From an optimization exercise on the open Yosys and OpenROAD flow, aimed at small area, a short achievable clock period and few clock cycles per item; shortcuts taken in it are not production practice. RTL that was checked went through simulation tests only; none was proved equivalent to the original. Not every run is shown, and edits may drop behaviour that the tests do not exercise. For runs 1 to 8, only the layout was checked, not whether the RTL still works. Treat power and IR drop as tool artefacts here; the default activity estimate runs too high for this design.

===== config.mk =====
export PLATFORM = sky130hd
export DESIGN_NAME = simple_generic_matrix_mult
export DESIGN_NICKNAME = simple_generic_matrix_mult
export VERILOG_FILES = /design/flow/design.v
export SDC_FILE = /design/flow/constraint.sdc
export NUM_CORES = 4
export LEC_CHECK = 0
export ABC_CLOCK_PERIOD_IN_PS = 3000
export CAP_MARGIN = 20
export CORE_MARGIN = 2
export CORE_UTILIZATION = 40
export SETUP_SLACK_MARGIN = 5
export SLEW_MARGIN = 20
export SYNTH_HIERARCHICAL = 1
export SYNTH_MINIMUM_KEEP_SIZE = 0

===== constraint.sdc =====
create_clock -name core_clock -period 10.0 [get_ports {clk}]
set_input_delay 2.0000 -clock core_clock [delete_from_list [all_inputs] [get_ports {clk}]]
set_output_delay 2.0000 -clock core_clock [all_outputs]
set_load 0.01 [all_outputs]

===== design.v =====
module simple_generic_matrix_mult #(
    parameter integer M = 3,
    parameter integer N = 3,
    parameter integer P = 3,
    parameter integer DATA_WIDTH = 8
)(
    input  wire clk,
    input  wire rst,
    input  wire start,
    input  wire signed [DATA_WIDTH-1:0] a_in,
    input  wire [$clog2(M*N)-1:0] a_addr,
    input  wire a_wen,
    input  wire signed [DATA_WIDTH-1:0] b_in,
    input  wire [$clog2(N*P)-1:0] b_addr,
    input  wire b_wen,
    output reg [2*DATA_WIDTH-1:0] c_out,
    output reg c_valid,
    output reg done
);
    localparam integer E = 1;    
    reg [7:0] A [0:8];
    reg [7:0] B [0:8];
    always @(posedge clk) begin
        if (a_wen) A[a_addr] <= a_in;
        if (b_wen) B[b_addr] <= b_in;
    end
    reg [3:0] t;
    reg [2:0] row, col;    
    wire adv = start | (t != 0);
    always @(posedge clk or posedge rst) begin
        if (rst) begin
            t <= 0;
            row <= 3'b001;
            col <= 3'b001;
            c_valid <= 0;
            done <= 0;
        end else begin
            c_valid <= adv && (t >= E) && (t <= E + 8);
            done <= (t == E + 8);
            t <= (t == E + 8) ? 4'd0 : adv ? t + 4'd1 : 4'd0;
            if (adv && t <= 8) begin
                col <= {col[1:0], col[2]};
                if (col[2]) row <= {row[1:0], row[2]};
            end
        end
    end
    wire [7:0] ma0 = ({8{row[0]}} & A[0]) | ({8{row[1]}} & A[3]) | ({8{row[2]}} & A[6]);
    wire [7:0] ma1 = ({8{row[0]}} & A[1]) | ({8{row[1]}} & A[4]) | ({8{row[2]}} & A[7]);
    wire [7:0] ma2 = ({8{row[0]}} & A[2]) | ({8{row[1]}} & A[5]) | ({8{row[2]}} & A[8]);
    wire [7:0] mb0 = ({8{col[0]}} & B[0]) | ({8{col[1]}} & B[1]) | ({8{col[2]}} & B[2]);
    wire [7:0] mb1 = ({8{col[0]}} & B[3]) | ({8{col[1]}} & B[4]) | ({8{col[2]}} & B[5]);
    wire [7:0] mb2 = ({8{col[0]}} & B[6]) | ({8{col[1]}} & B[7]) | ({8{col[2]}} & B[8]);
    wire [7:0] a0 = ma0, a1 = ma1, a2 = ma2, b0 = mb0, b1 = mb1, b2 = mb2;
    wire pp0_0_0, pp0_0_1, pp0_0_2, pp0_0_3, pp0_0_4, pp0_0_5, pp0_0_6, pp0_0_7, pp0_1_0, pp0_1_1, pp0_1_2, pp0_1_3, pp0_1_4, pp0_1_5, pp0_1_6, pp0_1_7, pp0_2_0, pp0_2_1, pp0_2_2, pp0_2_3, pp0_2_4, pp0_2_5, pp0_2_6, pp0_2_7, pp0_3_0, pp0_3_1, pp0_3_2, pp0_3_3, pp0_3_4, pp0_3_5, pp0_3_6, pp0_3_7, pp0_4_0, pp0_4_1, pp0_4_2, pp0_4_3, pp0_4_4, pp0_4_5, pp0_4_6, pp0_4_7, pp0_5_0, pp0_5_1, pp0_5_2, pp0_5_3, pp0_5_4, pp0_5_5, pp0_5_6, pp0_5_7, pp0_6_0, pp0_6_1, pp0_6_2, pp0_6_3, pp0_6_4, pp0_6_5, pp0_6_6, pp0_6_7, pp0_7_0, pp0_7_1, pp0_7_2, pp0_7_3, pp0_7_4, pp0_7_5, pp0_7_6, pp0_7_7, pp1_0_0, pp1_0_1, pp1_0_2, pp1_0_3, pp1_0_4, pp1_0_5, pp1_0_6, pp1_0_7, pp1_1_0, pp1_1_1, pp1_1_2, pp1_1_3, pp1_1_4, pp1_1_5, pp1_1_6, pp1_1_7, pp1_2_0, pp1_2_1, pp1_2_2, pp1_2_3, pp1_2_4, pp1_2_5, pp1_2_6, pp1_2_7, pp1_3_0, pp1_3_1, pp1_3_2, pp1_3_3, pp1_3_4, pp1_3_5, pp1_3_6, pp1_3_7, pp1_4_0, pp1_4_1, pp1_4_2, pp1_4_3, pp1_4_4, pp1_4_5, pp1_4_6, pp1_4_7, pp1_5_0, pp1_5_1, pp1_5_2, pp1_5_3, pp1_5_4, pp1_5_5, pp1_5_6, pp1_5_7, pp1_6_0, pp1_6_1, pp1_6_2, pp1_6_3, pp1_6_4, pp1_6_5, pp1_6_6, pp1_6_7, pp1_7_0, pp1_7_1, pp1_7_2, pp1_7_3, pp1_7_4, pp1_7_5, pp1_7_6, pp1_7_7, pp2_0_0, pp2_0_1, pp2_0_2, pp2_0_3, pp2_0_4, pp2_0_5, pp2_0_6, pp2_0_7, pp2_1_0, pp2_1_1, pp2_1_2, pp2_1_3, pp2_1_4, pp2_1_5, pp2_1_6, pp2_1_7, pp2_2_0, pp2_2_1, pp2_2_2, pp2_2_3, pp2_2_4, pp2_2_5, pp2_2_6, pp2_2_7, pp2_3_0, pp2_3_1, pp2_3_2, pp2_3_3, pp2_3_4, pp2_3_5, pp2_3_6, pp2_3_7, pp2_4_0, pp2_4_1, pp2_4_2, pp2_4_3, pp2_4_4, pp2_4_5, pp2_4_6, pp2_4_7, pp2_5_0, pp2_5_1, pp2_5_2, pp2_5_3, pp2_5_4, pp2_5_5, pp2_5_6, pp2_5_7, pp2_6_0, pp2_6_1, pp2_6_2, pp2_6_3, pp2_6_4, pp2_6_5, pp2_6_6, pp2_6_7, pp2_7_0, pp2_7_1, pp2_7_2, pp2_7_3, pp2_7_4, pp2_7_5, pp2_7_6, pp2_7_7, s1, c2, s3, c4, s5, c6, s7, c8, s9, c10, s11, c12, s13, c14, s15, c16, s17, c18, s19, c20, s21, c22, s23, c24, s25, c26, s27, c28, s29, c30, s31, c32, s33, c34, s35, c36, s37, c38, s39, c40, s41, c42, s43, c44, s45, c46, s47, c48, s49, c50, s51, c52, s53, c54, s55, c56, s57, c58, s59, c60, s61, c62, s63, c64, s65, c66, s67, c68, s69, c70, s71, c72, s73, c74, s75, c76, s77, c78, s79, c80, s81, c82, s83, c84, s85, c86, s87, c88, s89, c90, s91, c92, s93, c94, s95, c96, s97, c98, s99, c100, s101, c102, s103, c104, s105, c106, s107, c108, s109, c110, s111, c112, s113, c114, s115, c116, s117, c118, s119, c120, s121, c122, s123, c124, s125, c126, s127, c128, s129, c130, s131, c132, s133, c134, s135, c136, s137, c138, s139, c140, s141, c142, s143, c144, s145, c146, s147, c148, s149, c150, s151, c152, s153, c154, s155, c156, s157, c158, s159, c160, s161, c162, s163, c164, s165, c166, s167, c168, s169, c170, s171, c172, s173, c174, s175, c176, s177, c178, s179, c180, s181, c182, s183, c184, s185, c186, s187, c188, s189, c190, s191, c192, s193, c194, s195, c196, s197, c198, s199, c200, s201, c202, s203, c204, s205, c206, s207, c208, s209, c210, s211, c212, s213, c214, s215, c216, s217, c218, s219, c220, s221, c222, s223, c224, s225, c226, s227, c228, s229, c230, s231, c232, s233, c234, s235, c236, s237, c238, s239, c240, s241, c242, s243, c244, s245, c246, s247, c248, s249, c250, s251, c252, s253, s254, c255, s256, c257, s258, c259, s260, c261, s262, c263, s264, c265, s266, c267, s268, c269, s270, c271, s272, c273, s274, c275, s276, c277, s278, c279, s280, c281, s282, c283, s284, c285, s286, c287, s288, c289, s290, c291, s292, c293, s294, c295, s296, c297, s298, c299, s300, c301, s302, c303, s304, c305, s306, c307, s308, c309, s310, c311, s312, c313, s314, c315, s316, c317, s318, c319, s320, c321, s322, c323, s324, c325, s326, c327, s328, c329, s330, c331, s332, c333, s334, c335, s336, c337, s338;
    assign pp0_0_0 = a0[0] & b0[0];
    assign pp0_0_1 = a0[0] & b0[1];
    assign pp0_0_2 = a0[0] & b0[2];
    assign pp0_0_3 = a0[0] & b0[3];
    assign pp0_0_4 = a0[0] & b0[4];
    assign pp0_0_5 = a0[0] & b0[5];
    assign pp0_0_6 = a0[0] & b0[6];
    assign pp0_0_7 = ~(a0[0] & b0[7]);
    assign pp0_1_0 = a0[1] & b0[0];
    assign pp0_1_1 = a0[1] & b0[1];
    assign pp0_1_2 = a0[1] & b0[2];
    assign pp0_1_3 = a0[1] & b0[3];
    assign pp0_1_4 = a0[1] & b0[4];
    assign pp0_1_5 = a0[1] & b0[5];
    assign pp0_1_6 = a0[1] & b0[6];
    assign pp0_1_7 = ~(a0[1] & b0[7]);
    assign pp0_2_0 = a0[2] & b0[0];
    assign pp0_2_1 = a0[2] & b0[1];
    assign pp0_2_2 = a0[2] & b0[2];
    assign pp0_2_3 = a0[2] & b0[3];
    assign pp0_2_4 = a0[2] & b0[4];
    assign pp0_2_5 = a0[2] & b0[5];
    assign pp0_2_6 = a0[2] & b0[6];
    assign pp0_2_7 = ~(a0[2] & b0[7]);
    assign pp0_3_0 = a0[3] & b0[0];
    assign pp0_3_1 = a0[3] & b0[1];
    assign pp0_3_2 = a0[3] & b0[2];
    assign pp0_3_3 = a0[3] & b0[3];
    assign pp0_3_4 = a0[3] & b0[4];
    assign pp0_3_5 = a0[3] & b0[5];
    assign pp0_3_6 = a0[3] & b0[6];
    assign pp0_3_7 = ~(a0[3] & b0[7]);
    assign pp0_4_0 = a0[4] & b0[0];
    assign pp0_4_1 = a0[4] & b0[1];
    assign pp0_4_2 = a0[4] & b0[2];
    assign pp0_4_3 = a0[4] & b0[3];
    assign pp0_4_4 = a0[4] & b0[4];
    assign pp0_4_5 = a0[4] & b0[5];
    assign pp0_4_6 = a0[4] & b0[6];
    assign pp0_4_7 = ~(a0[4] & b0[7]);
    assign pp0_5_0 = a0[5] & b0[0];
    assign pp0_5_1 = a0[5] & b0[1];
    assign pp0_5_2 = a0[5] & b0[2];
    assign pp0_5_3 = a0[5] & b0[3];
    assign pp0_5_4 = a0[5] & b0[4];
    assign pp0_5_5 = a0[5] & b0[5];
    assign pp0_5_6 = a0[5] & b0[6];
    assign pp0_5_7 = ~(a0[5] & b0[7]);
    assign pp0_6_0 = a0[6] & b0[0];
    assign pp0_6_1 = a0[6] & b0[1];
    assign pp0_6_2 = a0[6] & b0[2];
    assign pp0_6_3 = a0[6] & b0[3];
    assign pp0_6_4 = a0[6] & b0[4];
    assign pp0_6_5 = a0[6] & b0[5];
    assign pp0_6_6 = a0[6] & b0[6];
    assign pp0_6_7 = ~(a0[6] & b0[7]);
    assign pp0_7_0 = ~(a0[7] & b0[0]);
    assign pp0_7_1 = ~(a0[7] & b0[1]);
    assign pp0_7_2 = ~(a0[7] & b0[2]);
    assign pp0_7_3 = ~(a0[7] & b0[3]);
    assign pp0_7_4 = ~(a0[7] & b0[4]);
    assign pp0_7_5 = ~(a0[7] & b0[5]);
    assign pp0_7_6 = ~(a0[7] & b0[6]);
    assign pp0_7_7 = a0[7] & b0[7];
    assign pp1_0_0 = a1[0] & b1[0];
    assign pp1_0_1 = a1[0] & b1[1];
    assign pp1_0_2 = a1[0] & b1[2];
    assign pp1_0_3 = a1[0] & b1[3];
    assign pp1_0_4 = a1[0] & b1[4];
    assign pp1_0_5 = a1[0] & b1[5];
    assign pp1_0_6 = a1[0] & b1[6];
    assign pp1_0_7 = ~(a1[0] & b1[7]);
    assign pp1_1_0 = a1[1] & b1[0];
    assign pp1_1_1 = a1[1] & b1[1];
    assign pp1_1_2 = a1[1] & b1[2];
    assign pp1_1_3 = a1[1] & b1[3];
    assign pp1_1_4 = a1[1] & b1[4];
    assign pp1_1_5 = a1[1] & b1[5];
    assign pp1_1_6 = a1[1] & b1[6];
    assign pp1_1_7 = ~(a1[1] & b1[7]);
    assign pp1_2_0 = a1[2] & b1[0];
    assign pp1_2_1 = a1[2] & b1[1];
    assign pp1_2_2 = a1[2] & b1[2];
    assign pp1_2_3 = a1[2] & b1[3];
    assign pp1_2_4 = a1[2] & b1[4];
    assign pp1_2_5 = a1[2] & b1[5];
    assign pp1_2_6 = a1[2] & b1[6];
    assign pp1_2_7 = ~(a1[2] & b1[7]);
    assign pp1_3_0 = a1[3] & b1[0];
    assign pp1_3_1 = a1[3] & b1[1];
    assign pp1_3_2 = a1[3] & b1[2];
    assign pp1_3_3 = a1[3] & b1[3];
    assign pp1_3_4 = a1[3] & b1[4];
    assign pp1_3_5 = a1[3] & b1[5];
    assign pp1_3_6 = a1[3] & b1[6];
    assign pp1_3_7 = ~(a1[3] & b1[7]);
    assign pp1_4_0 = a1[4] & b1[0];
    assign pp1_4_1 = a1[4] & b1[1];
    assign pp1_4_2 = a1[4] & b1[2];
    assign pp1_4_3 = a1[4] & b1[3];
    assign pp1_4_4 = a1[4] & b1[4];
    assign pp1_4_5 = a1[4] & b1[5];
    assign pp1_4_6 = a1[4] & b1[6];
    assign pp1_4_7 = ~(a1[4] & b1[7]);
    assign pp1_5_0 = a1[5] & b1[0];
    assign pp1_5_1 = a1[5] & b1[1];
    assign pp1_5_2 = a1[5] & b1[2];
    assign pp1_5_3 = a1[5] & b1[3];
    assign pp1_5_4 = a1[5] & b1[4];
    assign pp1_5_5 = a1[5] & b1[5];
    assign pp1_5_6 = a1[5] & b1[6];
    assign pp1_5_7 = ~(a1[5] & b1[7]);
    assign pp1_6_0 = a1[6] & b1[0];
    assign pp1_6_1 = a1[6] & b1[1];
    assign pp1_6_2 = a1[6] & b1[2];
    assign pp1_6_3 = a1[6] & b1[3];
    assign pp1_6_4 = a1[6] & b1[4];
    assign pp1_6_5 = a1[6] & b1[5];
    assign pp1_6_6 = a1[6] & b1[6];
    assign pp1_6_7 = ~(a1[6] & b1[7]);
    assign pp1_7_0 = ~(a1[7] & b1[0]);
    assign pp1_7_1 = ~(a1[7] & b1[1]);
    assign pp1_7_2 = ~(a1[7] & b1[2]);
    assign pp1_7_3 = ~(a1[7] & b1[3]);
    assign pp1_7_4 = ~(a1[7] & b1[4]);
    assign pp1_7_5 = ~(a1[7] & b1[5]);
    assign pp1_7_6 = ~(a1[7] & b1[6]);
    assign pp1_7_7 = a1[7] & b1[7];
    assign pp2_0_0 = a2[0] & b2[0];
    assign pp2_0_1 = a2[0] & b2[1];
    assign pp2_0_2 = a2[0] & b2[2];
    assign pp2_0_3 = a2[0] & b2[3];
    assign pp2_0_4 = a2[0] & b2[4];
    assign pp2_0_5 = a2[0] & b2[5];
    assign pp2_0_6 = a2[0] & b2[6];
    assign pp2_0_7 = ~(a2[0] & b2[7]);
    assign pp2_1_0 = a2[1] & b2[0];
    assign pp2_1_1 = a2[1] & b2[1];
    assign pp2_1_2 = a2[1] & b2[2];
    assign pp2_1_3 = a2[1] & b2[3];
    assign pp2_1_4 = a2[1] & b2[4];
    assign pp2_1_5 = a2[1] & b2[5];
    assign pp2_1_6 = a2[1] & b2[6];
    assign pp2_1_7 = ~(a2[1] & b2[7]);
    assign pp2_2_0 = a2[2] & b2[0];
    assign pp2_2_1 = a2[2] & b2[1];
    assign pp2_2_2 = a2[2] & b2[2];
    assign pp2_2_3 = a2[2] & b2[3];
    assign pp2_2_4 = a2[2] & b2[4];
    assign pp2_2_5 = a2[2] & b2[5];
    assign pp2_2_6 = a2[2] & b2[6];
    assign pp2_2_7 = ~(a2[2] & b2[7]);
    assign pp2_3_0 = a2[3] & b2[0];
    assign pp2_3_1 = a2[3] & b2[1];
    assign pp2_3_2 = a2[3] & b2[2];
    assign pp2_3_3 = a2[3] & b2[3];
    assign pp2_3_4 = a2[3] & b2[4];
    assign pp2_3_5 = a2[3] & b2[5];
    assign pp2_3_6 = a2[3] & b2[6];
    assign pp2_3_7 = ~(a2[3] & b2[7]);
    assign pp2_4_0 = a2[4] & b2[0];
    assign pp2_4_1 = a2[4] & b2[1];
    assign pp2_4_2 = a2[4] & b2[2];
    assign pp2_4_3 = a2[4] & b2[3];
    assign pp2_4_4 = a2[4] & b2[4];
    assign pp2_4_5 = a2[4] & b2[5];
    assign pp2_4_6 = a2[4] & b2[6];
    assign pp2_4_7 = ~(a2[4] & b2[7]);
    assign pp2_5_0 = a2[5] & b2[0];
    assign pp2_5_1 = a2[5] & b2[1];
    assign pp2_5_2 = a2[5] & b2[2];
    assign pp2_5_3 = a2[5] & b2[3];
    assign pp2_5_4 = a2[5] & b2[4];
    assign pp2_5_5 = a2[5] & b2[5];
    assign pp2_5_6 = a2[5] & b2[6];
    assign pp2_5_7 = ~(a2[5] & b2[7]);
    assign pp2_6_0 = a2[6] & b2[0];
    assign pp2_6_1 = a2[6] & b2[1];
    assign pp2_6_2 = a2[6] & b2[2];
    assign pp2_6_3 = a2[6] & b2[3];
    assign pp2_6_4 = a2[6] & b2[4];
    assign pp2_6_5 = a2[6] & b2[5];
    assign pp2_6_6 = a2[6] & b2[6];
    assign pp2_6_7 = ~(a2[6] & b2[7]);
    assign pp2_7_0 = ~(a2[7] & b2[0]);
    assign pp2_7_1 = ~(a2[7] & b2[1]);
    assign pp2_7_2 = ~(a2[7] & b2[2]);
    assign pp2_7_3 = ~(a2[7] & b2[3]);
    assign pp2_7_4 = ~(a2[7] & b2[4]);
    assign pp2_7_5 = ~(a2[7] & b2[5]);
    assign pp2_7_6 = ~(a2[7] & b2[6]);
    assign pp2_7_7 = a2[7] & b2[7];
    mm_fa u_s1 (.a(pp0_0_0), .b(pp1_0_0), .c(pp2_0_0), .s(s1), .co(c2));
    mm_fa u_s3 (.a(pp0_0_1), .b(pp0_1_0), .c(pp1_0_1), .s(s3), .co(c4));
    mm_fa u_s5 (.a(pp1_1_0), .b(pp2_0_1), .c(pp2_1_0), .s(s5), .co(c6));
    mm_fa u_s7 (.a(pp0_0_2), .b(pp0_1_1), .c(pp0_2_0), .s(s7), .co(c8));
    mm_fa u_s9 (.a(pp1_0_2), .b(pp1_1_1), .c(pp1_2_0), .s(s9), .co(c10));
    mm_fa u_s11 (.a(pp2_0_2), .b(pp2_1_1), .c(pp2_2_0), .s(s11), .co(c12));
    mm_fa u_s13 (.a(pp0_0_3), .b(pp0_1_2), .c(pp0_2_1), .s(s13), .co(c14));
    mm_fa u_s15 (.a(pp0_3_0), .b(pp1_0_3), .c(pp1_1_2), .s(s15), .co(c16));
    mm_fa u_s17 (.a(pp1_2_1), .b(pp1_3_0), .c(pp2_0_3), .s(s17), .co(c18));
    mm_fa u_s19 (.a(pp2_1_2), .b(pp2_2_1), .c(pp2_3_0), .s(s19), .co(c20));
    mm_fa u_s21 (.a(pp0_0_4), .b(pp0_1_3), .c(pp0_2_2), .s(s21), .co(c22));
    mm_fa u_s23 (.a(pp0_3_1), .b(pp0_4_0), .c(pp1_0_4), .s(s23), .co(c24));
    mm_fa u_s25 (.a(pp1_1_3), .b(pp1_2_2), .c(pp1_3_1), .s(s25), .co(c26));
    mm_fa u_s27 (.a(pp1_4_0), .b(pp2_0_4), .c(pp2_1_3), .s(s27), .co(c28));
    mm_fa u_s29 (.a(pp2_2_2), .b(pp2_3_1), .c(pp2_4_0), .s(s29), .co(c30));
    mm_fa u_s31 (.a(pp0_0_5), .b(pp0_1_4), .c(pp0_2_3), .s(s31), .co(c32));
    mm_fa u_s33 (.a(pp0_3_2), .b(pp0_4_1), .c(pp0_5_0), .s(s33), .co(c34));
    mm_fa u_s35 (.a(pp1_0_5), .b(pp1_1_4), .c(pp1_2_3), .s(s35), .co(c36));
    mm_fa u_s37 (.a(pp1_3_2), .b(pp1_4_1), .c(pp1_5_0), .s(s37), .co(c38));
    mm_fa u_s39 (.a(pp2_0_5), .b(pp2_1_4), .c(pp2_2_3), .s(s39), .co(c40));
    mm_fa u_s41 (.a(pp2_3_2), .b(pp2_4_1), .c(pp2_5_0), .s(s41), .co(c42));
    mm_fa u_s43 (.a(pp0_0_6), .b(pp0_1_5), .c(pp0_2_4), .s(s43), .co(c44));
    mm_fa u_s45 (.a(pp0_3_3), .b(pp0_4_2), .c(pp0_5_1), .s(s45), .co(c46));
    mm_fa u_s47 (.a(pp0_6_0), .b(pp1_0_6), .c(pp1_1_5), .s(s47), .co(c48));
    mm_fa u_s49 (.a(pp1_2_4), .b(pp1_3_3), .c(pp1_4_2), .s(s49), .co(c50));
    mm_fa u_s51 (.a(pp1_5_1), .b(pp1_6_0), .c(pp2_0_6), .s(s51), .co(c52));
    mm_fa u_s53 (.a(pp2_1_5), .b(pp2_2_4), .c(pp2_3_3), .s(s53), .co(c54));
    mm_fa u_s55 (.a(pp2_4_2), .b(pp2_5_1), .c(pp2_6_0), .s(s55), .co(c56));
    mm_fa u_s57 (.a(pp0_0_7), .b(pp0_1_6), .c(pp0_2_5), .s(s57), .co(c58));
    mm_fa u_s59 (.a(pp0_3_4), .b(pp0_4_3), .c(pp0_5_2), .s(s59), .co(c60));
    mm_fa u_s61 (.a(pp0_6_1), .b(pp0_7_0), .c(pp1_0_7), .s(s61), .co(c62));
    mm_fa u_s63 (.a(pp1_1_6), .b(pp1_2_5), .c(pp1_3_4), .s(s63), .co(c64));
    mm_fa u_s65 (.a(pp1_4_3), .b(pp1_5_2), .c(pp1_6_1), .s(s65), .co(c66));
    mm_fa u_s67 (.a(pp1_7_0), .b(pp2_0_7), .c(pp2_1_6), .s(s67), .co(c68));
    mm_fa u_s69 (.a(pp2_2_5), .b(pp2_3_4), .c(pp2_4_3), .s(s69), .co(c70));
    mm_fa u_s71 (.a(pp2_5_2), .b(pp2_6_1), .c(pp2_7_0), .s(s71), .co(c72));
    mm_fa u_s73 (.a(pp0_1_7), .b(pp0_2_6), .c(pp0_3_5), .s(s73), .co(c74));
    mm_fa u_s75 (.a(pp0_4_4), .b(pp0_5_3), .c(pp0_6_2), .s(s75), .co(c76));
    mm_fa u_s77 (.a(pp0_7_1), .b(pp1_1_7), .c(pp1_2_6), .s(s77), .co(c78));
    mm_fa u_s79 (.a(pp1_3_5), .b(pp1_4_4), .c(pp1_5_3), .s(s79), .co(c80));
    mm_fa u_s81 (.a(pp1_6_2), .b(pp1_7_1), .c(pp2_1_7), .s(s81), .co(c82));
    mm_fa u_s83 (.a(pp2_2_6), .b(pp2_3_5), .c(pp2_4_4), .s(s83), .co(c84));
    mm_fa u_s85 (.a(pp2_5_3), .b(pp2_6_2), .c(pp2_7_1), .s(s85), .co(c86));
    mm_fa u_s87 (.a(pp0_2_7), .b(pp0_3_6), .c(pp0_4_5), .s(s87), .co(c88));
    mm_fa u_s89 (.a(pp0_5_4), .b(pp0_6_3), .c(pp0_7_2), .s(s89), .co(c90));
    mm_fa u_s91 (.a(pp1_2_7), .b(pp1_3_6), .c(pp1_4_5), .s(s91), .co(c92));
    mm_fa u_s93 (.a(pp1_5_4), .b(pp1_6_3), .c(pp1_7_2), .s(s93), .co(c94));
    mm_fa u_s95 (.a(pp2_2_7), .b(pp2_3_6), .c(pp2_4_5), .s(s95), .co(c96));
    mm_fa u_s97 (.a(pp2_5_4), .b(pp2_6_3), .c(pp2_7_2), .s(s97), .co(c98));
    mm_fa u_s99 (.a(pp0_3_7), .b(pp0_4_6), .c(pp0_5_5), .s(s99), .co(c100));
    mm_fa u_s101 (.a(pp0_6_4), .b(pp0_7_3), .c(pp1_3_7), .s(s101), .co(c102));
    mm_fa u_s103 (.a(pp1_4_6), .b(pp1_5_5), .c(pp1_6_4), .s(s103), .co(c104));
    mm_fa u_s105 (.a(pp1_7_3), .b(pp2_3_7), .c(pp2_4_6), .s(s105), .co(c106));
    mm_fa u_s107 (.a(pp2_5_5), .b(pp2_6_4), .c(pp2_7_3), .s(s107), .co(c108));
    mm_fa u_s109 (.a(pp0_4_7), .b(pp0_5_6), .c(pp0_6_5), .s(s109), .co(c110));
    mm_fa u_s111 (.a(pp0_7_4), .b(pp1_4_7), .c(pp1_5_6), .s(s111), .co(c112));
    mm_fa u_s113 (.a(pp1_6_5), .b(pp1_7_4), .c(pp2_4_7), .s(s113), .co(c114));
    mm_fa u_s115 (.a(pp2_5_6), .b(pp2_6_5), .c(pp2_7_4), .s(s115), .co(c116));
    mm_fa u_s117 (.a(pp0_5_7), .b(pp0_6_6), .c(pp0_7_5), .s(s117), .co(c118));
    mm_fa u_s119 (.a(pp1_5_7), .b(pp1_6_6), .c(pp1_7_5), .s(s119), .co(c120));
    mm_fa u_s121 (.a(pp2_5_7), .b(pp2_6_6), .c(pp2_7_5), .s(s121), .co(c122));
    mm_fa u_s123 (.a(pp0_6_7), .b(pp0_7_6), .c(pp1_6_7), .s(s123), .co(c124));
    mm_fa u_s125 (.a(pp1_7_6), .b(pp2_6_7), .c(pp2_7_6), .s(s125), .co(c126));
    mm_fa u_s127 (.a(pp0_7_7), .b(pp1_7_7), .c(pp2_7_7), .s(s127), .co(c128));
    mm_fa u_s129 (.a(c2), .b(s3), .c(s5), .s(s129), .co(c130));
    mm_fa u_s131 (.a(c4), .b(c6), .c(s7), .s(s131), .co(c132));
    mm_fa u_s133 (.a(c8), .b(c10), .c(c12), .s(s133), .co(c134));
    mm_fa u_s135 (.a(s13), .b(s15), .c(s17), .s(s135), .co(c136));
    mm_fa u_s137 (.a(c14), .b(c16), .c(c18), .s(s137), .co(c138));
    mm_fa u_s139 (.a(c20), .b(s21), .c(s23), .s(s139), .co(c140));
    mm_fa u_s141 (.a(s25), .b(s27), .c(s29), .s(s141), .co(c142));
    mm_fa u_s143 (.a(c22), .b(c24), .c(c26), .s(s143), .co(c144));
    mm_fa u_s145 (.a(c28), .b(c30), .c(s31), .s(s145), .co(c146));
    mm_fa u_s147 (.a(s33), .b(s35), .c(s37), .s(s147), .co(c148));
    mm_fa u_s149 (.a(c32), .b(c34), .c(c36), .s(s149), .co(c150));
    mm_fa u_s151 (.a(c38), .b(c40), .c(c42), .s(s151), .co(c152));
    mm_fa u_s153 (.a(s43), .b(s45), .c(s47), .s(s153), .co(c154));
    mm_fa u_s155 (.a(s49), .b(s51), .c(s53), .s(s155), .co(c156));
    mm_fa u_s157 (.a(c44), .b(c46), .c(c48), .s(s157), .co(c158));
    mm_fa u_s159 (.a(c50), .b(c52), .c(c54), .s(s159), .co(c160));
    mm_fa u_s161 (.a(c56), .b(s57), .c(s59), .s(s161), .co(c162));
    mm_fa u_s163 (.a(s61), .b(s63), .c(s65), .s(s163), .co(c164));
    mm_fa u_s165 (.a(s67), .b(s69), .c(s71), .s(s165), .co(c166));
    mm_fa u_s167 (.a(c58), .b(c60), .c(c62), .s(s167), .co(c168));
    mm_fa u_s169 (.a(c64), .b(c66), .c(c68), .s(s169), .co(c170));
    mm_fa u_s171 (.a(c70), .b(c72), .c(s73), .s(s171), .co(c172));
    mm_fa u_s173 (.a(s75), .b(s77), .c(s79), .s(s173), .co(c174));
    mm_fa u_s175 (.a(s81), .b(s83), .c(s85), .s(s175), .co(c176));
    mm_fa u_s177 (.a(c74), .b(c76), .c(c78), .s(s177), .co(c178));
    mm_fa u_s179 (.a(c80), .b(c82), .c(c84), .s(s179), .co(c180));
    mm_fa u_s181 (.a(c86), .b(s87), .c(s89), .s(s181), .co(c182));
    mm_fa u_s183 (.a(s91), .b(s93), .c(s95), .s(s183), .co(c184));
    mm_fa u_s185 (.a(c88), .b(c90), .c(c92), .s(s185), .co(c186));
    mm_fa u_s187 (.a(c94), .b(c96), .c(c98), .s(s187), .co(c188));
    mm_fa u_s189 (.a(s99), .b(s101), .c(s103), .s(s189), .co(c190));
    mm_fa u_s191 (.a(c100), .b(c102), .c(c104), .s(s191), .co(c192));
    mm_fa u_s193 (.a(c106), .b(c108), .c(s109), .s(s193), .co(c194));
    mm_fa u_s195 (.a(s111), .b(s113), .c(s115), .s(s195), .co(c196));
    mm_fa u_s197 (.a(c110), .b(c112), .c(c114), .s(s197), .co(c198));
    mm_fa u_s199 (.a(c116), .b(s117), .c(s119), .s(s199), .co(c200));
    mm_fa u_s201 (.a(c118), .b(c120), .c(c122), .s(s201), .co(c202));
    mm_fa u_s203 (.a(c124), .b(c126), .c(s127), .s(s203), .co(c204));
    mm_fa u_s205 (.a(c130), .b(s131), .c(s9), .s(s205), .co(c206));
    mm_fa u_s207 (.a(c132), .b(s133), .c(s135), .s(s207), .co(c208));
    mm_fa u_s209 (.a(c134), .b(c136), .c(s137), .s(s209), .co(c210));
    mm_fa u_s211 (.a(c138), .b(c140), .c(c142), .s(s211), .co(c212));
    mm_fa u_s213 (.a(s143), .b(s145), .c(s147), .s(s213), .co(c214));
    mm_fa u_s215 (.a(c144), .b(c146), .c(c148), .s(s215), .co(c216));
    mm_fa u_s217 (.a(s149), .b(s151), .c(s153), .s(s217), .co(c218));
    mm_fa u_s219 (.a(c150), .b(c152), .c(c154), .s(s219), .co(c220));
    mm_fa u_s221 (.a(c156), .b(s157), .c(s159), .s(s221), .co(c222));
    mm_fa u_s223 (.a(s161), .b(s163), .c(s165), .s(s223), .co(c224));
    mm_fa u_s225 (.a(c158), .b(c160), .c(c162), .s(s225), .co(c226));
    mm_fa u_s227 (.a(c164), .b(c166), .c(s167), .s(s227), .co(c228));
    mm_fa u_s229 (.a(s169), .b(s171), .c(s173), .s(s229), .co(c230));
    mm_fa u_s231 (.a(c168), .b(c170), .c(c172), .s(s231), .co(c232));
    mm_fa u_s233 (.a(c174), .b(c176), .c(s177), .s(s233), .co(c234));
    mm_fa u_s235 (.a(s179), .b(s181), .c(s183), .s(s235), .co(c236));
    mm_fa u_s237 (.a(c178), .b(c180), .c(c182), .s(s237), .co(c238));
    mm_fa u_s239 (.a(c184), .b(s185), .c(s187), .s(s239), .co(c240));
    mm_fa u_s241 (.a(s189), .b(s105), .c(s107), .s(s241), .co(c242));
    mm_fa u_s243 (.a(c186), .b(c188), .c(c190), .s(s243), .co(c244));
    mm_fa u_s245 (.a(s191), .b(s193), .c(s195), .s(s245), .co(c246));
    mm_fa u_s247 (.a(c192), .b(c194), .c(c196), .s(s247), .co(c248));
    mm_fa u_s249 (.a(s197), .b(s199), .c(s121), .s(s249), .co(c250));
    mm_fa u_s251 (.a(c198), .b(c200), .c(s201), .s(s251), .co(c252));
    assign s253 = c204 ^ c128 ^ 1'b1;
    mm_fa u_s254 (.a(c206), .b(s207), .c(s19), .s(s254), .co(c255));
    mm_fa u_s256 (.a(c208), .b(s209), .c(s139), .s(s256), .co(c257));
    mm_fa u_s258 (.a(c210), .b(s211), .c(s213), .s(s258), .co(c259));
    mm_fa u_s260 (.a(c212), .b(c214), .c(s215), .s(s260), .co(c261));
    mm_fa u_s262 (.a(s217), .b(s155), .c(s55), .s(s262), .co(c263));
    mm_fa u_s264 (.a(c216), .b(c218), .c(s219), .s(s264), .co(c265));
    mm_fa u_s266 (.a(c220), .b(c222), .c(c224), .s(s266), .co(c267));
    mm_fa u_s268 (.a(s225), .b(s227), .c(s229), .s(s268), .co(c269));
    mm_fa u_s270 (.a(c226), .b(c228), .c(c230), .s(s270), .co(c271));
    mm_fa u_s272 (.a(s231), .b(s233), .c(s235), .s(s272), .co(c273));
    mm_fa u_s274 (.a(c232), .b(c234), .c(c236), .s(s274), .co(c275));
    mm_fa u_s276 (.a(s237), .b(s239), .c(s241), .s(s276), .co(c277));
    mm_fa u_s278 (.a(c238), .b(c240), .c(c242), .s(s278), .co(c279));
    mm_fa u_s280 (.a(c244), .b(c246), .c(s247), .s(s280), .co(c281));
    mm_fa u_s282 (.a(c248), .b(c250), .c(s251), .s(s282), .co(c283));
    mm_fa u_s284 (.a(c252), .b(c202), .c(s203), .s(s284), .co(c285));
    mm_ha u_s286 (.a(ra_c261), .b(ra_c263), .s(s286), .co(c287));
    mm_fa u_s288 (.a(ra_c265), .b(ra_s266), .c(ra_s268), .s(s288), .co(c289));
    mm_fa u_s290 (.a(ra_c267), .b(ra_c269), .c(ra_s270), .s(s290), .co(c291));
    mm_ha u_s292 (.a(ra_s272), .b(ra_s97), .s(s292), .co(c293));
    mm_fa u_s294 (.a(ra_c271), .b(ra_c273), .c(ra_s274), .s(s294), .co(c295));
    mm_fa u_s296 (.a(ra_c275), .b(ra_c277), .c(ra_s278), .s(s296), .co(c297));
    mm_ha u_s298 (.a(ra_c257), .b(ra_s258), .s(s298), .co(c299));
    mm_ha u_s300 (.a(ra_c259), .b(ra_s260), .s(s300), .co(c301));
    mm_fa u_s302 (.a(s286), .b(ra_s264), .c(ra_s221), .s(s302), .co(c303));
    mm_fa u_s304 (.a(c287), .b(s288), .c(ra_s175), .s(s304), .co(c305));
    mm_fa u_s306 (.a(c289), .b(s290), .c(s292), .s(s306), .co(c307));
    mm_fa u_s308 (.a(c291), .b(c293), .c(s294), .s(s308), .co(c309));
    mm_fa u_s310 (.a(c295), .b(s296), .c(ra_s243), .s(s310), .co(c311));
    mm_fa u_s312 (.a(c297), .b(ra_c279), .c(ra_s280), .s(s312), .co(c313));
    mm_fa u_s314 (.a(ra_c281), .b(ra_s282), .c(ra_s123), .s(s314), .co(c315));
    mm_ha u_s316 (.a(ra_c255), .b(ra_s256), .s(s316), .co(c317));
    mm_fa u_s318 (.a(s298), .b(ra_s39), .c(ra_s41), .s(s318), .co(c319));
    mm_fa u_s320 (.a(c299), .b(s300), .c(ra_s262), .s(s320), .co(c321));
    mm_fa u_s322 (.a(c301), .b(s302), .c(ra_s223), .s(s322), .co(c323));
    assign s324 = ~(c303 ^ s304);
    assign c325 = c303 | s304;
    assign s326 = ~(c305 ^ s306);
    assign c327 = c305 | s306;
    mm_fa u_s328 (.a(c307), .b(s308), .c(ra_s276), .s(s328), .co(c329));
    mm_fa u_s330 (.a(c309), .b(s310), .c(ra_s245), .s(s330), .co(c331));
    mm_fa u_s332 (.a(c311), .b(s312), .c(ra_s249), .s(s332), .co(c333));
    mm_fa u_s334 (.a(c313), .b(s314), .c(ra_s125), .s(s334), .co(c335));
    mm_fa u_s336 (.a(c315), .b(ra_c283), .c(ra_s284), .s(s336), .co(c337));
    assign s338 = ra_c285 ^ ra_s253;
    reg ra_s1, ra_s129, ra_s205, ra_s11, ra_s254, ra_c255, ra_s256, ra_s141, ra_c257, ra_s258, ra_s39, ra_s41, ra_c259, ra_s260, ra_s262, ra_c261, ra_c263, ra_s264, ra_s221, ra_s223, ra_c265, ra_s266, ra_s268, ra_s175, ra_c267, ra_c269, ra_s270, ra_s272, ra_s97, ra_c271, ra_c273, ra_s274, ra_s276, ra_c275, ra_c277, ra_s278, ra_s243, ra_s245, ra_c279, ra_s280, ra_s249, ra_c281, ra_s282, ra_s123, ra_s125, ra_c283, ra_s284, ra_c285, ra_s253;
    always @(posedge clk) begin
        ra_s1 <= s1;
        ra_s129 <= s129;
        ra_s205 <= s205;
        ra_s11 <= s11;
        ra_s254 <= s254;
        ra_c255 <= c255;
        ra_s256 <= s256;
        ra_s141 <= s141;
        ra_c257 <= c257;
        ra_s258 <= s258;
        ra_s39 <= s39;
        ra_s41 <= s41;
        ra_c259 <= c259;
        ra_s260 <= s260;
        ra_s262 <= s262;
        ra_c261 <= c261;
        ra_c263 <= c263;
        ra_s264 <= s264;
        ra_s221 <= s221;
        ra_s223 <= s223;
        ra_c265 <= c265;
        ra_s266 <= s266;
        ra_s268 <= s268;
        ra_s175 <= s175;
        ra_c267 <= c267;
        ra_c269 <= c269;
        ra_s270 <= s270;
        ra_s272 <= s272;
        ra_s97 <= s97;
        ra_c271 <= c271;
        ra_c273 <= c273;
        ra_s274 <= s274;
        ra_s276 <= s276;
        ra_c275 <= c275;
        ra_c277 <= c277;
        ra_s278 <= s278;
        ra_s243 <= s243;
        ra_s245 <= s245;
        ra_c279 <= c279;
        ra_s280 <= s280;
        ra_s249 <= s249;
        ra_c281 <= c281;
        ra_s282 <= s282;
        ra_s123 <= s123;
        ra_s125 <= s125;
        ra_c283 <= c283;
        ra_s284 <= s284;
        ra_c285 <= c285;
        ra_s253 <= s253;
    end
    wire [15:0] row1 = {c337, c335, c333, c331, c329, c327, c325, c323, c321, c319, c317, s316, ra_s254, ra_s205, ra_s129, ra_s1};
    wire [15:0] row2 = {s338, s336, s334, s332, s330, s328, s326, s324, s322, s320, s318, ra_s141, 1'b0, ra_s11, 1'b0, 1'b0};
    always @(posedge clk) c_out <= row1 + row2;
endmodule
module mm_fa (input wire a, input wire b, input wire c, output wire s, output wire co);
    assign s = a ^ b ^ c;
    assign co = (a & b) | (a & c) | (b & c);
endmodule
module mm_ha (input wire a, input wire b, output wire s, output wire co);
    assign s = a ^ b;
    assign co = a & b;
endmodule

===== run.sh =====
#!/bin/bash
# synth_recipe.tcl (not shown) runs the flow's synth.tcl, then flattens the netlist and writes it again
# the make line also repeats each setting of config.mk as NAME=value (left out here)
make -C /OpenROAD-flow-scripts/flow DESIGN_CONFIG=/design/flow/config.mk WORK_HOME=/design/flow/orfs CLKGATE_MAP_FILE= SYNTH_SCRIPT=/design/flow/synth_recipe.tcl finish

==> run notes, run 1 <==
The run finished with no timing, DRC or antenna violations. The pre-CTS worst setup slack came out at 5660 ps. In this run, synthesis inferred 144 flip-flops with an integrated enable. The worst-case IR drop observed on VDD is 0.140 mV. The tools report the met1 capacity usage during global routing as 24.3%. The detailed route wirelength on metal2 was 12400 um.

The HPWL after detailed placement is 18900 um. The minimum clock period after layout was 4020 ps. The number of antenna violations at the first check in global routing is 0, and the count of synthesis-stage warnings from yosys is 7.

In the routed design, unresolved DRC markers number 0. Before antenna repair, the detailed router went through 7 iterations. The via count of the first global-routing pass is 7478. For this design, the CTS-stage hold fixing added 0 buffers. The die span in y is 175 um. Leaving out fill and tap cells, the most frequent cell in the layout is nor2_1. When the netlist entered floorplanning its net count stood at 1030.

After synthesis, flip-flops and latches occupy 50.4% of the total area. The run gives 40.8% as the effective utilization at floorplan. The worst setup path is launched from a flip-flop. Setup violations remaining at the end of the flow were counted as 0.

The run gives 0 as the number of endpoints with negative hold slack in the final report. In this run the worst setup path terminates at ra_s276. Main combinational cell family by area after synthesis: adder cells.

The count of nets left with antenna violations once routing finished came out at 0. Buffers placed on the I/O ports in this run total 46. CTS buffer count: 25.

For this run, the total global-route usage over all layers was measured as 17.5%. Counting every instance in the synthesized netlist gives 816. Summing every instance area after synthesis gives 11800 um^2. Routability-driven placement finished with a final weighted congestion of 0.833. The tools report the instance area at placement as 12900 um^2. CTS placed an instance of clkbuf_16 at the clock tree root. The floorplan has 62 rows.

The type of the setup path with the least slack is reg2reg. The area growth from synthesis to layout is 17.1%, and the remaining max-slew budget at the tightest pin is 36.4%. The pin slew with the least headroom to its limit was 951 ps; the compound-gate portion of the synthesized area was 5.79%. The max-slew violation count is 0, and the fraction of synthesis flops using an asynchronous set or reset pin is 5.43%. The clock-pin slew of the registers on the worst-case setup and hold paths is 60 ps. Required time at the worst-slack endpoint: 10410 ps. The number of buffer and inverter stages on the critical path is 1.

In this run, post-CTS repair resized a total of 0 instances. Setup repair after global routing left no endpoint under its margin. In this run the most critical hold path is launched from ra_s1.

The top cell types in the final layout, fill and taps aside, are 167 x nor2_1, 161 x fa_1, 144 x edfxtp_1.
-- run 1: cell type report --
type,count,area [um^2]
Inverter,22,82.6
Fill cell,2513,15000
Sequential cell,221,5930
Multi-Input combinational cell,554,5590
Tap cell,384,480
Clock inverter,17,236
Timing Repair Buffer,94,808
Clock buffer,28,637
-- run 1: power breakdown --
group,total (mW),internal [mW],switching (mW)
sequential,1.01,0.995,0.0147
combinational,0.0784,0.0353,0.0431
clock,0.970,0.591,0.379
total,2.06,1.62,0.437
-- run 1: cell usage after synthesis, drive strengths merged (5+ instances only) --
cell type  number  area [um^2]
nand3b          5         37.5
nand2          24         90.1
nor2          167          627
ha             24          300
nor3            8         40.0
fa            161         3220
nand2b         42          263
mux2            6         67.6
edfxtp        144         4320
and2            5         31.3
nand3           7         35.0
dfrtp          10          250
inv            22         82.6
o21ai           9         45.0
a22oi           6         45.0
a21oi          11         55.1
a222oi         42          420
o211ai          5         37.5
buf            16          155
xnor2          10         87.6
dfxtp          65         1300
-- run 1: sequential cells by signal (all words and copies together) (netlist names), 3 cells and up --
signal / flops
c_out: 16
B: 72
row: 3
col: 3
t: 4
A: 72
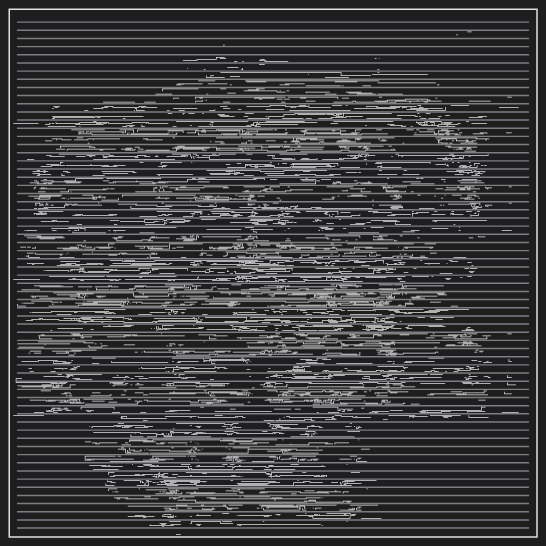
*M1 wires, run 1*
Drawn at 3 px/um. Supply wires on this layer in gray.
nets with wire on the layer: 1018
longest straight run: 50.6 um
wire length on this layer: 11300 um
share of all routed wire: 44%
main direction: horizontal
Via Count: 6881
total wirelength of the detailed-routed design: 25900 um

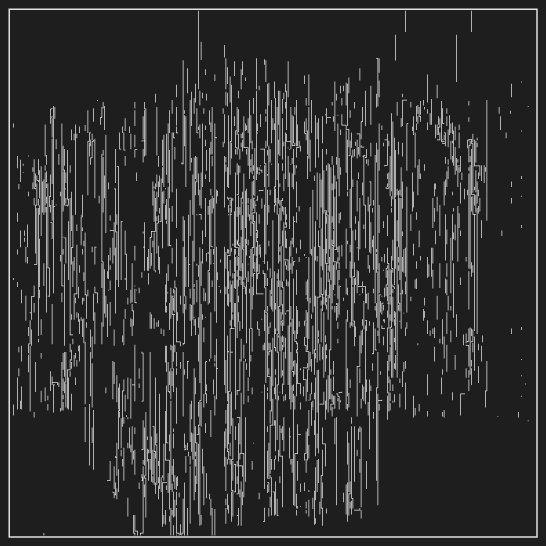
*The metal 2 layer, run 1*
Drawn at 3 px/um.
main direction: vertical
longest straight run: 62.6 um
share of all routed wire: 48%
met2 track demand over resource in global routing: 28.7%

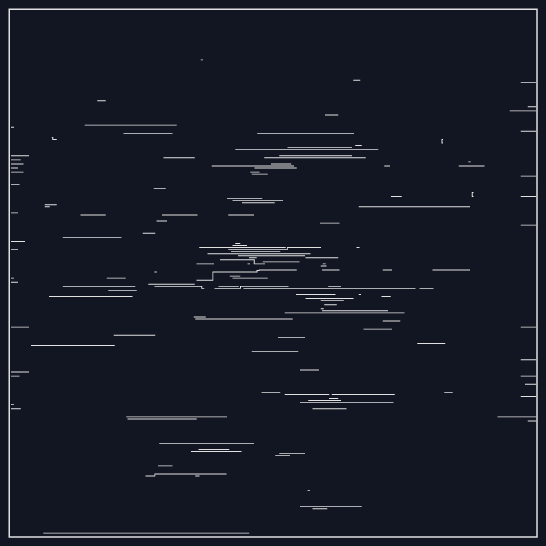
*The metal 3 layer, run 1*
Drawn at 3 px/um.
share of all routed wire: 6.2%
nets with wire on the layer: 102
main direction: horizontal
longest straight run: 68.3 um
met3 usage: 2.97%

==> run 2, diff against run 1 <==
==> flow/run.sh (new file) <==
#!/bin/bash
set -euo pipefail
bash standard.sh SETUP_SLACK_MARGIN=7 finish > standard_flow.log 2>&1
==> standard.sh (new file) <==
#!/bin/bash
# synth_recipe.tcl (not shown) runs the flow's synth.tcl, then flattens the netlist and writes it again
# the make line also repeats each setting of config.mk as NAME=value (left out here)
make -C /OpenROAD-flow-scripts/flow DESIGN_CONFIG=/design/flow/config.mk WORK_HOME=/design/flow/orfs CLKGATE_MAP_FILE= SYNTH_SCRIPT=/design/flow/synth_recipe.tcl "${@:-finish}"
--- a/config.mk
+++ b/config.mk
@@ -9,7 +9,6 @@
 export CAP_MARGIN = 20
 export CORE_MARGIN = 2
 export CORE_UTILIZATION = 40
-export SETUP_SLACK_MARGIN = 5
 export SLEW_MARGIN = 20
 export SYNTH_HIERARCHICAL = 1
 export SYNTH_MINIMUM_KEEP_SIZE = 0
removed: run.sh
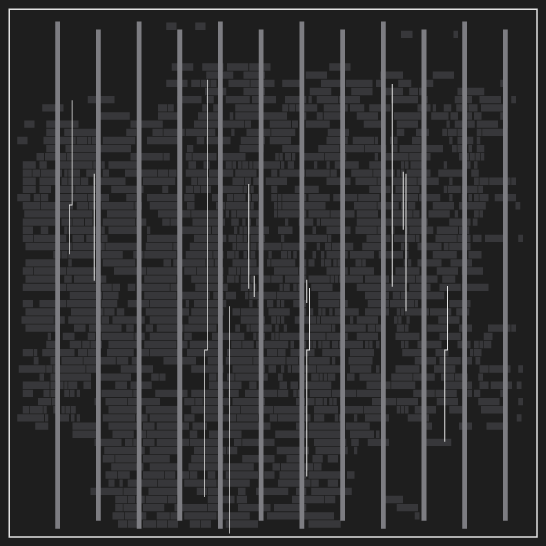
*The metal 4 layer, run 2*
Drawn at 3 px/um. Supply wires on this layer in gray.
share of all routed wire: 2.1%
nets with wire on the layer: 8
longest straight run: 89.9 um
main direction: vertical
wire length on this layer: 599 um
total wirelength of the detailed-routed design: 28000 um
Via Count: 7279

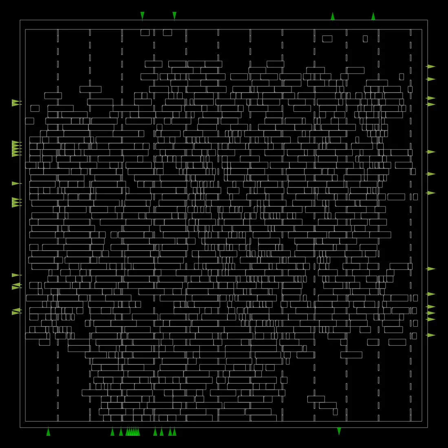
*Placement view, run 2*
Final Util: 52.4%
Tapcell Cnt: 384
fraction of area in registers: 39.5%

==> run 2 against run 1 <==
Effect of this change:
- worst setup slack better by 450 ps
- highest routed layer unchanged
- via count increased by 5.8%
- worst hold slack worse by 4.0 ps
- cell count is 5.5% higher
- largest power group unchanged
- synthesized area unchanged
- critical endpoint is now ra_s254
==> run notes, run 2 <==
The residual DRC count was 0 (unchanged). The tools report the count of synthesis-stage warnings from yosys as 7 (unchanged). The final setup violation count came out at 0 (unchanged).

Max-cap violations in this run came to 0. Placed wire-length estimate: 19200 um (+1.8%). The cell sitting at the root of the clock tree is a clkbuf_16.

In the layout the commonest cells are 146 x nor2_1, 144 x edfxtp_1, 90 x fa_2. The x dimension of the die is 175 um, and the total iterations of the first detailed-routing run is 5 (-2). By count the netlist is led by 167 x nor2_1, 161 x fa_1, 144 x edfxtp_1, 65 x dfxtp_1. The CTS buffer count was 25 (unchanged); the power in combinational cells was 0.0888 mW (+13%).

Number of cell rows: 62 (unchanged). The number of standard cells after synthesis was 816 (unchanged); the remaining max-slew budget at the tightest pin was 66.6% (+30 points). For the number of gates resized after cts, the log shows 182 (+182). The largest registers in the layout are A: 72 flops, B: 72 flops, c_out: 16 flops. For the part of the total power dissipated in the clock network, the log shows 45.1% (-2.0 points). Leaving out fill and tap cells, the most frequent cell in the layout is nor2_1.

The minimum clock period after layout is 3570 ps (-452 ps), and the detailed route wirelength on metal2 is 14000 um (+13%). The sequential-to-total area share from yosys stat was 50.4% (unchanged). The number of buffer and inverter stages on the critical path was 2 (+1).

The area growth from synthesis to layout is 28.3%. Summed over all instances, the cell type with the most area after synthesis is edfxtp_1. By area, the combinational part of the netlist is dominated by adder cells.

The area share of the leading cell type in the synthesized netlist is 36.8% (unchanged). The tools report the sequential-cell power consumption as 1.01 mW (about the same). Per report_power, the top consumer among the power groups is registers. The fraction of power consumed by sequential logic is 50.5% (+1.4 points). The library cell with the highest instance count after synthesis is nor2_1. The cell total after placement came out at 1267. The global placer's final weighted congestion was 0.837 (+0.55%). The tools report the antenna diode count as 0. The run finished with no timing, DRC or antenna violations. The instance area at placement was 13000 um^2 (+0.59%); the clock-pin slew of the registers on the worst-case setup and hold paths was 60 ps (about the same). Setup repair after global routing could not meet its margin everywhere. Die span in y: 175 um (unchanged). The compound-gate portion of the synthesized area was 5.79% (unchanged). The type of the setup path with the least slack was reg2reg. The maximum VDD drop is 0.132 mV (-6.1%), and the effective utilization at floorplan is 40.8% (unchanged).

The pin slew with the least headroom to its limit is 499 ps (-451 ps). The highest signal layer in the routed design is met4. The number of endpoints with negative hold slack in the final report was 0 (unchanged).

Count of port buffers added during placement: 46 (unchanged). The total of hold buffers inserted after clock tree synthesis is 0 (unchanged), and the via count of the first global-routing pass is 7839 (+4.8%). The switching fraction of total power works out to 22.0% (+0.82 points). The internal power summed over all cells is 1.56 mW (-3.9%), and the max-slew violation count is 0 (unchanged).
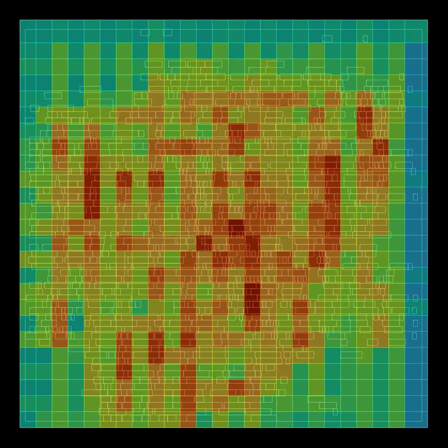
*Routing congestion, run 2*
met1 GRT Util: 25.4%
most congested layer reported by global routing: met2
GR Util All Layers: 18.8%

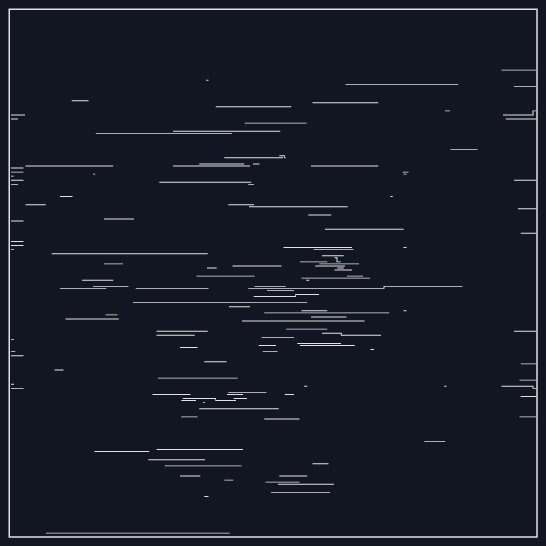
*The metal 3 layer, run 2*
Drawn at 3 px/um.
longest straight run: 61.0 um
main direction: horizontal
met3 usage: 3.01%

## run 2: cell families after synthesis
group,count (synthesis)
AO/OA/AOI/OAI,83
XOR/XNOR,14
adder cells (fa/ha/maj),185
buffers and inverters,41
flip-flops,221
multiplexers,6
AND/OR/NAND/NOR,266
## run 2: final timing paths
path,startpoint,end,slack (ps)
setup reg to reg,row[0],ra_s254,6430
min in group asynchronous,rst,col[2],1780
max in group asynchronous,rst,col[1],7860
setup / recovery,row[0],ra_s254,6430
hold reg to reg,ra_s129,c_out[1],330
hold / removal,ra_s129,c_out[1],330
## run 2: metrics by stage
| step | setup WS [ps] | utilization, % |
|---|---|---|
| 6_report | 6430 | 52.4 |
| 2_1_floorplan | 6480 | - |
| 3_3_place_gp | 5620 | 44.8 |
| 4_1_cts | 6530 | 51.1 |
| 3_5_place_dp | 5810 | 45.0 |
| 5_1_grt | 6370 | 52.4 |
## run 2: layout make-up
cell class | instances | area, um^2
Clock buffer | 34 | 699
Clock inverter | 12 | 123
Fill cell | 2390 | 13700
Inverter | 22 | 82.6
Multi-Input combinational cell | 554 | 6140
Sequential cell | 221 | 5950
Tap cell | 384 | 480
Timing Repair Buffer | 165 | 1600
### The metal 2 layer, run 2

Drawn at 3 px/um.
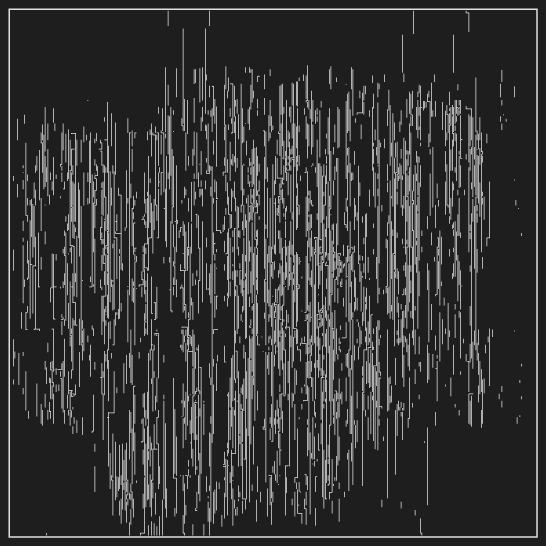

==> run 3, diff against run 2 <==
==> flow/run.sh (replaced) <==
#!/bin/bash
set -euo pipefail
bash standard.sh SETUP_SLACK_MARGIN=6 finish > standard_flow.log 2>&1
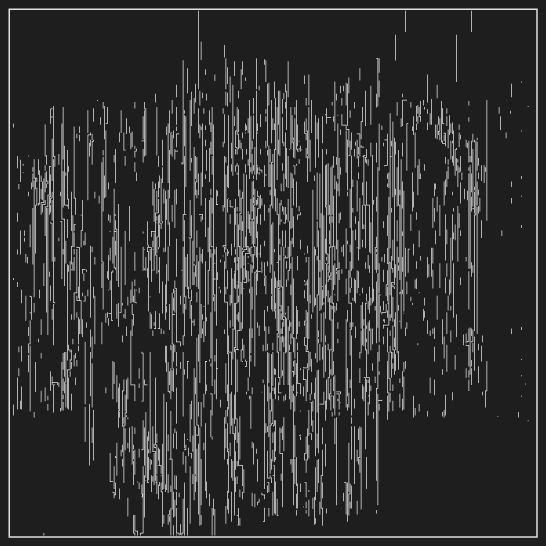
*The metal 2 layer, run 3*
Drawn at 3 px/um.
nets with wire on the layer: 962
longest straight run: 56.8 um
main direction: vertical
share of all routed wire: 47%
Via Count: 6921
total wirelength of the detailed-routed design: 25900 um

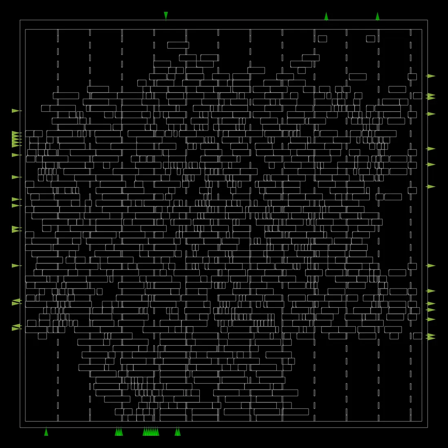
*Placement view, run 3*
row count: 62
filler-free cell count of the finished design: 1321
area of the placeable core: 28800 um^2
number of sequential storage elements: 221

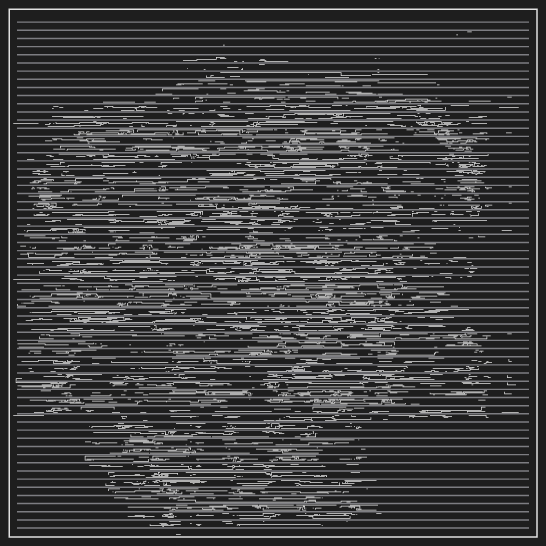
*M1 wires, run 3*
Drawn at 3 px/um. Supply wires on this layer in gray.
share of all routed wire: 44%
nets with wire on the layer: 1019
longest straight run: 50.6 um
met1 GRT Util: 24.4%

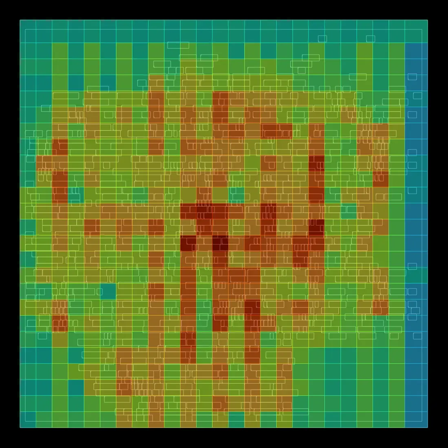
*Routing congestion, run 3*
met3 usage: 2.92%
GR Util All Layers: 17.6%
Final Util: 47.9%
WL per Instance: 19.6 um

==> run 3 against run 2 <==
Effect of this change:
- critical endpoint is now ra_s262
- flip-flop and latch count unchanged
- die area unchanged
- via count decreased by 4.9%
- synthesized area is the same
- sequential power about the same
- cell count decreased by 5.1%
- first-iteration DRC count increased by 12%
- global-route usage is 1.2 points lower
- final area down 8.6%
- non-clock buffer count shrank 70
- synthesized cell count unchanged
==> run notes, run 3 <==
For the cell total after placement, the log shows 1273 (+0.47%). For the total iterations of the first detailed-routing run, the log shows 7 (+2). The remaining max-slew budget at the tightest pin is 36.8% (-30 points). The flow ran to the end and the layout has no timing, DRC or antenna violations.

The die span in y came out at 175 um (unchanged). Number of buffer and inverter stages on the critical path: 1 (-1). Kind of end point of the critical path: a flip-flop. The clock-pin slew of the registers on the worst-case setup and hold paths works out to 60 ps (about the same). In the layout the commonest cells are 167 x nor2_1, 161 x fa_1, 144 x edfxtp_1.

The logs give 0 (unchanged) for the antenna diode count and 50.4% (unchanged) for the sequential-to-total area share from yosys stat. For this design, the sink count on the clock tree is 221. The startpoint identified for the worst register-to-register timing path is col[2]. Global placer's final weighted congestion: 0.833 (-0.55%).

The largest registers in the layout are A: 72 flops, B: 72 flops, c_out: 16 flops. The effective utilization at floorplan came out at 40.8% (unchanged). The startpoint identified for the worst hold timing path is ra_s1. The library cell with the highest instance count after synthesis was nor2_1. The max-slew violation count is 0 (unchanged), and the area growth from synthesis to layout is 17.2%.

The CTS buffer count is 25 (unchanged), and the minimum clock period after layout is 3840 ps (+276 ps). The endpoint identified for the worst register-to-register timing path is ra_s262. The instance area at placement is 12900 um^2 (-0.59%).

The residual antenna-violating net count after detailed routing was 0. TritonCTS built the clock tree. After synthesis, the largest family of logic cells by area is adder cells. The compound-gate portion of the synthesized area was 5.79% (unchanged). By startpoint and endpoint, the worst setup path is classified as reg2reg. The pin slew with the least headroom to its limit was 944 ps (+444 ps).

The clock passes through at most 3 buffers. Counting flops with an async set or reset pin after synthesis yields a share of 5.43%. For the clock latency at the later pin of the worst-skew pair, the log shows 550 ps.

Setup repair after global routing left no endpoint under its margin. The final setup violation count is 0 (unchanged). By count the netlist is led by 167 x nor2_1, 161 x fa_1, 144 x edfxtp_1, 65 x dfxtp_1. The tools report the number of endpoints with negative hold slack in the final report as 0 (unchanged). The count of synthesis-stage warnings from yosys was 7 (unchanged); the count of maximum capacitance violations was 0 (unchanged).

The tools report the number of standard cells after synthesis as 816 (unchanged). Leading cell type in the layout, fill and taps excluded: nor2_1. The maximum fanout encountered on the critical timing path was 13.

The tools report the endpoint of the most critical setup path as ra_s262. The cell family contributing the most delay on the critical path is adder cells. The path with the worst hold slack has its endpoint at c_out[0]. The x dimension of the die came out at 175 um (unchanged). The tools report the via count of the first global-routing pass as 7497 (-4.4%). The residual DRC count is 0 (unchanged), and the worst setup slack after layout is 6160 ps (-276 ps). The area share of the leading cell type in the synthesized netlist is 36.8% (unchanged), and the internal reg-to-reg setup slack is 6160 ps (-280 ps). Clock tree root buffer cell: clkbuf_16. The maximum VDD drop was 0.143 mV (+8.4%). The largest area contributor in the netlist was edfxtp_1.

The count of port buffers added during placement came out at 46 (unchanged). Tracing the worst setup path back leads to its startpoint at col[2]. The logs give 18900 um (-1.8%) for the placed wire-length estimate and 5660 ps (-152 ps) for the pre-CTS worst setup slack.
-- run 3: metal layers --
metal | vias up | track usage (%) | routed length [um] | part of all wire (%)
met3 | 41 | 2.92 | 1700 | 6.6
met1 | 3560 | 24.4 | 11400 | 44
met2 | 239 | 28.7 | 12200 | 47
li1 | 3081 | - | - | -
met4 | 0 | 5.13 | 630 | 2.4
met5 | - | 0 | 0 | 0
-- run 3: what timing repair did --
| action | in CTS | in global routing |
|---|---|---|
| pin swaps | 3 | 1 |
| buffers inserted | 3 | 0 |
| endpoints found under the setup margin | 27 | 2 |
| hold buffers | 0 | 0 |
| resized for setup | 0 | 1 |
-- run 3: power by group --
group | switching (mW) | leakage (nW) | internal (mW)
Sequential | 0.0147 | 1.97 | 0.995
Combinational | 0.0431 | 2.70 | 0.0353
Clock | 0.378 | 0.419 | 0.591
Total | 0.436 | 5.09 | 1.62
-- run 3: area by class of cell --
class	instances	area, um^2
Inverter	22	82.6
Tap cell	384	480
Clock buffer	28	637
Timing Repair Buffer	95	821
Clock inverter	17	236
Multi-Input combinational cell	554	5590
Fill cell	2512	15000
Sequential cell	221	5930
==> run 4: a larger rewrite; changed files in full <==
==> design.v <==
module simple_generic_matrix_mult #(
    parameter integer M = 3,
    parameter integer N = 3,
    parameter integer P = 3,
    parameter integer DATA_WIDTH = 8
)(
    input  wire clk,
    input  wire rst,
    input  wire start,
    input  wire signed [DATA_WIDTH-1:0] a_in,
    input  wire [$clog2(M*N)-1:0] a_addr,
    input  wire a_wen,
    input  wire signed [DATA_WIDTH-1:0] b_in,
    input  wire [$clog2(N*P)-1:0] b_addr,
    input  wire b_wen,
    output reg [2*DATA_WIDTH-1:0] c_out,
    output reg c_valid,
    output reg done
);
    localparam integer E = 1;    
    reg [3:0] t;
    wire rd = start | ((t != 0) & (t <= 8));           
    wire rot_b = rd;                                    
    wire rot_a = rd & ((t == 2) | (t == 5) | (t == 8));  
    always @(posedge clk or posedge rst) begin
        if (rst) begin
            t <= 0;
            c_valid <= 0;
            done <= 0;
        end else begin
            c_valid <= (t >= E) && (t <= E + 8) && (t != 0 || start);
            done <= (t == E + 8);
            t <= (t == E + 8) ? 4'd0 : (start || t != 0) ? t + 4'd1 : 4'd0;
        end
    end
    reg [71:0] Am, Bm;
    genvar x;
    generate
        for (x = 0; x < 9; x = x + 1) begin : st
            wire wa = a_wen & (a_addr == x);
            wire wb = b_wen & (b_addr == x);
            wire ha = ~(wa | rot_a);
            wire hb = ~(wb | rot_b);
            if (x < 3) begin : ao
                always @(posedge clk)
                    Am[8*x +: 8] <= ({8{wa}} & a_in) | ({8{rot_a}} & Am[8*((x + 3) % 9) +: 8])
                                  | ({8{ha}} & Am[8*x +: 8]);
            end else begin : ae
                always @(posedge clk)
                    if (rot_a) Am[8*x +: 8] <= Am[8*((x + 3) % 9) +: 8];
                    else if (wa) Am[8*x +: 8] <= a_in;
            end
            if (x % 3 == 0) begin : bo
                always @(posedge clk)
                    Bm[8*x +: 8] <= ({8{wb}} & b_in) | ({8{rot_b}} & Bm[8*(x + 1) +: 8])
                                  | ({8{hb}} & Bm[8*x +: 8]);
            end else begin : be
                always @(posedge clk)
                    if (rot_b) Bm[8*x +: 8] <= Bm[8*((x % 3 == 2) ? x - 2 : x + 1) +: 8];
                    else if (wb) Bm[8*x +: 8] <= b_in;
            end
        end
    endgenerate
    wire [7:0] ma0 = Am[7:0], ma1 = Am[15:8], ma2 = Am[23:16];
    wire [7:0] mb0 = Bm[7:0], mb1 = Bm[31:24], mb2 = Bm[55:48];
    wire [7:0] a0 = ma0, a1 = ma1, a2 = ma2, b0 = mb0, b1 = mb1, b2 = mb2;
    wire bo0_0, bt0_0, bn0_0, pp0_0_0, pp0_0_1, pp0_0_2, pp0_0_3, pp0_0_4, pp0_0_5, pp0_0_6, pp0_0_7, pp0_0_8, bo0_1, bt0_1, bn0_1, pp0_1_0, pp0_1_1, pp0_1_2, pp0_1_3, pp0_1_4, pp0_1_5, pp0_1_6, pp0_1_7, pp0_1_8, bo0_2, bt0_2, bn0_2, pp0_2_0, pp0_2_1, pp0_2_2, pp0_2_3, pp0_2_4, pp0_2_5, pp0_2_6, pp0_2_7, pp0_2_8, bo0_3, bt0_3, bn0_3, pp0_3_0, pp0_3_1, pp0_3_2, pp0_3_3, pp0_3_4, pp0_3_5, pp0_3_6, pp0_3_7, pp0_3_8, bo1_0, bt1_0, bn1_0, pp1_0_0, pp1_0_1, pp1_0_2, pp1_0_3, pp1_0_4, pp1_0_5, pp1_0_6, pp1_0_7, pp1_0_8, bo1_1, bt1_1, bn1_1, pp1_1_0, pp1_1_1, pp1_1_2, pp1_1_3, pp1_1_4, pp1_1_5, pp1_1_6, pp1_1_7, pp1_1_8, bo1_2, bt1_2, bn1_2, pp1_2_0, pp1_2_1, pp1_2_2, pp1_2_3, pp1_2_4, pp1_2_5, pp1_2_6, pp1_2_7, pp1_2_8, bo1_3, bt1_3, bn1_3, pp1_3_0, pp1_3_1, pp1_3_2, pp1_3_3, pp1_3_4, pp1_3_5, pp1_3_6, pp1_3_7, pp1_3_8, bo2_0, bt2_0, bn2_0, pp2_0_0, pp2_0_1, pp2_0_2, pp2_0_3, pp2_0_4, pp2_0_5, pp2_0_6, pp2_0_7, pp2_0_8, bo2_1, bt2_1, bn2_1, pp2_1_0, pp2_1_1, pp2_1_2, pp2_1_3, pp2_1_4, pp2_1_5, pp2_1_6, pp2_1_7, pp2_1_8, bo2_2, bt2_2, bn2_2, pp2_2_0, pp2_2_1, pp2_2_2, pp2_2_3, pp2_2_4, pp2_2_5, pp2_2_6, pp2_2_7, pp2_2_8, bo2_3, bt2_3, bn2_3, pp2_3_0, pp2_3_1, pp2_3_2, pp2_3_3, pp2_3_4, pp2_3_5, pp2_3_6, pp2_3_7, pp2_3_8, s1, c2, s3, c4, s5, c6, s7, c8, s9, c10, s11, c12, s13, c14, s15, c16, s17, c18, s19, c20, s21, c22, s23, c24, s25, c26, s27, c28, s29, c30, s31, c32, s33, c34, s35, c36, s37, c38, s39, c40, s41, c42, s43, c44, s45, c46, s47, c48, s49, c50, s51, c52, s53, c54, s55, c56, s57, c58, s59, c60, s61, c62, s63, c64, s65, c66, s67, c68, s69, c70, s71, c72, s73, c74, s75, c76, s77, c78, s79, c80, s81, c82, s83, c84, s85, c86, s87, c88, s89, c90, s91, c92, s93, c94, s95, c96, s97, c98, s99, c100, s101, c102, s103, c104, s105, c106, s107, c108, s109, c110, s111, c112, s113, c114, s115, c116, s117, c118, s119, c120, s121, c122, s123, c124, s125, c126, s127, c128, s129, c130, s131, c132, s133, c134, s135, c136, s137, c138, s139, c140, s141, c142, s143, c144, s145, c146, s147, c148, s149, c150, s151, c152, s153, c154, s155, c156, s157, c158, s159, c160, s161, c162, s163, c164, s165, c166, s167, c168, s169, c170, s171, c172, s173, c174, s175, c176, s177, c178, s179, c180, s181, c182, s183, c184, s185, c186, s187, c188, s189, c190, s191, c192;
    assign bo0_0 = b0[0] ^ 1'b0;
    assign bt0_0 = (b0[1] ^ b0[0]) & ~(b0[0] ^ 1'b0);
    assign bn0_0 = b0[1];
    assign pp0_0_0 = (bo0_0 & a0[0]) ^ bn0_0;
    mm_bs u_pp0_0_1 (.one(bo0_0), .two(bt0_0), .neg(bn0_0), .x(a0[1]), .y(a0[0]), .p(pp0_0_1));
    mm_bs u_pp0_0_2 (.one(bo0_0), .two(bt0_0), .neg(bn0_0), .x(a0[2]), .y(a0[1]), .p(pp0_0_2));
    mm_bs u_pp0_0_3 (.one(bo0_0), .two(bt0_0), .neg(bn0_0), .x(a0[3]), .y(a0[2]), .p(pp0_0_3));
    mm_bs u_pp0_0_4 (.one(bo0_0), .two(bt0_0), .neg(bn0_0), .x(a0[4]), .y(a0[3]), .p(pp0_0_4));
    mm_bs u_pp0_0_5 (.one(bo0_0), .two(bt0_0), .neg(bn0_0), .x(a0[5]), .y(a0[4]), .p(pp0_0_5));
    mm_bs u_pp0_0_6 (.one(bo0_0), .two(bt0_0), .neg(bn0_0), .x(a0[6]), .y(a0[5]), .p(pp0_0_6));
    mm_bs u_pp0_0_7 (.one(bo0_0), .two(bt0_0), .neg(bn0_0), .x(a0[7]), .y(a0[6]), .p(pp0_0_7));
    assign pp0_0_8 = ~(((bo0_0 | bt0_0) & a0[7]) ^ bn0_0);
    mm_be u_bo0_1 (.b2(b0[3]), .b1(b0[2]), .b0(b0[1]), .one(bo0_1), .two(bt0_1));
    assign bn0_1 = b0[3];
    assign pp0_1_0 = (bo0_1 & a0[0]) ^ bn0_1;
    mm_bs u_pp0_1_1 (.one(bo0_1), .two(bt0_1), .neg(bn0_1), .x(a0[1]), .y(a0[0]), .p(pp0_1_1));
    mm_bs u_pp0_1_2 (.one(bo0_1), .two(bt0_1), .neg(bn0_1), .x(a0[2]), .y(a0[1]), .p(pp0_1_2));
    mm_bs u_pp0_1_3 (.one(bo0_1), .two(bt0_1), .neg(bn0_1), .x(a0[3]), .y(a0[2]), .p(pp0_1_3));
    mm_bs u_pp0_1_4 (.one(bo0_1), .two(bt0_1), .neg(bn0_1), .x(a0[4]), .y(a0[3]), .p(pp0_1_4));
    mm_bs u_pp0_1_5 (.one(bo0_1), .two(bt0_1), .neg(bn0_1), .x(a0[5]), .y(a0[4]), .p(pp0_1_5));
    mm_bs u_pp0_1_6 (.one(bo0_1), .two(bt0_1), .neg(bn0_1), .x(a0[6]), .y(a0[5]), .p(pp0_1_6));
    mm_bs u_pp0_1_7 (.one(bo0_1), .two(bt0_1), .neg(bn0_1), .x(a0[7]), .y(a0[6]), .p(pp0_1_7));
    assign pp0_1_8 = ~(((bo0_1 | bt0_1) & a0[7]) ^ bn0_1);
    mm_be u_bo0_2 (.b2(b0[5]), .b1(b0[4]), .b0(b0[3]), .one(bo0_2), .two(bt0_2));
    assign bn0_2 = b0[5];
    assign pp0_2_0 = (bo0_2 & a0[0]) ^ bn0_2;
    mm_bs u_pp0_2_1 (.one(bo0_2), .two(bt0_2), .neg(bn0_2), .x(a0[1]), .y(a0[0]), .p(pp0_2_1));
    mm_bs u_pp0_2_2 (.one(bo0_2), .two(bt0_2), .neg(bn0_2), .x(a0[2]), .y(a0[1]), .p(pp0_2_2));
    mm_bs u_pp0_2_3 (.one(bo0_2), .two(bt0_2), .neg(bn0_2), .x(a0[3]), .y(a0[2]), .p(pp0_2_3));
    mm_bs u_pp0_2_4 (.one(bo0_2), .two(bt0_2), .neg(bn0_2), .x(a0[4]), .y(a0[3]), .p(pp0_2_4));
    mm_bs u_pp0_2_5 (.one(bo0_2), .two(bt0_2), .neg(bn0_2), .x(a0[5]), .y(a0[4]), .p(pp0_2_5));
    mm_bs u_pp0_2_6 (.one(bo0_2), .two(bt0_2), .neg(bn0_2), .x(a0[6]), .y(a0[5]), .p(pp0_2_6));
    mm_bs u_pp0_2_7 (.one(bo0_2), .two(bt0_2), .neg(bn0_2), .x(a0[7]), .y(a0[6]), .p(pp0_2_7));
    assign pp0_2_8 = ~(((bo0_2 | bt0_2) & a0[7]) ^ bn0_2);
    mm_be u_bo0_3 (.b2(b0[7]), .b1(b0[6]), .b0(b0[5]), .one(bo0_3), .two(bt0_3));
    assign bn0_3 = b0[7];
    assign pp0_3_0 = (bo0_3 & a0[0]) ^ bn0_3;
    mm_bs u_pp0_3_1 (.one(bo0_3), .two(bt0_3), .neg(bn0_3), .x(a0[1]), .y(a0[0]), .p(pp0_3_1));
    mm_bs u_pp0_3_2 (.one(bo0_3), .two(bt0_3), .neg(bn0_3), .x(a0[2]), .y(a0[1]), .p(pp0_3_2));
    mm_bs u_pp0_3_3 (.one(bo0_3), .two(bt0_3), .neg(bn0_3), .x(a0[3]), .y(a0[2]), .p(pp0_3_3));
    mm_bs u_pp0_3_4 (.one(bo0_3), .two(bt0_3), .neg(bn0_3), .x(a0[4]), .y(a0[3]), .p(pp0_3_4));
    mm_bs u_pp0_3_5 (.one(bo0_3), .two(bt0_3), .neg(bn0_3), .x(a0[5]), .y(a0[4]), .p(pp0_3_5));
    mm_bs u_pp0_3_6 (.one(bo0_3), .two(bt0_3), .neg(bn0_3), .x(a0[6]), .y(a0[5]), .p(pp0_3_6));
    mm_bs u_pp0_3_7 (.one(bo0_3), .two(bt0_3), .neg(bn0_3), .x(a0[7]), .y(a0[6]), .p(pp0_3_7));
    assign pp0_3_8 = ~(((bo0_3 | bt0_3) & a0[7]) ^ bn0_3);
    assign bo1_0 = b1[0] ^ 1'b0;
    assign bt1_0 = (b1[1] ^ b1[0]) & ~(b1[0] ^ 1'b0);
    assign bn1_0 = b1[1];
    assign pp1_0_0 = (bo1_0 & a1[0]) ^ bn1_0;
    mm_bs u_pp1_0_1 (.one(bo1_0), .two(bt1_0), .neg(bn1_0), .x(a1[1]), .y(a1[0]), .p(pp1_0_1));
    mm_bs u_pp1_0_2 (.one(bo1_0), .two(bt1_0), .neg(bn1_0), .x(a1[2]), .y(a1[1]), .p(pp1_0_2));
    mm_bs u_pp1_0_3 (.one(bo1_0), .two(bt1_0), .neg(bn1_0), .x(a1[3]), .y(a1[2]), .p(pp1_0_3));
    mm_bs u_pp1_0_4 (.one(bo1_0), .two(bt1_0), .neg(bn1_0), .x(a1[4]), .y(a1[3]), .p(pp1_0_4));
    mm_bs u_pp1_0_5 (.one(bo1_0), .two(bt1_0), .neg(bn1_0), .x(a1[5]), .y(a1[4]), .p(pp1_0_5));
    mm_bs u_pp1_0_6 (.one(bo1_0), .two(bt1_0), .neg(bn1_0), .x(a1[6]), .y(a1[5]), .p(pp1_0_6));
    mm_bs u_pp1_0_7 (.one(bo1_0), .two(bt1_0), .neg(bn1_0), .x(a1[7]), .y(a1[6]), .p(pp1_0_7));
    assign pp1_0_8 = ~(((bo1_0 | bt1_0) & a1[7]) ^ bn1_0);
    mm_be u_bo1_1 (.b2(b1[3]), .b1(b1[2]), .b0(b1[1]), .one(bo1_1), .two(bt1_1));
    assign bn1_1 = b1[3];
    assign pp1_1_0 = (bo1_1 & a1[0]) ^ bn1_1;
    mm_bs u_pp1_1_1 (.one(bo1_1), .two(bt1_1), .neg(bn1_1), .x(a1[1]), .y(a1[0]), .p(pp1_1_1));
    mm_bs u_pp1_1_2 (.one(bo1_1), .two(bt1_1), .neg(bn1_1), .x(a1[2]), .y(a1[1]), .p(pp1_1_2));
    mm_bs u_pp1_1_3 (.one(bo1_1), .two(bt1_1), .neg(bn1_1), .x(a1[3]), .y(a1[2]), .p(pp1_1_3));
    mm_bs u_pp1_1_4 (.one(bo1_1), .two(bt1_1), .neg(bn1_1), .x(a1[4]), .y(a1[3]), .p(pp1_1_4));
    mm_bs u_pp1_1_5 (.one(bo1_1), .two(bt1_1), .neg(bn1_1), .x(a1[5]), .y(a1[4]), .p(pp1_1_5));
    mm_bs u_pp1_1_6 (.one(bo1_1), .two(bt1_1), .neg(bn1_1), .x(a1[6]), .y(a1[5]), .p(pp1_1_6));
    mm_bs u_pp1_1_7 (.one(bo1_1), .two(bt1_1), .neg(bn1_1), .x(a1[7]), .y(a1[6]), .p(pp1_1_7));
    assign pp1_1_8 = ~(((bo1_1 | bt1_1) & a1[7]) ^ bn1_1);
    mm_be u_bo1_2 (.b2(b1[5]), .b1(b1[4]), .b0(b1[3]), .one(bo1_2), .two(bt1_2));
    assign bn1_2 = b1[5];
    assign pp1_2_0 = (bo1_2 & a1[0]) ^ bn1_2;
    mm_bs u_pp1_2_1 (.one(bo1_2), .two(bt1_2), .neg(bn1_2), .x(a1[1]), .y(a1[0]), .p(pp1_2_1));
    mm_bs u_pp1_2_2 (.one(bo1_2), .two(bt1_2), .neg(bn1_2), .x(a1[2]), .y(a1[1]), .p(pp1_2_2));
    mm_bs u_pp1_2_3 (.one(bo1_2), .two(bt1_2), .neg(bn1_2), .x(a1[3]), .y(a1[2]), .p(pp1_2_3));
    mm_bs u_pp1_2_4 (.one(bo1_2), .two(bt1_2), .neg(bn1_2), .x(a1[4]), .y(a1[3]), .p(pp1_2_4));
    mm_bs u_pp1_2_5 (.one(bo1_2), .two(bt1_2), .neg(bn1_2), .x(a1[5]), .y(a1[4]), .p(pp1_2_5));
    mm_bs u_pp1_2_6 (.one(bo1_2), .two(bt1_2), .neg(bn1_2), .x(a1[6]), .y(a1[5]), .p(pp1_2_6));
    mm_bs u_pp1_2_7 (.one(bo1_2), .two(bt1_2), .neg(bn1_2), .x(a1[7]), .y(a1[6]), .p(pp1_2_7));
    assign pp1_2_8 = ~(((bo1_2 | bt1_2) & a1[7]) ^ bn1_2);
    mm_be u_bo1_3 (.b2(b1[7]), .b1(b1[6]), .b0(b1[5]), .one(bo1_3), .two(bt1_3));
    assign bn1_3 = b1[7];
    assign pp1_3_0 = (bo1_3 & a1[0]) ^ bn1_3;
    mm_bs u_pp1_3_1 (.one(bo1_3), .two(bt1_3), .neg(bn1_3), .x(a1[1]), .y(a1[0]), .p(pp1_3_1));
    mm_bs u_pp1_3_2 (.one(bo1_3), .two(bt1_3), .neg(bn1_3), .x(a1[2]), .y(a1[1]), .p(pp1_3_2));
    mm_bs u_pp1_3_3 (.one(bo1_3), .two(bt1_3), .neg(bn1_3), .x(a1[3]), .y(a1[2]), .p(pp1_3_3));
    mm_bs u_pp1_3_4 (.one(bo1_3), .two(bt1_3), .neg(bn1_3), .x(a1[4]), .y(a1[3]), .p(pp1_3_4));
    mm_bs u_pp1_3_5 (.one(bo1_3), .two(bt1_3), .neg(bn1_3), .x(a1[5]), .y(a1[4]), .p(pp1_3_5));
    mm_bs u_pp1_3_6 (.one(bo1_3), .two(bt1_3), .neg(bn1_3), .x(a1[6]), .y(a1[5]), .p(pp1_3_6));
    mm_bs u_pp1_3_7 (.one(bo1_3), .two(bt1_3), .neg(bn1_3), .x(a1[7]), .y(a1[6]), .p(pp1_3_7));
    assign pp1_3_8 = ~(((bo1_3 | bt1_3) & a1[7]) ^ bn1_3);
    assign bo2_0 = b2[0] ^ 1'b0;
    assign bt2_0 = (b2[1] ^ b2[0]) & ~(b2[0] ^ 1'b0);
    assign bn2_0 = b2[1];
    assign pp2_0_0 = (bo2_0 & a2[0]) ^ bn2_0;
    mm_bs u_pp2_0_1 (.one(bo2_0), .two(bt2_0), .neg(bn2_0), .x(a2[1]), .y(a2[0]), .p(pp2_0_1));
    mm_bs u_pp2_0_2 (.one(bo2_0), .two(bt2_0), .neg(bn2_0), .x(a2[2]), .y(a2[1]), .p(pp2_0_2));
    mm_bs u_pp2_0_3 (.one(bo2_0), .two(bt2_0), .neg(bn2_0), .x(a2[3]), .y(a2[2]), .p(pp2_0_3));
    mm_bs u_pp2_0_4 (.one(bo2_0), .two(bt2_0), .neg(bn2_0), .x(a2[4]), .y(a2[3]), .p(pp2_0_4));
    mm_bs u_pp2_0_5 (.one(bo2_0), .two(bt2_0), .neg(bn2_0), .x(a2[5]), .y(a2[4]), .p(pp2_0_5));
    mm_bs u_pp2_0_6 (.one(bo2_0), .two(bt2_0), .neg(bn2_0), .x(a2[6]), .y(a2[5]), .p(pp2_0_6));
    mm_bs u_pp2_0_7 (.one(bo2_0), .two(bt2_0), .neg(bn2_0), .x(a2[7]), .y(a2[6]), .p(pp2_0_7));
    assign pp2_0_8 = ~(((bo2_0 | bt2_0) & a2[7]) ^ bn2_0);
    mm_be u_bo2_1 (.b2(b2[3]), .b1(b2[2]), .b0(b2[1]), .one(bo2_1), .two(bt2_1));
    assign bn2_1 = b2[3];
    assign pp2_1_0 = (bo2_1 & a2[0]) ^ bn2_1;
    mm_bs u_pp2_1_1 (.one(bo2_1), .two(bt2_1), .neg(bn2_1), .x(a2[1]), .y(a2[0]), .p(pp2_1_1));
    mm_bs u_pp2_1_2 (.one(bo2_1), .two(bt2_1), .neg(bn2_1), .x(a2[2]), .y(a2[1]), .p(pp2_1_2));
    mm_bs u_pp2_1_3 (.one(bo2_1), .two(bt2_1), .neg(bn2_1), .x(a2[3]), .y(a2[2]), .p(pp2_1_3));
    mm_bs u_pp2_1_4 (.one(bo2_1), .two(bt2_1), .neg(bn2_1), .x(a2[4]), .y(a2[3]), .p(pp2_1_4));
    mm_bs u_pp2_1_5 (.one(bo2_1), .two(bt2_1), .neg(bn2_1), .x(a2[5]), .y(a2[4]), .p(pp2_1_5));
    mm_bs u_pp2_1_6 (.one(bo2_1), .two(bt2_1), .neg(bn2_1), .x(a2[6]), .y(a2[5]), .p(pp2_1_6));
    mm_bs u_pp2_1_7 (.one(bo2_1), .two(bt2_1), .neg(bn2_1), .x(a2[7]), .y(a2[6]), .p(pp2_1_7));
    assign pp2_1_8 = ~(((bo2_1 | bt2_1) & a2[7]) ^ bn2_1);
    mm_be u_bo2_2 (.b2(b2[5]), .b1(b2[4]), .b0(b2[3]), .one(bo2_2), .two(bt2_2));
    assign bn2_2 = b2[5];
    assign pp2_2_0 = (bo2_2 & a2[0]) ^ bn2_2;
    mm_bs u_pp2_2_1 (.one(bo2_2), .two(bt2_2), .neg(bn2_2), .x(a2[1]), .y(a2[0]), .p(pp2_2_1));
    mm_bs u_pp2_2_2 (.one(bo2_2), .two(bt2_2), .neg(bn2_2), .x(a2[2]), .y(a2[1]), .p(pp2_2_2));
    mm_bs u_pp2_2_3 (.one(bo2_2), .two(bt2_2), .neg(bn2_2), .x(a2[3]), .y(a2[2]), .p(pp2_2_3));
    mm_bs u_pp2_2_4 (.one(bo2_2), .two(bt2_2), .neg(bn2_2), .x(a2[4]), .y(a2[3]), .p(pp2_2_4));
    mm_bs u_pp2_2_5 (.one(bo2_2), .two(bt2_2), .neg(bn2_2), .x(a2[5]), .y(a2[4]), .p(pp2_2_5));
    mm_bs u_pp2_2_6 (.one(bo2_2), .two(bt2_2), .neg(bn2_2), .x(a2[6]), .y(a2[5]), .p(pp2_2_6));
    mm_bs u_pp2_2_7 (.one(bo2_2), .two(bt2_2), .neg(bn2_2), .x(a2[7]), .y(a2[6]), .p(pp2_2_7));
    assign pp2_2_8 = ~(((bo2_2 | bt2_2) & a2[7]) ^ bn2_2);
    mm_be u_bo2_3 (.b2(b2[7]), .b1(b2[6]), .b0(b2[5]), .one(bo2_3), .two(bt2_3));
    assign bn2_3 = b2[7];
    assign pp2_3_0 = (bo2_3 & a2[0]) ^ bn2_3;
    mm_bs u_pp2_3_1 (.one(bo2_3), .two(bt2_3), .neg(bn2_3), .x(a2[1]), .y(a2[0]), .p(pp2_3_1));
    mm_bs u_pp2_3_2 (.one(bo2_3), .two(bt2_3), .neg(bn2_3), .x(a2[2]), .y(a2[1]), .p(pp2_3_2));
    mm_bs u_pp2_3_3 (.one(bo2_3), .two(bt2_3), .neg(bn2_3), .x(a2[3]), .y(a2[2]), .p(pp2_3_3));
    mm_bs u_pp2_3_4 (.one(bo2_3), .two(bt2_3), .neg(bn2_3), .x(a2[4]), .y(a2[3]), .p(pp2_3_4));
    mm_bs u_pp2_3_5 (.one(bo2_3), .two(bt2_3), .neg(bn2_3), .x(a2[5]), .y(a2[4]), .p(pp2_3_5));
    mm_bs u_pp2_3_6 (.one(bo2_3), .two(bt2_3), .neg(bn2_3), .x(a2[6]), .y(a2[5]), .p(pp2_3_6));
    mm_bs u_pp2_3_7 (.one(bo2_3), .two(bt2_3), .neg(bn2_3), .x(a2[7]), .y(a2[6]), .p(pp2_3_7));
    assign pp2_3_8 = ~(((bo2_3 | bt2_3) & a2[7]) ^ bn2_3);
    mm_fa u_s1 (.a(pp0_0_0), .b(bn0_0), .c(pp1_0_0), .s(s1), .co(c2));
    mm_fa u_s3 (.a(bn1_0), .b(pp2_0_0), .c(bn2_0), .s(s3), .co(c4));
    mm_fa u_s5 (.a(pp0_0_1), .b(pp1_0_1), .c(pp2_0_1), .s(s5), .co(c6));
    mm_fa u_s7 (.a(pp0_0_2), .b(pp0_1_0), .c(bn0_1), .s(s7), .co(c8));
    mm_fa u_s9 (.a(pp1_0_2), .b(pp1_1_0), .c(bn1_1), .s(s9), .co(c10));
    mm_fa u_s11 (.a(pp2_0_2), .b(pp2_1_0), .c(bn2_1), .s(s11), .co(c12));
    mm_fa u_s13 (.a(pp0_0_3), .b(pp0_1_1), .c(pp1_0_3), .s(s13), .co(c14));
    mm_fa u_s15 (.a(pp1_1_1), .b(pp2_0_3), .c(pp2_1_1), .s(s15), .co(c16));
    mm_fa u_s17 (.a(pp0_0_4), .b(pp0_1_2), .c(pp0_2_0), .s(s17), .co(c18));
    mm_fa u_s19 (.a(bn0_2), .b(pp1_0_4), .c(pp1_1_2), .s(s19), .co(c20));
    mm_fa u_s21 (.a(pp1_2_0), .b(bn1_2), .c(pp2_0_4), .s(s21), .co(c22));
    mm_fa u_s23 (.a(pp2_1_2), .b(pp2_2_0), .c(bn2_2), .s(s23), .co(c24));
    mm_fa u_s25 (.a(pp0_0_5), .b(pp0_1_3), .c(pp0_2_1), .s(s25), .co(c26));
    mm_fa u_s27 (.a(pp1_0_5), .b(pp1_1_3), .c(pp1_2_1), .s(s27), .co(c28));
    mm_fa u_s29 (.a(pp2_0_5), .b(pp2_1_3), .c(pp2_2_1), .s(s29), .co(c30));
    mm_fa u_s31 (.a(pp0_0_6), .b(pp0_1_4), .c(pp0_2_2), .s(s31), .co(c32));
    mm_fa u_s33 (.a(pp0_3_0), .b(bn0_3), .c(pp1_0_6), .s(s33), .co(c34));
    mm_fa u_s35 (.a(pp1_1_4), .b(pp1_2_2), .c(pp1_3_0), .s(s35), .co(c36));
    mm_fa u_s37 (.a(bn1_3), .b(pp2_0_6), .c(pp2_1_4), .s(s37), .co(c38));
    mm_fa u_s39 (.a(pp2_2_2), .b(pp2_3_0), .c(bn2_3), .s(s39), .co(c40));
    mm_fa u_s41 (.a(pp0_0_7), .b(pp0_1_5), .c(pp0_2_3), .s(s41), .co(c42));
    mm_fa u_s43 (.a(pp0_3_1), .b(pp1_0_7), .c(pp1_1_5), .s(s43), .co(c44));
    mm_fa u_s45 (.a(pp1_2_3), .b(pp1_3_1), .c(pp2_0_7), .s(s45), .co(c46));
    mm_fa u_s47 (.a(pp2_1_5), .b(pp2_2_3), .c(pp2_3_1), .s(s47), .co(c48));
    mm_fa u_s49 (.a(pp0_0_8), .b(pp0_1_6), .c(pp0_2_4), .s(s49), .co(c50));
    mm_fa u_s51 (.a(pp0_3_2), .b(pp1_0_8), .c(pp1_1_6), .s(s51), .co(c52));
    mm_fa u_s53 (.a(pp1_2_4), .b(pp1_3_2), .c(pp2_0_8), .s(s53), .co(c54));
    mm_fa u_s55 (.a(pp2_1_6), .b(pp2_2_4), .c(pp2_3_2), .s(s55), .co(c56));
    mm_fa u_s57 (.a(pp0_1_7), .b(pp0_2_5), .c(pp0_3_3), .s(s57), .co(c58));
    mm_fa u_s59 (.a(pp1_1_7), .b(pp1_2_5), .c(pp1_3_3), .s(s59), .co(c60));
    mm_fa u_s61 (.a(pp2_1_7), .b(pp2_2_5), .c(pp2_3_3), .s(s61), .co(c62));
    mm_fa u_s63 (.a(pp0_1_8), .b(pp0_2_6), .c(pp0_3_4), .s(s63), .co(c64));
    mm_fa u_s65 (.a(pp1_1_8), .b(pp1_2_6), .c(pp1_3_4), .s(s65), .co(c66));
    mm_fa u_s67 (.a(pp2_1_8), .b(pp2_2_6), .c(pp2_3_4), .s(s67), .co(c68));
    mm_fa u_s69 (.a(pp0_2_7), .b(pp0_3_5), .c(pp1_2_7), .s(s69), .co(c70));
    mm_fa u_s71 (.a(pp1_3_5), .b(pp2_2_7), .c(pp2_3_5), .s(s71), .co(c72));
    mm_fa u_s73 (.a(pp0_2_8), .b(pp0_3_6), .c(pp1_2_8), .s(s73), .co(c74));
    mm_fa u_s75 (.a(pp1_3_6), .b(pp2_2_8), .c(pp2_3_6), .s(s75), .co(c76));
    mm_fa u_s77 (.a(pp0_3_7), .b(pp1_3_7), .c(pp2_3_7), .s(s77), .co(c78));
    mm_fa u_s79 (.a(pp0_3_8), .b(pp1_3_8), .c(pp2_3_8), .s(s79), .co(c80));
    mm_fa u_s81 (.a(c2), .b(c4), .c(s5), .s(s81), .co(c82));
    mm_fa u_s83 (.a(c6), .b(s7), .c(s9), .s(s83), .co(c84));
    mm_fa u_s85 (.a(c8), .b(c10), .c(c12), .s(s85), .co(c86));
    mm_fa u_s87 (.a(c14), .b(c16), .c(s17), .s(s87), .co(c88));
    mm_fa u_s89 (.a(s19), .b(s21), .c(s23), .s(s89), .co(c90));
    mm_fa u_s91 (.a(c18), .b(c20), .c(c22), .s(s91), .co(c92));
    mm_fa u_s93 (.a(c24), .b(s25), .c(s27), .s(s93), .co(c94));
    mm_fa u_s95 (.a(c26), .b(c28), .c(c30), .s(s95), .co(c96));
    mm_fa u_s97 (.a(s31), .b(s33), .c(s35), .s(s97), .co(c98));
    mm_fa u_s99 (.a(c32), .b(c34), .c(c36), .s(s99), .co(c100));
    mm_fa u_s101 (.a(c38), .b(c40), .c(s41), .s(s101), .co(c102));
    mm_fa u_s103 (.a(s43), .b(s45), .c(s47), .s(s103), .co(c104));
    mm_fa u_s105 (.a(c42), .b(c44), .c(c46), .s(s105), .co(c106));
    mm_fa u_s107 (.a(c48), .b(s49), .c(s51), .s(s107), .co(c108));
    assign s109 = ~(s53 ^ s55);
    assign c110 = s53 | s55;
    mm_fa u_s111 (.a(c50), .b(c52), .c(c54), .s(s111), .co(c112));
    mm_fa u_s113 (.a(c56), .b(s57), .c(s59), .s(s113), .co(c114));
    mm_fa u_s115 (.a(c58), .b(c60), .c(c62), .s(s115), .co(c116));
    mm_fa u_s117 (.a(s63), .b(s65), .c(s67), .s(s117), .co(c118));
    mm_fa u_s119 (.a(c64), .b(c66), .c(c68), .s(s119), .co(c120));
    mm_fa u_s121 (.a(c70), .b(c72), .c(s73), .s(s121), .co(c122));
    mm_fa u_s123 (.a(c74), .b(c76), .c(s77), .s(s123), .co(c124));
    mm_fa u_s125 (.a(c82), .b(s83), .c(s11), .s(s125), .co(c126));
    mm_fa u_s127 (.a(c84), .b(s85), .c(s13), .s(s127), .co(c128));
    mm_fa u_s129 (.a(c86), .b(s87), .c(s89), .s(s129), .co(c130));
    mm_fa u_s131 (.a(c88), .b(c90), .c(s91), .s(s131), .co(c132));
    mm_fa u_s133 (.a(c92), .b(c94), .c(s95), .s(s133), .co(c134));
    mm_fa u_s135 (.a(s97), .b(s37), .c(s39), .s(s135), .co(c136));
    mm_fa u_s137 (.a(c96), .b(c98), .c(s99), .s(s137), .co(c138));
    mm_fa u_s139 (.a(c100), .b(c102), .c(c104), .s(s139), .co(c140));
    mm_fa u_s141 (.a(s105), .b(s107), .c(s109), .s(s141), .co(c142));
    mm_fa u_s143 (.a(c106), .b(c108), .c(c110), .s(s143), .co(c144));
    mm_fa u_s145 (.a(s111), .b(s113), .c(s61), .s(s145), .co(c146));
    mm_fa u_s147 (.a(c112), .b(c114), .c(s115), .s(s147), .co(c148));
    mm_fa u_s149 (.a(c116), .b(c118), .c(s119), .s(s149), .co(c150));
    mm_fa u_s151 (.a(c120), .b(s121), .c(s75), .s(s151), .co(c152));
    mm_fa u_s153 (.a(c124), .b(c78), .c(s79), .s(s153), .co(c154));
    mm_ha u_s155 (.a(ra_c134), .b(ra_c136), .s(s155), .co(c156));
    mm_ha u_s157 (.a(ra_c130), .b(ra_s131), .s(s157), .co(c158));
    mm_ha u_s159 (.a(ra_c132), .b(ra_s133), .s(s159), .co(c160));
    mm_fa u_s161 (.a(s155), .b(ra_s137), .c(ra_s101), .s(s161), .co(c162));
    mm_fa u_s163 (.a(c156), .b(ra_c138), .c(ra_s139), .s(s163), .co(c164));
    mm_fa u_s165 (.a(ra_c140), .b(ra_c142), .c(ra_s143), .s(s165), .co(c166));
    mm_fa u_s167 (.a(ra_c144), .b(ra_c146), .c(ra_s147), .s(s167), .co(c168));
    mm_fa u_s169 (.a(ra_c148), .b(ra_s149), .c(ra_s69), .s(s169), .co(c170));
    mm_ha u_s171 (.a(ra_c126), .b(ra_s127), .s(s171), .co(c172));
    mm_ha u_s173 (.a(ra_c128), .b(ra_s129), .s(s173), .co(c174));
    mm_fa u_s175 (.a(s157), .b(ra_s93), .c(ra_s29), .s(s175), .co(c176));
    mm_fa u_s177 (.a(c158), .b(s159), .c(ra_s135), .s(s177), .co(c178));
    mm_fa u_s179 (.a(c160), .b(s161), .c(ra_s103), .s(s179), .co(c180));
    mm_fa u_s181 (.a(c162), .b(s163), .c(ra_s141), .s(s181), .co(c182));
    mm_fa u_s183 (.a(c164), .b(s165), .c(ra_s145), .s(s183), .co(c184));
    mm_fa u_s185 (.a(c166), .b(s167), .c(ra_s117), .s(s185), .co(c186));
    mm_fa u_s187 (.a(c168), .b(s169), .c(ra_s71), .s(s187), .co(c188));
    mm_fa u_s189 (.a(c170), .b(ra_c150), .c(ra_s151), .s(s189), .co(c190));
    mm_fa u_s191 (.a(ra_c152), .b(ra_c122), .c(ra_s123), .s(s191), .co(c192));
    reg ra_s1, ra_s3, ra_s81, ra_s125, ra_c126, ra_s127, ra_s15, ra_c128, ra_s129, ra_c130, ra_s131, ra_s93, ra_s29, ra_c132, ra_s133, ra_s135, ra_c134, ra_c136, ra_s137, ra_s101, ra_s103, ra_c138, ra_s139, ra_s141, ra_c140, ra_c142, ra_s143, ra_s145, ra_c144, ra_c146, ra_s147, ra_s117, ra_c148, ra_s149, ra_s69, ra_s71, ra_c150, ra_s151, ra_c152, ra_c122, ra_s123, ra_s153, ra_c154, ra_c80;
    always @(posedge clk) begin
        ra_s1 <= s1;
        ra_s3 <= s3;
        ra_s81 <= s81;
        ra_s125 <= s125;
        ra_c126 <= c126;
        ra_s127 <= s127;
        ra_s15 <= s15;
        ra_c128 <= c128;
        ra_s129 <= s129;
        ra_c130 <= c130;
        ra_s131 <= s131;
        ra_s93 <= s93;
        ra_s29 <= s29;
        ra_c132 <= c132;
        ra_s133 <= s133;
        ra_s135 <= s135;
        ra_c134 <= c134;
        ra_c136 <= c136;
        ra_s137 <= s137;
        ra_s101 <= s101;
        ra_s103 <= s103;
        ra_c138 <= c138;
        ra_s139 <= s139;
        ra_s141 <= s141;
        ra_c140 <= c140;
        ra_c142 <= c142;
        ra_s143 <= s143;
        ra_s145 <= s145;
        ra_c144 <= c144;
        ra_c146 <= c146;
        ra_s147 <= s147;
        ra_s117 <= s117;
        ra_c148 <= c148;
        ra_s149 <= s149;
        ra_s69 <= s69;
        ra_s71 <= s71;
        ra_c150 <= c150;
        ra_s151 <= s151;
        ra_c152 <= c152;
        ra_c122 <= c122;
        ra_s123 <= s123;
        ra_s153 <= s153;
        ra_c154 <= c154;
        ra_c80 <= c80;
    end
    wire [15:0] row1 = {ra_c154, c192, c190, c188, c186, c184, c182, c180, c178, c176, c174, c172, s171, ra_s125, ra_s81, ra_s1};
    wire [15:0] row2 = {ra_c80, ra_s153, s191, s189, s187, s185, s183, s181, s179, s177, s175, s173, ra_s15, 1'b0, 1'b0, ra_s3};
    always @(posedge clk) c_out <= row1 + row2;
endmodule
module mm_fa (input wire a, input wire b, input wire c, output wire s, output wire co);
    assign s = a ^ b ^ c;
    assign co = (a & b) | (a & c) | (b & c);
endmodule
module mm_be (input wire b2, input wire b1, input wire b0, output wire one, output wire two);
    assign one = b1 ^ b0;
    assign two = (b2 ^ b1) & ~(b1 ^ b0);
endmodule
module mm_bs (input wire one, input wire two, input wire neg, input wire x, input wire y, output wire p);
    assign p = ((one & x) | (two & y)) ^ neg;
endmodule
module mm_ha (input wire a, input wire b, output wire s, output wire co);
    assign s = a ^ b;
    assign co = a & b;
endmodule
==> flow/run.sh <==
#!/bin/bash
set -euo pipefail
bash standard.sh SETUP_SLACK_MARGIN=7 finish > standard_flow.log 2>&1
==> config.mk <==
export PLATFORM = sky130hd
export DESIGN_NAME = simple_generic_matrix_mult
export DESIGN_NICKNAME = simple_generic_matrix_mult
export VERILOG_FILES = /design/flow/design.v
export SDC_FILE = /design/flow/constraint.sdc
export NUM_CORES = 4
export LEC_CHECK = 0
export ABC_CLOCK_PERIOD_IN_PS = 3000
export CAP_MARGIN = 20
export CORE_MARGIN = 2
export CORE_UTILIZATION = 60
export CTS_BUF_LIST = sky130_fd_sc_hd__clkbuf_8
export CTS_CLUSTER_DIAMETER = 60
export CTS_CLUSTER_SIZE = 14
export SLEW_MARGIN = 20
export SYNTH_HIERARCHICAL = 1
export SYNTH_MINIMUM_KEEP_SIZE = 0
==> run 4 against run 3 <==
Effect of this change:
- still clean on timing, DRC and antenna
- total power rose to 4.8 times the previous value
- cell count is 7.9% higher
- sequential power is 120% higher
- non-clock buffer count up 20
- clock power shrank 42%
- sequential share of layout area fell by 7.3 points
- register-to-register slack better by 920 ps
- clock-buffer cell count is 3 lower
- worst hold slack gained 140 ps
- synthesized cell count is 26% higher
- largest power group is now combinational logic
==> run notes, run 4 <==
The worst setup path is of the reg2out kind. For the max-slew violation count, the log shows 0 (unchanged). The post-route non-filler standard cell count was 1426 (+7.9%). Internal power summed over all cells: 5.26 mW (+220%). For the fraction of power consumed by sequential logic, the log shows 23.0% (-26 points). The antenna diode count is 0 (unchanged), and the area growth from synthesis to layout is 19.0%.

The worst register-to-register path ends at ra_s135. For the clock-net power, the log shows 0.563 mW (-42%). By area, the combinational part of the netlist is dominated by compound AO/OA/AOI/OAI gates. The number of clock sinks is 210 (-5.0%).

Yosys instantiated no cell more often than nand2_1. The effective utilization at floorplan is 61.1% (+20 points), and the CTS buffer count is 22 (-12%). The wire length per cell after detailed routing came out at 20.7 um (+5.4%).

The clock-pin slew of the registers on the worst-case setup and hold paths came out at 90 ps (+30 ps). The residual antenna-violating net count after detailed routing is 0 (unchanged). The tools report the kind of end point of the critical path as a primary output.

The run gives 5.7% (-41 points) as the part of the total power dissipated in the clock network. The logs give 5460 ps (-200 ps) for the pre-CTS worst setup slack and 6.99 mW (+8800%) for the power in combinational cells. The logs give 28.0% (+10 points) for the overall routing resource usage and 560 ps (about the same) for the clock latency at the later pin of the worst-skew pair. The final setup violation count came out at 0 (unchanged). The tools report the start point of the worst min-delay path as ra_s3. By count the netlist is led by 177 x nand2_1, 111 x xnor2_1, 108 x dfxtp_1, 96 x edfxtp_1, 90 x fa_1. The die span in y is 147 um (-16%).

The worst register-to-register path begins at Bm[30]. The run gives 13200 um^2 (+2.9%) as the instance area at placement. The total net switching power was 4.54 mW (+940%); the fraction of synthesis flops using an asynchronous set or reset pin was 2.86% (-2.6 points). The tools report the total iterations of the first detailed-routing run as 4 (-3). The sequential-to-total area share from yosys stat was 42.2% (-8.3 points). TritonCTS built the clock tree. The run gives 49.9% (+13 points) as the remaining max-slew budget at the tightest pin.

The run finished with no timing, DRC or antenna violations. For the multi-input gate area in the final layout, the log shows 7480 um^2 (+34%).
==> run 4: per-module statistics from Yosys (local to each module, per instance) <==
| module | cells | area, um^2 | flops+latches | times used |
|---|---|---|---|---|
| simple_generic_matrix_mult | 733 | 8390 | 210 | 1 |
| mm_be | 4 | 31.3 | 0 | 9 |
| mm_fa | 1 | 20.0 | 0 | 90 |
| mm_bs | 2 | 21.3 | 0 | 84 |
| mm_ha | 1 | 12.5 | 0 | 5 |
==> run 4: layout make-up <==
cell class | count | area share, %
timing repair buffer | 115 | 7.62
clock buffer | 25 | 2.35
clock inverter | 14 | 0.631
sequential | 210 | 35.7
inverter | 14 | 0.358
multi-input combinational | 778 | 51.0
tap | 270 | 2.30
==> run 4: metal layers <==
metal	track usage, %	vias up	part of all wire, %
met4	7.84	0	2.7
met3	3.79	54	5.5
li1	-	3916	-
met2	45.4	224	48
met5	0	-	0
met1	40.0	4223	44
==> run 4: what timing repair did <==
action	4_1_cts	5_1_grt
gates resized for setup	146	36
endpoints found under the setup margin	285	145
setup buffers	29	31
hold buffers	0	0
pin swaps	24	9
cloned	3	0
endpoints found under the hold margin	0	0
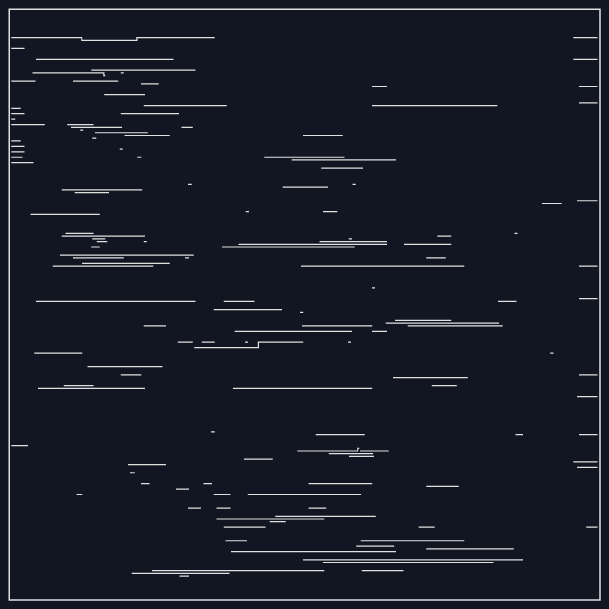
*The metal 3 layer, run 4*
Drawn at 4 px/um.
share of all routed wire: 5.5%
nets with wire on the layer: 96
main direction: horizontal
Via Count: 8417
total wirelength of the detailed-routed design: 29500 um
met3 usage: 3.79%

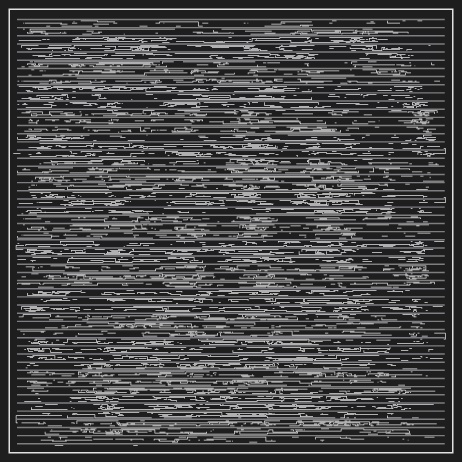
*M1 wires, run 4*
Drawn at 3 px/um. Supply wires on this layer in gray.
main direction: horizontal
nets with wire on the layer: 1176
met1 GRT Util: 40.0%

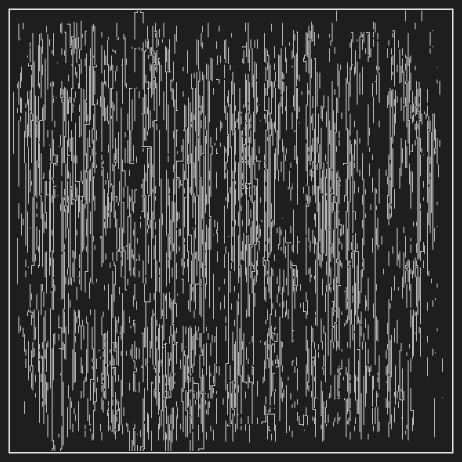
*The metal 2 layer, run 4*
Drawn at 3 px/um.
longest straight run: 68.0 um
wire length on this layer: 14000 um
share of all routed wire: 48%
met2 track demand over resource in global routing: 45.4%

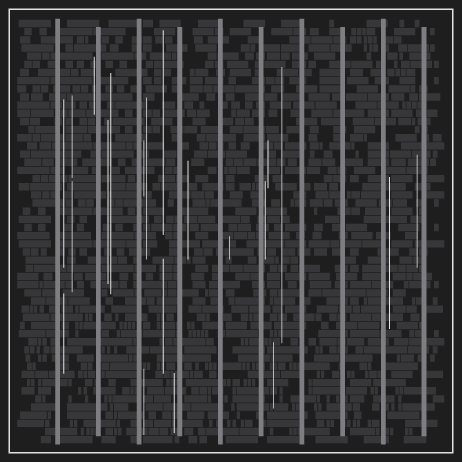
*The metal 4 layer, run 4*
Drawn at 3 px/um. Supply wires on this layer in gray.
longest straight run: 91.8 um
share of all routed wire: 2.7%
wire length on this layer: 796 um
main direction: vertical

--- run 5 (changed files replaced; the others as in run 4) ---
==> design.v <==
module simple_generic_matrix_mult #(
    parameter integer M = 3,
    parameter integer N = 3,
    parameter integer P = 3,
    parameter integer DATA_WIDTH = 8
)(
    input  wire clk,
    input  wire rst,
    input  wire start,
    input  wire signed [DATA_WIDTH-1:0] a_in,
    input  wire [$clog2(M*N)-1:0] a_addr,
    input  wire a_wen,
    input  wire signed [DATA_WIDTH-1:0] b_in,
    input  wire [$clog2(N*P)-1:0] b_addr,
    input  wire b_wen,
    output reg [2*DATA_WIDTH-1:0] c_out,
    output reg c_valid,
    output reg done
);
    localparam integer E = 1;    
    reg [3:0] t;
    wire rd = start | ((t != 0) & (t <= 8));           
    wire rot_b = rd;                                    
    wire rot_a = rd & ((t == 2) | (t == 5) | (t == 8));  
    always @(posedge clk or posedge rst) begin
        if (rst) begin
            t <= 0;
            c_valid <= 0;
            done <= 0;
        end else begin
            c_valid <= (t >= E) && (t <= E + 8) && (t != 0 || start);
            done <= (t == E + 8);
            t <= (t == E + 8) ? 4'd0 : (start || t != 0) ? t + 4'd1 : 4'd0;
        end
    end
    reg [71:0] Am, Bm;
    genvar x;
    generate
        for (x = 0; x < 9; x = x + 1) begin : st
            wire wa = a_wen & (a_addr == x);
            wire wb = b_wen & (b_addr == x);
            wire ha = ~(wa | rot_a);
            wire hb = ~(wb | rot_b);
            always @(posedge clk) begin
                Am[8*x +: 8] <= ({8{wa}} & a_in) | ({8{rot_a}} & Am[8*((x + 3) % 9) +: 8])
                              | ({8{ha}} & Am[8*x +: 8]);
                Bm[8*x +: 8] <= ({8{wb}} & b_in) | ({8{rot_b}} & Bm[8*((x % 3 == 2) ? x - 2 : x + 1) +: 8])
                              | ({8{hb}} & Bm[8*x +: 8]);
            end
        end
    endgenerate
    wire [7:0] ma0 = Am[7:0], ma1 = Am[15:8], ma2 = Am[23:16];
    wire [7:0] mb0 = Bm[7:0], mb1 = Bm[31:24], mb2 = Bm[55:48];
    wire [7:0] a0 = ma0, a1 = ma1, a2 = ma2, b0 = mb0, b1 = mb1, b2 = mb2;
    wire bo0_0, bt0_0, bn0_0, pp0_0_0, pp0_0_1, pp0_0_2, pp0_0_3, pp0_0_4, pp0_0_5, pp0_0_6, pp0_0_7, pp0_0_8, bo0_1, bt0_1, bn0_1, pp0_1_0, pp0_1_1, pp0_1_2, pp0_1_3, pp0_1_4, pp0_1_5, pp0_1_6, pp0_1_7, pp0_1_8, bo0_2, bt0_2, bn0_2, pp0_2_0, pp0_2_1, pp0_2_2, pp0_2_3, pp0_2_4, pp0_2_5, pp0_2_6, pp0_2_7, pp0_2_8, bo0_3, bt0_3, bn0_3, pp0_3_0, pp0_3_1, pp0_3_2, pp0_3_3, pp0_3_4, pp0_3_5, pp0_3_6, pp0_3_7, pp0_3_8, bo1_0, bt1_0, bn1_0, pp1_0_0, pp1_0_1, pp1_0_2, pp1_0_3, pp1_0_4, pp1_0_5, pp1_0_6, pp1_0_7, pp1_0_8, bo1_1, bt1_1, bn1_1, pp1_1_0, pp1_1_1, pp1_1_2, pp1_1_3, pp1_1_4, pp1_1_5, pp1_1_6, pp1_1_7, pp1_1_8, bo1_2, bt1_2, bn1_2, pp1_2_0, pp1_2_1, pp1_2_2, pp1_2_3, pp1_2_4, pp1_2_5, pp1_2_6, pp1_2_7, pp1_2_8, bo1_3, bt1_3, bn1_3, pp1_3_0, pp1_3_1, pp1_3_2, pp1_3_3, pp1_3_4, pp1_3_5, pp1_3_6, pp1_3_7, pp1_3_8, bo2_0, bt2_0, bn2_0, pp2_0_0, pp2_0_1, pp2_0_2, pp2_0_3, pp2_0_4, pp2_0_5, pp2_0_6, pp2_0_7, pp2_0_8, bo2_1, bt2_1, bn2_1, pp2_1_0, pp2_1_1, pp2_1_2, pp2_1_3, pp2_1_4, pp2_1_5, pp2_1_6, pp2_1_7, pp2_1_8, bo2_2, bt2_2, bn2_2, pp2_2_0, pp2_2_1, pp2_2_2, pp2_2_3, pp2_2_4, pp2_2_5, pp2_2_6, pp2_2_7, pp2_2_8, bo2_3, bt2_3, bn2_3, pp2_3_0, pp2_3_1, pp2_3_2, pp2_3_3, pp2_3_4, pp2_3_5, pp2_3_6, pp2_3_7, pp2_3_8, s1, c2, s3, c4, s5, c6, s7, c8, s9, c10, s11, c12, s13, c14, s15, c16, s17, c18, s19, c20, s21, c22, s23, c24, s25, c26, s27, c28, s29, c30, s31, c32, s33, c34, s35, c36, s37, c38, s39, c40, s41, c42, s43, c44, s45, c46, s47, c48, s49, c50, s51, c52, s53, c54, s55, c56, s57, c58, s59, c60, s61, c62, s63, c64, s65, c66, s67, c68, s69, c70, s71, c72, s73, c74, s75, c76, s77, c78, s79, c80, s81, c82, s83, c84, s85, c86, s87, c88, s89, c90, s91, c92, s93, c94, s95, c96, s97, c98, s99, c100, s101, c102, s103, c104, s105, c106, s107, c108, s109, c110, s111, c112, s113, c114, s115, c116, s117, c118, s119, c120, s121, c122, s123, c124, s125, c126, s127, c128, s129, c130, s131, c132, s133, c134, s135, c136, s137, c138, s139, c140, s141, c142, s143, c144, s145, c146, s147, c148, s149, c150, s151, c152, s153, c154, s155, c156, s157, c158, s159, c160, s161, c162, s163, c164, s165, c166, s167, c168, s169, c170, s171, c172, s173, c174, s175, c176, s177, c178, s179, c180, s181, c182, s183, c184, s185, c186, s187, c188, s189, c190, s191, c192;
    assign bo0_0 = b0[0] ^ 1'b0;
    assign bt0_0 = (b0[1] ^ b0[0]) & ~(b0[0] ^ 1'b0);
    assign bn0_0 = b0[1];
    assign pp0_0_0 = (bo0_0 & a0[0]) ^ bn0_0;
    mm_bs u_pp0_0_1 (.one(bo0_0), .two(bt0_0), .neg(bn0_0), .x(a0[1]), .y(a0[0]), .p(pp0_0_1));
    mm_bs u_pp0_0_2 (.one(bo0_0), .two(bt0_0), .neg(bn0_0), .x(a0[2]), .y(a0[1]), .p(pp0_0_2));
    mm_bs u_pp0_0_3 (.one(bo0_0), .two(bt0_0), .neg(bn0_0), .x(a0[3]), .y(a0[2]), .p(pp0_0_3));
    mm_bs u_pp0_0_4 (.one(bo0_0), .two(bt0_0), .neg(bn0_0), .x(a0[4]), .y(a0[3]), .p(pp0_0_4));
    mm_bs u_pp0_0_5 (.one(bo0_0), .two(bt0_0), .neg(bn0_0), .x(a0[5]), .y(a0[4]), .p(pp0_0_5));
    mm_bs u_pp0_0_6 (.one(bo0_0), .two(bt0_0), .neg(bn0_0), .x(a0[6]), .y(a0[5]), .p(pp0_0_6));
    mm_bs u_pp0_0_7 (.one(bo0_0), .two(bt0_0), .neg(bn0_0), .x(a0[7]), .y(a0[6]), .p(pp0_0_7));
    assign pp0_0_8 = ~(((bo0_0 | bt0_0) & a0[7]) ^ bn0_0);
    mm_be u_bo0_1 (.b2(b0[3]), .b1(b0[2]), .b0(b0[1]), .one(bo0_1), .two(bt0_1));
    assign bn0_1 = b0[3];
    assign pp0_1_0 = (bo0_1 & a0[0]) ^ bn0_1;
    mm_bs u_pp0_1_1 (.one(bo0_1), .two(bt0_1), .neg(bn0_1), .x(a0[1]), .y(a0[0]), .p(pp0_1_1));
    mm_bs u_pp0_1_2 (.one(bo0_1), .two(bt0_1), .neg(bn0_1), .x(a0[2]), .y(a0[1]), .p(pp0_1_2));
    mm_bs u_pp0_1_3 (.one(bo0_1), .two(bt0_1), .neg(bn0_1), .x(a0[3]), .y(a0[2]), .p(pp0_1_3));
    mm_bs u_pp0_1_4 (.one(bo0_1), .two(bt0_1), .neg(bn0_1), .x(a0[4]), .y(a0[3]), .p(pp0_1_4));
    mm_bs u_pp0_1_5 (.one(bo0_1), .two(bt0_1), .neg(bn0_1), .x(a0[5]), .y(a0[4]), .p(pp0_1_5));
    mm_bs u_pp0_1_6 (.one(bo0_1), .two(bt0_1), .neg(bn0_1), .x(a0[6]), .y(a0[5]), .p(pp0_1_6));
    mm_bs u_pp0_1_7 (.one(bo0_1), .two(bt0_1), .neg(bn0_1), .x(a0[7]), .y(a0[6]), .p(pp0_1_7));
    assign pp0_1_8 = ~(((bo0_1 | bt0_1) & a0[7]) ^ bn0_1);
    mm_be u_bo0_2 (.b2(b0[5]), .b1(b0[4]), .b0(b0[3]), .one(bo0_2), .two(bt0_2));
    assign bn0_2 = b0[5];
    assign pp0_2_0 = (bo0_2 & a0[0]) ^ bn0_2;
    mm_bs u_pp0_2_1 (.one(bo0_2), .two(bt0_2), .neg(bn0_2), .x(a0[1]), .y(a0[0]), .p(pp0_2_1));
    mm_bs u_pp0_2_2 (.one(bo0_2), .two(bt0_2), .neg(bn0_2), .x(a0[2]), .y(a0[1]), .p(pp0_2_2));
    mm_bs u_pp0_2_3 (.one(bo0_2), .two(bt0_2), .neg(bn0_2), .x(a0[3]), .y(a0[2]), .p(pp0_2_3));
    mm_bs u_pp0_2_4 (.one(bo0_2), .two(bt0_2), .neg(bn0_2), .x(a0[4]), .y(a0[3]), .p(pp0_2_4));
    mm_bs u_pp0_2_5 (.one(bo0_2), .two(bt0_2), .neg(bn0_2), .x(a0[5]), .y(a0[4]), .p(pp0_2_5));
    mm_bs u_pp0_2_6 (.one(bo0_2), .two(bt0_2), .neg(bn0_2), .x(a0[6]), .y(a0[5]), .p(pp0_2_6));
    mm_bs u_pp0_2_7 (.one(bo0_2), .two(bt0_2), .neg(bn0_2), .x(a0[7]), .y(a0[6]), .p(pp0_2_7));
    assign pp0_2_8 = ~(((bo0_2 | bt0_2) & a0[7]) ^ bn0_2);
    mm_be u_bo0_3 (.b2(b0[7]), .b1(b0[6]), .b0(b0[5]), .one(bo0_3), .two(bt0_3));
    assign bn0_3 = b0[7];
    assign pp0_3_0 = (bo0_3 & a0[0]) ^ bn0_3;
    mm_bs u_pp0_3_1 (.one(bo0_3), .two(bt0_3), .neg(bn0_3), .x(a0[1]), .y(a0[0]), .p(pp0_3_1));
    mm_bs u_pp0_3_2 (.one(bo0_3), .two(bt0_3), .neg(bn0_3), .x(a0[2]), .y(a0[1]), .p(pp0_3_2));
    mm_bs u_pp0_3_3 (.one(bo0_3), .two(bt0_3), .neg(bn0_3), .x(a0[3]), .y(a0[2]), .p(pp0_3_3));
    mm_bs u_pp0_3_4 (.one(bo0_3), .two(bt0_3), .neg(bn0_3), .x(a0[4]), .y(a0[3]), .p(pp0_3_4));
    mm_bs u_pp0_3_5 (.one(bo0_3), .two(bt0_3), .neg(bn0_3), .x(a0[5]), .y(a0[4]), .p(pp0_3_5));
    mm_bs u_pp0_3_6 (.one(bo0_3), .two(bt0_3), .neg(bn0_3), .x(a0[6]), .y(a0[5]), .p(pp0_3_6));
    mm_bs u_pp0_3_7 (.one(bo0_3), .two(bt0_3), .neg(bn0_3), .x(a0[7]), .y(a0[6]), .p(pp0_3_7));
    assign pp0_3_8 = ~(((bo0_3 | bt0_3) & a0[7]) ^ bn0_3);
    assign bo1_0 = b1[0] ^ 1'b0;
    assign bt1_0 = (b1[1] ^ b1[0]) & ~(b1[0] ^ 1'b0);
    assign bn1_0 = b1[1];
    assign pp1_0_0 = (bo1_0 & a1[0]) ^ bn1_0;
    mm_bs u_pp1_0_1 (.one(bo1_0), .two(bt1_0), .neg(bn1_0), .x(a1[1]), .y(a1[0]), .p(pp1_0_1));
    mm_bs u_pp1_0_2 (.one(bo1_0), .two(bt1_0), .neg(bn1_0), .x(a1[2]), .y(a1[1]), .p(pp1_0_2));
    mm_bs u_pp1_0_3 (.one(bo1_0), .two(bt1_0), .neg(bn1_0), .x(a1[3]), .y(a1[2]), .p(pp1_0_3));
    mm_bs u_pp1_0_4 (.one(bo1_0), .two(bt1_0), .neg(bn1_0), .x(a1[4]), .y(a1[3]), .p(pp1_0_4));
    mm_bs u_pp1_0_5 (.one(bo1_0), .two(bt1_0), .neg(bn1_0), .x(a1[5]), .y(a1[4]), .p(pp1_0_5));
    mm_bs u_pp1_0_6 (.one(bo1_0), .two(bt1_0), .neg(bn1_0), .x(a1[6]), .y(a1[5]), .p(pp1_0_6));
    mm_bs u_pp1_0_7 (.one(bo1_0), .two(bt1_0), .neg(bn1_0), .x(a1[7]), .y(a1[6]), .p(pp1_0_7));
    assign pp1_0_8 = ~(((bo1_0 | bt1_0) & a1[7]) ^ bn1_0);
    mm_be u_bo1_1 (.b2(b1[3]), .b1(b1[2]), .b0(b1[1]), .one(bo1_1), .two(bt1_1));
    assign bn1_1 = b1[3];
    assign pp1_1_0 = (bo1_1 & a1[0]) ^ bn1_1;
    mm_bs u_pp1_1_1 (.one(bo1_1), .two(bt1_1), .neg(bn1_1), .x(a1[1]), .y(a1[0]), .p(pp1_1_1));
    mm_bs u_pp1_1_2 (.one(bo1_1), .two(bt1_1), .neg(bn1_1), .x(a1[2]), .y(a1[1]), .p(pp1_1_2));
    mm_bs u_pp1_1_3 (.one(bo1_1), .two(bt1_1), .neg(bn1_1), .x(a1[3]), .y(a1[2]), .p(pp1_1_3));
    mm_bs u_pp1_1_4 (.one(bo1_1), .two(bt1_1), .neg(bn1_1), .x(a1[4]), .y(a1[3]), .p(pp1_1_4));
    mm_bs u_pp1_1_5 (.one(bo1_1), .two(bt1_1), .neg(bn1_1), .x(a1[5]), .y(a1[4]), .p(pp1_1_5));
    mm_bs u_pp1_1_6 (.one(bo1_1), .two(bt1_1), .neg(bn1_1), .x(a1[6]), .y(a1[5]), .p(pp1_1_6));
    mm_bs u_pp1_1_7 (.one(bo1_1), .two(bt1_1), .neg(bn1_1), .x(a1[7]), .y(a1[6]), .p(pp1_1_7));
    assign pp1_1_8 = ~(((bo1_1 | bt1_1) & a1[7]) ^ bn1_1);
    mm_be u_bo1_2 (.b2(b1[5]), .b1(b1[4]), .b0(b1[3]), .one(bo1_2), .two(bt1_2));
    assign bn1_2 = b1[5];
    assign pp1_2_0 = (bo1_2 & a1[0]) ^ bn1_2;
    mm_bs u_pp1_2_1 (.one(bo1_2), .two(bt1_2), .neg(bn1_2), .x(a1[1]), .y(a1[0]), .p(pp1_2_1));
    mm_bs u_pp1_2_2 (.one(bo1_2), .two(bt1_2), .neg(bn1_2), .x(a1[2]), .y(a1[1]), .p(pp1_2_2));
    mm_bs u_pp1_2_3 (.one(bo1_2), .two(bt1_2), .neg(bn1_2), .x(a1[3]), .y(a1[2]), .p(pp1_2_3));
    mm_bs u_pp1_2_4 (.one(bo1_2), .two(bt1_2), .neg(bn1_2), .x(a1[4]), .y(a1[3]), .p(pp1_2_4));
    mm_bs u_pp1_2_5 (.one(bo1_2), .two(bt1_2), .neg(bn1_2), .x(a1[5]), .y(a1[4]), .p(pp1_2_5));
    mm_bs u_pp1_2_6 (.one(bo1_2), .two(bt1_2), .neg(bn1_2), .x(a1[6]), .y(a1[5]), .p(pp1_2_6));
    mm_bs u_pp1_2_7 (.one(bo1_2), .two(bt1_2), .neg(bn1_2), .x(a1[7]), .y(a1[6]), .p(pp1_2_7));
    assign pp1_2_8 = ~(((bo1_2 | bt1_2) & a1[7]) ^ bn1_2);
    mm_be u_bo1_3 (.b2(b1[7]), .b1(b1[6]), .b0(b1[5]), .one(bo1_3), .two(bt1_3));
    assign bn1_3 = b1[7];
    assign pp1_3_0 = (bo1_3 & a1[0]) ^ bn1_3;
    mm_bs u_pp1_3_1 (.one(bo1_3), .two(bt1_3), .neg(bn1_3), .x(a1[1]), .y(a1[0]), .p(pp1_3_1));
    mm_bs u_pp1_3_2 (.one(bo1_3), .two(bt1_3), .neg(bn1_3), .x(a1[2]), .y(a1[1]), .p(pp1_3_2));
    mm_bs u_pp1_3_3 (.one(bo1_3), .two(bt1_3), .neg(bn1_3), .x(a1[3]), .y(a1[2]), .p(pp1_3_3));
    mm_bs u_pp1_3_4 (.one(bo1_3), .two(bt1_3), .neg(bn1_3), .x(a1[4]), .y(a1[3]), .p(pp1_3_4));
    mm_bs u_pp1_3_5 (.one(bo1_3), .two(bt1_3), .neg(bn1_3), .x(a1[5]), .y(a1[4]), .p(pp1_3_5));
    mm_bs u_pp1_3_6 (.one(bo1_3), .two(bt1_3), .neg(bn1_3), .x(a1[6]), .y(a1[5]), .p(pp1_3_6));
    mm_bs u_pp1_3_7 (.one(bo1_3), .two(bt1_3), .neg(bn1_3), .x(a1[7]), .y(a1[6]), .p(pp1_3_7));
    assign pp1_3_8 = ~(((bo1_3 | bt1_3) & a1[7]) ^ bn1_3);
    assign bo2_0 = b2[0] ^ 1'b0;
    assign bt2_0 = (b2[1] ^ b2[0]) & ~(b2[0] ^ 1'b0);
    assign bn2_0 = b2[1];
    assign pp2_0_0 = (bo2_0 & a2[0]) ^ bn2_0;
    mm_bs u_pp2_0_1 (.one(bo2_0), .two(bt2_0), .neg(bn2_0), .x(a2[1]), .y(a2[0]), .p(pp2_0_1));
    mm_bs u_pp2_0_2 (.one(bo2_0), .two(bt2_0), .neg(bn2_0), .x(a2[2]), .y(a2[1]), .p(pp2_0_2));
    mm_bs u_pp2_0_3 (.one(bo2_0), .two(bt2_0), .neg(bn2_0), .x(a2[3]), .y(a2[2]), .p(pp2_0_3));
    mm_bs u_pp2_0_4 (.one(bo2_0), .two(bt2_0), .neg(bn2_0), .x(a2[4]), .y(a2[3]), .p(pp2_0_4));
    mm_bs u_pp2_0_5 (.one(bo2_0), .two(bt2_0), .neg(bn2_0), .x(a2[5]), .y(a2[4]), .p(pp2_0_5));
    mm_bs u_pp2_0_6 (.one(bo2_0), .two(bt2_0), .neg(bn2_0), .x(a2[6]), .y(a2[5]), .p(pp2_0_6));
    mm_bs u_pp2_0_7 (.one(bo2_0), .two(bt2_0), .neg(bn2_0), .x(a2[7]), .y(a2[6]), .p(pp2_0_7));
    assign pp2_0_8 = ~(((bo2_0 | bt2_0) & a2[7]) ^ bn2_0);
    mm_be u_bo2_1 (.b2(b2[3]), .b1(b2[2]), .b0(b2[1]), .one(bo2_1), .two(bt2_1));
    assign bn2_1 = b2[3];
    assign pp2_1_0 = (bo2_1 & a2[0]) ^ bn2_1;
    mm_bs u_pp2_1_1 (.one(bo2_1), .two(bt2_1), .neg(bn2_1), .x(a2[1]), .y(a2[0]), .p(pp2_1_1));
    mm_bs u_pp2_1_2 (.one(bo2_1), .two(bt2_1), .neg(bn2_1), .x(a2[2]), .y(a2[1]), .p(pp2_1_2));
    mm_bs u_pp2_1_3 (.one(bo2_1), .two(bt2_1), .neg(bn2_1), .x(a2[3]), .y(a2[2]), .p(pp2_1_3));
    mm_bs u_pp2_1_4 (.one(bo2_1), .two(bt2_1), .neg(bn2_1), .x(a2[4]), .y(a2[3]), .p(pp2_1_4));
    mm_bs u_pp2_1_5 (.one(bo2_1), .two(bt2_1), .neg(bn2_1), .x(a2[5]), .y(a2[4]), .p(pp2_1_5));
    mm_bs u_pp2_1_6 (.one(bo2_1), .two(bt2_1), .neg(bn2_1), .x(a2[6]), .y(a2[5]), .p(pp2_1_6));
    mm_bs u_pp2_1_7 (.one(bo2_1), .two(bt2_1), .neg(bn2_1), .x(a2[7]), .y(a2[6]), .p(pp2_1_7));
    assign pp2_1_8 = ~(((bo2_1 | bt2_1) & a2[7]) ^ bn2_1);
    mm_be u_bo2_2 (.b2(b2[5]), .b1(b2[4]), .b0(b2[3]), .one(bo2_2), .two(bt2_2));
    assign bn2_2 = b2[5];
    assign pp2_2_0 = (bo2_2 & a2[0]) ^ bn2_2;
    mm_bs u_pp2_2_1 (.one(bo2_2), .two(bt2_2), .neg(bn2_2), .x(a2[1]), .y(a2[0]), .p(pp2_2_1));
    mm_bs u_pp2_2_2 (.one(bo2_2), .two(bt2_2), .neg(bn2_2), .x(a2[2]), .y(a2[1]), .p(pp2_2_2));
    mm_bs u_pp2_2_3 (.one(bo2_2), .two(bt2_2), .neg(bn2_2), .x(a2[3]), .y(a2[2]), .p(pp2_2_3));
    mm_bs u_pp2_2_4 (.one(bo2_2), .two(bt2_2), .neg(bn2_2), .x(a2[4]), .y(a2[3]), .p(pp2_2_4));
    mm_bs u_pp2_2_5 (.one(bo2_2), .two(bt2_2), .neg(bn2_2), .x(a2[5]), .y(a2[4]), .p(pp2_2_5));
    mm_bs u_pp2_2_6 (.one(bo2_2), .two(bt2_2), .neg(bn2_2), .x(a2[6]), .y(a2[5]), .p(pp2_2_6));
    mm_bs u_pp2_2_7 (.one(bo2_2), .two(bt2_2), .neg(bn2_2), .x(a2[7]), .y(a2[6]), .p(pp2_2_7));
    assign pp2_2_8 = ~(((bo2_2 | bt2_2) & a2[7]) ^ bn2_2);
    mm_be u_bo2_3 (.b2(b2[7]), .b1(b2[6]), .b0(b2[5]), .one(bo2_3), .two(bt2_3));
    assign bn2_3 = b2[7];
    assign pp2_3_0 = (bo2_3 & a2[0]) ^ bn2_3;
    mm_bs u_pp2_3_1 (.one(bo2_3), .two(bt2_3), .neg(bn2_3), .x(a2[1]), .y(a2[0]), .p(pp2_3_1));
    mm_bs u_pp2_3_2 (.one(bo2_3), .two(bt2_3), .neg(bn2_3), .x(a2[2]), .y(a2[1]), .p(pp2_3_2));
    mm_bs u_pp2_3_3 (.one(bo2_3), .two(bt2_3), .neg(bn2_3), .x(a2[3]), .y(a2[2]), .p(pp2_3_3));
    mm_bs u_pp2_3_4 (.one(bo2_3), .two(bt2_3), .neg(bn2_3), .x(a2[4]), .y(a2[3]), .p(pp2_3_4));
    mm_bs u_pp2_3_5 (.one(bo2_3), .two(bt2_3), .neg(bn2_3), .x(a2[5]), .y(a2[4]), .p(pp2_3_5));
    mm_bs u_pp2_3_6 (.one(bo2_3), .two(bt2_3), .neg(bn2_3), .x(a2[6]), .y(a2[5]), .p(pp2_3_6));
    mm_bs u_pp2_3_7 (.one(bo2_3), .two(bt2_3), .neg(bn2_3), .x(a2[7]), .y(a2[6]), .p(pp2_3_7));
    assign pp2_3_8 = ~(((bo2_3 | bt2_3) & a2[7]) ^ bn2_3);
    mm_fa u_s1 (.a(pp0_0_0), .b(bn0_0), .c(pp1_0_0), .s(s1), .co(c2));
    mm_fa u_s3 (.a(bn1_0), .b(pp2_0_0), .c(bn2_0), .s(s3), .co(c4));
    mm_fa u_s5 (.a(pp0_0_1), .b(pp1_0_1), .c(pp2_0_1), .s(s5), .co(c6));
    mm_fa u_s7 (.a(c2), .b(c4), .c(s5), .s(s7), .co(c8));
    mm_fa u_s9 (.a(pp0_0_2), .b(pp0_1_0), .c(bn0_1), .s(s9), .co(c10));
    mm_fa u_s11 (.a(pp1_0_2), .b(pp1_1_0), .c(bn1_1), .s(s11), .co(c12));
    mm_fa u_s13 (.a(pp2_0_2), .b(pp2_1_0), .c(bn2_1), .s(s13), .co(c14));
    mm_fa u_s15 (.a(c6), .b(s9), .c(s11), .s(s15), .co(c16));
    mm_fa u_s17 (.a(s13), .b(c8), .c(s15), .s(s17), .co(c18));
    mm_fa u_s19 (.a(pp0_0_3), .b(pp0_1_1), .c(pp1_0_3), .s(s19), .co(c20));
    mm_fa u_s21 (.a(pp1_1_1), .b(pp2_0_3), .c(pp2_1_1), .s(s21), .co(c22));
    mm_fa u_s23 (.a(c10), .b(c12), .c(c14), .s(s23), .co(c24));
    mm_fa u_s25 (.a(s19), .b(s21), .c(c16), .s(s25), .co(c26));
    mm_fa u_s27 (.a(pp0_0_4), .b(pp0_1_2), .c(pp0_2_0), .s(s27), .co(c28));
    mm_fa u_s29 (.a(bn0_2), .b(pp1_0_4), .c(pp1_1_2), .s(s29), .co(c30));
    mm_fa u_s31 (.a(pp1_2_0), .b(bn1_2), .c(pp2_0_4), .s(s31), .co(c32));
    mm_fa u_s33 (.a(pp2_1_2), .b(pp2_2_0), .c(bn2_2), .s(s33), .co(c34));
    mm_fa u_s35 (.a(c20), .b(c22), .c(s27), .s(s35), .co(c36));
    mm_fa u_s37 (.a(s29), .b(s31), .c(s33), .s(s37), .co(c38));
    mm_fa u_s39 (.a(c24), .b(s35), .c(s37), .s(s39), .co(c40));
    mm_fa u_s41 (.a(pp0_0_5), .b(pp0_1_3), .c(pp0_2_1), .s(s41), .co(c42));
    mm_fa u_s43 (.a(pp1_0_5), .b(pp1_1_3), .c(pp1_2_1), .s(s43), .co(c44));
    mm_fa u_s45 (.a(pp2_0_5), .b(pp2_1_3), .c(pp2_2_1), .s(s45), .co(c46));
    mm_fa u_s47 (.a(c28), .b(c30), .c(c32), .s(s47), .co(c48));
    mm_fa u_s49 (.a(c34), .b(s41), .c(s43), .s(s49), .co(c50));
    mm_fa u_s51 (.a(s45), .b(c36), .c(c38), .s(s51), .co(c52));
    mm_fa u_s53 (.a(pp0_0_6), .b(pp0_1_4), .c(pp0_2_2), .s(s53), .co(c54));
    mm_fa u_s55 (.a(pp0_3_0), .b(bn0_3), .c(pp1_0_6), .s(s55), .co(c56));
    mm_fa u_s57 (.a(pp1_1_4), .b(pp1_2_2), .c(pp1_3_0), .s(s57), .co(c58));
    mm_fa u_s59 (.a(bn1_3), .b(pp2_0_6), .c(pp2_1_4), .s(s59), .co(c60));
    mm_fa u_s61 (.a(pp2_2_2), .b(pp2_3_0), .c(bn2_3), .s(s61), .co(c62));
    mm_fa u_s63 (.a(c42), .b(c44), .c(c46), .s(s63), .co(c64));
    mm_fa u_s65 (.a(s53), .b(s55), .c(s57), .s(s65), .co(c66));
    mm_fa u_s67 (.a(s59), .b(s61), .c(c48), .s(s67), .co(c68));
    mm_fa u_s69 (.a(c50), .b(s63), .c(s65), .s(s69), .co(c70));
    mm_fa u_s71 (.a(pp0_0_7), .b(pp0_1_5), .c(pp0_2_3), .s(s71), .co(c72));
    mm_fa u_s73 (.a(pp0_3_1), .b(pp1_0_7), .c(pp1_1_5), .s(s73), .co(c74));
    mm_fa u_s75 (.a(pp1_2_3), .b(pp1_3_1), .c(pp2_0_7), .s(s75), .co(c76));
    mm_fa u_s77 (.a(pp2_1_5), .b(pp2_2_3), .c(pp2_3_1), .s(s77), .co(c78));
    mm_fa u_s79 (.a(c54), .b(c56), .c(c58), .s(s79), .co(c80));
    mm_fa u_s81 (.a(c60), .b(c62), .c(s71), .s(s81), .co(c82));
    mm_fa u_s83 (.a(s73), .b(s75), .c(s77), .s(s83), .co(c84));
    mm_fa u_s85 (.a(c64), .b(c66), .c(s79), .s(s85), .co(c86));
    assign s87 = ~(pp0_0_8 ^ pp0_1_6);
    assign c88 = pp0_0_8 | pp0_1_6;
    mm_fa u_s89 (.a(pp0_2_4), .b(pp0_3_2), .c(pp1_0_8), .s(s89), .co(c90));
    mm_fa u_s91 (.a(pp1_1_6), .b(pp1_2_4), .c(pp1_3_2), .s(s91), .co(c92));
    mm_fa u_s93 (.a(pp2_0_8), .b(pp2_1_6), .c(pp2_2_4), .s(s93), .co(c94));
    mm_fa u_s95 (.a(pp2_3_2), .b(c72), .c(c74), .s(s95), .co(c96));
    mm_fa u_s97 (.a(c76), .b(c78), .c(s87), .s(s97), .co(c98));
    mm_fa u_s99 (.a(s89), .b(s91), .c(s93), .s(s99), .co(c100));
    mm_fa u_s101 (.a(c80), .b(c82), .c(s95), .s(s101), .co(c102));
    mm_fa u_s103 (.a(c84), .b(s97), .c(s99), .s(s103), .co(c104));
    mm_fa u_s105 (.a(pp0_1_7), .b(pp0_2_5), .c(pp0_3_3), .s(s105), .co(c106));
    mm_fa u_s107 (.a(pp1_1_7), .b(pp1_2_5), .c(pp1_3_3), .s(s107), .co(c108));
    mm_fa u_s109 (.a(pp2_1_7), .b(pp2_2_5), .c(pp2_3_3), .s(s109), .co(c110));
    mm_fa u_s111 (.a(c88), .b(c90), .c(c92), .s(s111), .co(c112));
    mm_fa u_s113 (.a(c94), .b(s105), .c(s107), .s(s113), .co(c114));
    mm_fa u_s115 (.a(s109), .b(c96), .c(c98), .s(s115), .co(c116));
    mm_fa u_s117 (.a(s111), .b(c100), .c(s113), .s(s117), .co(c118));
    mm_fa u_s119 (.a(pp0_1_8), .b(pp0_2_6), .c(pp0_3_4), .s(s119), .co(c120));
    mm_fa u_s121 (.a(pp1_1_8), .b(pp1_2_6), .c(pp1_3_4), .s(s121), .co(c122));
    mm_fa u_s123 (.a(pp2_1_8), .b(pp2_2_6), .c(pp2_3_4), .s(s123), .co(c124));
    mm_fa u_s125 (.a(c106), .b(c108), .c(c110), .s(s125), .co(c126));
    mm_fa u_s127 (.a(s119), .b(s121), .c(s123), .s(s127), .co(c128));
    mm_fa u_s129 (.a(c112), .b(c114), .c(s125), .s(s129), .co(c130));
    mm_fa u_s131 (.a(pp0_2_7), .b(pp0_3_5), .c(pp1_2_7), .s(s131), .co(c132));
    mm_fa u_s133 (.a(pp1_3_5), .b(pp2_2_7), .c(pp2_3_5), .s(s133), .co(c134));
    mm_fa u_s135 (.a(c120), .b(c122), .c(c124), .s(s135), .co(c136));
    mm_fa u_s137 (.a(s131), .b(s133), .c(c126), .s(s137), .co(c138));
    mm_fa u_s139 (.a(pp0_2_8), .b(pp0_3_6), .c(pp1_2_8), .s(s139), .co(c140));
    mm_fa u_s141 (.a(pp1_3_6), .b(pp2_2_8), .c(pp2_3_6), .s(s141), .co(c142));
    mm_fa u_s143 (.a(c132), .b(c134), .c(s139), .s(s143), .co(c144));
    mm_fa u_s145 (.a(s141), .b(c136), .c(s143), .s(s145), .co(c146));
    mm_fa u_s147 (.a(pp0_3_7), .b(pp1_3_7), .c(pp2_3_7), .s(s147), .co(c148));
    mm_fa u_s149 (.a(c140), .b(c142), .c(s147), .s(s149), .co(c150));
    mm_fa u_s151 (.a(pp0_3_8), .b(pp1_3_8), .c(pp2_3_8), .s(s151), .co(c152));
    mm_fa u_s153 (.a(c148), .b(s151), .c(c150), .s(s153), .co(c154));
    mm_fa u_s155 (.a(ra_s23), .b(ra_c18), .c(ra_s25), .s(s155), .co(c156));
    mm_fa u_s157 (.a(ra_c26), .b(ra_s39), .c(c156), .s(s157), .co(c158));
    mm_fa u_s159 (.a(ra_s47), .b(ra_s49), .c(ra_c40), .s(s159), .co(c160));
    mm_fa u_s161 (.a(ra_s51), .b(s159), .c(c158), .s(s161), .co(c162));
    mm_fa u_s163 (.a(ra_c52), .b(ra_s67), .c(ra_s69), .s(s163), .co(c164));
    mm_fa u_s165 (.a(c160), .b(s163), .c(c162), .s(s165), .co(c166));
    mm_fa u_s167 (.a(ra_s81), .b(ra_s83), .c(ra_c68), .s(s167), .co(c168));
    mm_fa u_s169 (.a(ra_c70), .b(ra_s85), .c(c164), .s(s169), .co(c170));
    mm_fa u_s171 (.a(s167), .b(s169), .c(c166), .s(s171), .co(c172));
    mm_fa u_s173 (.a(ra_c86), .b(ra_s101), .c(ra_s103), .s(s173), .co(c174));
    mm_fa u_s175 (.a(c168), .b(s173), .c(c170), .s(s175), .co(c176));
    mm_fa u_s177 (.a(ra_c102), .b(ra_s115), .c(ra_c104), .s(s177), .co(c178));
    mm_fa u_s179 (.a(ra_s117), .b(c174), .c(s177), .s(s179), .co(c180));
    mm_fa u_s181 (.a(ra_s127), .b(ra_c116), .c(ra_c118), .s(s181), .co(c182));
    mm_fa u_s183 (.a(ra_s129), .b(c178), .c(s181), .s(s183), .co(c184));
    mm_fa u_s185 (.a(ra_c128), .b(ra_s135), .c(ra_c130), .s(s185), .co(c186));
    mm_fa u_s187 (.a(ra_s137), .b(c182), .c(s185), .s(s187), .co(c188));
    mm_fa u_s189 (.a(ra_c138), .b(ra_s145), .c(c186), .s(s189), .co(c190));
    mm_fa u_s191 (.a(ra_c144), .b(ra_s149), .c(ra_c146), .s(s191), .co(c192));
    reg ra_s1, ra_s3, ra_s7, ra_s17, ra_s23, ra_c18, ra_s25, ra_c26, ra_s39, ra_s47, ra_s49, ra_c40, ra_s51, ra_c52, ra_s67, ra_s69, ra_s81, ra_s83, ra_c68, ra_c70, ra_s85, ra_c86, ra_s101, ra_s103, ra_c102, ra_s115, ra_c104, ra_s117, ra_s127, ra_c116, ra_c118, ra_s129, ra_c128, ra_s135, ra_c130, ra_s137, ra_c138, ra_s145, ra_c144, ra_s149, ra_c146, ra_s153, ra_c152, ra_c154;
    always @(posedge clk) begin
        ra_s1 <= s1;
        ra_s3 <= s3;
        ra_s7 <= s7;
        ra_s17 <= s17;
        ra_s23 <= s23;
        ra_c18 <= c18;
        ra_s25 <= s25;
        ra_c26 <= c26;
        ra_s39 <= s39;
        ra_s47 <= s47;
        ra_s49 <= s49;
        ra_c40 <= c40;
        ra_s51 <= s51;
        ra_c52 <= c52;
        ra_s67 <= s67;
        ra_s69 <= s69;
        ra_s81 <= s81;
        ra_s83 <= s83;
        ra_c68 <= c68;
        ra_c70 <= c70;
        ra_s85 <= s85;
        ra_c86 <= c86;
        ra_s101 <= s101;
        ra_s103 <= s103;
        ra_c102 <= c102;
        ra_s115 <= s115;
        ra_c104 <= c104;
        ra_s117 <= s117;
        ra_s127 <= s127;
        ra_c116 <= c116;
        ra_c118 <= c118;
        ra_s129 <= s129;
        ra_c128 <= c128;
        ra_s135 <= s135;
        ra_c130 <= c130;
        ra_s137 <= s137;
        ra_c138 <= c138;
        ra_s145 <= s145;
        ra_c144 <= c144;
        ra_s149 <= s149;
        ra_c146 <= c146;
        ra_s153 <= s153;
        ra_c152 <= c152;
        ra_c154 <= c154;
    end
    wire [15:0] row1 = {ra_c152, ra_s153, s191, c188, c184, c180, s179, s175, s171, s165, s161, s157, s155, ra_s17, ra_s7, ra_s1};
    wire [15:0] row2 = {ra_c154, c192, c190, s189, s187, s183, c176, c172, 1'b0, 1'b0, 1'b0, 1'b0, 1'b0, 1'b0, 1'b0, ra_s3};
    always @(posedge clk) c_out <= row1 + row2;
endmodule
module mm_fa (input wire a, input wire b, input wire c, output wire s, output wire co);
    assign s = a ^ b ^ c;
    assign co = (a & b) | (a & c) | (b & c);
endmodule
module mm_ha (input wire a, input wire b, output wire s, output wire co);
    assign s = a ^ b;
    assign co = a & b;
endmodule
module mm_be (input wire b2, input wire b1, input wire b0, output wire one, output wire two);
    assign one = b1 ^ b0;
    assign two = (b2 ^ b1) & ~(b1 ^ b0);
endmodule
module mm_bs (input wire one, input wire two, input wire neg, input wire x, input wire y, output wire p);
    assign p = ((one & x) | (two & y)) ^ neg;
endmodule
==> flow/run.sh <==
#!/bin/bash
set -euo pipefail
bash standard.sh SETUP_SLACK_MARGIN=7 "BUFFER_PORTS_ARGS=-buffer_cell sky130_fd_sc_hd__buf_2" finish > standard_flow.log 2>&1
==> config.mk <==
export PLATFORM = sky130hd
export DESIGN_NAME = simple_generic_matrix_mult
export DESIGN_NICKNAME = simple_generic_matrix_mult
export VERILOG_FILES = /design/flow/design.v
export SDC_FILE = /design/flow/constraint.sdc
export NUM_CORES = 4
export LEC_CHECK = 0
export ABC_CLOCK_PERIOD_IN_PS = 3000
export CAP_MARGIN = 20
export CORE_MARGIN = 2
export CORE_UTILIZATION = 70
export CTS_BUF_LIST = sky130_fd_sc_hd__clkbuf_8
export CTS_CLUSTER_DIAMETER = 60
export CTS_CLUSTER_SIZE = 14
export SLEW_MARGIN = 20
export SYNTH_HIERARCHICAL = 1
export SYNTH_MINIMUM_KEEP_SIZE = 0
==> run 5 against run 4 <==
Effect of this change:
- total power decreased by 31%
- non-clock buffer count decreased by 16
- via count increased by 8.0%
- critical endpoint is now c_out[14]
- die area decreased by 15%
- worst hold slack got worse by 10 ps
- sequential power decreased by about 20%
- still clean
- synthesized area decreased by 1.3%
- first-iteration DRC count decreased by 4.8%
- highest routed layer unchanged
==> run notes, run 5 <==
The flow ran to the end and the layout has no timing, DRC or antenna violations. The startpoint identified for the worst register-to-register timing path is ra_s23. The sequential-to-total area share from yosys stat is 34.8% (-7.4 points). The clock-pin slew of the registers on the worst-case setup and hold paths was 90 ps (about the same); the number of gates resized after cts was 58 (-60%).

The met2 usage in global routing was 51.5% (+6.2 points). The max-slew violation count is 0 (unchanged), and the total of hold buffers inserted after clock tree synthesis is 0 (unchanged). The clock-net power was 0.462 mW (-18%); the total net switching power was 3.09 mW (-32%). The run gives 3.64 mW (-31%) as the internal power summed over all cells. The library cell with the highest instance count after synthesis was dfxtp_1.

TritonCTS built the clock tree. The wire length per cell after detailed routing is 22.1 um (+6.9%), and the number of clock sinks is 210 (unchanged). The logs give 0 (unchanged) for the residual antenna-violating net count after detailed routing and 12700 um^2 (-4.4%) for the instance area at placement.

The met1 wire length came out at 12500 um (-4.3%). The highest signal layer in the routed design is met4. The effective utilization at floorplan is 71.1% (+10 points).

The detailed route wirelength on metal2 came out at 14800 um (+5.6%). The setup path with the least slack is of type reg2reg. Total iterations of the first detailed-routing run: 7 (+3). In this run the critical register-to-register path is captured at c_out[14]. The commonest cells after synthesis are 204 x dfxtp_1, 144 x a221o_1, 103 x xnor2_1, 95 x fa_1, 84 x a22oi_2. Compared with the post-synthesis result, the final layout area differs by 14.3%.

The count of buffers added by post-CTS timing repair for setup is 5 (-83%). Most congested layer reported by global routing: met2.
-- run 5: changes by cell type in the layout (fill, tap and decap cells not counted), moves of 24 or more --
| cell | delta |
|---|---|
| a221o_1 | +143 |
| nand2_1 | -154 |
| a22o_1 | -24 |
| dfxtp_1 | +85 |
| nor3_1 | +42 |
| a21o_1 | -72 |
| a22oi_1 | -24 |
| edfxtp_1 | -96 |
| and2_1 | +78 |
-- run 5: cell type report --
| type | instances | share of cell area, % |
|---|---|---|
| tap | 225 | 2.02 |
| clock buffer | 19 | 1.88 |
| timing repair buffer | 99 | 5.57 |
| sequential | 210 | 30.9 |
| multi-input combinational | 787 | 59.0 |
| clock inverter | 5 | 0.216 |
| inverter | 17 | 0.459 |
-- run 5: worst max path at each step --
stage	start	to	slack [ps]	depth (start not counted)
floorplan	b_addr[3]	Bm[16]	6850	5
global placement	b_addr[3]	Bm[38]	6000	5
detailed placement	b_addr[3]	Bm[35]	5910	5
CTS	ra_s23	c_out[12]	6770	10
global route	ra_s23	c_out[12]	6730	10
finish	ra_s23	c_out[14]	6830	10
-- run 5: logic make-up after synthesis --
group,Yosys count
mux,5
xor+xnor,126
buf+inv,52
flops,210
compound gates,285
fa+ha+maj,110
simple gates,257
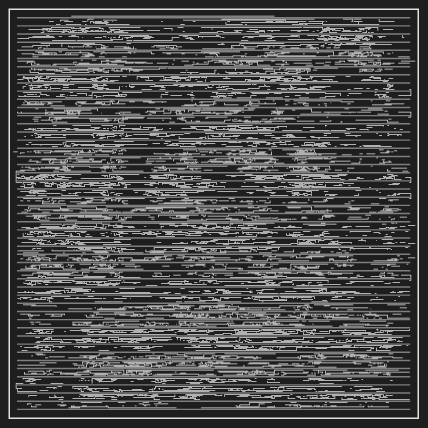
*M1 wires, run 5*
Drawn at 3 px/um. Supply wires on this layer in gray.
wire length on this layer: 12500 um
share of all routed wire: 41%
nets with wire on the layer: 1187
longest straight run: 67.6 um
total wirelength of the detailed-routed design: 30100 um
met1 GRT Util: 42.6%
Via Count: 9089

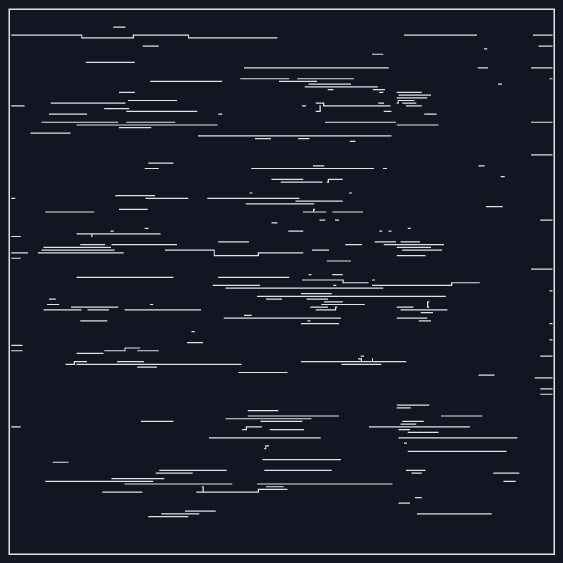
*The metal 3 layer, run 5*
Drawn at 4 px/um.
longest straight run: 48.1 um
share of all routed wire: 6.5%
met3 usage: 4.77%

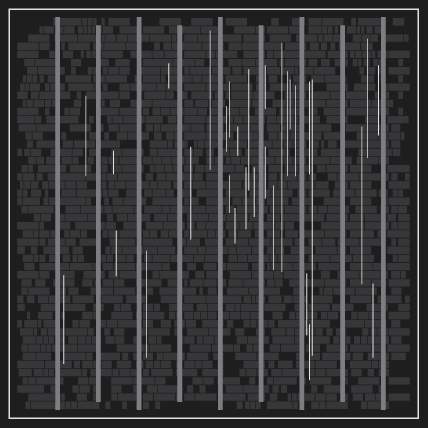
*The metal 4 layer, run 5*
Drawn at 3 px/um. Supply wires on this layer in gray.
nets with wire on the layer: 25
share of all routed wire: 2.9%
wire length on this layer: 859 um
main direction: vertical

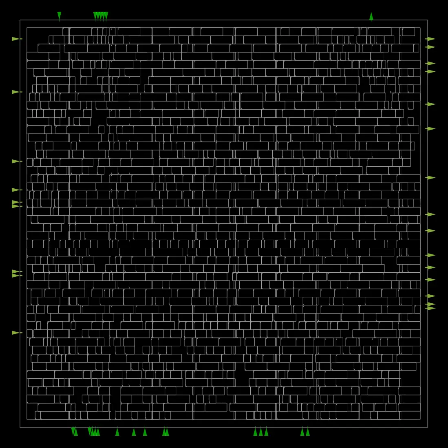
*Placement view, run 5*
row count: 48
Final Util: 81.3%

## Run 6: files that changed since run 5, shown whole
==> design.v <==
module simple_generic_matrix_mult #(
    parameter integer M = 3,
    parameter integer N = 3,
    parameter integer P = 3,
    parameter integer DATA_WIDTH = 8
)(
    input  wire clk,
    input  wire rst,
    input  wire start,
    input  wire signed [DATA_WIDTH-1:0] a_in,
    input  wire [$clog2(M*N)-1:0] a_addr,
    input  wire a_wen,
    input  wire signed [DATA_WIDTH-1:0] b_in,
    input  wire [$clog2(N*P)-1:0] b_addr,
    input  wire b_wen,
    output reg [2*DATA_WIDTH-1:0] c_out,
    output reg c_valid,
    output reg done
);
    localparam integer E = 1;    
    reg [3:0] t;
    wire rd = start | ((t != 0) & (t <= 8));           
    wire rot_b = rd;                                    
    wire rot_a = rd & ((t == 2) | (t == 5) | (t == 8));  
    always @(posedge clk or posedge rst) begin
        if (rst) begin
            t <= 0;
            c_valid <= 0;
            done <= 0;
        end else begin
            c_valid <= (t >= E) && (t <= E + 8) && (t != 0 || start);
            done <= (t == E + 8);
            t <= (t == E + 8) ? 4'd0 : (start || t != 0) ? t + 4'd1 : 4'd0;
        end
    end
    reg [71:0] Am, Bm;
    genvar x;
    generate
        for (x = 0; x < 9; x = x + 1) begin : st
            wire wa = a_wen & (a_addr == x);
            wire wb = b_wen & (b_addr == x);
            wire ha = ~(wa | rot_a);
            wire hb = ~(wb | rot_b);
            if (x < 3) begin : ao
                always @(posedge clk)
                    Am[8*x +: 8] <= ({8{wa}} & a_in) | ({8{rot_a}} & Am[8*((x + 3) % 9) +: 8])
                                  | ({8{ha}} & Am[8*x +: 8]);
            end else begin : ae
                always @(posedge clk)
                    if (rot_a) Am[8*x +: 8] <= Am[8*((x + 3) % 9) +: 8];
                    else if (wa) Am[8*x +: 8] <= a_in;
            end
            if (x % 3 == 0) begin : bo
                always @(posedge clk)
                    Bm[8*x +: 8] <= ({8{wb}} & b_in) | ({8{rot_b}} & Bm[8*(x + 1) +: 8])
                                  | ({8{hb}} & Bm[8*x +: 8]);
            end else begin : be
                always @(posedge clk)
                    if (rot_b) Bm[8*x +: 8] <= Bm[8*((x % 3 == 2) ? x - 2 : x + 1) +: 8];
                    else if (wb) Bm[8*x +: 8] <= b_in;
            end
        end
    endgenerate
    wire [7:0] ma0 = Am[7:0], ma1 = Am[15:8], ma2 = Am[23:16];
    wire [7:0] mb0 = Bm[7:0], mb1 = Bm[31:24], mb2 = Bm[55:48];
    wire [7:0] a0 = ma0, a1 = ma1, a2 = ma2, b0 = mb0, b1 = mb1, b2 = mb2;
    wire pp0_0_0, pp0_0_1, pp0_0_2, pp0_0_3, pp0_0_4, pp0_0_5, pp0_0_6, pp0_0_7, pp0_1_0, pp0_1_1, pp0_1_2, pp0_1_3, pp0_1_4, pp0_1_5, pp0_1_6, pp0_1_7, pp0_2_0, pp0_2_1, pp0_2_2, pp0_2_3, pp0_2_4, pp0_2_5, pp0_2_6, pp0_2_7, pp0_3_0, pp0_3_1, pp0_3_2, pp0_3_3, pp0_3_4, pp0_3_5, pp0_3_6, pp0_3_7, pp0_4_0, pp0_4_1, pp0_4_2, pp0_4_3, pp0_4_4, pp0_4_5, pp0_4_6, pp0_4_7, pp0_5_0, pp0_5_1, pp0_5_2, pp0_5_3, pp0_5_4, pp0_5_5, pp0_5_6, pp0_5_7, pp0_6_0, pp0_6_1, pp0_6_2, pp0_6_3, pp0_6_4, pp0_6_5, pp0_6_6, pp0_6_7, pp0_7_0, pp0_7_1, pp0_7_2, pp0_7_3, pp0_7_4, pp0_7_5, pp0_7_6, pp0_7_7, pp1_0_0, pp1_0_1, pp1_0_2, pp1_0_3, pp1_0_4, pp1_0_5, pp1_0_6, pp1_0_7, pp1_1_0, pp1_1_1, pp1_1_2, pp1_1_3, pp1_1_4, pp1_1_5, pp1_1_6, pp1_1_7, pp1_2_0, pp1_2_1, pp1_2_2, pp1_2_3, pp1_2_4, pp1_2_5, pp1_2_6, pp1_2_7, pp1_3_0, pp1_3_1, pp1_3_2, pp1_3_3, pp1_3_4, pp1_3_5, pp1_3_6, pp1_3_7, pp1_4_0, pp1_4_1, pp1_4_2, pp1_4_3, pp1_4_4, pp1_4_5, pp1_4_6, pp1_4_7, pp1_5_0, pp1_5_1, pp1_5_2, pp1_5_3, pp1_5_4, pp1_5_5, pp1_5_6, pp1_5_7, pp1_6_0, pp1_6_1, pp1_6_2, pp1_6_3, pp1_6_4, pp1_6_5, pp1_6_6, pp1_6_7, pp1_7_0, pp1_7_1, pp1_7_2, pp1_7_3, pp1_7_4, pp1_7_5, pp1_7_6, pp1_7_7, pp2_0_0, pp2_0_1, pp2_0_2, pp2_0_3, pp2_0_4, pp2_0_5, pp2_0_6, pp2_0_7, pp2_1_0, pp2_1_1, pp2_1_2, pp2_1_3, pp2_1_4, pp2_1_5, pp2_1_6, pp2_1_7, pp2_2_0, pp2_2_1, pp2_2_2, pp2_2_3, pp2_2_4, pp2_2_5, pp2_2_6, pp2_2_7, pp2_3_0, pp2_3_1, pp2_3_2, pp2_3_3, pp2_3_4, pp2_3_5, pp2_3_6, pp2_3_7, pp2_4_0, pp2_4_1, pp2_4_2, pp2_4_3, pp2_4_4, pp2_4_5, pp2_4_6, pp2_4_7, pp2_5_0, pp2_5_1, pp2_5_2, pp2_5_3, pp2_5_4, pp2_5_5, pp2_5_6, pp2_5_7, pp2_6_0, pp2_6_1, pp2_6_2, pp2_6_3, pp2_6_4, pp2_6_5, pp2_6_6, pp2_6_7, pp2_7_0, pp2_7_1, pp2_7_2, pp2_7_3, pp2_7_4, pp2_7_5, pp2_7_6, pp2_7_7, s1, c2, s3, c4, s5, c6, s7, c8, s9, c10, s11, c12, s13, c14, s15, c16, s17, c18, s19, c20, s21, c22, s23, c24, s25, c26, s27, c28, s29, c30, s31, c32, s33, c34, s35, c36, s37, c38, s39, c40, s41, c42, s43, c44, s45, c46, s47, c48, s49, c50, s51, c52, s53, c54, s55, c56, s57, c58, s59, c60, s61, c62, s63, c64, s65, c66, s67, c68, s69, c70, s71, c72, s73, c74, s75, c76, s77, c78, s79, c80, s81, c82, s83, c84, s85, c86, s87, c88, s89, c90, s91, c92, s93, c94, s95, c96, s97, c98, s99, c100, s101, c102, s103, c104, s105, c106, s107, c108, s109, c110, s111, c112, s113, c114, s115, c116, s117, c118, s119, c120, s121, c122, s123, c124, s125, c126, s127, c128, s129, c130, s131, c132, s133, c134, s135, c136, s137, c138, s139, c140, s141, c142, s143, c144, s145, c146, s147, c148, s149, c150, s151, c152, s153, c154, s155, c156, s157, c158, s159, c160, s161, c162, s163, c164, s165, c166, s167, c168, s169, c170, s171, c172, s173, c174, s175, c176, s177, c178, s179, c180, s181, c182, s183, c184, s185, c186, s187, c188, s189, c190, s191, c192, s193, c194, s195, c196, s197, c198, s199, c200, s201, c202, s203, c204, s205, c206, s207, c208, s209, c210, s211, c212, s213, c214, s215, c216, s217, c218, s219, c220, s221, c222, s223, c224, s225, c226, s227, c228, s229, c230, s231, c232, s233, c234, s235, c236, s237, c238, s239, c240, s241, c242, s243, c244, s245, c246, s247, c248, s249, c250, s251, c252, s253, c254, s255, c256, s257, c258, s259, c260, s261, c262, s263, c264, s265, c266, s267, c268, s269, c270, s271, c272, s273, c274, s275, c276, s277, c278, s279, c280, s281, c282, s283, c284, s285, c286, s287, c288, s289, c290, s291, c292, s293, c294, s295, c296, s297, c298, s299, c300, s301, c302, s303, c304, s305, c306, s307, c308, s309, c310, s311, s312, c313, s314, c315, s316, c317, s318, c319, s320, c321, s322, c323, s324, c325, s326, c327, s328, c329, s330, c331, s332, c333, s334, c335, s336, c337, s338, c339, s340, c341, s342, c343, s344, c345, s346, c347, s348, c349, s350;
    assign pp0_0_0 = ~(a0[0] & b0[0]);
    assign pp0_0_1 = ~(a0[0] & b0[1]);
    assign pp0_0_2 = ~(a0[0] & b0[2]);
    assign pp0_0_3 = ~(a0[0] & b0[3]);
    assign pp0_0_4 = ~(a0[0] & b0[4]);
    assign pp0_0_5 = ~(a0[0] & b0[5]);
    assign pp0_0_6 = ~(a0[0] & b0[6]);
    assign pp0_0_7 = a0[0] & b0[7];
    assign pp0_1_0 = ~(a0[1] & b0[0]);
    assign pp0_1_1 = ~(a0[1] & b0[1]);
    assign pp0_1_2 = ~(a0[1] & b0[2]);
    assign pp0_1_3 = ~(a0[1] & b0[3]);
    assign pp0_1_4 = ~(a0[1] & b0[4]);
    assign pp0_1_5 = ~(a0[1] & b0[5]);
    assign pp0_1_6 = ~(a0[1] & b0[6]);
    assign pp0_1_7 = a0[1] & b0[7];
    assign pp0_2_0 = ~(a0[2] & b0[0]);
    assign pp0_2_1 = ~(a0[2] & b0[1]);
    assign pp0_2_2 = ~(a0[2] & b0[2]);
    assign pp0_2_3 = ~(a0[2] & b0[3]);
    assign pp0_2_4 = ~(a0[2] & b0[4]);
    assign pp0_2_5 = ~(a0[2] & b0[5]);
    assign pp0_2_6 = ~(a0[2] & b0[6]);
    assign pp0_2_7 = a0[2] & b0[7];
    assign pp0_3_0 = ~(a0[3] & b0[0]);
    assign pp0_3_1 = ~(a0[3] & b0[1]);
    assign pp0_3_2 = ~(a0[3] & b0[2]);
    assign pp0_3_3 = ~(a0[3] & b0[3]);
    assign pp0_3_4 = ~(a0[3] & b0[4]);
    assign pp0_3_5 = ~(a0[3] & b0[5]);
    assign pp0_3_6 = ~(a0[3] & b0[6]);
    assign pp0_3_7 = a0[3] & b0[7];
    assign pp0_4_0 = ~(a0[4] & b0[0]);
    assign pp0_4_1 = ~(a0[4] & b0[1]);
    assign pp0_4_2 = ~(a0[4] & b0[2]);
    assign pp0_4_3 = ~(a0[4] & b0[3]);
    assign pp0_4_4 = ~(a0[4] & b0[4]);
    assign pp0_4_5 = ~(a0[4] & b0[5]);
    assign pp0_4_6 = ~(a0[4] & b0[6]);
    assign pp0_4_7 = a0[4] & b0[7];
    assign pp0_5_0 = ~(a0[5] & b0[0]);
    assign pp0_5_1 = ~(a0[5] & b0[1]);
    assign pp0_5_2 = ~(a0[5] & b0[2]);
    assign pp0_5_3 = ~(a0[5] & b0[3]);
    assign pp0_5_4 = ~(a0[5] & b0[4]);
    assign pp0_5_5 = ~(a0[5] & b0[5]);
    assign pp0_5_6 = ~(a0[5] & b0[6]);
    assign pp0_5_7 = a0[5] & b0[7];
    assign pp0_6_0 = ~(a0[6] & b0[0]);
    assign pp0_6_1 = ~(a0[6] & b0[1]);
    assign pp0_6_2 = ~(a0[6] & b0[2]);
    assign pp0_6_3 = ~(a0[6] & b0[3]);
    assign pp0_6_4 = ~(a0[6] & b0[4]);
    assign pp0_6_5 = ~(a0[6] & b0[5]);
    assign pp0_6_6 = ~(a0[6] & b0[6]);
    assign pp0_6_7 = a0[6] & b0[7];
    assign pp0_7_0 = a0[7] & b0[0];
    assign pp0_7_1 = a0[7] & b0[1];
    assign pp0_7_2 = a0[7] & b0[2];
    assign pp0_7_3 = a0[7] & b0[3];
    assign pp0_7_4 = a0[7] & b0[4];
    assign pp0_7_5 = a0[7] & b0[5];
    assign pp0_7_6 = a0[7] & b0[6];
    assign pp0_7_7 = ~(a0[7] & b0[7]);
    assign pp1_0_0 = ~(a1[0] & b1[0]);
    assign pp1_0_1 = ~(a1[0] & b1[1]);
    assign pp1_0_2 = ~(a1[0] & b1[2]);
    assign pp1_0_3 = ~(a1[0] & b1[3]);
    assign pp1_0_4 = ~(a1[0] & b1[4]);
    assign pp1_0_5 = ~(a1[0] & b1[5]);
    assign pp1_0_6 = ~(a1[0] & b1[6]);
    assign pp1_0_7 = a1[0] & b1[7];
    assign pp1_1_0 = ~(a1[1] & b1[0]);
    assign pp1_1_1 = ~(a1[1] & b1[1]);
    assign pp1_1_2 = ~(a1[1] & b1[2]);
    assign pp1_1_3 = ~(a1[1] & b1[3]);
    assign pp1_1_4 = ~(a1[1] & b1[4]);
    assign pp1_1_5 = ~(a1[1] & b1[5]);
    assign pp1_1_6 = ~(a1[1] & b1[6]);
    assign pp1_1_7 = a1[1] & b1[7];
    assign pp1_2_0 = ~(a1[2] & b1[0]);
    assign pp1_2_1 = ~(a1[2] & b1[1]);
    assign pp1_2_2 = ~(a1[2] & b1[2]);
    assign pp1_2_3 = ~(a1[2] & b1[3]);
    assign pp1_2_4 = ~(a1[2] & b1[4]);
    assign pp1_2_5 = ~(a1[2] & b1[5]);
    assign pp1_2_6 = ~(a1[2] & b1[6]);
    assign pp1_2_7 = a1[2] & b1[7];
    assign pp1_3_0 = ~(a1[3] & b1[0]);
    assign pp1_3_1 = ~(a1[3] & b1[1]);
    assign pp1_3_2 = ~(a1[3] & b1[2]);
    assign pp1_3_3 = ~(a1[3] & b1[3]);
    assign pp1_3_4 = ~(a1[3] & b1[4]);
    assign pp1_3_5 = ~(a1[3] & b1[5]);
    assign pp1_3_6 = ~(a1[3] & b1[6]);
    assign pp1_3_7 = a1[3] & b1[7];
    assign pp1_4_0 = ~(a1[4] & b1[0]);
    assign pp1_4_1 = ~(a1[4] & b1[1]);
    assign pp1_4_2 = ~(a1[4] & b1[2]);
    assign pp1_4_3 = ~(a1[4] & b1[3]);
    assign pp1_4_4 = ~(a1[4] & b1[4]);
    assign pp1_4_5 = ~(a1[4] & b1[5]);
    assign pp1_4_6 = ~(a1[4] & b1[6]);
    assign pp1_4_7 = a1[4] & b1[7];
    assign pp1_5_0 = ~(a1[5] & b1[0]);
    assign pp1_5_1 = ~(a1[5] & b1[1]);
    assign pp1_5_2 = ~(a1[5] & b1[2]);
    assign pp1_5_3 = ~(a1[5] & b1[3]);
    assign pp1_5_4 = ~(a1[5] & b1[4]);
    assign pp1_5_5 = ~(a1[5] & b1[5]);
    assign pp1_5_6 = ~(a1[5] & b1[6]);
    assign pp1_5_7 = a1[5] & b1[7];
    assign pp1_6_0 = ~(a1[6] & b1[0]);
    assign pp1_6_1 = ~(a1[6] & b1[1]);
    assign pp1_6_2 = ~(a1[6] & b1[2]);
    assign pp1_6_3 = ~(a1[6] & b1[3]);
    assign pp1_6_4 = ~(a1[6] & b1[4]);
    assign pp1_6_5 = ~(a1[6] & b1[5]);
    assign pp1_6_6 = ~(a1[6] & b1[6]);
    assign pp1_6_7 = a1[6] & b1[7];
    assign pp1_7_0 = a1[7] & b1[0];
    assign pp1_7_1 = a1[7] & b1[1];
    assign pp1_7_2 = a1[7] & b1[2];
    assign pp1_7_3 = a1[7] & b1[3];
    assign pp1_7_4 = a1[7] & b1[4];
    assign pp1_7_5 = a1[7] & b1[5];
    assign pp1_7_6 = a1[7] & b1[6];
    assign pp1_7_7 = ~(a1[7] & b1[7]);
    assign pp2_0_0 = ~(a2[0] & b2[0]);
    assign pp2_0_1 = ~(a2[0] & b2[1]);
    assign pp2_0_2 = ~(a2[0] & b2[2]);
    assign pp2_0_3 = ~(a2[0] & b2[3]);
    assign pp2_0_4 = ~(a2[0] & b2[4]);
    assign pp2_0_5 = ~(a2[0] & b2[5]);
    assign pp2_0_6 = ~(a2[0] & b2[6]);
    assign pp2_0_7 = a2[0] & b2[7];
    assign pp2_1_0 = ~(a2[1] & b2[0]);
    assign pp2_1_1 = ~(a2[1] & b2[1]);
    assign pp2_1_2 = ~(a2[1] & b2[2]);
    assign pp2_1_3 = ~(a2[1] & b2[3]);
    assign pp2_1_4 = ~(a2[1] & b2[4]);
    assign pp2_1_5 = ~(a2[1] & b2[5]);
    assign pp2_1_6 = ~(a2[1] & b2[6]);
    assign pp2_1_7 = a2[1] & b2[7];
    assign pp2_2_0 = ~(a2[2] & b2[0]);
    assign pp2_2_1 = ~(a2[2] & b2[1]);
    assign pp2_2_2 = ~(a2[2] & b2[2]);
    assign pp2_2_3 = ~(a2[2] & b2[3]);
    assign pp2_2_4 = ~(a2[2] & b2[4]);
    assign pp2_2_5 = ~(a2[2] & b2[5]);
    assign pp2_2_6 = ~(a2[2] & b2[6]);
    assign pp2_2_7 = a2[2] & b2[7];
    assign pp2_3_0 = ~(a2[3] & b2[0]);
    assign pp2_3_1 = ~(a2[3] & b2[1]);
    assign pp2_3_2 = ~(a2[3] & b2[2]);
    assign pp2_3_3 = ~(a2[3] & b2[3]);
    assign pp2_3_4 = ~(a2[3] & b2[4]);
    assign pp2_3_5 = ~(a2[3] & b2[5]);
    assign pp2_3_6 = ~(a2[3] & b2[6]);
    assign pp2_3_7 = a2[3] & b2[7];
    assign pp2_4_0 = ~(a2[4] & b2[0]);
    assign pp2_4_1 = ~(a2[4] & b2[1]);
    assign pp2_4_2 = ~(a2[4] & b2[2]);
    assign pp2_4_3 = ~(a2[4] & b2[3]);
    assign pp2_4_4 = ~(a2[4] & b2[4]);
    assign pp2_4_5 = ~(a2[4] & b2[5]);
    assign pp2_4_6 = ~(a2[4] & b2[6]);
    assign pp2_4_7 = a2[4] & b2[7];
    assign pp2_5_0 = ~(a2[5] & b2[0]);
    assign pp2_5_1 = ~(a2[5] & b2[1]);
    assign pp2_5_2 = ~(a2[5] & b2[2]);
    assign pp2_5_3 = ~(a2[5] & b2[3]);
    assign pp2_5_4 = ~(a2[5] & b2[4]);
    assign pp2_5_5 = ~(a2[5] & b2[5]);
    assign pp2_5_6 = ~(a2[5] & b2[6]);
    assign pp2_5_7 = a2[5] & b2[7];
    assign pp2_6_0 = ~(a2[6] & b2[0]);
    assign pp2_6_1 = ~(a2[6] & b2[1]);
    assign pp2_6_2 = ~(a2[6] & b2[2]);
    assign pp2_6_3 = ~(a2[6] & b2[3]);
    assign pp2_6_4 = ~(a2[6] & b2[4]);
    assign pp2_6_5 = ~(a2[6] & b2[5]);
    assign pp2_6_6 = ~(a2[6] & b2[6]);
    assign pp2_6_7 = a2[6] & b2[7];
    assign pp2_7_0 = a2[7] & b2[0];
    assign pp2_7_1 = a2[7] & b2[1];
    assign pp2_7_2 = a2[7] & b2[2];
    assign pp2_7_3 = a2[7] & b2[3];
    assign pp2_7_4 = a2[7] & b2[4];
    assign pp2_7_5 = a2[7] & b2[5];
    assign pp2_7_6 = a2[7] & b2[6];
    assign pp2_7_7 = ~(a2[7] & b2[7]);
    mm_fa u_s1 (.a(pp0_0_0), .b(pp1_0_0), .c(pp2_0_0), .s(s1), .co(c2));
    mm_fa u_s3 (.a(pp0_0_1), .b(pp0_1_0), .c(pp1_0_1), .s(s3), .co(c4));
    mm_fa u_s5 (.a(pp1_1_0), .b(pp2_0_1), .c(pp2_1_0), .s(s5), .co(c6));
    mm_fa u_s7 (.a(c2), .b(s3), .c(s5), .s(s7), .co(c8));
    assign s9 = ~(pp0_0_2 ^ pp0_1_1);
    assign c10 = pp0_0_2 | pp0_1_1;
    mm_fa u_s11 (.a(pp0_2_0), .b(pp1_0_2), .c(pp1_1_1), .s(s11), .co(c12));
    mm_fa u_s13 (.a(pp1_2_0), .b(pp2_0_2), .c(pp2_1_1), .s(s13), .co(c14));
    mm_fa u_s15 (.a(pp2_2_0), .b(c4), .c(c6), .s(s15), .co(c16));
    mm_fa u_s17 (.a(s9), .b(s11), .c(s13), .s(s17), .co(c18));
    mm_fa u_s19 (.a(c8), .b(s15), .c(s17), .s(s19), .co(c20));
    assign s21 = ~(pp0_0_3 ^ pp0_1_2);
    assign c22 = pp0_0_3 | pp0_1_2;
    mm_fa u_s23 (.a(pp0_2_1), .b(pp0_3_0), .c(pp1_0_3), .s(s23), .co(c24));
    mm_fa u_s25 (.a(pp1_1_2), .b(pp1_2_1), .c(pp1_3_0), .s(s25), .co(c26));
    mm_fa u_s27 (.a(pp2_0_3), .b(pp2_1_2), .c(pp2_2_1), .s(s27), .co(c28));
    mm_fa u_s29 (.a(pp2_3_0), .b(c10), .c(c12), .s(s29), .co(c30));
    mm_fa u_s31 (.a(c14), .b(s21), .c(s23), .s(s31), .co(c32));
    mm_fa u_s33 (.a(s25), .b(s27), .c(c16), .s(s33), .co(c34));
    mm_fa u_s35 (.a(c18), .b(s29), .c(s31), .s(s35), .co(c36));
    mm_fa u_s37 (.a(s33), .b(c20), .c(s35), .s(s37), .co(c38));
    assign s39 = ~(pp0_0_4 ^ pp0_1_3);
    assign c40 = pp0_0_4 | pp0_1_3;
    mm_fa u_s41 (.a(pp0_2_2), .b(pp0_3_1), .c(pp0_4_0), .s(s41), .co(c42));
    mm_fa u_s43 (.a(pp1_0_4), .b(pp1_1_3), .c(pp1_2_2), .s(s43), .co(c44));
    mm_fa u_s45 (.a(pp1_3_1), .b(pp1_4_0), .c(pp2_0_4), .s(s45), .co(c46));
    mm_fa u_s47 (.a(pp2_1_3), .b(pp2_2_2), .c(pp2_3_1), .s(s47), .co(c48));
    mm_fa u_s49 (.a(pp2_4_0), .b(c22), .c(c24), .s(s49), .co(c50));
    mm_fa u_s51 (.a(c26), .b(c28), .c(s39), .s(s51), .co(c52));
    mm_fa u_s53 (.a(s41), .b(s43), .c(s45), .s(s53), .co(c54));
    mm_fa u_s55 (.a(s47), .b(c30), .c(c32), .s(s55), .co(c56));
    mm_fa u_s57 (.a(s49), .b(s51), .c(s53), .s(s57), .co(c58));
    mm_fa u_s59 (.a(c34), .b(c36), .c(s55), .s(s59), .co(c60));
    assign s61 = ~(pp0_0_5 ^ pp0_1_4);
    assign c62 = pp0_0_5 | pp0_1_4;
    mm_fa u_s63 (.a(pp0_2_3), .b(pp0_3_2), .c(pp0_4_1), .s(s63), .co(c64));
    mm_fa u_s65 (.a(pp0_5_0), .b(pp1_0_5), .c(pp1_1_4), .s(s65), .co(c66));
    mm_fa u_s67 (.a(pp1_2_3), .b(pp1_3_2), .c(pp1_4_1), .s(s67), .co(c68));
    mm_fa u_s69 (.a(pp1_5_0), .b(pp2_0_5), .c(pp2_1_4), .s(s69), .co(c70));
    mm_fa u_s71 (.a(pp2_2_3), .b(pp2_3_2), .c(pp2_4_1), .s(s71), .co(c72));
    mm_fa u_s73 (.a(pp2_5_0), .b(c40), .c(c42), .s(s73), .co(c74));
    mm_fa u_s75 (.a(c44), .b(c46), .c(c48), .s(s75), .co(c76));
    mm_fa u_s77 (.a(s61), .b(s63), .c(s65), .s(s77), .co(c78));
    mm_fa u_s79 (.a(s67), .b(s69), .c(s71), .s(s79), .co(c80));
    mm_fa u_s81 (.a(c50), .b(c52), .c(c54), .s(s81), .co(c82));
    mm_fa u_s83 (.a(s73), .b(s75), .c(s77), .s(s83), .co(c84));
    mm_fa u_s85 (.a(s79), .b(c56), .c(c58), .s(s85), .co(c86));
    mm_fa u_s87 (.a(s81), .b(s83), .c(c60), .s(s87), .co(c88));
    assign s89 = ~(pp0_0_6 ^ pp0_1_5);
    assign c90 = pp0_0_6 | pp0_1_5;
    mm_fa u_s91 (.a(pp0_2_4), .b(pp0_3_3), .c(pp0_4_2), .s(s91), .co(c92));
    mm_fa u_s93 (.a(pp0_5_1), .b(pp0_6_0), .c(pp1_0_6), .s(s93), .co(c94));
    mm_fa u_s95 (.a(pp1_1_5), .b(pp1_2_4), .c(pp1_3_3), .s(s95), .co(c96));
    mm_fa u_s97 (.a(pp1_4_2), .b(pp1_5_1), .c(pp1_6_0), .s(s97), .co(c98));
    mm_fa u_s99 (.a(pp2_0_6), .b(pp2_1_5), .c(pp2_2_4), .s(s99), .co(c100));
    mm_fa u_s101 (.a(pp2_3_3), .b(pp2_4_2), .c(pp2_5_1), .s(s101), .co(c102));
    mm_fa u_s103 (.a(pp2_6_0), .b(c62), .c(c64), .s(s103), .co(c104));
    mm_fa u_s105 (.a(c66), .b(c68), .c(c70), .s(s105), .co(c106));
    mm_fa u_s107 (.a(c72), .b(s89), .c(s91), .s(s107), .co(c108));
    mm_fa u_s109 (.a(s93), .b(s95), .c(s97), .s(s109), .co(c110));
    mm_fa u_s111 (.a(s99), .b(s101), .c(c74), .s(s111), .co(c112));
    mm_fa u_s113 (.a(c76), .b(c78), .c(c80), .s(s113), .co(c114));
    mm_fa u_s115 (.a(s103), .b(s105), .c(s107), .s(s115), .co(c116));
    mm_fa u_s117 (.a(s109), .b(c82), .c(s111), .s(s117), .co(c118));
    mm_fa u_s119 (.a(c84), .b(s113), .c(s115), .s(s119), .co(c120));
    assign s121 = ~(pp0_0_7 ^ pp0_1_6);
    assign c122 = pp0_0_7 | pp0_1_6;
    mm_fa u_s123 (.a(pp0_2_5), .b(pp0_3_4), .c(pp0_4_3), .s(s123), .co(c124));
    mm_fa u_s125 (.a(pp0_5_2), .b(pp0_6_1), .c(pp0_7_0), .s(s125), .co(c126));
    mm_fa u_s127 (.a(pp1_0_7), .b(pp1_1_6), .c(pp1_2_5), .s(s127), .co(c128));
    mm_fa u_s129 (.a(pp1_3_4), .b(pp1_4_3), .c(pp1_5_2), .s(s129), .co(c130));
    mm_fa u_s131 (.a(pp1_6_1), .b(pp1_7_0), .c(pp2_0_7), .s(s131), .co(c132));
    mm_fa u_s133 (.a(pp2_1_6), .b(pp2_2_5), .c(pp2_3_4), .s(s133), .co(c134));
    mm_fa u_s135 (.a(pp2_4_3), .b(pp2_5_2), .c(pp2_6_1), .s(s135), .co(c136));
    mm_fa u_s137 (.a(pp2_7_0), .b(c90), .c(c92), .s(s137), .co(c138));
    mm_fa u_s139 (.a(c94), .b(c96), .c(c98), .s(s139), .co(c140));
    mm_fa u_s141 (.a(c100), .b(c102), .c(s121), .s(s141), .co(c142));
    mm_fa u_s143 (.a(s123), .b(s125), .c(s127), .s(s143), .co(c144));
    mm_fa u_s145 (.a(s129), .b(s131), .c(s133), .s(s145), .co(c146));
    mm_fa u_s147 (.a(s135), .b(c104), .c(c106), .s(s147), .co(c148));
    mm_fa u_s149 (.a(c108), .b(c110), .c(s137), .s(s149), .co(c150));
    mm_fa u_s151 (.a(s139), .b(s141), .c(s143), .s(s151), .co(c152));
    mm_fa u_s153 (.a(s145), .b(c112), .c(c114), .s(s153), .co(c154));
    mm_fa u_s155 (.a(s147), .b(c116), .c(s149), .s(s155), .co(c156));
    mm_fa u_s157 (.a(s151), .b(c118), .c(s153), .s(s157), .co(c158));
    mm_fa u_s159 (.a(pp0_1_7), .b(pp0_2_6), .c(pp0_3_5), .s(s159), .co(c160));
    mm_fa u_s161 (.a(pp0_4_4), .b(pp0_5_3), .c(pp0_6_2), .s(s161), .co(c162));
    mm_fa u_s163 (.a(pp0_7_1), .b(pp1_1_7), .c(pp1_2_6), .s(s163), .co(c164));
    mm_fa u_s165 (.a(pp1_3_5), .b(pp1_4_4), .c(pp1_5_3), .s(s165), .co(c166));
    mm_fa u_s167 (.a(pp1_6_2), .b(pp1_7_1), .c(pp2_1_7), .s(s167), .co(c168));
    mm_fa u_s169 (.a(pp2_2_6), .b(pp2_3_5), .c(pp2_4_4), .s(s169), .co(c170));
    mm_fa u_s171 (.a(pp2_5_3), .b(pp2_6_2), .c(pp2_7_1), .s(s171), .co(c172));
    mm_fa u_s173 (.a(c122), .b(c124), .c(c126), .s(s173), .co(c174));
    mm_fa u_s175 (.a(c128), .b(c130), .c(c132), .s(s175), .co(c176));
    mm_fa u_s177 (.a(c134), .b(c136), .c(s159), .s(s177), .co(c178));
    mm_fa u_s179 (.a(s161), .b(s163), .c(s165), .s(s179), .co(c180));
    mm_fa u_s181 (.a(s167), .b(s169), .c(s171), .s(s181), .co(c182));
    mm_fa u_s183 (.a(c138), .b(c140), .c(c142), .s(s183), .co(c184));
    mm_fa u_s185 (.a(c144), .b(c146), .c(s173), .s(s185), .co(c186));
    mm_fa u_s187 (.a(s175), .b(s177), .c(s179), .s(s187), .co(c188));
    mm_fa u_s189 (.a(s181), .b(c148), .c(c150), .s(s189), .co(c190));
    mm_fa u_s191 (.a(c152), .b(s183), .c(s185), .s(s191), .co(c192));
    mm_fa u_s193 (.a(s187), .b(c154), .c(c156), .s(s193), .co(c194));
    assign s195 = ~(pp0_2_7 ^ pp0_3_6);
    assign c196 = pp0_2_7 | pp0_3_6;
    mm_fa u_s197 (.a(pp0_4_5), .b(pp0_5_4), .c(pp0_6_3), .s(s197), .co(c198));
    mm_fa u_s199 (.a(pp0_7_2), .b(pp1_2_7), .c(pp1_3_6), .s(s199), .co(c200));
    mm_fa u_s201 (.a(pp1_4_5), .b(pp1_5_4), .c(pp1_6_3), .s(s201), .co(c202));
    mm_fa u_s203 (.a(pp1_7_2), .b(pp2_2_7), .c(pp2_3_6), .s(s203), .co(c204));
    mm_fa u_s205 (.a(pp2_4_5), .b(pp2_5_4), .c(pp2_6_3), .s(s205), .co(c206));
    mm_fa u_s207 (.a(pp2_7_2), .b(c160), .c(c162), .s(s207), .co(c208));
    mm_fa u_s209 (.a(c164), .b(c166), .c(c168), .s(s209), .co(c210));
    mm_fa u_s211 (.a(c170), .b(c172), .c(s195), .s(s211), .co(c212));
    mm_fa u_s213 (.a(s197), .b(s199), .c(s201), .s(s213), .co(c214));
    mm_fa u_s215 (.a(s203), .b(s205), .c(c174), .s(s215), .co(c216));
    mm_fa u_s217 (.a(c176), .b(c178), .c(c180), .s(s217), .co(c218));
    mm_fa u_s219 (.a(c182), .b(s207), .c(s209), .s(s219), .co(c220));
    mm_fa u_s221 (.a(s211), .b(s213), .c(c184), .s(s221), .co(c222));
    mm_fa u_s223 (.a(c186), .b(s215), .c(c188), .s(s223), .co(c224));
    mm_fa u_s225 (.a(s217), .b(s219), .c(c190), .s(s225), .co(c226));
    mm_fa u_s227 (.a(pp0_3_7), .b(pp0_4_6), .c(pp0_5_5), .s(s227), .co(c228));
    mm_fa u_s229 (.a(pp0_6_4), .b(pp0_7_3), .c(pp1_3_7), .s(s229), .co(c230));
    mm_fa u_s231 (.a(pp1_4_6), .b(pp1_5_5), .c(pp1_6_4), .s(s231), .co(c232));
    mm_fa u_s233 (.a(pp1_7_3), .b(pp2_3_7), .c(pp2_4_6), .s(s233), .co(c234));
    mm_fa u_s235 (.a(pp2_5_5), .b(pp2_6_4), .c(pp2_7_3), .s(s235), .co(c236));
    mm_fa u_s237 (.a(c196), .b(c198), .c(c200), .s(s237), .co(c238));
    mm_fa u_s239 (.a(c202), .b(c204), .c(c206), .s(s239), .co(c240));
    mm_fa u_s241 (.a(s227), .b(s229), .c(s231), .s(s241), .co(c242));
    mm_fa u_s243 (.a(s233), .b(s235), .c(c208), .s(s243), .co(c244));
    mm_fa u_s245 (.a(c210), .b(c212), .c(c214), .s(s245), .co(c246));
    mm_fa u_s247 (.a(s237), .b(s239), .c(s241), .s(s247), .co(c248));
    mm_fa u_s249 (.a(c216), .b(c218), .c(c220), .s(s249), .co(c250));
    mm_fa u_s251 (.a(s243), .b(s245), .c(s247), .s(s251), .co(c252));
    mm_fa u_s253 (.a(c222), .b(c224), .c(s249), .s(s253), .co(c254));
    mm_fa u_s255 (.a(pp0_4_7), .b(pp0_5_6), .c(pp0_6_5), .s(s255), .co(c256));
    mm_fa u_s257 (.a(pp0_7_4), .b(pp1_4_7), .c(pp1_5_6), .s(s257), .co(c258));
    mm_fa u_s259 (.a(pp1_6_5), .b(pp1_7_4), .c(pp2_4_7), .s(s259), .co(c260));
    mm_fa u_s261 (.a(pp2_5_6), .b(pp2_6_5), .c(pp2_7_4), .s(s261), .co(c262));
    mm_fa u_s263 (.a(c228), .b(c230), .c(c232), .s(s263), .co(c264));
    mm_fa u_s265 (.a(c234), .b(c236), .c(s255), .s(s265), .co(c266));
    mm_fa u_s267 (.a(s257), .b(s259), .c(s261), .s(s267), .co(c268));
    mm_fa u_s269 (.a(c238), .b(c240), .c(c242), .s(s269), .co(c270));
    mm_fa u_s271 (.a(s263), .b(s265), .c(s267), .s(s271), .co(c272));
    mm_fa u_s273 (.a(c244), .b(c246), .c(c248), .s(s273), .co(c274));
    mm_fa u_s275 (.a(s269), .b(s271), .c(c250), .s(s275), .co(c276));
    mm_fa u_s277 (.a(pp0_5_7), .b(pp0_6_6), .c(pp0_7_5), .s(s277), .co(c278));
    mm_fa u_s279 (.a(pp1_5_7), .b(pp1_6_6), .c(pp1_7_5), .s(s279), .co(c280));
    mm_fa u_s281 (.a(pp2_5_7), .b(pp2_6_6), .c(pp2_7_5), .s(s281), .co(c282));
    mm_fa u_s283 (.a(c256), .b(c258), .c(c260), .s(s283), .co(c284));
    mm_fa u_s285 (.a(c262), .b(s277), .c(s279), .s(s285), .co(c286));
    mm_fa u_s287 (.a(s281), .b(c264), .c(c266), .s(s287), .co(c288));
    mm_fa u_s289 (.a(c268), .b(s283), .c(s285), .s(s289), .co(c290));
    mm_fa u_s291 (.a(c270), .b(c272), .c(s287), .s(s291), .co(c292));
    mm_fa u_s293 (.a(pp0_6_7), .b(pp0_7_6), .c(pp1_6_7), .s(s293), .co(c294));
    mm_fa u_s295 (.a(pp1_7_6), .b(pp2_6_7), .c(pp2_7_6), .s(s295), .co(c296));
    mm_fa u_s297 (.a(c278), .b(c280), .c(c282), .s(s297), .co(c298));
    mm_fa u_s299 (.a(s293), .b(s295), .c(c284), .s(s299), .co(c300));
    mm_fa u_s301 (.a(c286), .b(s297), .c(c288), .s(s301), .co(c302));
    mm_fa u_s303 (.a(s299), .b(c290), .c(c292), .s(s303), .co(c304));
    mm_fa u_s305 (.a(pp0_7_7), .b(pp1_7_7), .c(pp2_7_7), .s(s305), .co(c306));
    mm_fa u_s307 (.a(c294), .b(c296), .c(s305), .s(s307), .co(c308));
    mm_fa u_s309 (.a(c298), .b(s307), .c(c300), .s(s309), .co(c310));
    assign s311 = 1'b1 ^ c306 ^ c308;
    mm_fa u_s312 (.a(ra_s57), .b(ra_c38), .c(ra_s59), .s(s312), .co(c313));
    mm_fa u_s314 (.a(ra_s85), .b(ra_s87), .c(c313), .s(s314), .co(c315));
    mm_fa u_s316 (.a(ra_c86), .b(ra_s117), .c(ra_s119), .s(s316), .co(c317));
    mm_fa u_s318 (.a(ra_c88), .b(s316), .c(c315), .s(s318), .co(c319));
    mm_fa u_s320 (.a(ra_c120), .b(ra_s155), .c(ra_s157), .s(s320), .co(c321));
    mm_fa u_s322 (.a(c317), .b(s320), .c(c319), .s(s322), .co(c323));
    mm_fa u_s324 (.a(ra_s189), .b(ra_s191), .c(ra_c158), .s(s324), .co(c325));
    mm_fa u_s326 (.a(ra_s193), .b(c321), .c(s324), .s(s326), .co(c327));
    mm_fa u_s328 (.a(ra_c192), .b(ra_s221), .c(ra_s223), .s(s328), .co(c329));
    mm_fa u_s330 (.a(ra_c194), .b(ra_s225), .c(c325), .s(s330), .co(c331));
    mm_fa u_s332 (.a(s328), .b(c327), .c(s330), .s(s332), .co(c333));
    mm_fa u_s334 (.a(ra_s251), .b(ra_c226), .c(ra_s253), .s(s334), .co(c335));
    mm_fa u_s336 (.a(c329), .b(s334), .c(c331), .s(s336), .co(c337));
    mm_fa u_s338 (.a(ra_c252), .b(ra_s273), .c(ra_c254), .s(s338), .co(c339));
    mm_fa u_s340 (.a(ra_s275), .b(c335), .c(s338), .s(s340), .co(c341));
    mm_fa u_s342 (.a(ra_s289), .b(ra_c274), .c(ra_s291), .s(s342), .co(c343));
    mm_fa u_s344 (.a(ra_c276), .b(c339), .c(s342), .s(s344), .co(c345));
    mm_fa u_s346 (.a(ra_s301), .b(ra_s303), .c(c343), .s(s346), .co(c347));
    mm_fa u_s348 (.a(ra_c302), .b(ra_s309), .c(ra_c304), .s(s348), .co(c349));
    assign s350 = ra_s311 ^ ra_c310 ^ c349;
    reg ra_s1, ra_s7, ra_s19, ra_s37, ra_s57, ra_c38, ra_s59, ra_s85, ra_s87, ra_c86, ra_s117, ra_s119, ra_c88, ra_c120, ra_s155, ra_s157, ra_s189, ra_s191, ra_c158, ra_s193, ra_c192, ra_s221, ra_s223, ra_c194, ra_s225, ra_s251, ra_c226, ra_s253, ra_c252, ra_s273, ra_c254, ra_s275, ra_s289, ra_c274, ra_s291, ra_c276, ra_s301, ra_s303, ra_c302, ra_s309, ra_c304, ra_s311, ra_c310;
    always @(posedge clk) begin
        ra_s1 <= s1;
        ra_s7 <= s7;
        ra_s19 <= s19;
        ra_s37 <= s37;
        ra_s57 <= s57;
        ra_c38 <= c38;
        ra_s59 <= s59;
        ra_s85 <= s85;
        ra_s87 <= s87;
        ra_c86 <= c86;
        ra_s117 <= s117;
        ra_s119 <= s119;
        ra_c88 <= c88;
        ra_c120 <= c120;
        ra_s155 <= s155;
        ra_s157 <= s157;
        ra_s189 <= s189;
        ra_s191 <= s191;
        ra_c158 <= c158;
        ra_s193 <= s193;
        ra_c192 <= c192;
        ra_s221 <= s221;
        ra_s223 <= s223;
        ra_c194 <= c194;
        ra_s225 <= s225;
        ra_s251 <= s251;
        ra_c226 <= c226;
        ra_s253 <= s253;
        ra_c252 <= c252;
        ra_s273 <= s273;
        ra_c254 <= c254;
        ra_s275 <= s275;
        ra_s289 <= s289;
        ra_c274 <= c274;
        ra_s291 <= s291;
        ra_c276 <= c276;
        ra_s301 <= s301;
        ra_s303 <= s303;
        ra_c302 <= c302;
        ra_s309 <= s309;
        ra_c304 <= c304;
        ra_s311 <= s311;
        ra_c310 <= c310;
    end
    wire [15:0] row1 = {s350, s348, c345, c341, s340, c333, s332, s326, s322, s318, s314, s312, ra_s37, ra_s19, ra_s7, ra_s1};
    wire [15:0] row2 = {1'b0, c347, s346, s344, c337, s336, 1'b0, c323, 1'b0, 1'b0, 1'b0, 1'b0, 1'b0, 1'b0, 1'b0, 1'b0};
    always @(posedge clk) c_out <= ~(row1 + row2);
endmodule
module mm_fa (input wire a, input wire b, input wire c, output wire s, output wire co);
    assign s = a ^ b ^ c;
    assign co = (a & b) | (a & c) | (b & c);
endmodule
module mm_ha (input wire a, input wire b, output wire s, output wire co);
    assign s = a ^ b;
    assign co = a & b;
endmodule
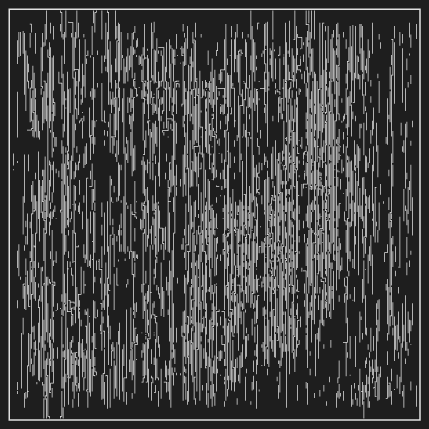
*The metal 2 layer, run 6*
Drawn at 3 px/um.
longest straight run: 58.6 um
share of all routed wire: 48%
nets with wire on the layer: 1144
main direction: vertical
wire length on this layer: 14200 um
Via Count: 8140
met2 track demand over resource in global routing: 51.6%
total wirelength of the detailed-routed design: 29200 um

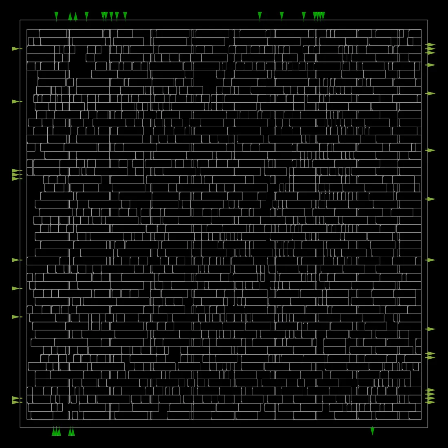
*Placement view, run 6*
number of sequential storage elements: 209
filler-free cell count of the finished design: 1279
fraction of area in registers: 38.6%

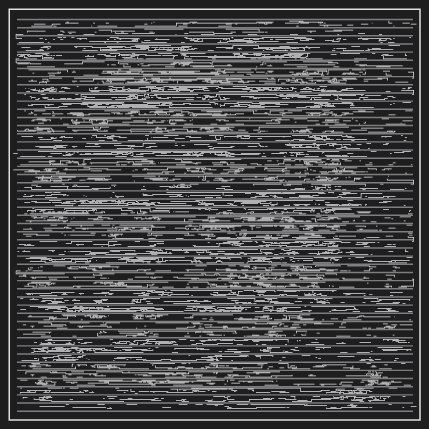
*M1 wires, run 6*
Drawn at 3 px/um. Supply wires on this layer in gray.
nets with wire on the layer: 1145
wire length on this layer: 11000 um
share of all routed wire: 38%
met1 GRT Util: 42.1%

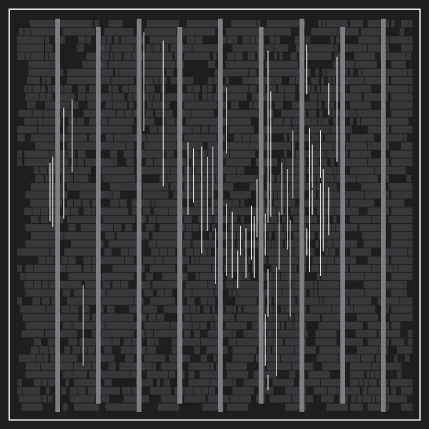
*The metal 4 layer, run 6*
Drawn at 3 px/um. Supply wires on this layer in gray.
wire length on this layer: 1050 um
share of all routed wire: 3.6%
nets with wire on the layer: 36
longest straight run: 57.1 um
main direction: vertical

==> run 6 against run 5 <==
Effect of this change:
- clock skew rose by 14 ps
- register-to-register slack better by 140 ps
- synthesized cell count decreased by 4.5%
- maximum frequency increased by 4.2%
- global-route usage up 0.71 points
- largest power group unchanged
- critical path type is now reg2out
- highest routed layer is now met5
- total power increased by 6.3%
- final area decreased by 0.21%
- via count fell by 10%
- still clean
- sequential power is 18% higher
- non-clock buffer count grew 7
- cell count fell by 6.1%
- critical endpoint is now done
==> run notes, run 6 <==
Global-route met3 utilization: 8.02% (+3.2 points). The number of nets in the synthesized netlist is 1213. In this run the register-to-register setup slack is 6970 ps. The number of flops mapped to enable cells by yosys is 96, and the proportion of cell area occupied by multi-input gates is 50.3% (-8.6 points).

After synthesis, the most frequently instantiated cells are 167 x fa_1, 144 x nand2_1, 120 x a21o_1, 107 x dfxtp_1, 96 x edfxtp_1. The run gives 11000 um (-12%) as the met1 wire length. The effective utilization at floorplan came out at 71.2% (+0.15 points). Data arrives at the worst endpoint at 1040 ps. The tools report the worst setup path startpoint as done. In this run the critical register-to-register path is captured at ra_s253. The proportion of cell area spent on the clock network is 2.36% (+0.27 points), and the power share of the combinational group is 63.8%. Residual antenna-violating net count after detailed routing: 0 (unchanged). The total of hold buffers inserted after clock tree synthesis came out at 0 (unchanged). The critical path ends at done.

The tools report the number of cell rows as 48 (unchanged). The run gives 1257 as the number of nets in the layout. The most congested layer reported by global routing was met2. The share of post-route cells with drive strength above 1 was 25.3%. The run gives 3.13 mW (+1.3%) as the total net switching power. The startpoint identified for the worst register-to-register timing path is Bm[25].

The fraction of area in non-clock buffers is 5.67% (+0.10 points). For the internal power summed over all cells, the log shows 4.03 mW (+11%). The count of non-CTS buffers in the layout is 106 (+7.1%). TritonCTS built the clock tree. The cell class with the largest area share was multi-input gates. The count of non-CTS inverters in the layout is 38 (+21), and the area growth from synthesis to layout is 13.1%. The sequential-to-total area share from yosys stat was 42.1% (+7.3 points); the clock-pin slew of the registers on the worst-case setup and hold paths was 90 ps (about the same).

The highest signal layer in the routed design is met5. The clock-net power is 0.468 mW (+1%). Type of the setup path with the least slack: reg2out.

The flow ran to the end and the layout has no timing, DRC or antenna violations. The library cell with the highest instance count after synthesis is fa_1. Number of clock sinks: 209 (-0.48%). Instance count on the critical path: 1 (-9). The number of endpoints with negative hold slack in the final report is 0. In this run the horizontal extent of the chip is 136 um. The tools report the number of combinational gates with multiple inputs as 668 (-15%). The wire length per cell after detailed routing is 22.8 um (+3.4%).

The detailed route wirelength on metal2 was 14200 um (-4.2%). For the number of clock buffers in the layout, the log shows 19 (unchanged). For the number of tap instances, the log shows 225 (unchanged).
==> run 6: repair_timing <==
action	4_1_cts	5_1_grt
endpoints found under the setup margin	231	55
resized for setup	114	59
buffers inserted	23	35
pin swaps	5	27
==> run 6: metrics by stage <==
| step | utilization, % | cell area (um^2) | setup WS, ps |
|---|---|---|---|
| after global placement | 73.4 | 12700 | 6190 |
| final | 80.5 | 13900 | 6960 |
| after CTS | 78.0 | 13400 | 6950 |
| after detailed placement | 73.4 | 12700 | 6090 |
| after floorplan | - | 12600 | 6830 |
| after global routing | 80.5 | 13900 | 6920 |
==> run 6: cell families (layout without fill, tap and decap cells) <==
| kind of cell | count (synthesis) | count (layout) | share of synthesized area, % |
|---|---|---|---|
| multiplexers | 2 | 2 | 0.173 |
| adder cells (fa/ha/maj) | 186 | 186 | 29.2 |
| AND/OR/NAND/NOR | 271 | 271 | 11.0 |
| AO/OA/AOI/OAI | 200 | 200 | 12.7 |
| buffers and inverters | 121 | 177 | 4.17 |
| XOR/XNOR | 9 | 9 | 0.642 |
| flip-flops | 209 | 209 | 42.1 |
==> run 7, diff against run 6 <==
--- a/design.v
+++ b/design.v
@@ -359,7 +359,7 @@
     mm_fa u_s187 (.a(s175), .b(s177), .c(s179), .s(s187), .co(c188));
     mm_fa u_s189 (.a(s181), .b(c148), .c(c150), .s(s189), .co(c190));
     mm_fa u_s191 (.a(c152), .b(s183), .c(s185), .s(s191), .co(c192));
-    mm_fa u_s193 (.a(s187), .b(c154), .c(c156), .s(s193), .co(c194));
+    mm_fa u_s193 (.a(s187), .b(c154), .c(s189), .s(s193), .co(c194));
     assign s195 = ~(pp0_2_7 ^ pp0_3_6);
     assign c196 = pp0_2_7 | pp0_3_6;
     mm_fa u_s197 (.a(pp0_4_5), .b(pp0_5_4), .c(pp0_6_3), .s(s197), .co(c198));
@@ -390,7 +390,7 @@
     mm_fa u_s247 (.a(s237), .b(s239), .c(s241), .s(s247), .co(c248));
     mm_fa u_s249 (.a(c216), .b(c218), .c(c220), .s(s249), .co(c250));
     mm_fa u_s251 (.a(s243), .b(s245), .c(s247), .s(s251), .co(c252));
-    mm_fa u_s253 (.a(c222), .b(c224), .c(s249), .s(s253), .co(c254));
+    mm_fa u_s253 (.a(c222), .b(s249), .c(c224), .s(s253), .co(c254));
     mm_fa u_s255 (.a(pp0_4_7), .b(pp0_5_6), .c(pp0_6_5), .s(s255), .co(c256));
     mm_fa u_s257 (.a(pp0_7_4), .b(pp1_4_7), .c(pp1_5_6), .s(s257), .co(c258));
     mm_fa u_s259 (.a(pp1_6_5), .b(pp1_7_4), .c(pp2_4_7), .s(s259), .co(c260));
@@ -415,32 +415,32 @@
     mm_fa u_s297 (.a(c278), .b(c280), .c(c282), .s(s297), .co(c298));
     mm_fa u_s299 (.a(s293), .b(s295), .c(c284), .s(s299), .co(c300));
     mm_fa u_s301 (.a(c286), .b(s297), .c(c288), .s(s301), .co(c302));
-    mm_fa u_s303 (.a(s299), .b(c290), .c(c292), .s(s303), .co(c304));
+    mm_fa u_s303 (.a(s299), .b(c290), .c(s301), .s(s303), .co(c304));
     mm_fa u_s305 (.a(pp0_7_7), .b(pp1_7_7), .c(pp2_7_7), .s(s305), .co(c306));
     mm_fa u_s307 (.a(c294), .b(c296), .c(s305), .s(s307), .co(c308));
     mm_fa u_s309 (.a(c298), .b(s307), .c(c300), .s(s309), .co(c310));
     assign s311 = 1'b1 ^ c306 ^ c308;
     mm_fa u_s312 (.a(ra_s57), .b(ra_c38), .c(ra_s59), .s(s312), .co(c313));
     mm_fa u_s314 (.a(ra_s85), .b(ra_s87), .c(c313), .s(s314), .co(c315));
-    mm_fa u_s316 (.a(ra_c86), .b(ra_s117), .c(ra_s119), .s(s316), .co(c317));
+    mm_fa u_s316 (.a(ra_s117), .b(ra_c86), .c(ra_s119), .s(s316), .co(c317));
     mm_fa u_s318 (.a(ra_c88), .b(s316), .c(c315), .s(s318), .co(c319));
     mm_fa u_s320 (.a(ra_c120), .b(ra_s155), .c(ra_s157), .s(s320), .co(c321));
     mm_fa u_s322 (.a(c317), .b(s320), .c(c319), .s(s322), .co(c323));
-    mm_fa u_s324 (.a(ra_s189), .b(ra_s191), .c(ra_c158), .s(s324), .co(c325));
+    mm_fa u_s324 (.a(ra_c156), .b(ra_s191), .c(ra_c158), .s(s324), .co(c325));
     mm_fa u_s326 (.a(ra_s193), .b(c321), .c(s324), .s(s326), .co(c327));
-    mm_fa u_s328 (.a(ra_c192), .b(ra_s221), .c(ra_s223), .s(s328), .co(c329));
+    mm_fa u_s328 (.a(ra_s221), .b(ra_c192), .c(ra_s223), .s(s328), .co(c329));
     mm_fa u_s330 (.a(ra_c194), .b(ra_s225), .c(c325), .s(s330), .co(c331));
     mm_fa u_s332 (.a(s328), .b(c327), .c(s330), .s(s332), .co(c333));
-    mm_fa u_s334 (.a(ra_s251), .b(ra_c226), .c(ra_s253), .s(s334), .co(c335));
+    mm_fa u_s334 (.a(ra_c226), .b(ra_s251), .c(ra_s253), .s(s334), .co(c335));
     mm_fa u_s336 (.a(c329), .b(s334), .c(c331), .s(s336), .co(c337));
-    mm_fa u_s338 (.a(ra_c252), .b(ra_s273), .c(ra_c254), .s(s338), .co(c339));
-    mm_fa u_s340 (.a(ra_s275), .b(c335), .c(s338), .s(s340), .co(c341));
+    mm_fa u_s338 (.a(ra_c252), .b(ra_s273), .c(ra_s275), .s(s338), .co(c339));
+    mm_fa u_s340 (.a(ra_c254), .b(c335), .c(s338), .s(s340), .co(c341));
     mm_fa u_s342 (.a(ra_s289), .b(ra_c274), .c(ra_s291), .s(s342), .co(c343));
     mm_fa u_s344 (.a(ra_c276), .b(c339), .c(s342), .s(s344), .co(c345));
-    mm_fa u_s346 (.a(ra_s301), .b(ra_s303), .c(c343), .s(s346), .co(c347));
+    mm_fa u_s346 (.a(ra_c292), .b(ra_s303), .c(c343), .s(s346), .co(c347));
     mm_fa u_s348 (.a(ra_c302), .b(ra_s309), .c(ra_c304), .s(s348), .co(c349));
     assign s350 = ra_s311 ^ ra_c310 ^ c349;
-    reg ra_s1, ra_s7, ra_s19, ra_s37, ra_s57, ra_c38, ra_s59, ra_s85, ra_s87, ra_c86, ra_s117, ra_s119, ra_c88, ra_c120, ra_s155, ra_s157, ra_s189, ra_s191, ra_c158, ra_s193, ra_c192, ra_s221, ra_s223, ra_c194, ra_s225, ra_s251, ra_c226, ra_s253, ra_c252, ra_s273, ra_c254, ra_s275, ra_s289, ra_c274, ra_s291, ra_c276, ra_s301, ra_s303, ra_c302, ra_s309, ra_c304, ra_s311, ra_c310;
+    reg ra_s1, ra_s7, ra_s19, ra_s37, ra_s57, ra_c38, ra_s59, ra_s85, ra_s87, ra_s117, ra_c86, ra_s119, ra_c88, ra_c120, ra_s155, ra_s157, ra_c156, ra_s191, ra_c158, ra_s193, ra_s221, ra_c192, ra_s223, ra_c194, ra_s225, ra_c226, ra_s251, ra_s253, ra_c252, ra_s273, ra_s275, ra_c254, ra_s289, ra_c274, ra_s291, ra_c276, ra_c292, ra_s303, ra_c302, ra_s309, ra_c304, ra_s311, ra_c310;
     always @(posedge clk) begin
         ra_s1 <= s1;
         ra_s7 <= s7;
@@ -451,34 +451,34 @@
         ra_s59 <= s59;
         ra_s85 <= s85;
         ra_s87 <= s87;
-        ra_c86 <= c86;
         ra_s117 <= s117;
+        ra_c86 <= c86;
         ra_s119 <= s119;
         ra_c88 <= c88;
         ra_c120 <= c120;
         ra_s155 <= s155;
         ra_s157 <= s157;
-        ra_s189 <= s189;
+        ra_c156 <= c156;
         ra_s191 <= s191;
         ra_c158 <= c158;
         ra_s193 <= s193;
-        ra_c192 <= c192;
         ra_s221 <= s221;
+        ra_c192 <= c192;
         ra_s223 <= s223;
         ra_c194 <= c194;
         ra_s225 <= s225;
-        ra_s251 <= s251;
         ra_c226 <= c226;
+        ra_s251 <= s251;
         ra_s253 <= s253;
         ra_c252 <= c252;
         ra_s273 <= s273;
-        ra_c254 <= c254;
         ra_s275 <= s275;
+        ra_c254 <= c254;
         ra_s289 <= s289;
         ra_c274 <= c274;
         ra_s291 <= s291;
         ra_c276 <= c276;
-        ra_s301 <= s301;
+        ra_c292 <= c292;
         ra_s303 <= s303;
         ra_c302 <= c302;
         ra_s309 <= s309;
==> run 7 against run 6 <==
Effect of this change:
- still clean
- worst hold slack got worse by 2.4 ps
- sequential power about the same
- sequential share of layout area increased by 0.59 points
- clock-buffer cell count increased by 1
- worst setup slack got worse by 21 ps
- critical endpoint is now ra_s157
- highest routed layer is now met4
==> run notes, run 7 <==
For the net count after synthesis, the log shows 1213 (unchanged). For the count of buffers added by post-CTS timing repair for setup, the log shows 28 (+22%). The proportion of cell area occupied by multi-input gates is 50.9% (+0.59 points), and the number of endpoints with negative hold slack in the final report is 0 (unchanged). The most critical setup path has its endpoint at ra_s157.

The number of nets in the layout came out at 1238 (-1.5%). Among all cell classes, the greatest summed area belongs to multi-input gates. The total of hold buffers inserted after clock tree synthesis is 0 (unchanged). By instance count, the leading cell after synthesis is fa_1. TritonCTS built the clock tree. The share of post-route cells with drive strength above 1 works out to 22.7% (-2.6 points). The number of combinational gates with multiple inputs came out at 668 (unchanged). The run gives 79.4% (-1.2 points) as the final core utilization. The number of gates resized after cts was 123 (+7.9%); the number of clock sinks was 209 (unchanged). The XOR/XNOR share of the synthesized area is 0.642% (unchanged), and the internal reg-to-reg setup slack is 6940 ps (-30 ps). Number of flops mapped to enable cells by yosys: 96 (unchanged). By count the netlist is led by 167 x fa_1, 144 x nand2_1, 120 x a21o_1, 107 x dfxtp_1, 96 x edfxtp_1. The type of the setup path with the least slack is reg2reg. The area growth from synthesis to layout is 11.4%.

Instance count on the critical path: 6 (+5). For the number of cell rows, the log shows 48 (unchanged). The tools report the arrival time of data at the critical path endpoint as 3450 ps (+2410 ps). Area of all placed cells without fillers: 13700 um^2 (-1.5%). The flow ran to the end and the layout has no timing, DRC or antenna violations. The clock-pin slew of the registers on the worst-case setup and hold paths was 100 ps (about the same).
[run 7: cell types whose count changed in the layout (fill, tap and decap cells not counted), moves of 4 or more]
cell and change:
fa_1 +10, dfxtp_2 -4, buf_4 -17, fa_2 -10, buf_6 -6, buf_2 +5
[run 7: metal layers]
metal,track usage (%),part of all wire [%],vias to the layer above
met5,0,0,-
met4,12.9,3.7,0
met3,6.26,9.2,104
met2,51.9,48,423
met1,44.3,39,4075
li1,-,-,3429
[run 7: power by group]
part	internal (mW)	leakage (nW)	switching (mW)
Clock	0.188	0.207	0.285
Sequential	1.65	1.96	0.475
Combinational	2.15	3.38	2.40
[run 7: metrics by stage]
step | setup slack [ps] | power (mW) | hold WS (ps) | instances
3_3_place_gp | 6120 | 5.95 | 337 | 1187
6_report | 6940 | 7.15 | 359 | 1260
2_1_floorplan | 6830 | 5.08 | 338 | 998
5_1_grt | 6890 | 7.79 | 372 | 1260
3_5_place_dp | 6040 | 6.19 | 341 | 1187
4_1_cts | 6960 | 6.93 | 361 | 1248
[run 7: Yosys stat by module (local to each module, per instance)]
module	cells	cell area [um^2]
simple_generic_matrix_mult	831	8940
mm_fa	1	20.0
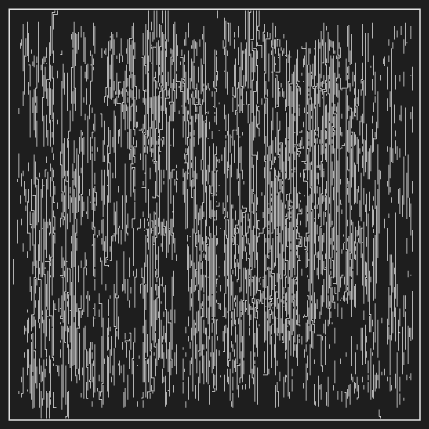
*The metal 2 layer, run 7*
Drawn at 3 px/um.
longest straight run: 67.1 um
share of all routed wire: 48%
met2 track demand over resource in global routing: 51.9%
total wirelength of the detailed-routed design: 29300 um
Via Count: 8031

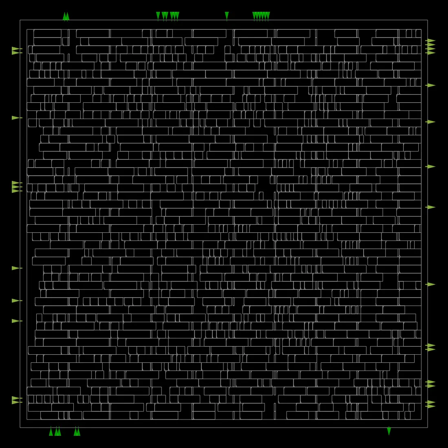
*Placement view, run 7*
filler-free cell count of the finished design: 1260
fraction of area in registers: 39.2%
Tapcell Cnt: 225
layout filler cell count: 1033

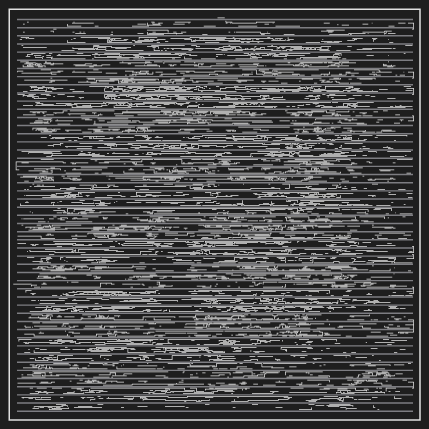
*M1 wires, run 7*
Drawn at 3 px/um. Supply wires on this layer in gray.
main direction: horizontal
wire length on this layer: 11500 um
nets with wire on the layer: 1157
longest straight run: 76.8 um
share of all routed wire: 39%
met1 GRT Util: 44.3%

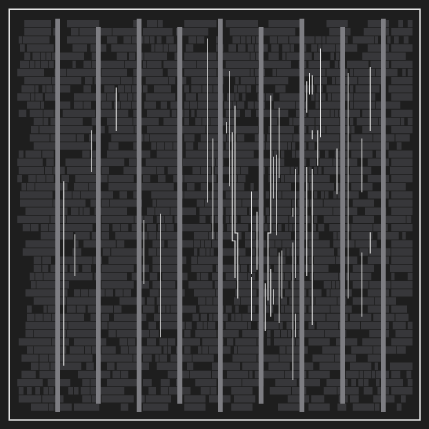
*The metal 4 layer, run 7*
Drawn at 3 px/um. Supply wires on this layer in gray.
main direction: vertical
longest straight run: 74.8 um

==> run 8, diff against run 7 <==
--- a/design.v
+++ b/design.v
@@ -41,23 +41,11 @@
             wire wb = b_wen & (b_addr == x);
             wire ha = ~(wa | rot_a);
             wire hb = ~(wb | rot_b);
-            if (x < 3) begin : ao
-                always @(posedge clk)
-                    Am[8*x +: 8] <= ({8{wa}} & a_in) | ({8{rot_a}} & Am[8*((x + 3) % 9) +: 8])
-                                  | ({8{ha}} & Am[8*x +: 8]);
-            end else begin : ae
-                always @(posedge clk)
-                    if (rot_a) Am[8*x +: 8] <= Am[8*((x + 3) % 9) +: 8];
-                    else if (wa) Am[8*x +: 8] <= a_in;
-            end
-            if (x % 3 == 0) begin : bo
-                always @(posedge clk)
-                    Bm[8*x +: 8] <= ({8{wb}} & b_in) | ({8{rot_b}} & Bm[8*(x + 1) +: 8])
-                                  | ({8{hb}} & Bm[8*x +: 8]);
-            end else begin : be
-                always @(posedge clk)
-                    if (rot_b) Bm[8*x +: 8] <= Bm[8*((x % 3 == 2) ? x - 2 : x + 1) +: 8];
-                    else if (wb) Bm[8*x +: 8] <= b_in;
+            always @(posedge clk) begin
+                Am[8*x +: 8] <= ({8{wa}} & a_in) | ({8{rot_a}} & Am[8*((x + 3) % 9) +: 8])
+                              | ({8{ha}} & Am[8*x +: 8]);
+                Bm[8*x +: 8] <= ({8{wb}} & b_in) | ({8{rot_b}} & Bm[8*((x % 3 == 2) ? x - 2 : x + 1) +: 8])
+                              | ({8{hb}} & Bm[8*x +: 8]);
             end
         end
     endgenerate
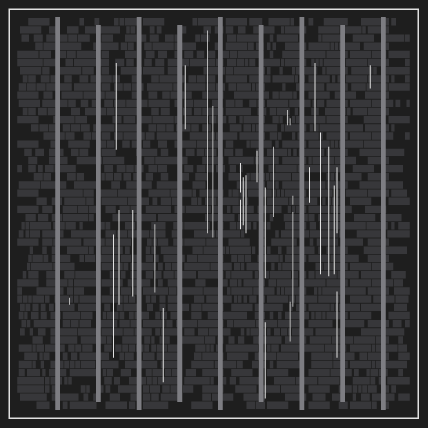
*The metal 4 layer, run 8*
Drawn at 3 px/um. Supply wires on this layer in gray.
main direction: vertical
nets with wire on the layer: 27
share of all routed wire: 2.4%
longest straight run: 67.3 um
total wirelength of the detailed-routed design: 29700 um
Via Count: 8817

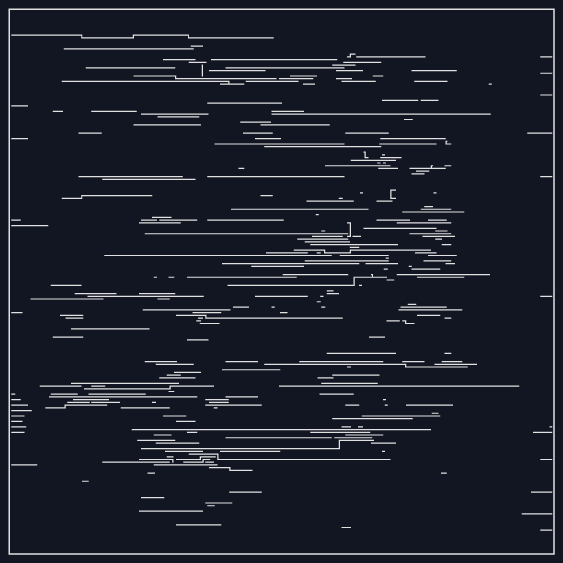
*The metal 3 layer, run 8*
Drawn at 4 px/um.
nets with wire on the layer: 192
main direction: horizontal
longest straight run: 74.5 um
share of all routed wire: 9.6%
met3 usage: 5.93%

==> run 8 against run 7 <==
Effect of this change:
- synthesized cell count increased by 10%
- routed wire length increased by 1.5%
- total power decreased by 33%
- largest power group unchanged
==> run notes, run 8 <==
The share of post-route cells with drive strength above 1 is 21.9% (-0.83 points). The number of cell rows came out at 48 (unchanged). Dividing the detail-routed via count by the number of cells gives 6.51. The instance area at placement is 12400 um^2, and the arrival time of data at the critical path endpoint is 3450 ps (about the same).

The power after layout was 4.81 mW (-33%); the number of combinational gates with multiple inputs was 763 (+14%). The path type of the worst min-delay path is reg2reg. The internal power summed over all cells is 2.78 mW (-30%), and the number of endpoints with negative hold slack in the final report is 0 (unchanged). The internal reg-to-reg setup slack was 6930 ps (about the same); the pin slew with the least headroom to its limit was 716 ps.

The run gives 34.4% (+4.6 points) as the fraction of power consumed by sequential logic. The commonest cells after synthesis are 203 x dfxtp_1, 167 x fa_1, 147 x nand2_1, 72 x a21o_1, 72 x a22o_1. The clock-pin slew of the registers on the worst-case setup and hold paths works out to 90 ps (about the same). The critical path starts at Bm[3]. The sequential-cell power consumption came out at 1.65 mW (-23%). The number of filler cells placed in the layout was 1073 (+3.9%).

TritonCTS built the clock tree. The residual antenna-violating net count after detailed routing was 0. The number of tap instances was 225 (unchanged); the register share of the cell area was 32.5% (-6.7 points). The number of gates resized after cts was 111 (-9.8%). Area of all placed cells without fillers: 13500 um^2 (-1.3%). Proportion of cell area occupied by multi-input gates: 57.0% (+6.0 points). Number of flops mapped to enable cells by yosys: 0 (-100%). Total of hold buffers inserted after clock tree synthesis: 0 (unchanged). The count of synthesis-stage warnings from yosys is 7, and the part of the total power dissipated in the clock network is 10.2% (+3.6 points). Registers take 4380 um^2.

The run finished with no timing, DRC or antenna violations. dfxtp_1 is the most common cell in the netlist. The net count after synthesis is 1316 (+8.5%). The switching fraction of total power works out to 42.3% (-1.9 points). The critical path in this run is classified as reg2reg. Summing the areas of all compound-gate instances in the mapped netlist gives 16.6% of the synthesized area. The total net switching power is 2.03 mW (-36%), and the number of clock sinks is 209 (unchanged). Compared with the post-synthesis result, the final layout area differs by 11.0%.

The highest-power group was combinational logic. The clock-net power was 0.491 mW (+4%). The adder and majority cell fraction of the synthesized area is 29.4%, and the XOR/XNOR share of the synthesized area is 0.874% (+0.23 points).

The cell class with the largest area share was multi-input gates. The via count of the first global-routing pass was 8607. The tree is rooted in a clkbuf_8.

The tools report the number of nets in the layout as 1340 (+8.2%). Leaving out the clock tree, the finished layout contains an inverter count of 38. The power share of the combinational group was 55.4% (-8.2 points); the count of buffers added by post-CTS timing repair for setup was 13 (-54%). The logs give 26.4 ps for the final worst clock skew and 2.67 mW (-41%) for the power in combinational cells.
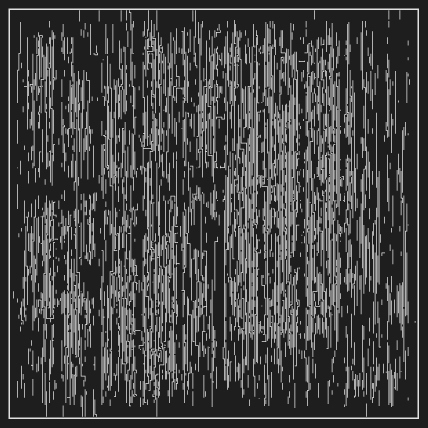
*The metal 2 layer, run 8*
Drawn at 3 px/um.
share of all routed wire: 48%
wire length on this layer: 14300 um
main direction: vertical
nets with wire on the layer: 1172
longest straight run: 57.6 um
met2 track demand over resource in global routing: 51.4%

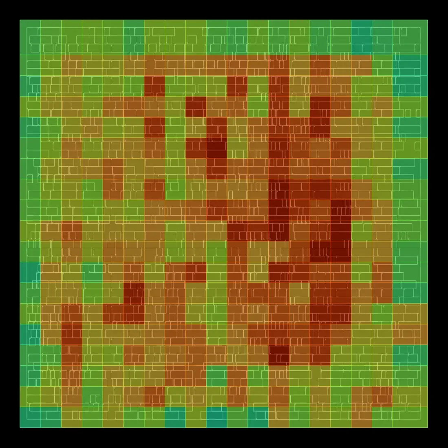
*Routing congestion, run 8*
WL per Instance: 21.9 um
GR Util All Layers: 31.8%
Final Util: 78.9%

==> run 8: cell types whose count changed in the layout (fill, tap and decap cells not counted), moves of 30 or more <==
cell / delta
a21o_1: -48
edfxtp_1: -96
a22o_1: +48
nor3_1: +30
dfxtp_1: +96
a221o_1: +46
==> run 8: final timing paths <==
| path | endpoint | cells after the start |
|---|---|---|
| worst max register to register | ra_s157 | 6 |
| worst min-delay path | c_out[3] | 1 |
| worst min register to register | c_out[3] | 1 |
| min in group asynchronous | t[0] | 2 |
| max in group asynchronous | c_valid | 2 |
| worst max-delay path | ra_s157 | 6 |
==> run 8: through the flow <==
stage                     util [%]  std cells  worst slack, ps  hold WS (ps)
final                         78.9       1354             6930           360
after global routing          78.9       1354             6900           376
after CTS                     76.6       1323             6960           362
after detailed placement      72.5       1284             6100           343
after global placement        72.5       1284             6160           338
after floorplan                  -       1101             6770           338
==> run 8: metal layers <==
metal / global-route usage (%) / vias up / share of wire (%)
li1: - / 3856 / -
met1: 44.5 / 4396 / 40
met2: 51.4 / 499 / 48
met3: 5.93 / 66 / 9.6
met4: 9.09 / 0 / 2.4
met5: 0 / - / 0
## Run 9: large edit since run 8, in outline
design.v: 488 -> 488 lines; modules unchanged: 2
  simple_generic_matrix_mult: edited, 480 -> 480 lines
==> flow/run.sh (replaced) <==
#!/bin/bash
set -euo pipefail
bash standard.sh SETUP_SLACK_MARGIN=7 finish > standard_flow.log 2>&1
--- a/config.mk
+++ b/config.mk
@@ -9,8 +9,6 @@
 export CAP_MARGIN = 20
 export CORE_MARGIN = 2
-export CORE_UTILIZATION = 70
-export CTS_BUF_LIST = sky130_fd_sc_hd__clkbuf_8
-export CTS_CLUSTER_DIAMETER = 60
-export CTS_CLUSTER_SIZE = 14
+export CORE_UTILIZATION = 40
+export CTS_BUF_LIST = sky130_fd_sc_hd__clkbuf_4
 export SLEW_MARGIN = 20
 export SYNTH_HIERARCHICAL = 1
==> run 9 against run 8 <==
Effect of this change:
- critical path depth is 5 lower
- flip-flop and latch count is 5 higher
- clock-buffer cell count is 61 higher
- routed wire length is 3.5% lower
- first-iteration DRC count is 48% lower
- cell count is 14% higher
- critical path type is now reg2out
- largest power group unchanged
==> run notes, run 9 <==
Library cell with the highest instance count after synthesis: fa_1. The number of instances on the worst hold path came out at 1 (unchanged). The path type of the worst min-delay path is reg2reg. The internal reg-to-reg setup slack is 6980 ps (+50 ps). Net count after synthesis: 1192 (-9.4%).

Highest-power group: combinational logic. Number of nets in the layout: 1318 (-1.6%). The number of flops mapped to enable cells by yosys was 144 (+144); the instance count on the critical path was 1 (-5). The sequential-cell power consumption was 2.12 mW (+28%). The internal power summed over all cells was 5.56 mW (+100%); the clock latency at the later pin of the worst-skew pair was 690 ps.

The critical path ends at c_valid. The logs give 1541 (+14%) for the post-route non-filler standard cell count and 83.7 ps (+57.4 ps) for the final worst clock skew. The endpoint identified for the worst register-to-register timing path is c_out[13]. The count of buffers added by post-CTS timing repair for setup is 42 (+29). The tools report the clock tree root buffer cell as clkbuf_4. The fraction of power consumed by sequential logic was 21.4% (-13 points). The via count of the first global-routing pass was 8156 (-5.2%). For the count of synthesis-stage warnings from yosys, the log shows 9 (+2). The total of hold buffers inserted after clock tree synthesis is 0 (unchanged). The clock-pin slew of the registers on the worst-case setup and hold paths was 70 ps (-20 ps); the detailed-route vias per instance was 5.09 (-22%). For the instance area at placement, the log shows 13300 um^2 (+7.2%). The adder and majority cell fraction of the synthesized area works out to 28.8% (-0.65 points). The XOR/XNOR share of the synthesized area was 1.04% (+0.16 points). The residual antenna-violating net count after detailed routing came out at 0 (unchanged). The tools report the clock-net power as 0.768 mW (+56%). The flow ran to the end and the layout has no timing, DRC or antenna violations. In the synthesized netlist, the cells that appear most often are 163 x fa_1, 158 x nand2_1, 145 x a21o_1, 144 x edfxtp_1, 64 x dfxtp_1. The power in combinational cells came out at 7.02 mW (+160%).

The switching fraction of total power came out at 43.9% (+1.6 points). The setup path with the least slack is of type reg2out. The area of all placed cells without fillers came out at 15200 um^2 (+12%). The compound-gate portion of the synthesized area came out at 10.9% (-5.7 points). The global routing stage identified its most utilized layer as met2. For the number of gates resized after cts, the log shows 106 (-4.5%). The power after layout was 9.91 mW (+110%); the wire length on met3 was 1660 um (-42%).

The tools report the worst setup slack after layout as 6810 ps (-118 ps). The run gives 214 (+2.4%) as the number of clock sinks. For the cell total after placement, the log shows 1341 (+4.4%).

The worst hold slack was 356 ps (-3.87 ps); the power share of the combinational group was 70.8% (+15 points). For the pre-CTS worst setup slack, the log shows 5820 ps (-275 ps). TritonCTS built the clock tree. The part of the total power dissipated in the clock network was 7.7% (-2.5 points); the arrival time of data at the critical path endpoint was 1190 ps (-2260 ps). The worst reg-to-reg path cell count came out at 9 (+3).
Testbench counts for the RTL of run 9, summed over its fixed seeds: cycles 30,400, items 14,400.
run 9: changes by cell type in the layout (fill, tap and decap cells not counted), moves of 44 or more:
cell      delta
a22o_1      -72
clkbuf_4    +80
nor3_1      -44
edfxtp_1   +144
a221o_1     -70
buf_4       +45
a21o_1      +73
dfxtp_1     -94
run 9: worst min-delay path by stage:
| stage | end | from |
|---|---|---|
| 2_1_floorplan | c_out[0] | ra_s1 |
| 3_3_place_gp | c_out[0] | ra_s1 |
| 3_5_place_dp | c_out[3] | ra_s264 |
| 4_1_cts | c_out[3] | ra_s264 |
| 5_1_grt | c_out[3] | ra_s264 |
| 6_report | c_out[3] | ra_s264 |
run 9: Yosys stat by module, one instance, submodules excluded:
module                      cells inside  cell area (um^2)  copies in the design
simple_generic_matrix_mult           805              9250                     1
mm_ha                                  1              12.5                     5
mm_fa                                  1              20.0                   162
run 9: final cells by class:
class	instances	area [um^2]	share of cell area, %
diodes	1	2.50	0.0165
clock buffers	82	616	4.06
clock inverters	21	118	0.776
inverters	41	154	1.02
multi-input cells	642	6690	44.1
flip-flops and latches	214	5760	38.0
well taps	396	495	3.27
repair buffers	144	1310	8.67
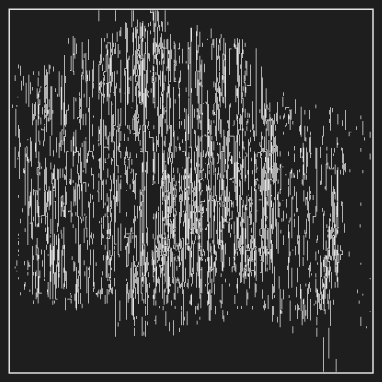
*The metal 2 layer, run 9*
Drawn at 2 px/um.
wire length on this layer: 13400 um
share of all routed wire: 47%
total wirelength of the detailed-routed design: 28700 um
met2 track demand over resource in global routing: 27.8%
Via Count: 7843

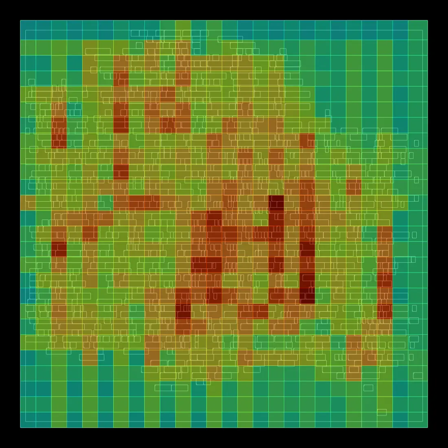
*Routing congestion, run 9*
met1 GRT Util: 24.2%
met3 usage: 3.59%
GR Util All Layers: 17.5%
Final Util: 49.3%
WL per Instance: 18.6 um

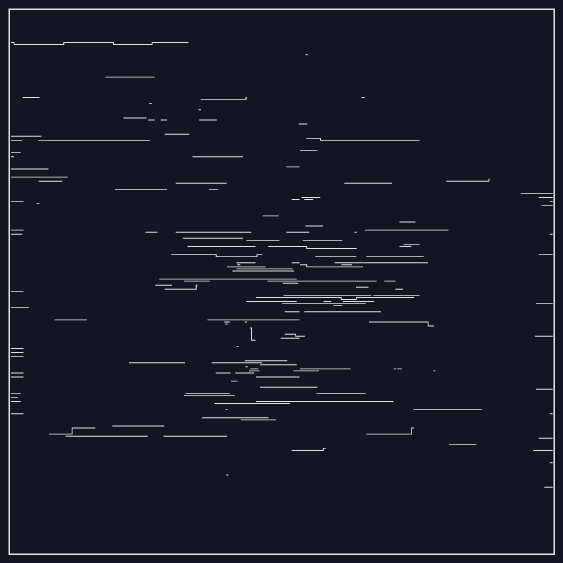
*The metal 3 layer, run 9*
Drawn at 3 px/um.
nets with wire on the layer: 106
share of all routed wire: 5.8%

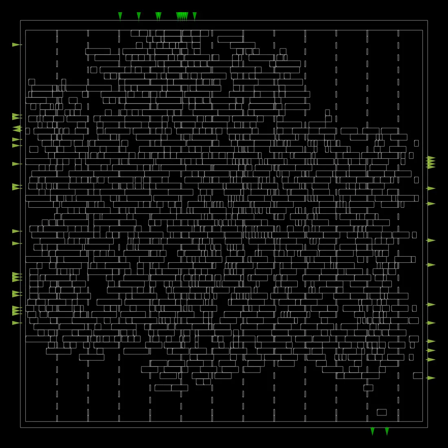
*Placement view, run 9*
layout filler cell count: 2718
area of the placeable core: 30700 um^2
row count: 64

==> run 10, diff against run 9 <==
--- a/config.mk
+++ b/config.mk
@@ -9,7 +9,9 @@
 export CAP_MARGIN = 20
 export CORE_MARGIN = 2
 export CORE_UTILIZATION = 40
-export CTS_BUF_LIST = sky130_fd_sc_hd__clkbuf_4
+export CTS_BUF_LIST = sky130_fd_sc_hd__clkbuf_8
+export CTS_CLUSTER_DIAMETER = 60
+export CTS_CLUSTER_SIZE = 14
 export SLEW_MARGIN = 20
 export SYNTH_HIERARCHICAL = 1
 export SYNTH_MINIMUM_KEEP_SIZE = 0
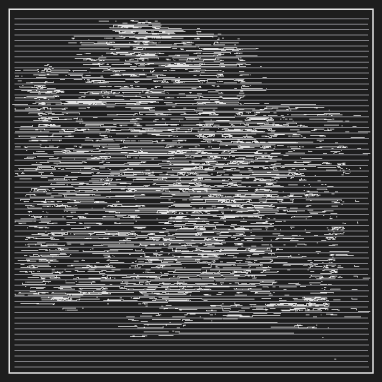
*M1 wires, run 10*
Drawn at 2 px/um. Supply wires on this layer in gray.
nets with wire on the layer: 1164
main direction: horizontal
longest straight run: 64.4 um
share of all routed wire: 46%
wire length on this layer: 13000 um
Via Count: 7466
total wirelength of the detailed-routed design: 28100 um
met1 GRT Util: 24.4%

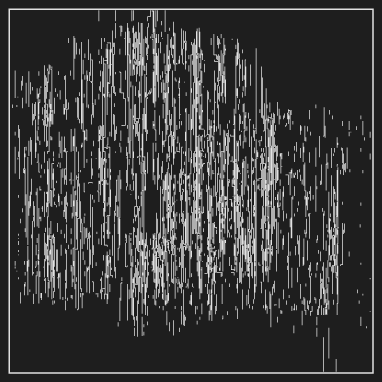
*The metal 2 layer, run 10*
Drawn at 2 px/um.
share of all routed wire: 46%
main direction: vertical
met2 track demand over resource in global routing: 27.6%

==> run 10 against run 9 <==
Effect of this change:
- still clean on timing, DRC and antenna
- non-clock buffer count decreased by 25
- critical path depth stayed put
- register-to-register slack better by 20 ps
- worst setup slack better by 130 ps
- combinational power decreased by 4.6%
- clock power is 33% lower
- clock skew shrank 62 ps
- global-route usage is 0.38 points lower
- synthesized area stayed put
- final area shrank 3.3%
- sequential share of layout area increased by 1.3 points
- cell count decreased by 5.9%
- critical endpoint unchanged
- highest routed layer unchanged
==> run notes, run 10 <==
The worst reg2reg path endpoint was c_out[15]. The path type of the worst min-delay path was reg2reg. The logs give 7000 ps (+20 ps) for the internal reg-to-reg setup slack and 64 (unchanged) for the number of cell rows.

Wire length per cell after detailed routing: 19.4 um (+4.3%). Number of filler cells placed in the layout: 2686 (-1.2%). In the synthesized netlist, the cells that appear most often are 163 x fa_1, 158 x nand2_1, 145 x a21o_1, 144 x edfxtp_1, 64 x dfxtp_1. The logs give 0 (unchanged) for the residual antenna-violating net count after detailed routing and 2.20 mW (+4%) for the sequential-cell power consumption. The switching fraction of total power was 44.9% (+1.0 points); the instance area at placement was 13300 um^2 (unchanged). For the number of clock sinks, the log shows 214 (unchanged). The number of instances on the worst hold path is 1 (unchanged). For the multi-input gate area in the final layout, the log shows 6650 um^2 (-0.51%). The logs give 14700 um^2 (-3.3%) for the area of all placed cells without fillers and 0 (-1) for the antenna diode count.

For the final core utilization, the log shows 47.7% (-1.6 points). The run gives 360 ps (+3.89 ps) as the worst hold slack. The post-route non-filler standard cell count is 1450 (-5.9%). In this run the most critical hold path is launched from ra_s264. The run gives 0 (unchanged) as the total of hold buffers inserted after clock tree synthesis. The core box area is 30700 um^2 (unchanged), and the instance count on the critical path is 1 (unchanged).

Cell total after placement: 1341 (unchanged). The final worst clock skew is 22.1 ps (-61.6 ps). The critical path in this run is classified as reg2out. The wire length on met3 is 1520 um (-8.6%).

The run gives 35 (-17%) as the count of buffers added by post-CTS timing repair for setup. The path with the worst hold slack has its endpoint at c_out[3]. The tree is rooted in a clkbuf_8. The count of synthesis-stage warnings from yosys is 9 (unchanged). The flow ran to the end and the layout has no timing, DRC or antenna violations.

The fraction of power consumed by sequential logic came out at 23.4% (+2.0 points). TritonCTS built the clock tree. The largest share of the power goes to combinational logic.

The part of the total power dissipated in the clock network was 5.5% (-2.2 points); the worst setup slack after layout was 6940 ps (+130 ps). In this run the most used layer during global routing was met2. The run gives 560 ps (-130 ps) as the clock latency at the later pin of the worst-skew pair. The run gives 5760 um^2 (unchanged) as the flip-flop and latch area. Pre-CTS worst setup slack: 5820 ps (unchanged). Among all cell types in the netlist, the one instantiated most often is fa_1.
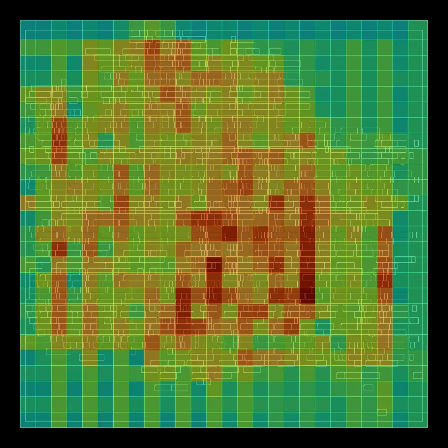
*Routing congestion, run 10*
met3 usage: 2.72%
GR Util All Layers: 17.1%

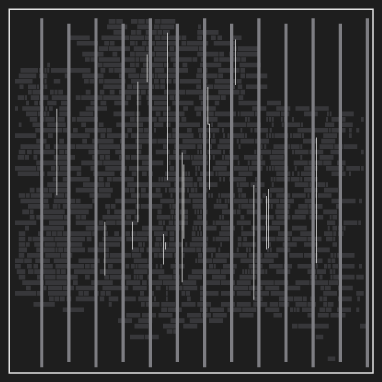
*The metal 4 layer, run 10*
Drawn at 2 px/um. Supply wires on this layer in gray.
share of all routed wire: 2.2%
nets with wire on the layer: 9

## run 10: cell count changes in the layout (fill, tap and decap cells not counted), sizes merged, moves of 2 or more
cell / before / now
clkbuf: 82 / 22
buf: 116 / 91
clkinv: 17 / 4
clkdlybuf4s50: 26 / 17
dlygate4sd2: 0 / 7
inv: 44 / 51
and2: 59 / 61
dlymetal6s2s: 1 / 3
## run 10: layout make-up
type | count | share of cell area (%)
clock buffer | 21 | 1.97
clock inverter | 15 | 0.572
inverter | 41 | 1.05
multi-input combinational | 644 | 45.4
sequential | 214 | 39.3
tap | 396 | 3.38
timing repair buffer | 119 | 8.29
## run 10: cells by family (layout without fill, tap and decap cells)
| logic type | Yosys count | count (layout) | share of synthesized area, % |
|---|---|---|---|
| flops | 214 | 214 | 45.8 |
| buf+inv | 117 | 196 | 4.26 |
| xor+xnor | 14 | 14 | 1.04 |
| fa+ha+maj | 191 | 191 | 28.8 |
| compound gates | 189 | 190 | 10.9 |
| simple gates | 247 | 249 | 9.22 |
## run 10: worst register-to-register path, stage by stage, from the launching register on
cell and delay [ps]:
dfxtp_2 330, fa_1 540, fa_1 430, fa_1 490
ha_4 310, nand3_2 70, o211ai_1 250, nand2b_4 210
a41oi_2 120, xnor2_1 140
==> run 11, diff against run 10 <==
--- a/config.mk
+++ b/config.mk
@@ -11,7 +11,7 @@
 export CORE_UTILIZATION = 40
 export CTS_BUF_LIST = sky130_fd_sc_hd__clkbuf_8
 export CTS_CLUSTER_DIAMETER = 60
-export CTS_CLUSTER_SIZE = 14
+export CTS_CLUSTER_SIZE = 18
 export SLEW_MARGIN = 20
 export SYNTH_HIERARCHICAL = 1
 export SYNTH_MINIMUM_KEEP_SIZE = 0
==> run 11 against run 10 <==
Effect of this change:
- still clean
- non-clock buffer count grew 1
- global-route usage fell by 0.095 points
- sequential power about the same
- clock power is 11% higher
- register-to-register slack about the same
- first-iteration DRC count decreased by 4.3%
- final area is 0.47% higher
- utilization rose by 0.22 points
- die area is the same
- routed wire length shrank 0.25%
- critical endpoint unchanged
- largest cell class unchanged
- largest power group unchanged
==> run notes, run 11 <==
TritonCTS built the clock tree. The dominant power group in this design is combinational logic. The worst setup slack after layout came out at 6950 ps (+4.38 ps).

Setup repair after global routing could not meet its margin everywhere. The tools report the part of the total power dissipated in the clock network as 6.0% (+0.5 points). The residual antenna-violating net count after detailed routing is 0 (unchanged), and the overall routing resource usage is 17.0% (-0.095 points).

The number of clock sinks is 214 (unchanged). The number of endpoints with negative hold slack in the final report came out at 0. The root buffer cell chosen for the clock tree is clkbuf_8.

The flow ran to the end and the layout has no timing, DRC or antenna violations. End of the worst hold path: c_out[3]. The worst hold slack was 358 ps (-2.13 ps).

The worst reg2reg path endpoint was ra_s288. Sorting the synthesized cells by how often they occur yields 163 x fa_1, 158 x nand2_1, 145 x a21o_1, 144 x edfxtp_1, 64 x dfxtp_1. Summed over the clock group, the power is 0.571 mW.

The run gives 560 ps (about the same) as the clock latency at the later pin of the worst-skew pair. Among all stages on the critical path, the largest delay is contributed by dfrtp_1. STA puts the critical path data arrival time at 1050 ps. Counting cells, the worst reg-to-reg path comes to 5.

The area of all placed cells without fillers is 14700 um^2 (+0.47%), and the switching fraction of total power is 44.7% (-0.21 points). The tools report the start point of the worst min-delay path as ra_s264. The tools report the core box area as 30700 um^2 (unchanged).

The logs give 27.0 ps (+4.85 ps) for the final worst clock skew and 2683 (-0.11%) for the number of filler cells placed in the layout. The type of the setup path with the least slack was reg2out. The path type of the worst min-delay path is reg2reg. The cell total after placement was 1341 (unchanged); the count of synthesis-stage warnings from yosys was 9 (unchanged). The number of cell rows was 64 (unchanged); the die span in y was 181 um. The run gives 1445 (-0.34%) as the post-route non-filler standard cell count.

The antenna diode count was 0 (unchanged). The area share of the leading cell type in the synthesized netlist was 34.4%. The netlist area before placement is 12600 um^2, and the wire length per cell after detailed routing is 19.4 um (about the same). The instance area at placement was 13300 um^2 (unchanged).

The run gives 4.26 mW as the total net switching power. The largest single stage delay on the critical path is 380 ps. Number of instances on the worst hold path: 1 (unchanged). The total of hold buffers inserted after clock tree synthesis is 0 (unchanged), and the remaining max-slew budget at the tightest pin is 53.2%. For the internal reg-to-reg setup slack, the log shows 7010 ps (about the same). The library cell with the highest instance count after synthesis is fa_1.

Fraction of power consumed by sequential logic: 22.9% (-0.5 points). The sequential-cell power consumption was 2.19 mW (about the same). The pre-CTS worst setup slack was 5820 ps (unchanged). In the routed layout, each cell is associated on average with a via count of 5.20.
## run 11: logic make-up (layout without fill, tap and decap cells)
logic type | Yosys count | after routing | share of synthesized area [%]
adders and majority gates | 191 | 191 | 28.8
AOI/OAI and AO/OA | 189 | 190 | 10.9
DFF | 214 | 214 | 45.8
and+or+nand+nor | 247 | 247 | 9.22
xor gates and xnor gates | 14 | 14 | 1.04
buffers and inverters | 117 | 193 | 4.26
## run 11: timing repair
action                                  4_1_cts  5_1_grt
endpoints found under the setup margin      312      198
endpoints found under the hold margin         0        0
pin swaps                                    25       14
buffers inserted                             32       36
cloned                                        2        2
resized for setup                           122       26
## run 11: per-layer routing
metal  up-vias  global-route usage [%]  wire length, um
met5         -                       0                0
met1      3901                    24.4            13000
met3        41                    2.58             1450
met2       223                    27.3            13000
met4         0                    4.07              643
li1       3353                       -                -
## run 11: cell type report
| cell class | instances | area [um^2] | area share [%] |
|---|---|---|---|
| multi-input cells | 642 | 6650 | 45.2 |
| inverters | 41 | 154 | 1.05 |
| clock buffers | 19 | 262 | 1.78 |
| repair buffers | 120 | 1240 | 8.41 |
| clock inverters | 13 | 159 | 1.08 |
| flip-flops and latches | 214 | 5760 | 39.1 |
| well taps | 396 | 495 | 3.37 |
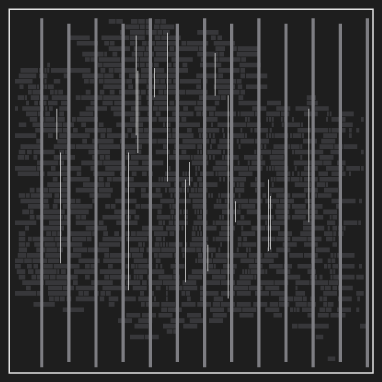
*The metal 4 layer, run 11*
Drawn at 2 px/um. Supply wires on this layer in gray.
share of all routed wire: 2.3%
wire length on this layer: 644 um
total wirelength of the detailed-routed design: 28100 um
Via Count: 7518

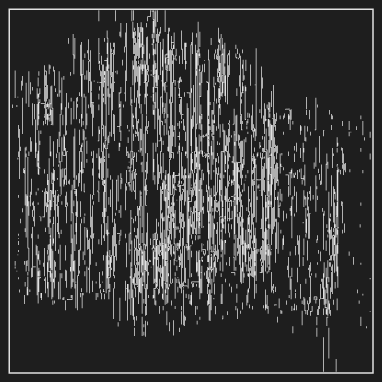
*The metal 2 layer, run 11*
Drawn at 2 px/um.
share of all routed wire: 46%
nets with wire on the layer: 1077
longest straight run: 75.8 um
main direction: vertical
wire length on this layer: 13000 um
met2 track demand over resource in global routing: 27.3%

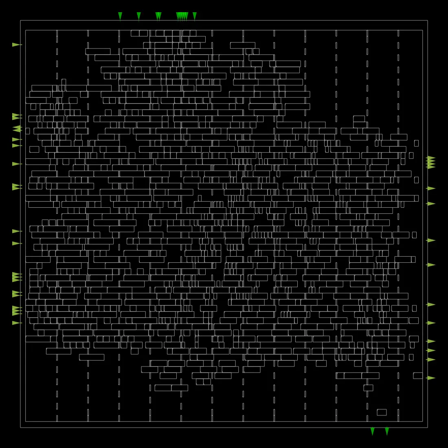
*Placement view, run 11*
fraction of area in registers: 39.1%
Final Util: 47.9%

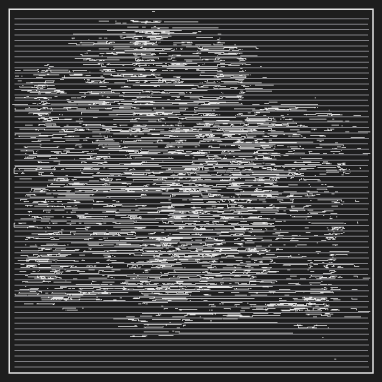
*M1 wires, run 11*
Drawn at 2 px/um. Supply wires on this layer in gray.
main direction: horizontal
wire length on this layer: 13000 um
met1 GRT Util: 24.4%

### The metal 3 layer, run 11

Drawn at 3 px/um.
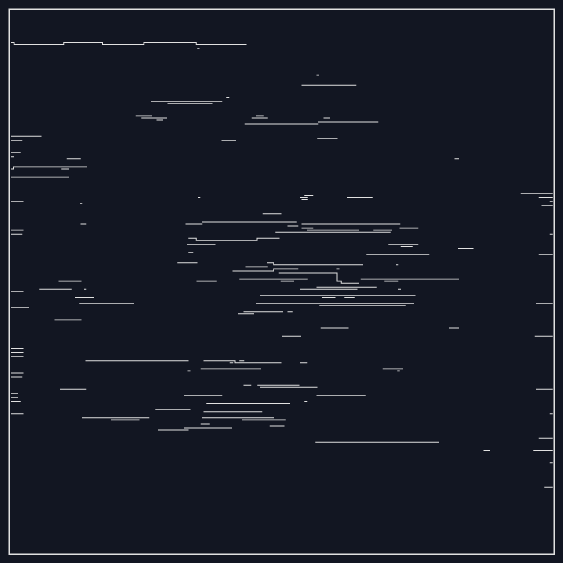

==> run 12, diff against run 11 <==
--- a/config.mk
+++ b/config.mk
@@ -10,8 +10,6 @@
 export CORE_MARGIN = 2
 export CORE_UTILIZATION = 40
 export CTS_BUF_LIST = sky130_fd_sc_hd__clkbuf_8
-export CTS_CLUSTER_DIAMETER = 60
-export CTS_CLUSTER_SIZE = 18
 export SLEW_MARGIN = 20
 export SYNTH_HIERARCHICAL = 1
 export SYNTH_MINIMUM_KEEP_SIZE = 0
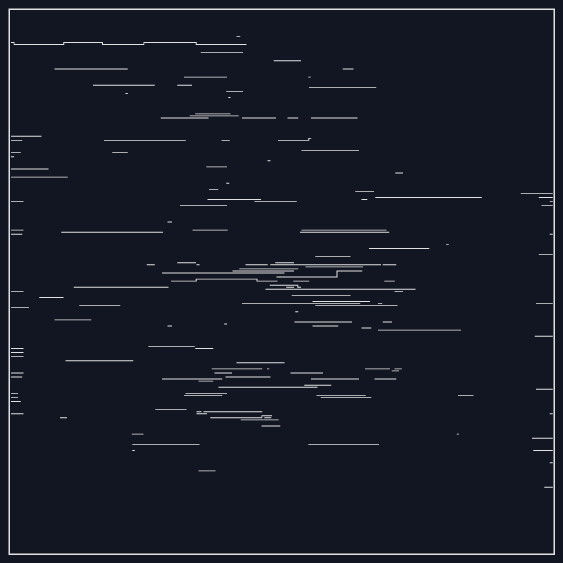
*The metal 3 layer, run 12*
Drawn at 3 px/um.
wire length on this layer: 1670 um
longest straight run: 49.7 um
share of all routed wire: 5.7%
nets with wire on the layer: 96
main direction: horizontal
met3 usage: 3.25%
Via Count: 7726
total wirelength of the detailed-routed design: 29200 um

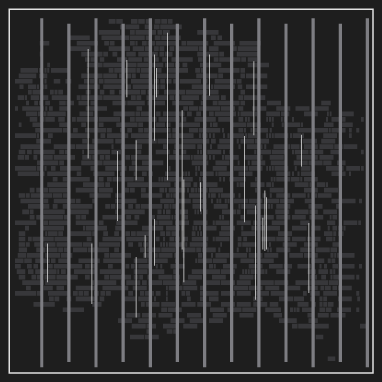
*The metal 4 layer, run 12*
Drawn at 2 px/um. Supply wires on this layer in gray.
wire length on this layer: 774 um
share of all routed wire: 2.7%
main direction: vertical
longest straight run: 73.4 um
nets with wire on the layer: 14

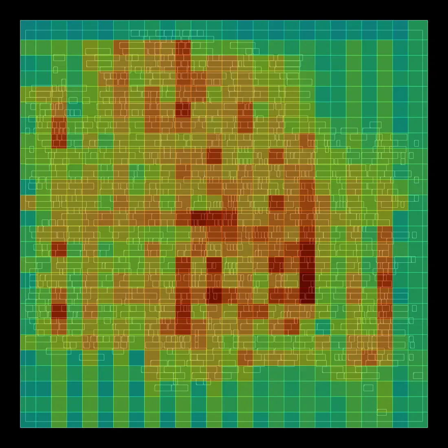
*Routing congestion, run 12*
Final Util: 49.6%
WL per Instance: 19.4 um
met2 track demand over resource in global routing: 28.2%

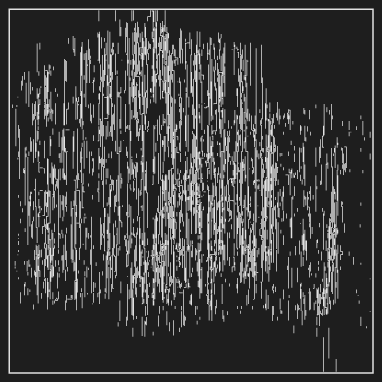
*The metal 2 layer, run 12*
Drawn at 2 px/um.
share of all routed wire: 46%
main direction: vertical

==> run 12 against run 11 <==
Effect of this change:
- flip-flop and latch count unchanged
- clock-buffer cell count increased by 21
- utilization increased by 1.7 points
- still clean
- worst setup slack got worse by 6.9 ps
- global-route usage increased by 0.64 points
- critical path type unchanged
- clock power increased by 45%
==> run notes, run 12 <==
The logs give 2.18 mW (about the same) for the sequential-cell power consumption and 17.6% (+0.64 points) for the overall routing resource usage. The run gives 0 (unchanged) as the antenna diode count. The count of buffers added by post-CTS timing repair for setup was 47 (+47%). The commonest cells after synthesis are 163 x fa_1, 158 x nand2_1, 145 x a21o_1, 144 x edfxtp_1, 64 x dfxtp_1.

The total of hold buffers inserted after clock tree synthesis came out at 0 (unchanged). The switching fraction of total power works out to 43.8% (-0.87 points). The worst hold slack is 353 ps (-4.30 ps), and the core box area is 30700 um^2 (unchanged). Netlist area before placement: 12600 um^2 (unchanged). The pre-CTS worst setup slack was 5820 ps (unchanged). The clock tree root buffer cell was clkbuf_8. The detailed-route vias per instance was 5.15 (-1.1%); the post-route non-filler standard cell count was 1501 (+3.9%).

The tools report the area of all placed cells without fillers as 15300 um^2 (+3.6%). The most common cell in the synthesized netlist is fa_1. The number of endpoints with negative hold slack in the final report is 0 (unchanged). Remaining max-slew budget at the tightest pin: 52.6% (-0.66 points). The run gives 6940 ps (-6.90 ps) as the worst setup slack after layout. Setup repair after global routing could not meet its margin everywhere.

The run gives 122 (unchanged) as the number of gates resized after cts. The area share of the leading cell type in the synthesized netlist is 34.4% (unchanged), and the clock-net power is 0.828 mW (+45%). The highest-power group was combinational logic. The internal reg-to-reg setup slack is 6980 ps (-30 ps). The number of cell rows came out at 64 (unchanged). The flow ran to the end and the layout has no timing, DRC or antenna violations. The biggest cell delay along the critical path is 370 ps (about the same), and the clock latency at the later pin of the worst-skew pair is 570 ps (about the same). The worst hold path belongs to the class reg2reg. The die span in y was 181 um (unchanged); the part of the total power dissipated in the clock network was 8.2% (+2.2 points). The path with the worst hold slack has its endpoint at c_out[3]. Total net switching power: 4.41 mW (+3.4%). The worst reg-to-reg path cell count works out to 9 (+4). The start point of the worst min-delay path is ra_s264. The run gives 1060 ps (about the same) as the arrival time of data at the critical path endpoint. Library cell contributing the largest single delay on the critical path: dfrtp_1.

The type of the setup path with the least slack is reg2out. The final worst clock skew came out at 37.5 ps (+10.5 ps). The logs give 9 (unchanged) for the count of synthesis-stage warnings from yosys and 1341 (unchanged) for the cell total after placement. The detailed route wirelength on metal2 is 13400 um (+3.4%), and the met1 capacity usage during global routing is 24.7% (+0.30 points).
[run 12: per-module statistics from Yosys, one instance, submodules excluded]
module | cell area, um^2 | cells inside | flip-flops and latches | times used
mm_fa | 20.0 | 1 | 0 | 162
simple_generic_matrix_mult | 9250 | 805 | 214 | 1
mm_ha | 12.5 | 1 | 0 | 5
[run 12: worst max path at each step]
stage | end | slack [ps]
after global routing | c_valid | 6880
after CTS | B[7][4] | 6830
after detailed placement | A[7][2] | 5820
after global placement | A[7][6] | 5870
final | c_valid | 6940
after floorplan | A[5][0] | 6800
[run 12: area by class of cell]
type                            count  area, um^2
Sequential cell                   214        5760
Multi-Input combinational cell    644        6700
Tap cell                          396         495
Fill cell                        2657       15500
Inverter                           41         154
Clock inverter                     24         205
Timing Repair Buffer              142        1400
Clock buffer                       40         551
[run 12: logic make-up (layout without fill, tap and decap cells)]
group | count (synthesis) | count (layout) | share of synthesized area [%]
simple gates | 247 | 248 | 9.22
fa+ha+maj | 191 | 191 | 28.8
buf+inv | 117 | 247 | 4.26
xor+xnor | 14 | 14 | 1.04
compound gates | 189 | 191 | 10.9
flops | 214 | 214 | 45.8
==> run 13, diff against run 12 <==
==> flow/run.sh (replaced) <==
#!/bin/bash
set -euo pipefail
bash standard.sh SETUP_SLACK_MARGIN=6.7 finish > standard_flow.log 2>&1
==> run 13 against run 12 <==
Effect of this change:
- flip-flop and latch count unchanged
- global-route usage is 0.61 points lower
- critical path type is now in2reg
- routed wire length decreased by 6.5%
- highest routed layer unchanged
- first-iteration DRC count is 14% lower
- largest cell class unchanged
- maximum frequency is 7.2% lower
- critical endpoint is now B[1][5]
- total power shrank 11%
- clock-buffer cell count grew 1
- worst hold slack improved by 0.95 ps
- synthesized cell count stayed put
- synthesized area stayed put
- via count down 5.0%
==> run notes, run 13 <==
The area of all placed cells without fillers is 14200 um^2 (-7.1%). The tree is rooted in a clkbuf_8. The number of gates resized after cts came out at 38 (-69%). For this design, the slowest cell found on the critical path is or3b_2. The run gives 24.3 ps (-13.3 ps) as the final worst clock skew. Tracing the worst setup path back leads to its startpoint at b_wen. The count of buffers added by post-CTS timing repair for setup was 7 (-85%). The number of top-level pins is 47.

Pre-CTS worst setup slack: 5820 ps (-0.350 ps). The logs give 354 ps (+0.949 ps) for the worst hold slack and 6700 ps (-238 ps) for the worst setup slack after layout. The path type of the worst min-delay path was reg2reg.

The tools report the count of synthesis-stage warnings from yosys as 9 (unchanged). Type of the setup path with the least slack: in2reg. The synthesized area per cell was 12.9 um^2; the worst reg-to-reg path cell count was 8 (-1).

By count the netlist is led by 163 x fa_1, 158 x nand2_1, 145 x a21o_1, 144 x edfxtp_1, 64 x dfxtp_1. For the overall routing resource usage, the log shows 17.0% (-0.61 points). The library cell with the highest instance count after synthesis is fa_1. Setup repair after global routing could not meet its margin everywhere. The post-synthesis sequential element count is 214. The count of port buffers added during placement is 46. Based on the critical path, the design can be clocked at up to 303 MHz.

The run gives 1345 (+0.30%) as the cell total after placement. The antenna diode count was 0 (unchanged). The run gives 12600 um^2 (unchanged) as the netlist area before placement. The biggest cell delay along the critical path was 580 ps (+210 ps). On the critical path the largest part of the delay comes from simple AND/OR/NAND/NOR gates.

For the number of endpoints with negative hold slack in the final report, the log shows 0 (unchanged). The clock latency at the later pin of the worst-skew pair was 550 ps (-20 ps); the remaining global-route overflow was 0. Die span in y: 181 um (unchanged).

The number of cell rows was 64 (unchanged). Counting every net in the synthesized netlist gives 1192. The total of hold buffers inserted after clock tree synthesis is 0 (unchanged).

The area share of the leading cell type in the synthesized netlist works out to 34.4% (unchanged). The HPWL after detailed placement is 19700 um. The core box area is 30700 um^2 (unchanged), and the remaining max-slew budget at the tightest pin is 43.6% (-8.9 points).

The tools report the via count of the first global-routing pass as 7785. Of the cells placed in the final design, the portion with a size suffix greater than 1 is 9.84%. The flow ran to the end and the layout has no timing, DRC or antenna violations. The deepest level of the CTS H-tree was 2; the detailed-route vias per instance was 5.16 (+0.28%).
## run 13: routing by layer
layer | global-route usage, % | share of wire (%) | up-vias
li1 | - | - | 3290
met1 | 23.8 | 44 | 3794
met2 | 26.9 | 48 | 206
met3 | 3.53 | 5.6 | 50
met4 | 5.17 | 2.5 | 0
met5 | 0 | 0 | -
## run 13: kinds of logic after synthesis
kind of cell	count (synthesis)	synth area share, %
simple gates	247	9.22
flops	214	45.8
fa+ha+maj	191	28.8
compound gates	189	10.9
buf+inv	117	4.26
xor+xnor	14	1.04
## run 13: cell type report
type / count / area (um^2) / share of cell area, %
Inverter: 41 / 154 / 1.09
Multi-Input combinational cell: 642 / 6470 / 45.7
Tap cell: 396 / 495 / 3.50
Clock inverter: 27 / 160 / 1.13
Sequential cell: 214 / 5760 / 40.6
Timing Repair Buffer: 61 / 573 / 4.04
Clock buffer: 41 / 564 / 3.98
## run 13: worst paths after layout
path	end	slack [ps]
max	B[1][5]	6700
min	c_out[3]	350
max reg2reg	c_out[12]	6800
min reg2reg	c_out[3]	350
max in group asynchronous	t[3]	8130
min in group asynchronous	done	1670
## run 13: power by group
group	internal [mW]	switching [mW]
clock	0.409	0.362
combinational	2.74	3.18
sequential	1.80	0.497
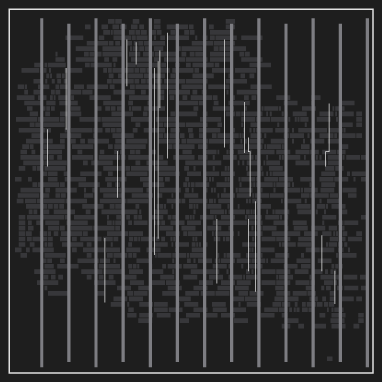
*The metal 4 layer, run 13*
Drawn at 2 px/um. Supply wires on this layer in gray.
longest straight run: 93.2 um
share of all routed wire: 2.5%
nets with wire on the layer: 12
Via Count: 7340
total wirelength of the detailed-routed design: 27300 um

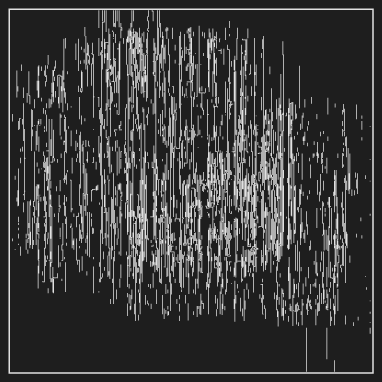
*The metal 2 layer, run 13*
Drawn at 2 px/um.
longest straight run: 78.9 um
nets with wire on the layer: 1046
main direction: vertical
wire length on this layer: 13000 um
share of all routed wire: 48%
met2 track demand over resource in global routing: 26.9%

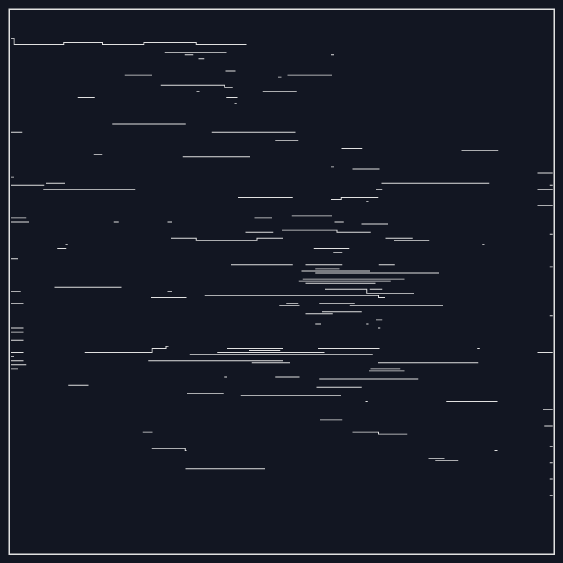
*The metal 3 layer, run 13*
Drawn at 3 px/um.
share of all routed wire: 5.6%
main direction: horizontal
longest straight run: 60.7 um
met3 usage: 3.53%

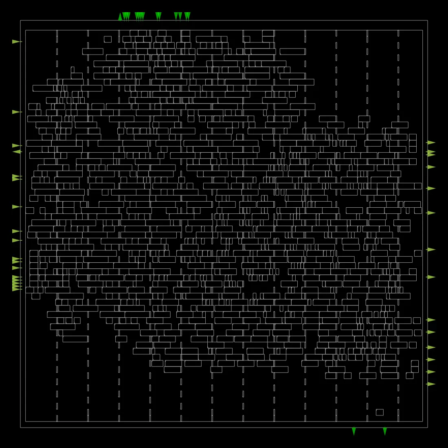
*Placement view, run 13*
Final Util: 46.1%
filler-free cell count of the finished design: 1422
layout filler cell count: 2836

==> run 14, diff against run 13 <==
==> flow/run.sh (replaced) <==
#!/bin/bash
set -euo pipefail
bash standard.sh SETUP_SLACK_MARGIN=7 finish > standard_flow.log 2>&1
--- a/config.mk
+++ b/config.mk
@@ -9,7 +9,9 @@
 export CAP_MARGIN = 20
 export CORE_MARGIN = 2
 export CORE_UTILIZATION = 40
-export CTS_BUF_LIST = sky130_fd_sc_hd__clkbuf_8
+export CTS_BUF_LIST = sky130_fd_sc_hd__clkbuf_16
+export CTS_CLUSTER_DIAMETER = 80
+export CTS_CLUSTER_SIZE = 28
 export SLEW_MARGIN = 20
 export SYNTH_HIERARCHICAL = 1
 export SYNTH_MINIMUM_KEEP_SIZE = 0
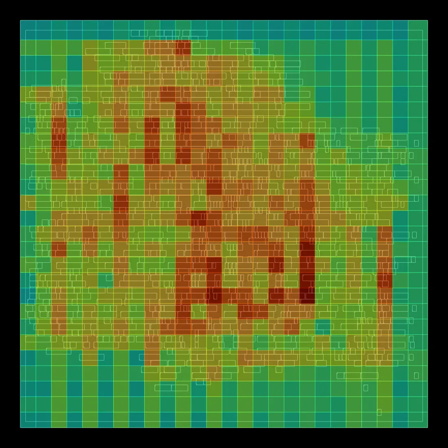
*Routing congestion, run 14*
Final Util: 48.8%
met3 usage: 2.14%
met1 GRT Util: 25.7%
WL per Instance: 19.8 um
GR Util All Layers: 17.4%

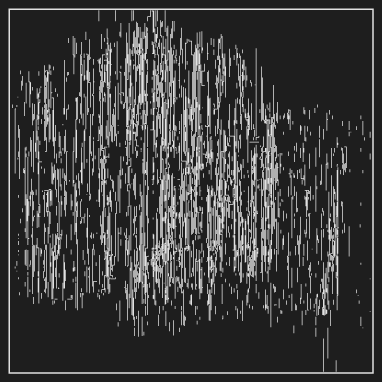
*The metal 2 layer, run 14*
Drawn at 2 px/um.
wire length on this layer: 13600 um
longest straight run: 64.1 um
total wirelength of the detailed-routed design: 29000 um
Via Count: 7653
met2 track demand over resource in global routing: 27.9%

==> run 14 against run 13 <==
Effect of this change:
- utilization is 2.7 points higher
- final area rose by 5.8%
- clock-buffer cell count shrank 28
- critical endpoint is now c_out[13]
==> run notes, run 14 <==
The highest signal layer in the routed design is met4. The total of hold buffers inserted after clock tree synthesis came out at 0 (unchanged). The total net switching power came out at 4.28 mW (+6.2%). The post-synthesis sequential element count was 214 (unchanged); the internal power summed over all cells was 5.41 mW (+9.2%).

The most congested layer reported by global routing is met2. The flow ran to the end and the layout has no timing, DRC or antenna violations. STA classifies the critical path endpoint as a flip-flop. The remaining global-route overflow was 0 (unchanged); the wire length on met3 was 1890 um (+23%). The switching fraction of total power is 44.2% (-0.71 points), and the basic-gate share of the synthesized area counting and, or, nand and nor cells is 9.22% (unchanged). Yosys instantiated no cell more often than fa_1.

Of all power groups, the one with the highest power is combinational logic. For the core box area, the log shows 30700 um^2 (unchanged). The synthesized area per cell works out to 12.9 um^2 (unchanged). The sequential-cell power consumption was 2.16 mW (-6%); the pin count of the biggest net entering global routing was 73. Worst setup path startpoint: ra_s278. The XOR/XNOR share of the synthesized area is 1.04% (unchanged), and the deepest level of the CTS H-tree is 1 (-1). The share of post-route cells with drive strength above 1 is 18.4% (+8.5 points), and the placed wire-length estimate is 19500 um (-0.74%).

The pre-CTS worst setup slack is 5820 ps (+0.350 ps). The clock latency at the later pin of the worst-skew pair was 510 ps (-40 ps). For this run, the leading register cell type out of synthesis is edfxtp_1. The adder and majority cell fraction of the synthesized area was 28.8% (unchanged); the net count after synthesis was 1192 (unchanged).

The remaining max-slew budget at the tightest pin was 53.5% (+9.9 points). The met1 wire length was 13000 um (+7.4%). Setup repair after global routing could not meet its margin everywhere.

Antenna diode count: 0 (unchanged). The largest area contributor in the netlist is edfxtp_1. The biggest cell delay along the critical path is 540 ps (-40 ps). The fraction of power consumed by sequential logic came out at 22.3% (-3.3 points). The detailed route wirelength on metal2 was 13600 um (+4.6%).

The run gives 71.9% (+6.1 points) as the power share of the combinational group. The tools report the type of origin of the critical path as a flip-flop. The worst setup slack after layout was 6960 ps (+256 ps); the netlist area before placement was 12600 um^2 (unchanged). The run gives 329 MHz (+8.4%) as the maximum operating frequency.

Area share of the leading cell type in the synthesized netlist: 34.4% (unchanged). The largest delay contributor family on the critical path was adder cells. Number of cell rows: 64 (unchanged). Die span in y: 181 um (unchanged).

The tools report the number of endpoints with negative hold slack in the final report as 0 (unchanged). The type of the setup path with the least slack is reg2reg. The run gives 35.0 ps (+10.7 ps) as the final worst clock skew. The count of port buffers added during placement is 46 (unchanged), and the number of top-level pins is 47 (unchanged).

The library cell contributing the largest single delay on the critical path was fa_1. After synthesis, the largest family of logic cells by area is adder cells. The number of filler cells placed in the layout is 2657 (-6.3%), and the compound-gate portion of the synthesized area is 10.9% (unchanged). The clock tree root buffer cell was clkbuf_16. The run gives 139 (+270%) as the number of gates resized after cts. In this run the worst hold path is classified as reg2reg.
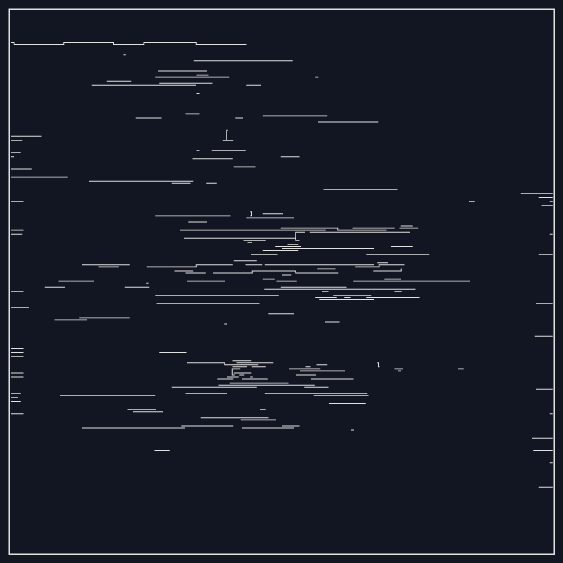
*The metal 3 layer, run 14*
Drawn at 3 px/um.
main direction: horizontal
share of all routed wire: 6.5%
longest straight run: 50.1 um
nets with wire on the layer: 125

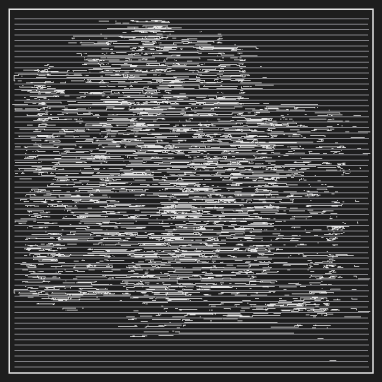
*M1 wires, run 14*
Drawn at 2 px/um. Supply wires on this layer in gray.
wire length on this layer: 13000 um
share of all routed wire: 45%
longest straight run: 57.5 um

[run 14: through the flow]
stage               hold WS (ps)  area (um^2)  std cells
floorplan                    338        12700        972
global placement             347        13300       1341
detailed placement           341        13300       1341
CTS                          360        14400       1413
global route                 370        15000       1464
finish                       358        15000       1464
[run 14: final timing paths]
| check | to | slack (ps) | cells past startpoint |
|---|---|---|---|
| min in group asynchronous | c_valid | 1700 | 2 |
| max in group asynchronous | t[2] | 8100 | 2 |
| hold reg to reg | c_out[3] | 360 | 1 |
| hold / removal | c_out[3] | 360 | 1 |
| setup reg to reg | c_out[13] | 6960 | 9 |
| setup / recovery | c_out[13] | 6960 | 9 |
[run 14: final cells by class]
| cell class | count | area (um^2) | share of cell area, % |
|---|---|---|---|
| clock buffers | 13 | 325 | 2.17 |
| clock inverters | 9 | 93.8 | 0.626 |
| inverters | 41 | 154 | 1.03 |
| multi-input cells | 642 | 6650 | 44.4 |
| flip-flops and latches | 214 | 5760 | 38.4 |
| well taps | 396 | 495 | 3.30 |
| repair buffers | 149 | 1520 | 10.1 |
[run 14: modules after synthesis, one instance, submodules excluded]
module,flops+latches,cells inside,times used
mm_ha,0,1,5
mm_fa,0,1,162
simple_generic_matrix_mult,214,805,1

[re-timing with driven ports]
No port has a modelled driver above. Below, the same layouts with a new extraction and two added sets of constraints. Step 1 assumes that a clkbuf_16 drives the clock port and a buf_2 every other input. Step 2 moves the port delays by t, midway between the first and last clock arrival at a register: inputs arrive t later, outputs are due t later. That takes back most of the time a late clock gives input paths. Slacks: ideal ports / drivers / drivers and shift; pairs: ideal ports / drivers.
run	t (ns)	setup WS [ns]	hold WS [ns]	worst register clock-pin slew, ns	pins driven straight from the clock port
run 1	0.588	5.983 / 5.983 / 5.869	0.331 / 0.331 / 0.331	0.07 / 0.07	1
run 2	0.579	6.434 / 6.434 / 6.434	0.327 / 0.327 / 0.327	0.06 / 0.06	1
run 3	0.587	6.158 / 6.158 / 5.860	0.330 / 0.330 / 0.330	0.07 / 0.07	1
run 4	0.595	6.936 / 6.892 / 6.428	0.470 / 0.470 / 0.470	0.09 / 0.09	1
run 5	0.570	6.832 / 6.832 / 6.437	0.460 / 0.460 / 0.460	0.09 / 0.09	1
run 6	0.564	6.958 / 6.918 / 6.499	0.362 / 0.362 / 0.362	0.09 / 0.09	1
run 7	0.559	6.937 / 6.931 / 6.476	0.359 / 0.359 / 0.359	0.10 / 0.10	1
run 8	0.556	6.931 / 6.931 / 6.481	0.360 / 0.360 / 0.360	0.09 / 0.09	1
run 9	0.693	6.813 / 6.771 / 6.277	0.356 / 0.356 / 0.356	0.08 / 0.08	1
run 10	0.593	6.943 / 6.896 / 6.488	0.360 / 0.360 / 0.360	0.09 / 0.09	1
run 11	0.595	6.947 / 6.900 / 6.451	0.358 / 0.358 / 0.358	0.12 / 0.12	1
run 12	0.595	6.940 / 6.893 / 6.484	0.353 / 0.353 / 0.353	0.07 / 0.07	1
run 13	0.579	6.702 / 6.723 / 6.144	0.354 / 0.354 / 0.354	0.06 / 0.06	1
run 14	0.537	6.958 / 6.928 / 6.473	0.358 / 0.358 / 0.358	0.11 / 0.11	1
After both steps every run listed still meets setup and hold. The setup slack of run 13, which loses most, moves by +0.021 ns with the drivers and by -0.558 ns with both steps.
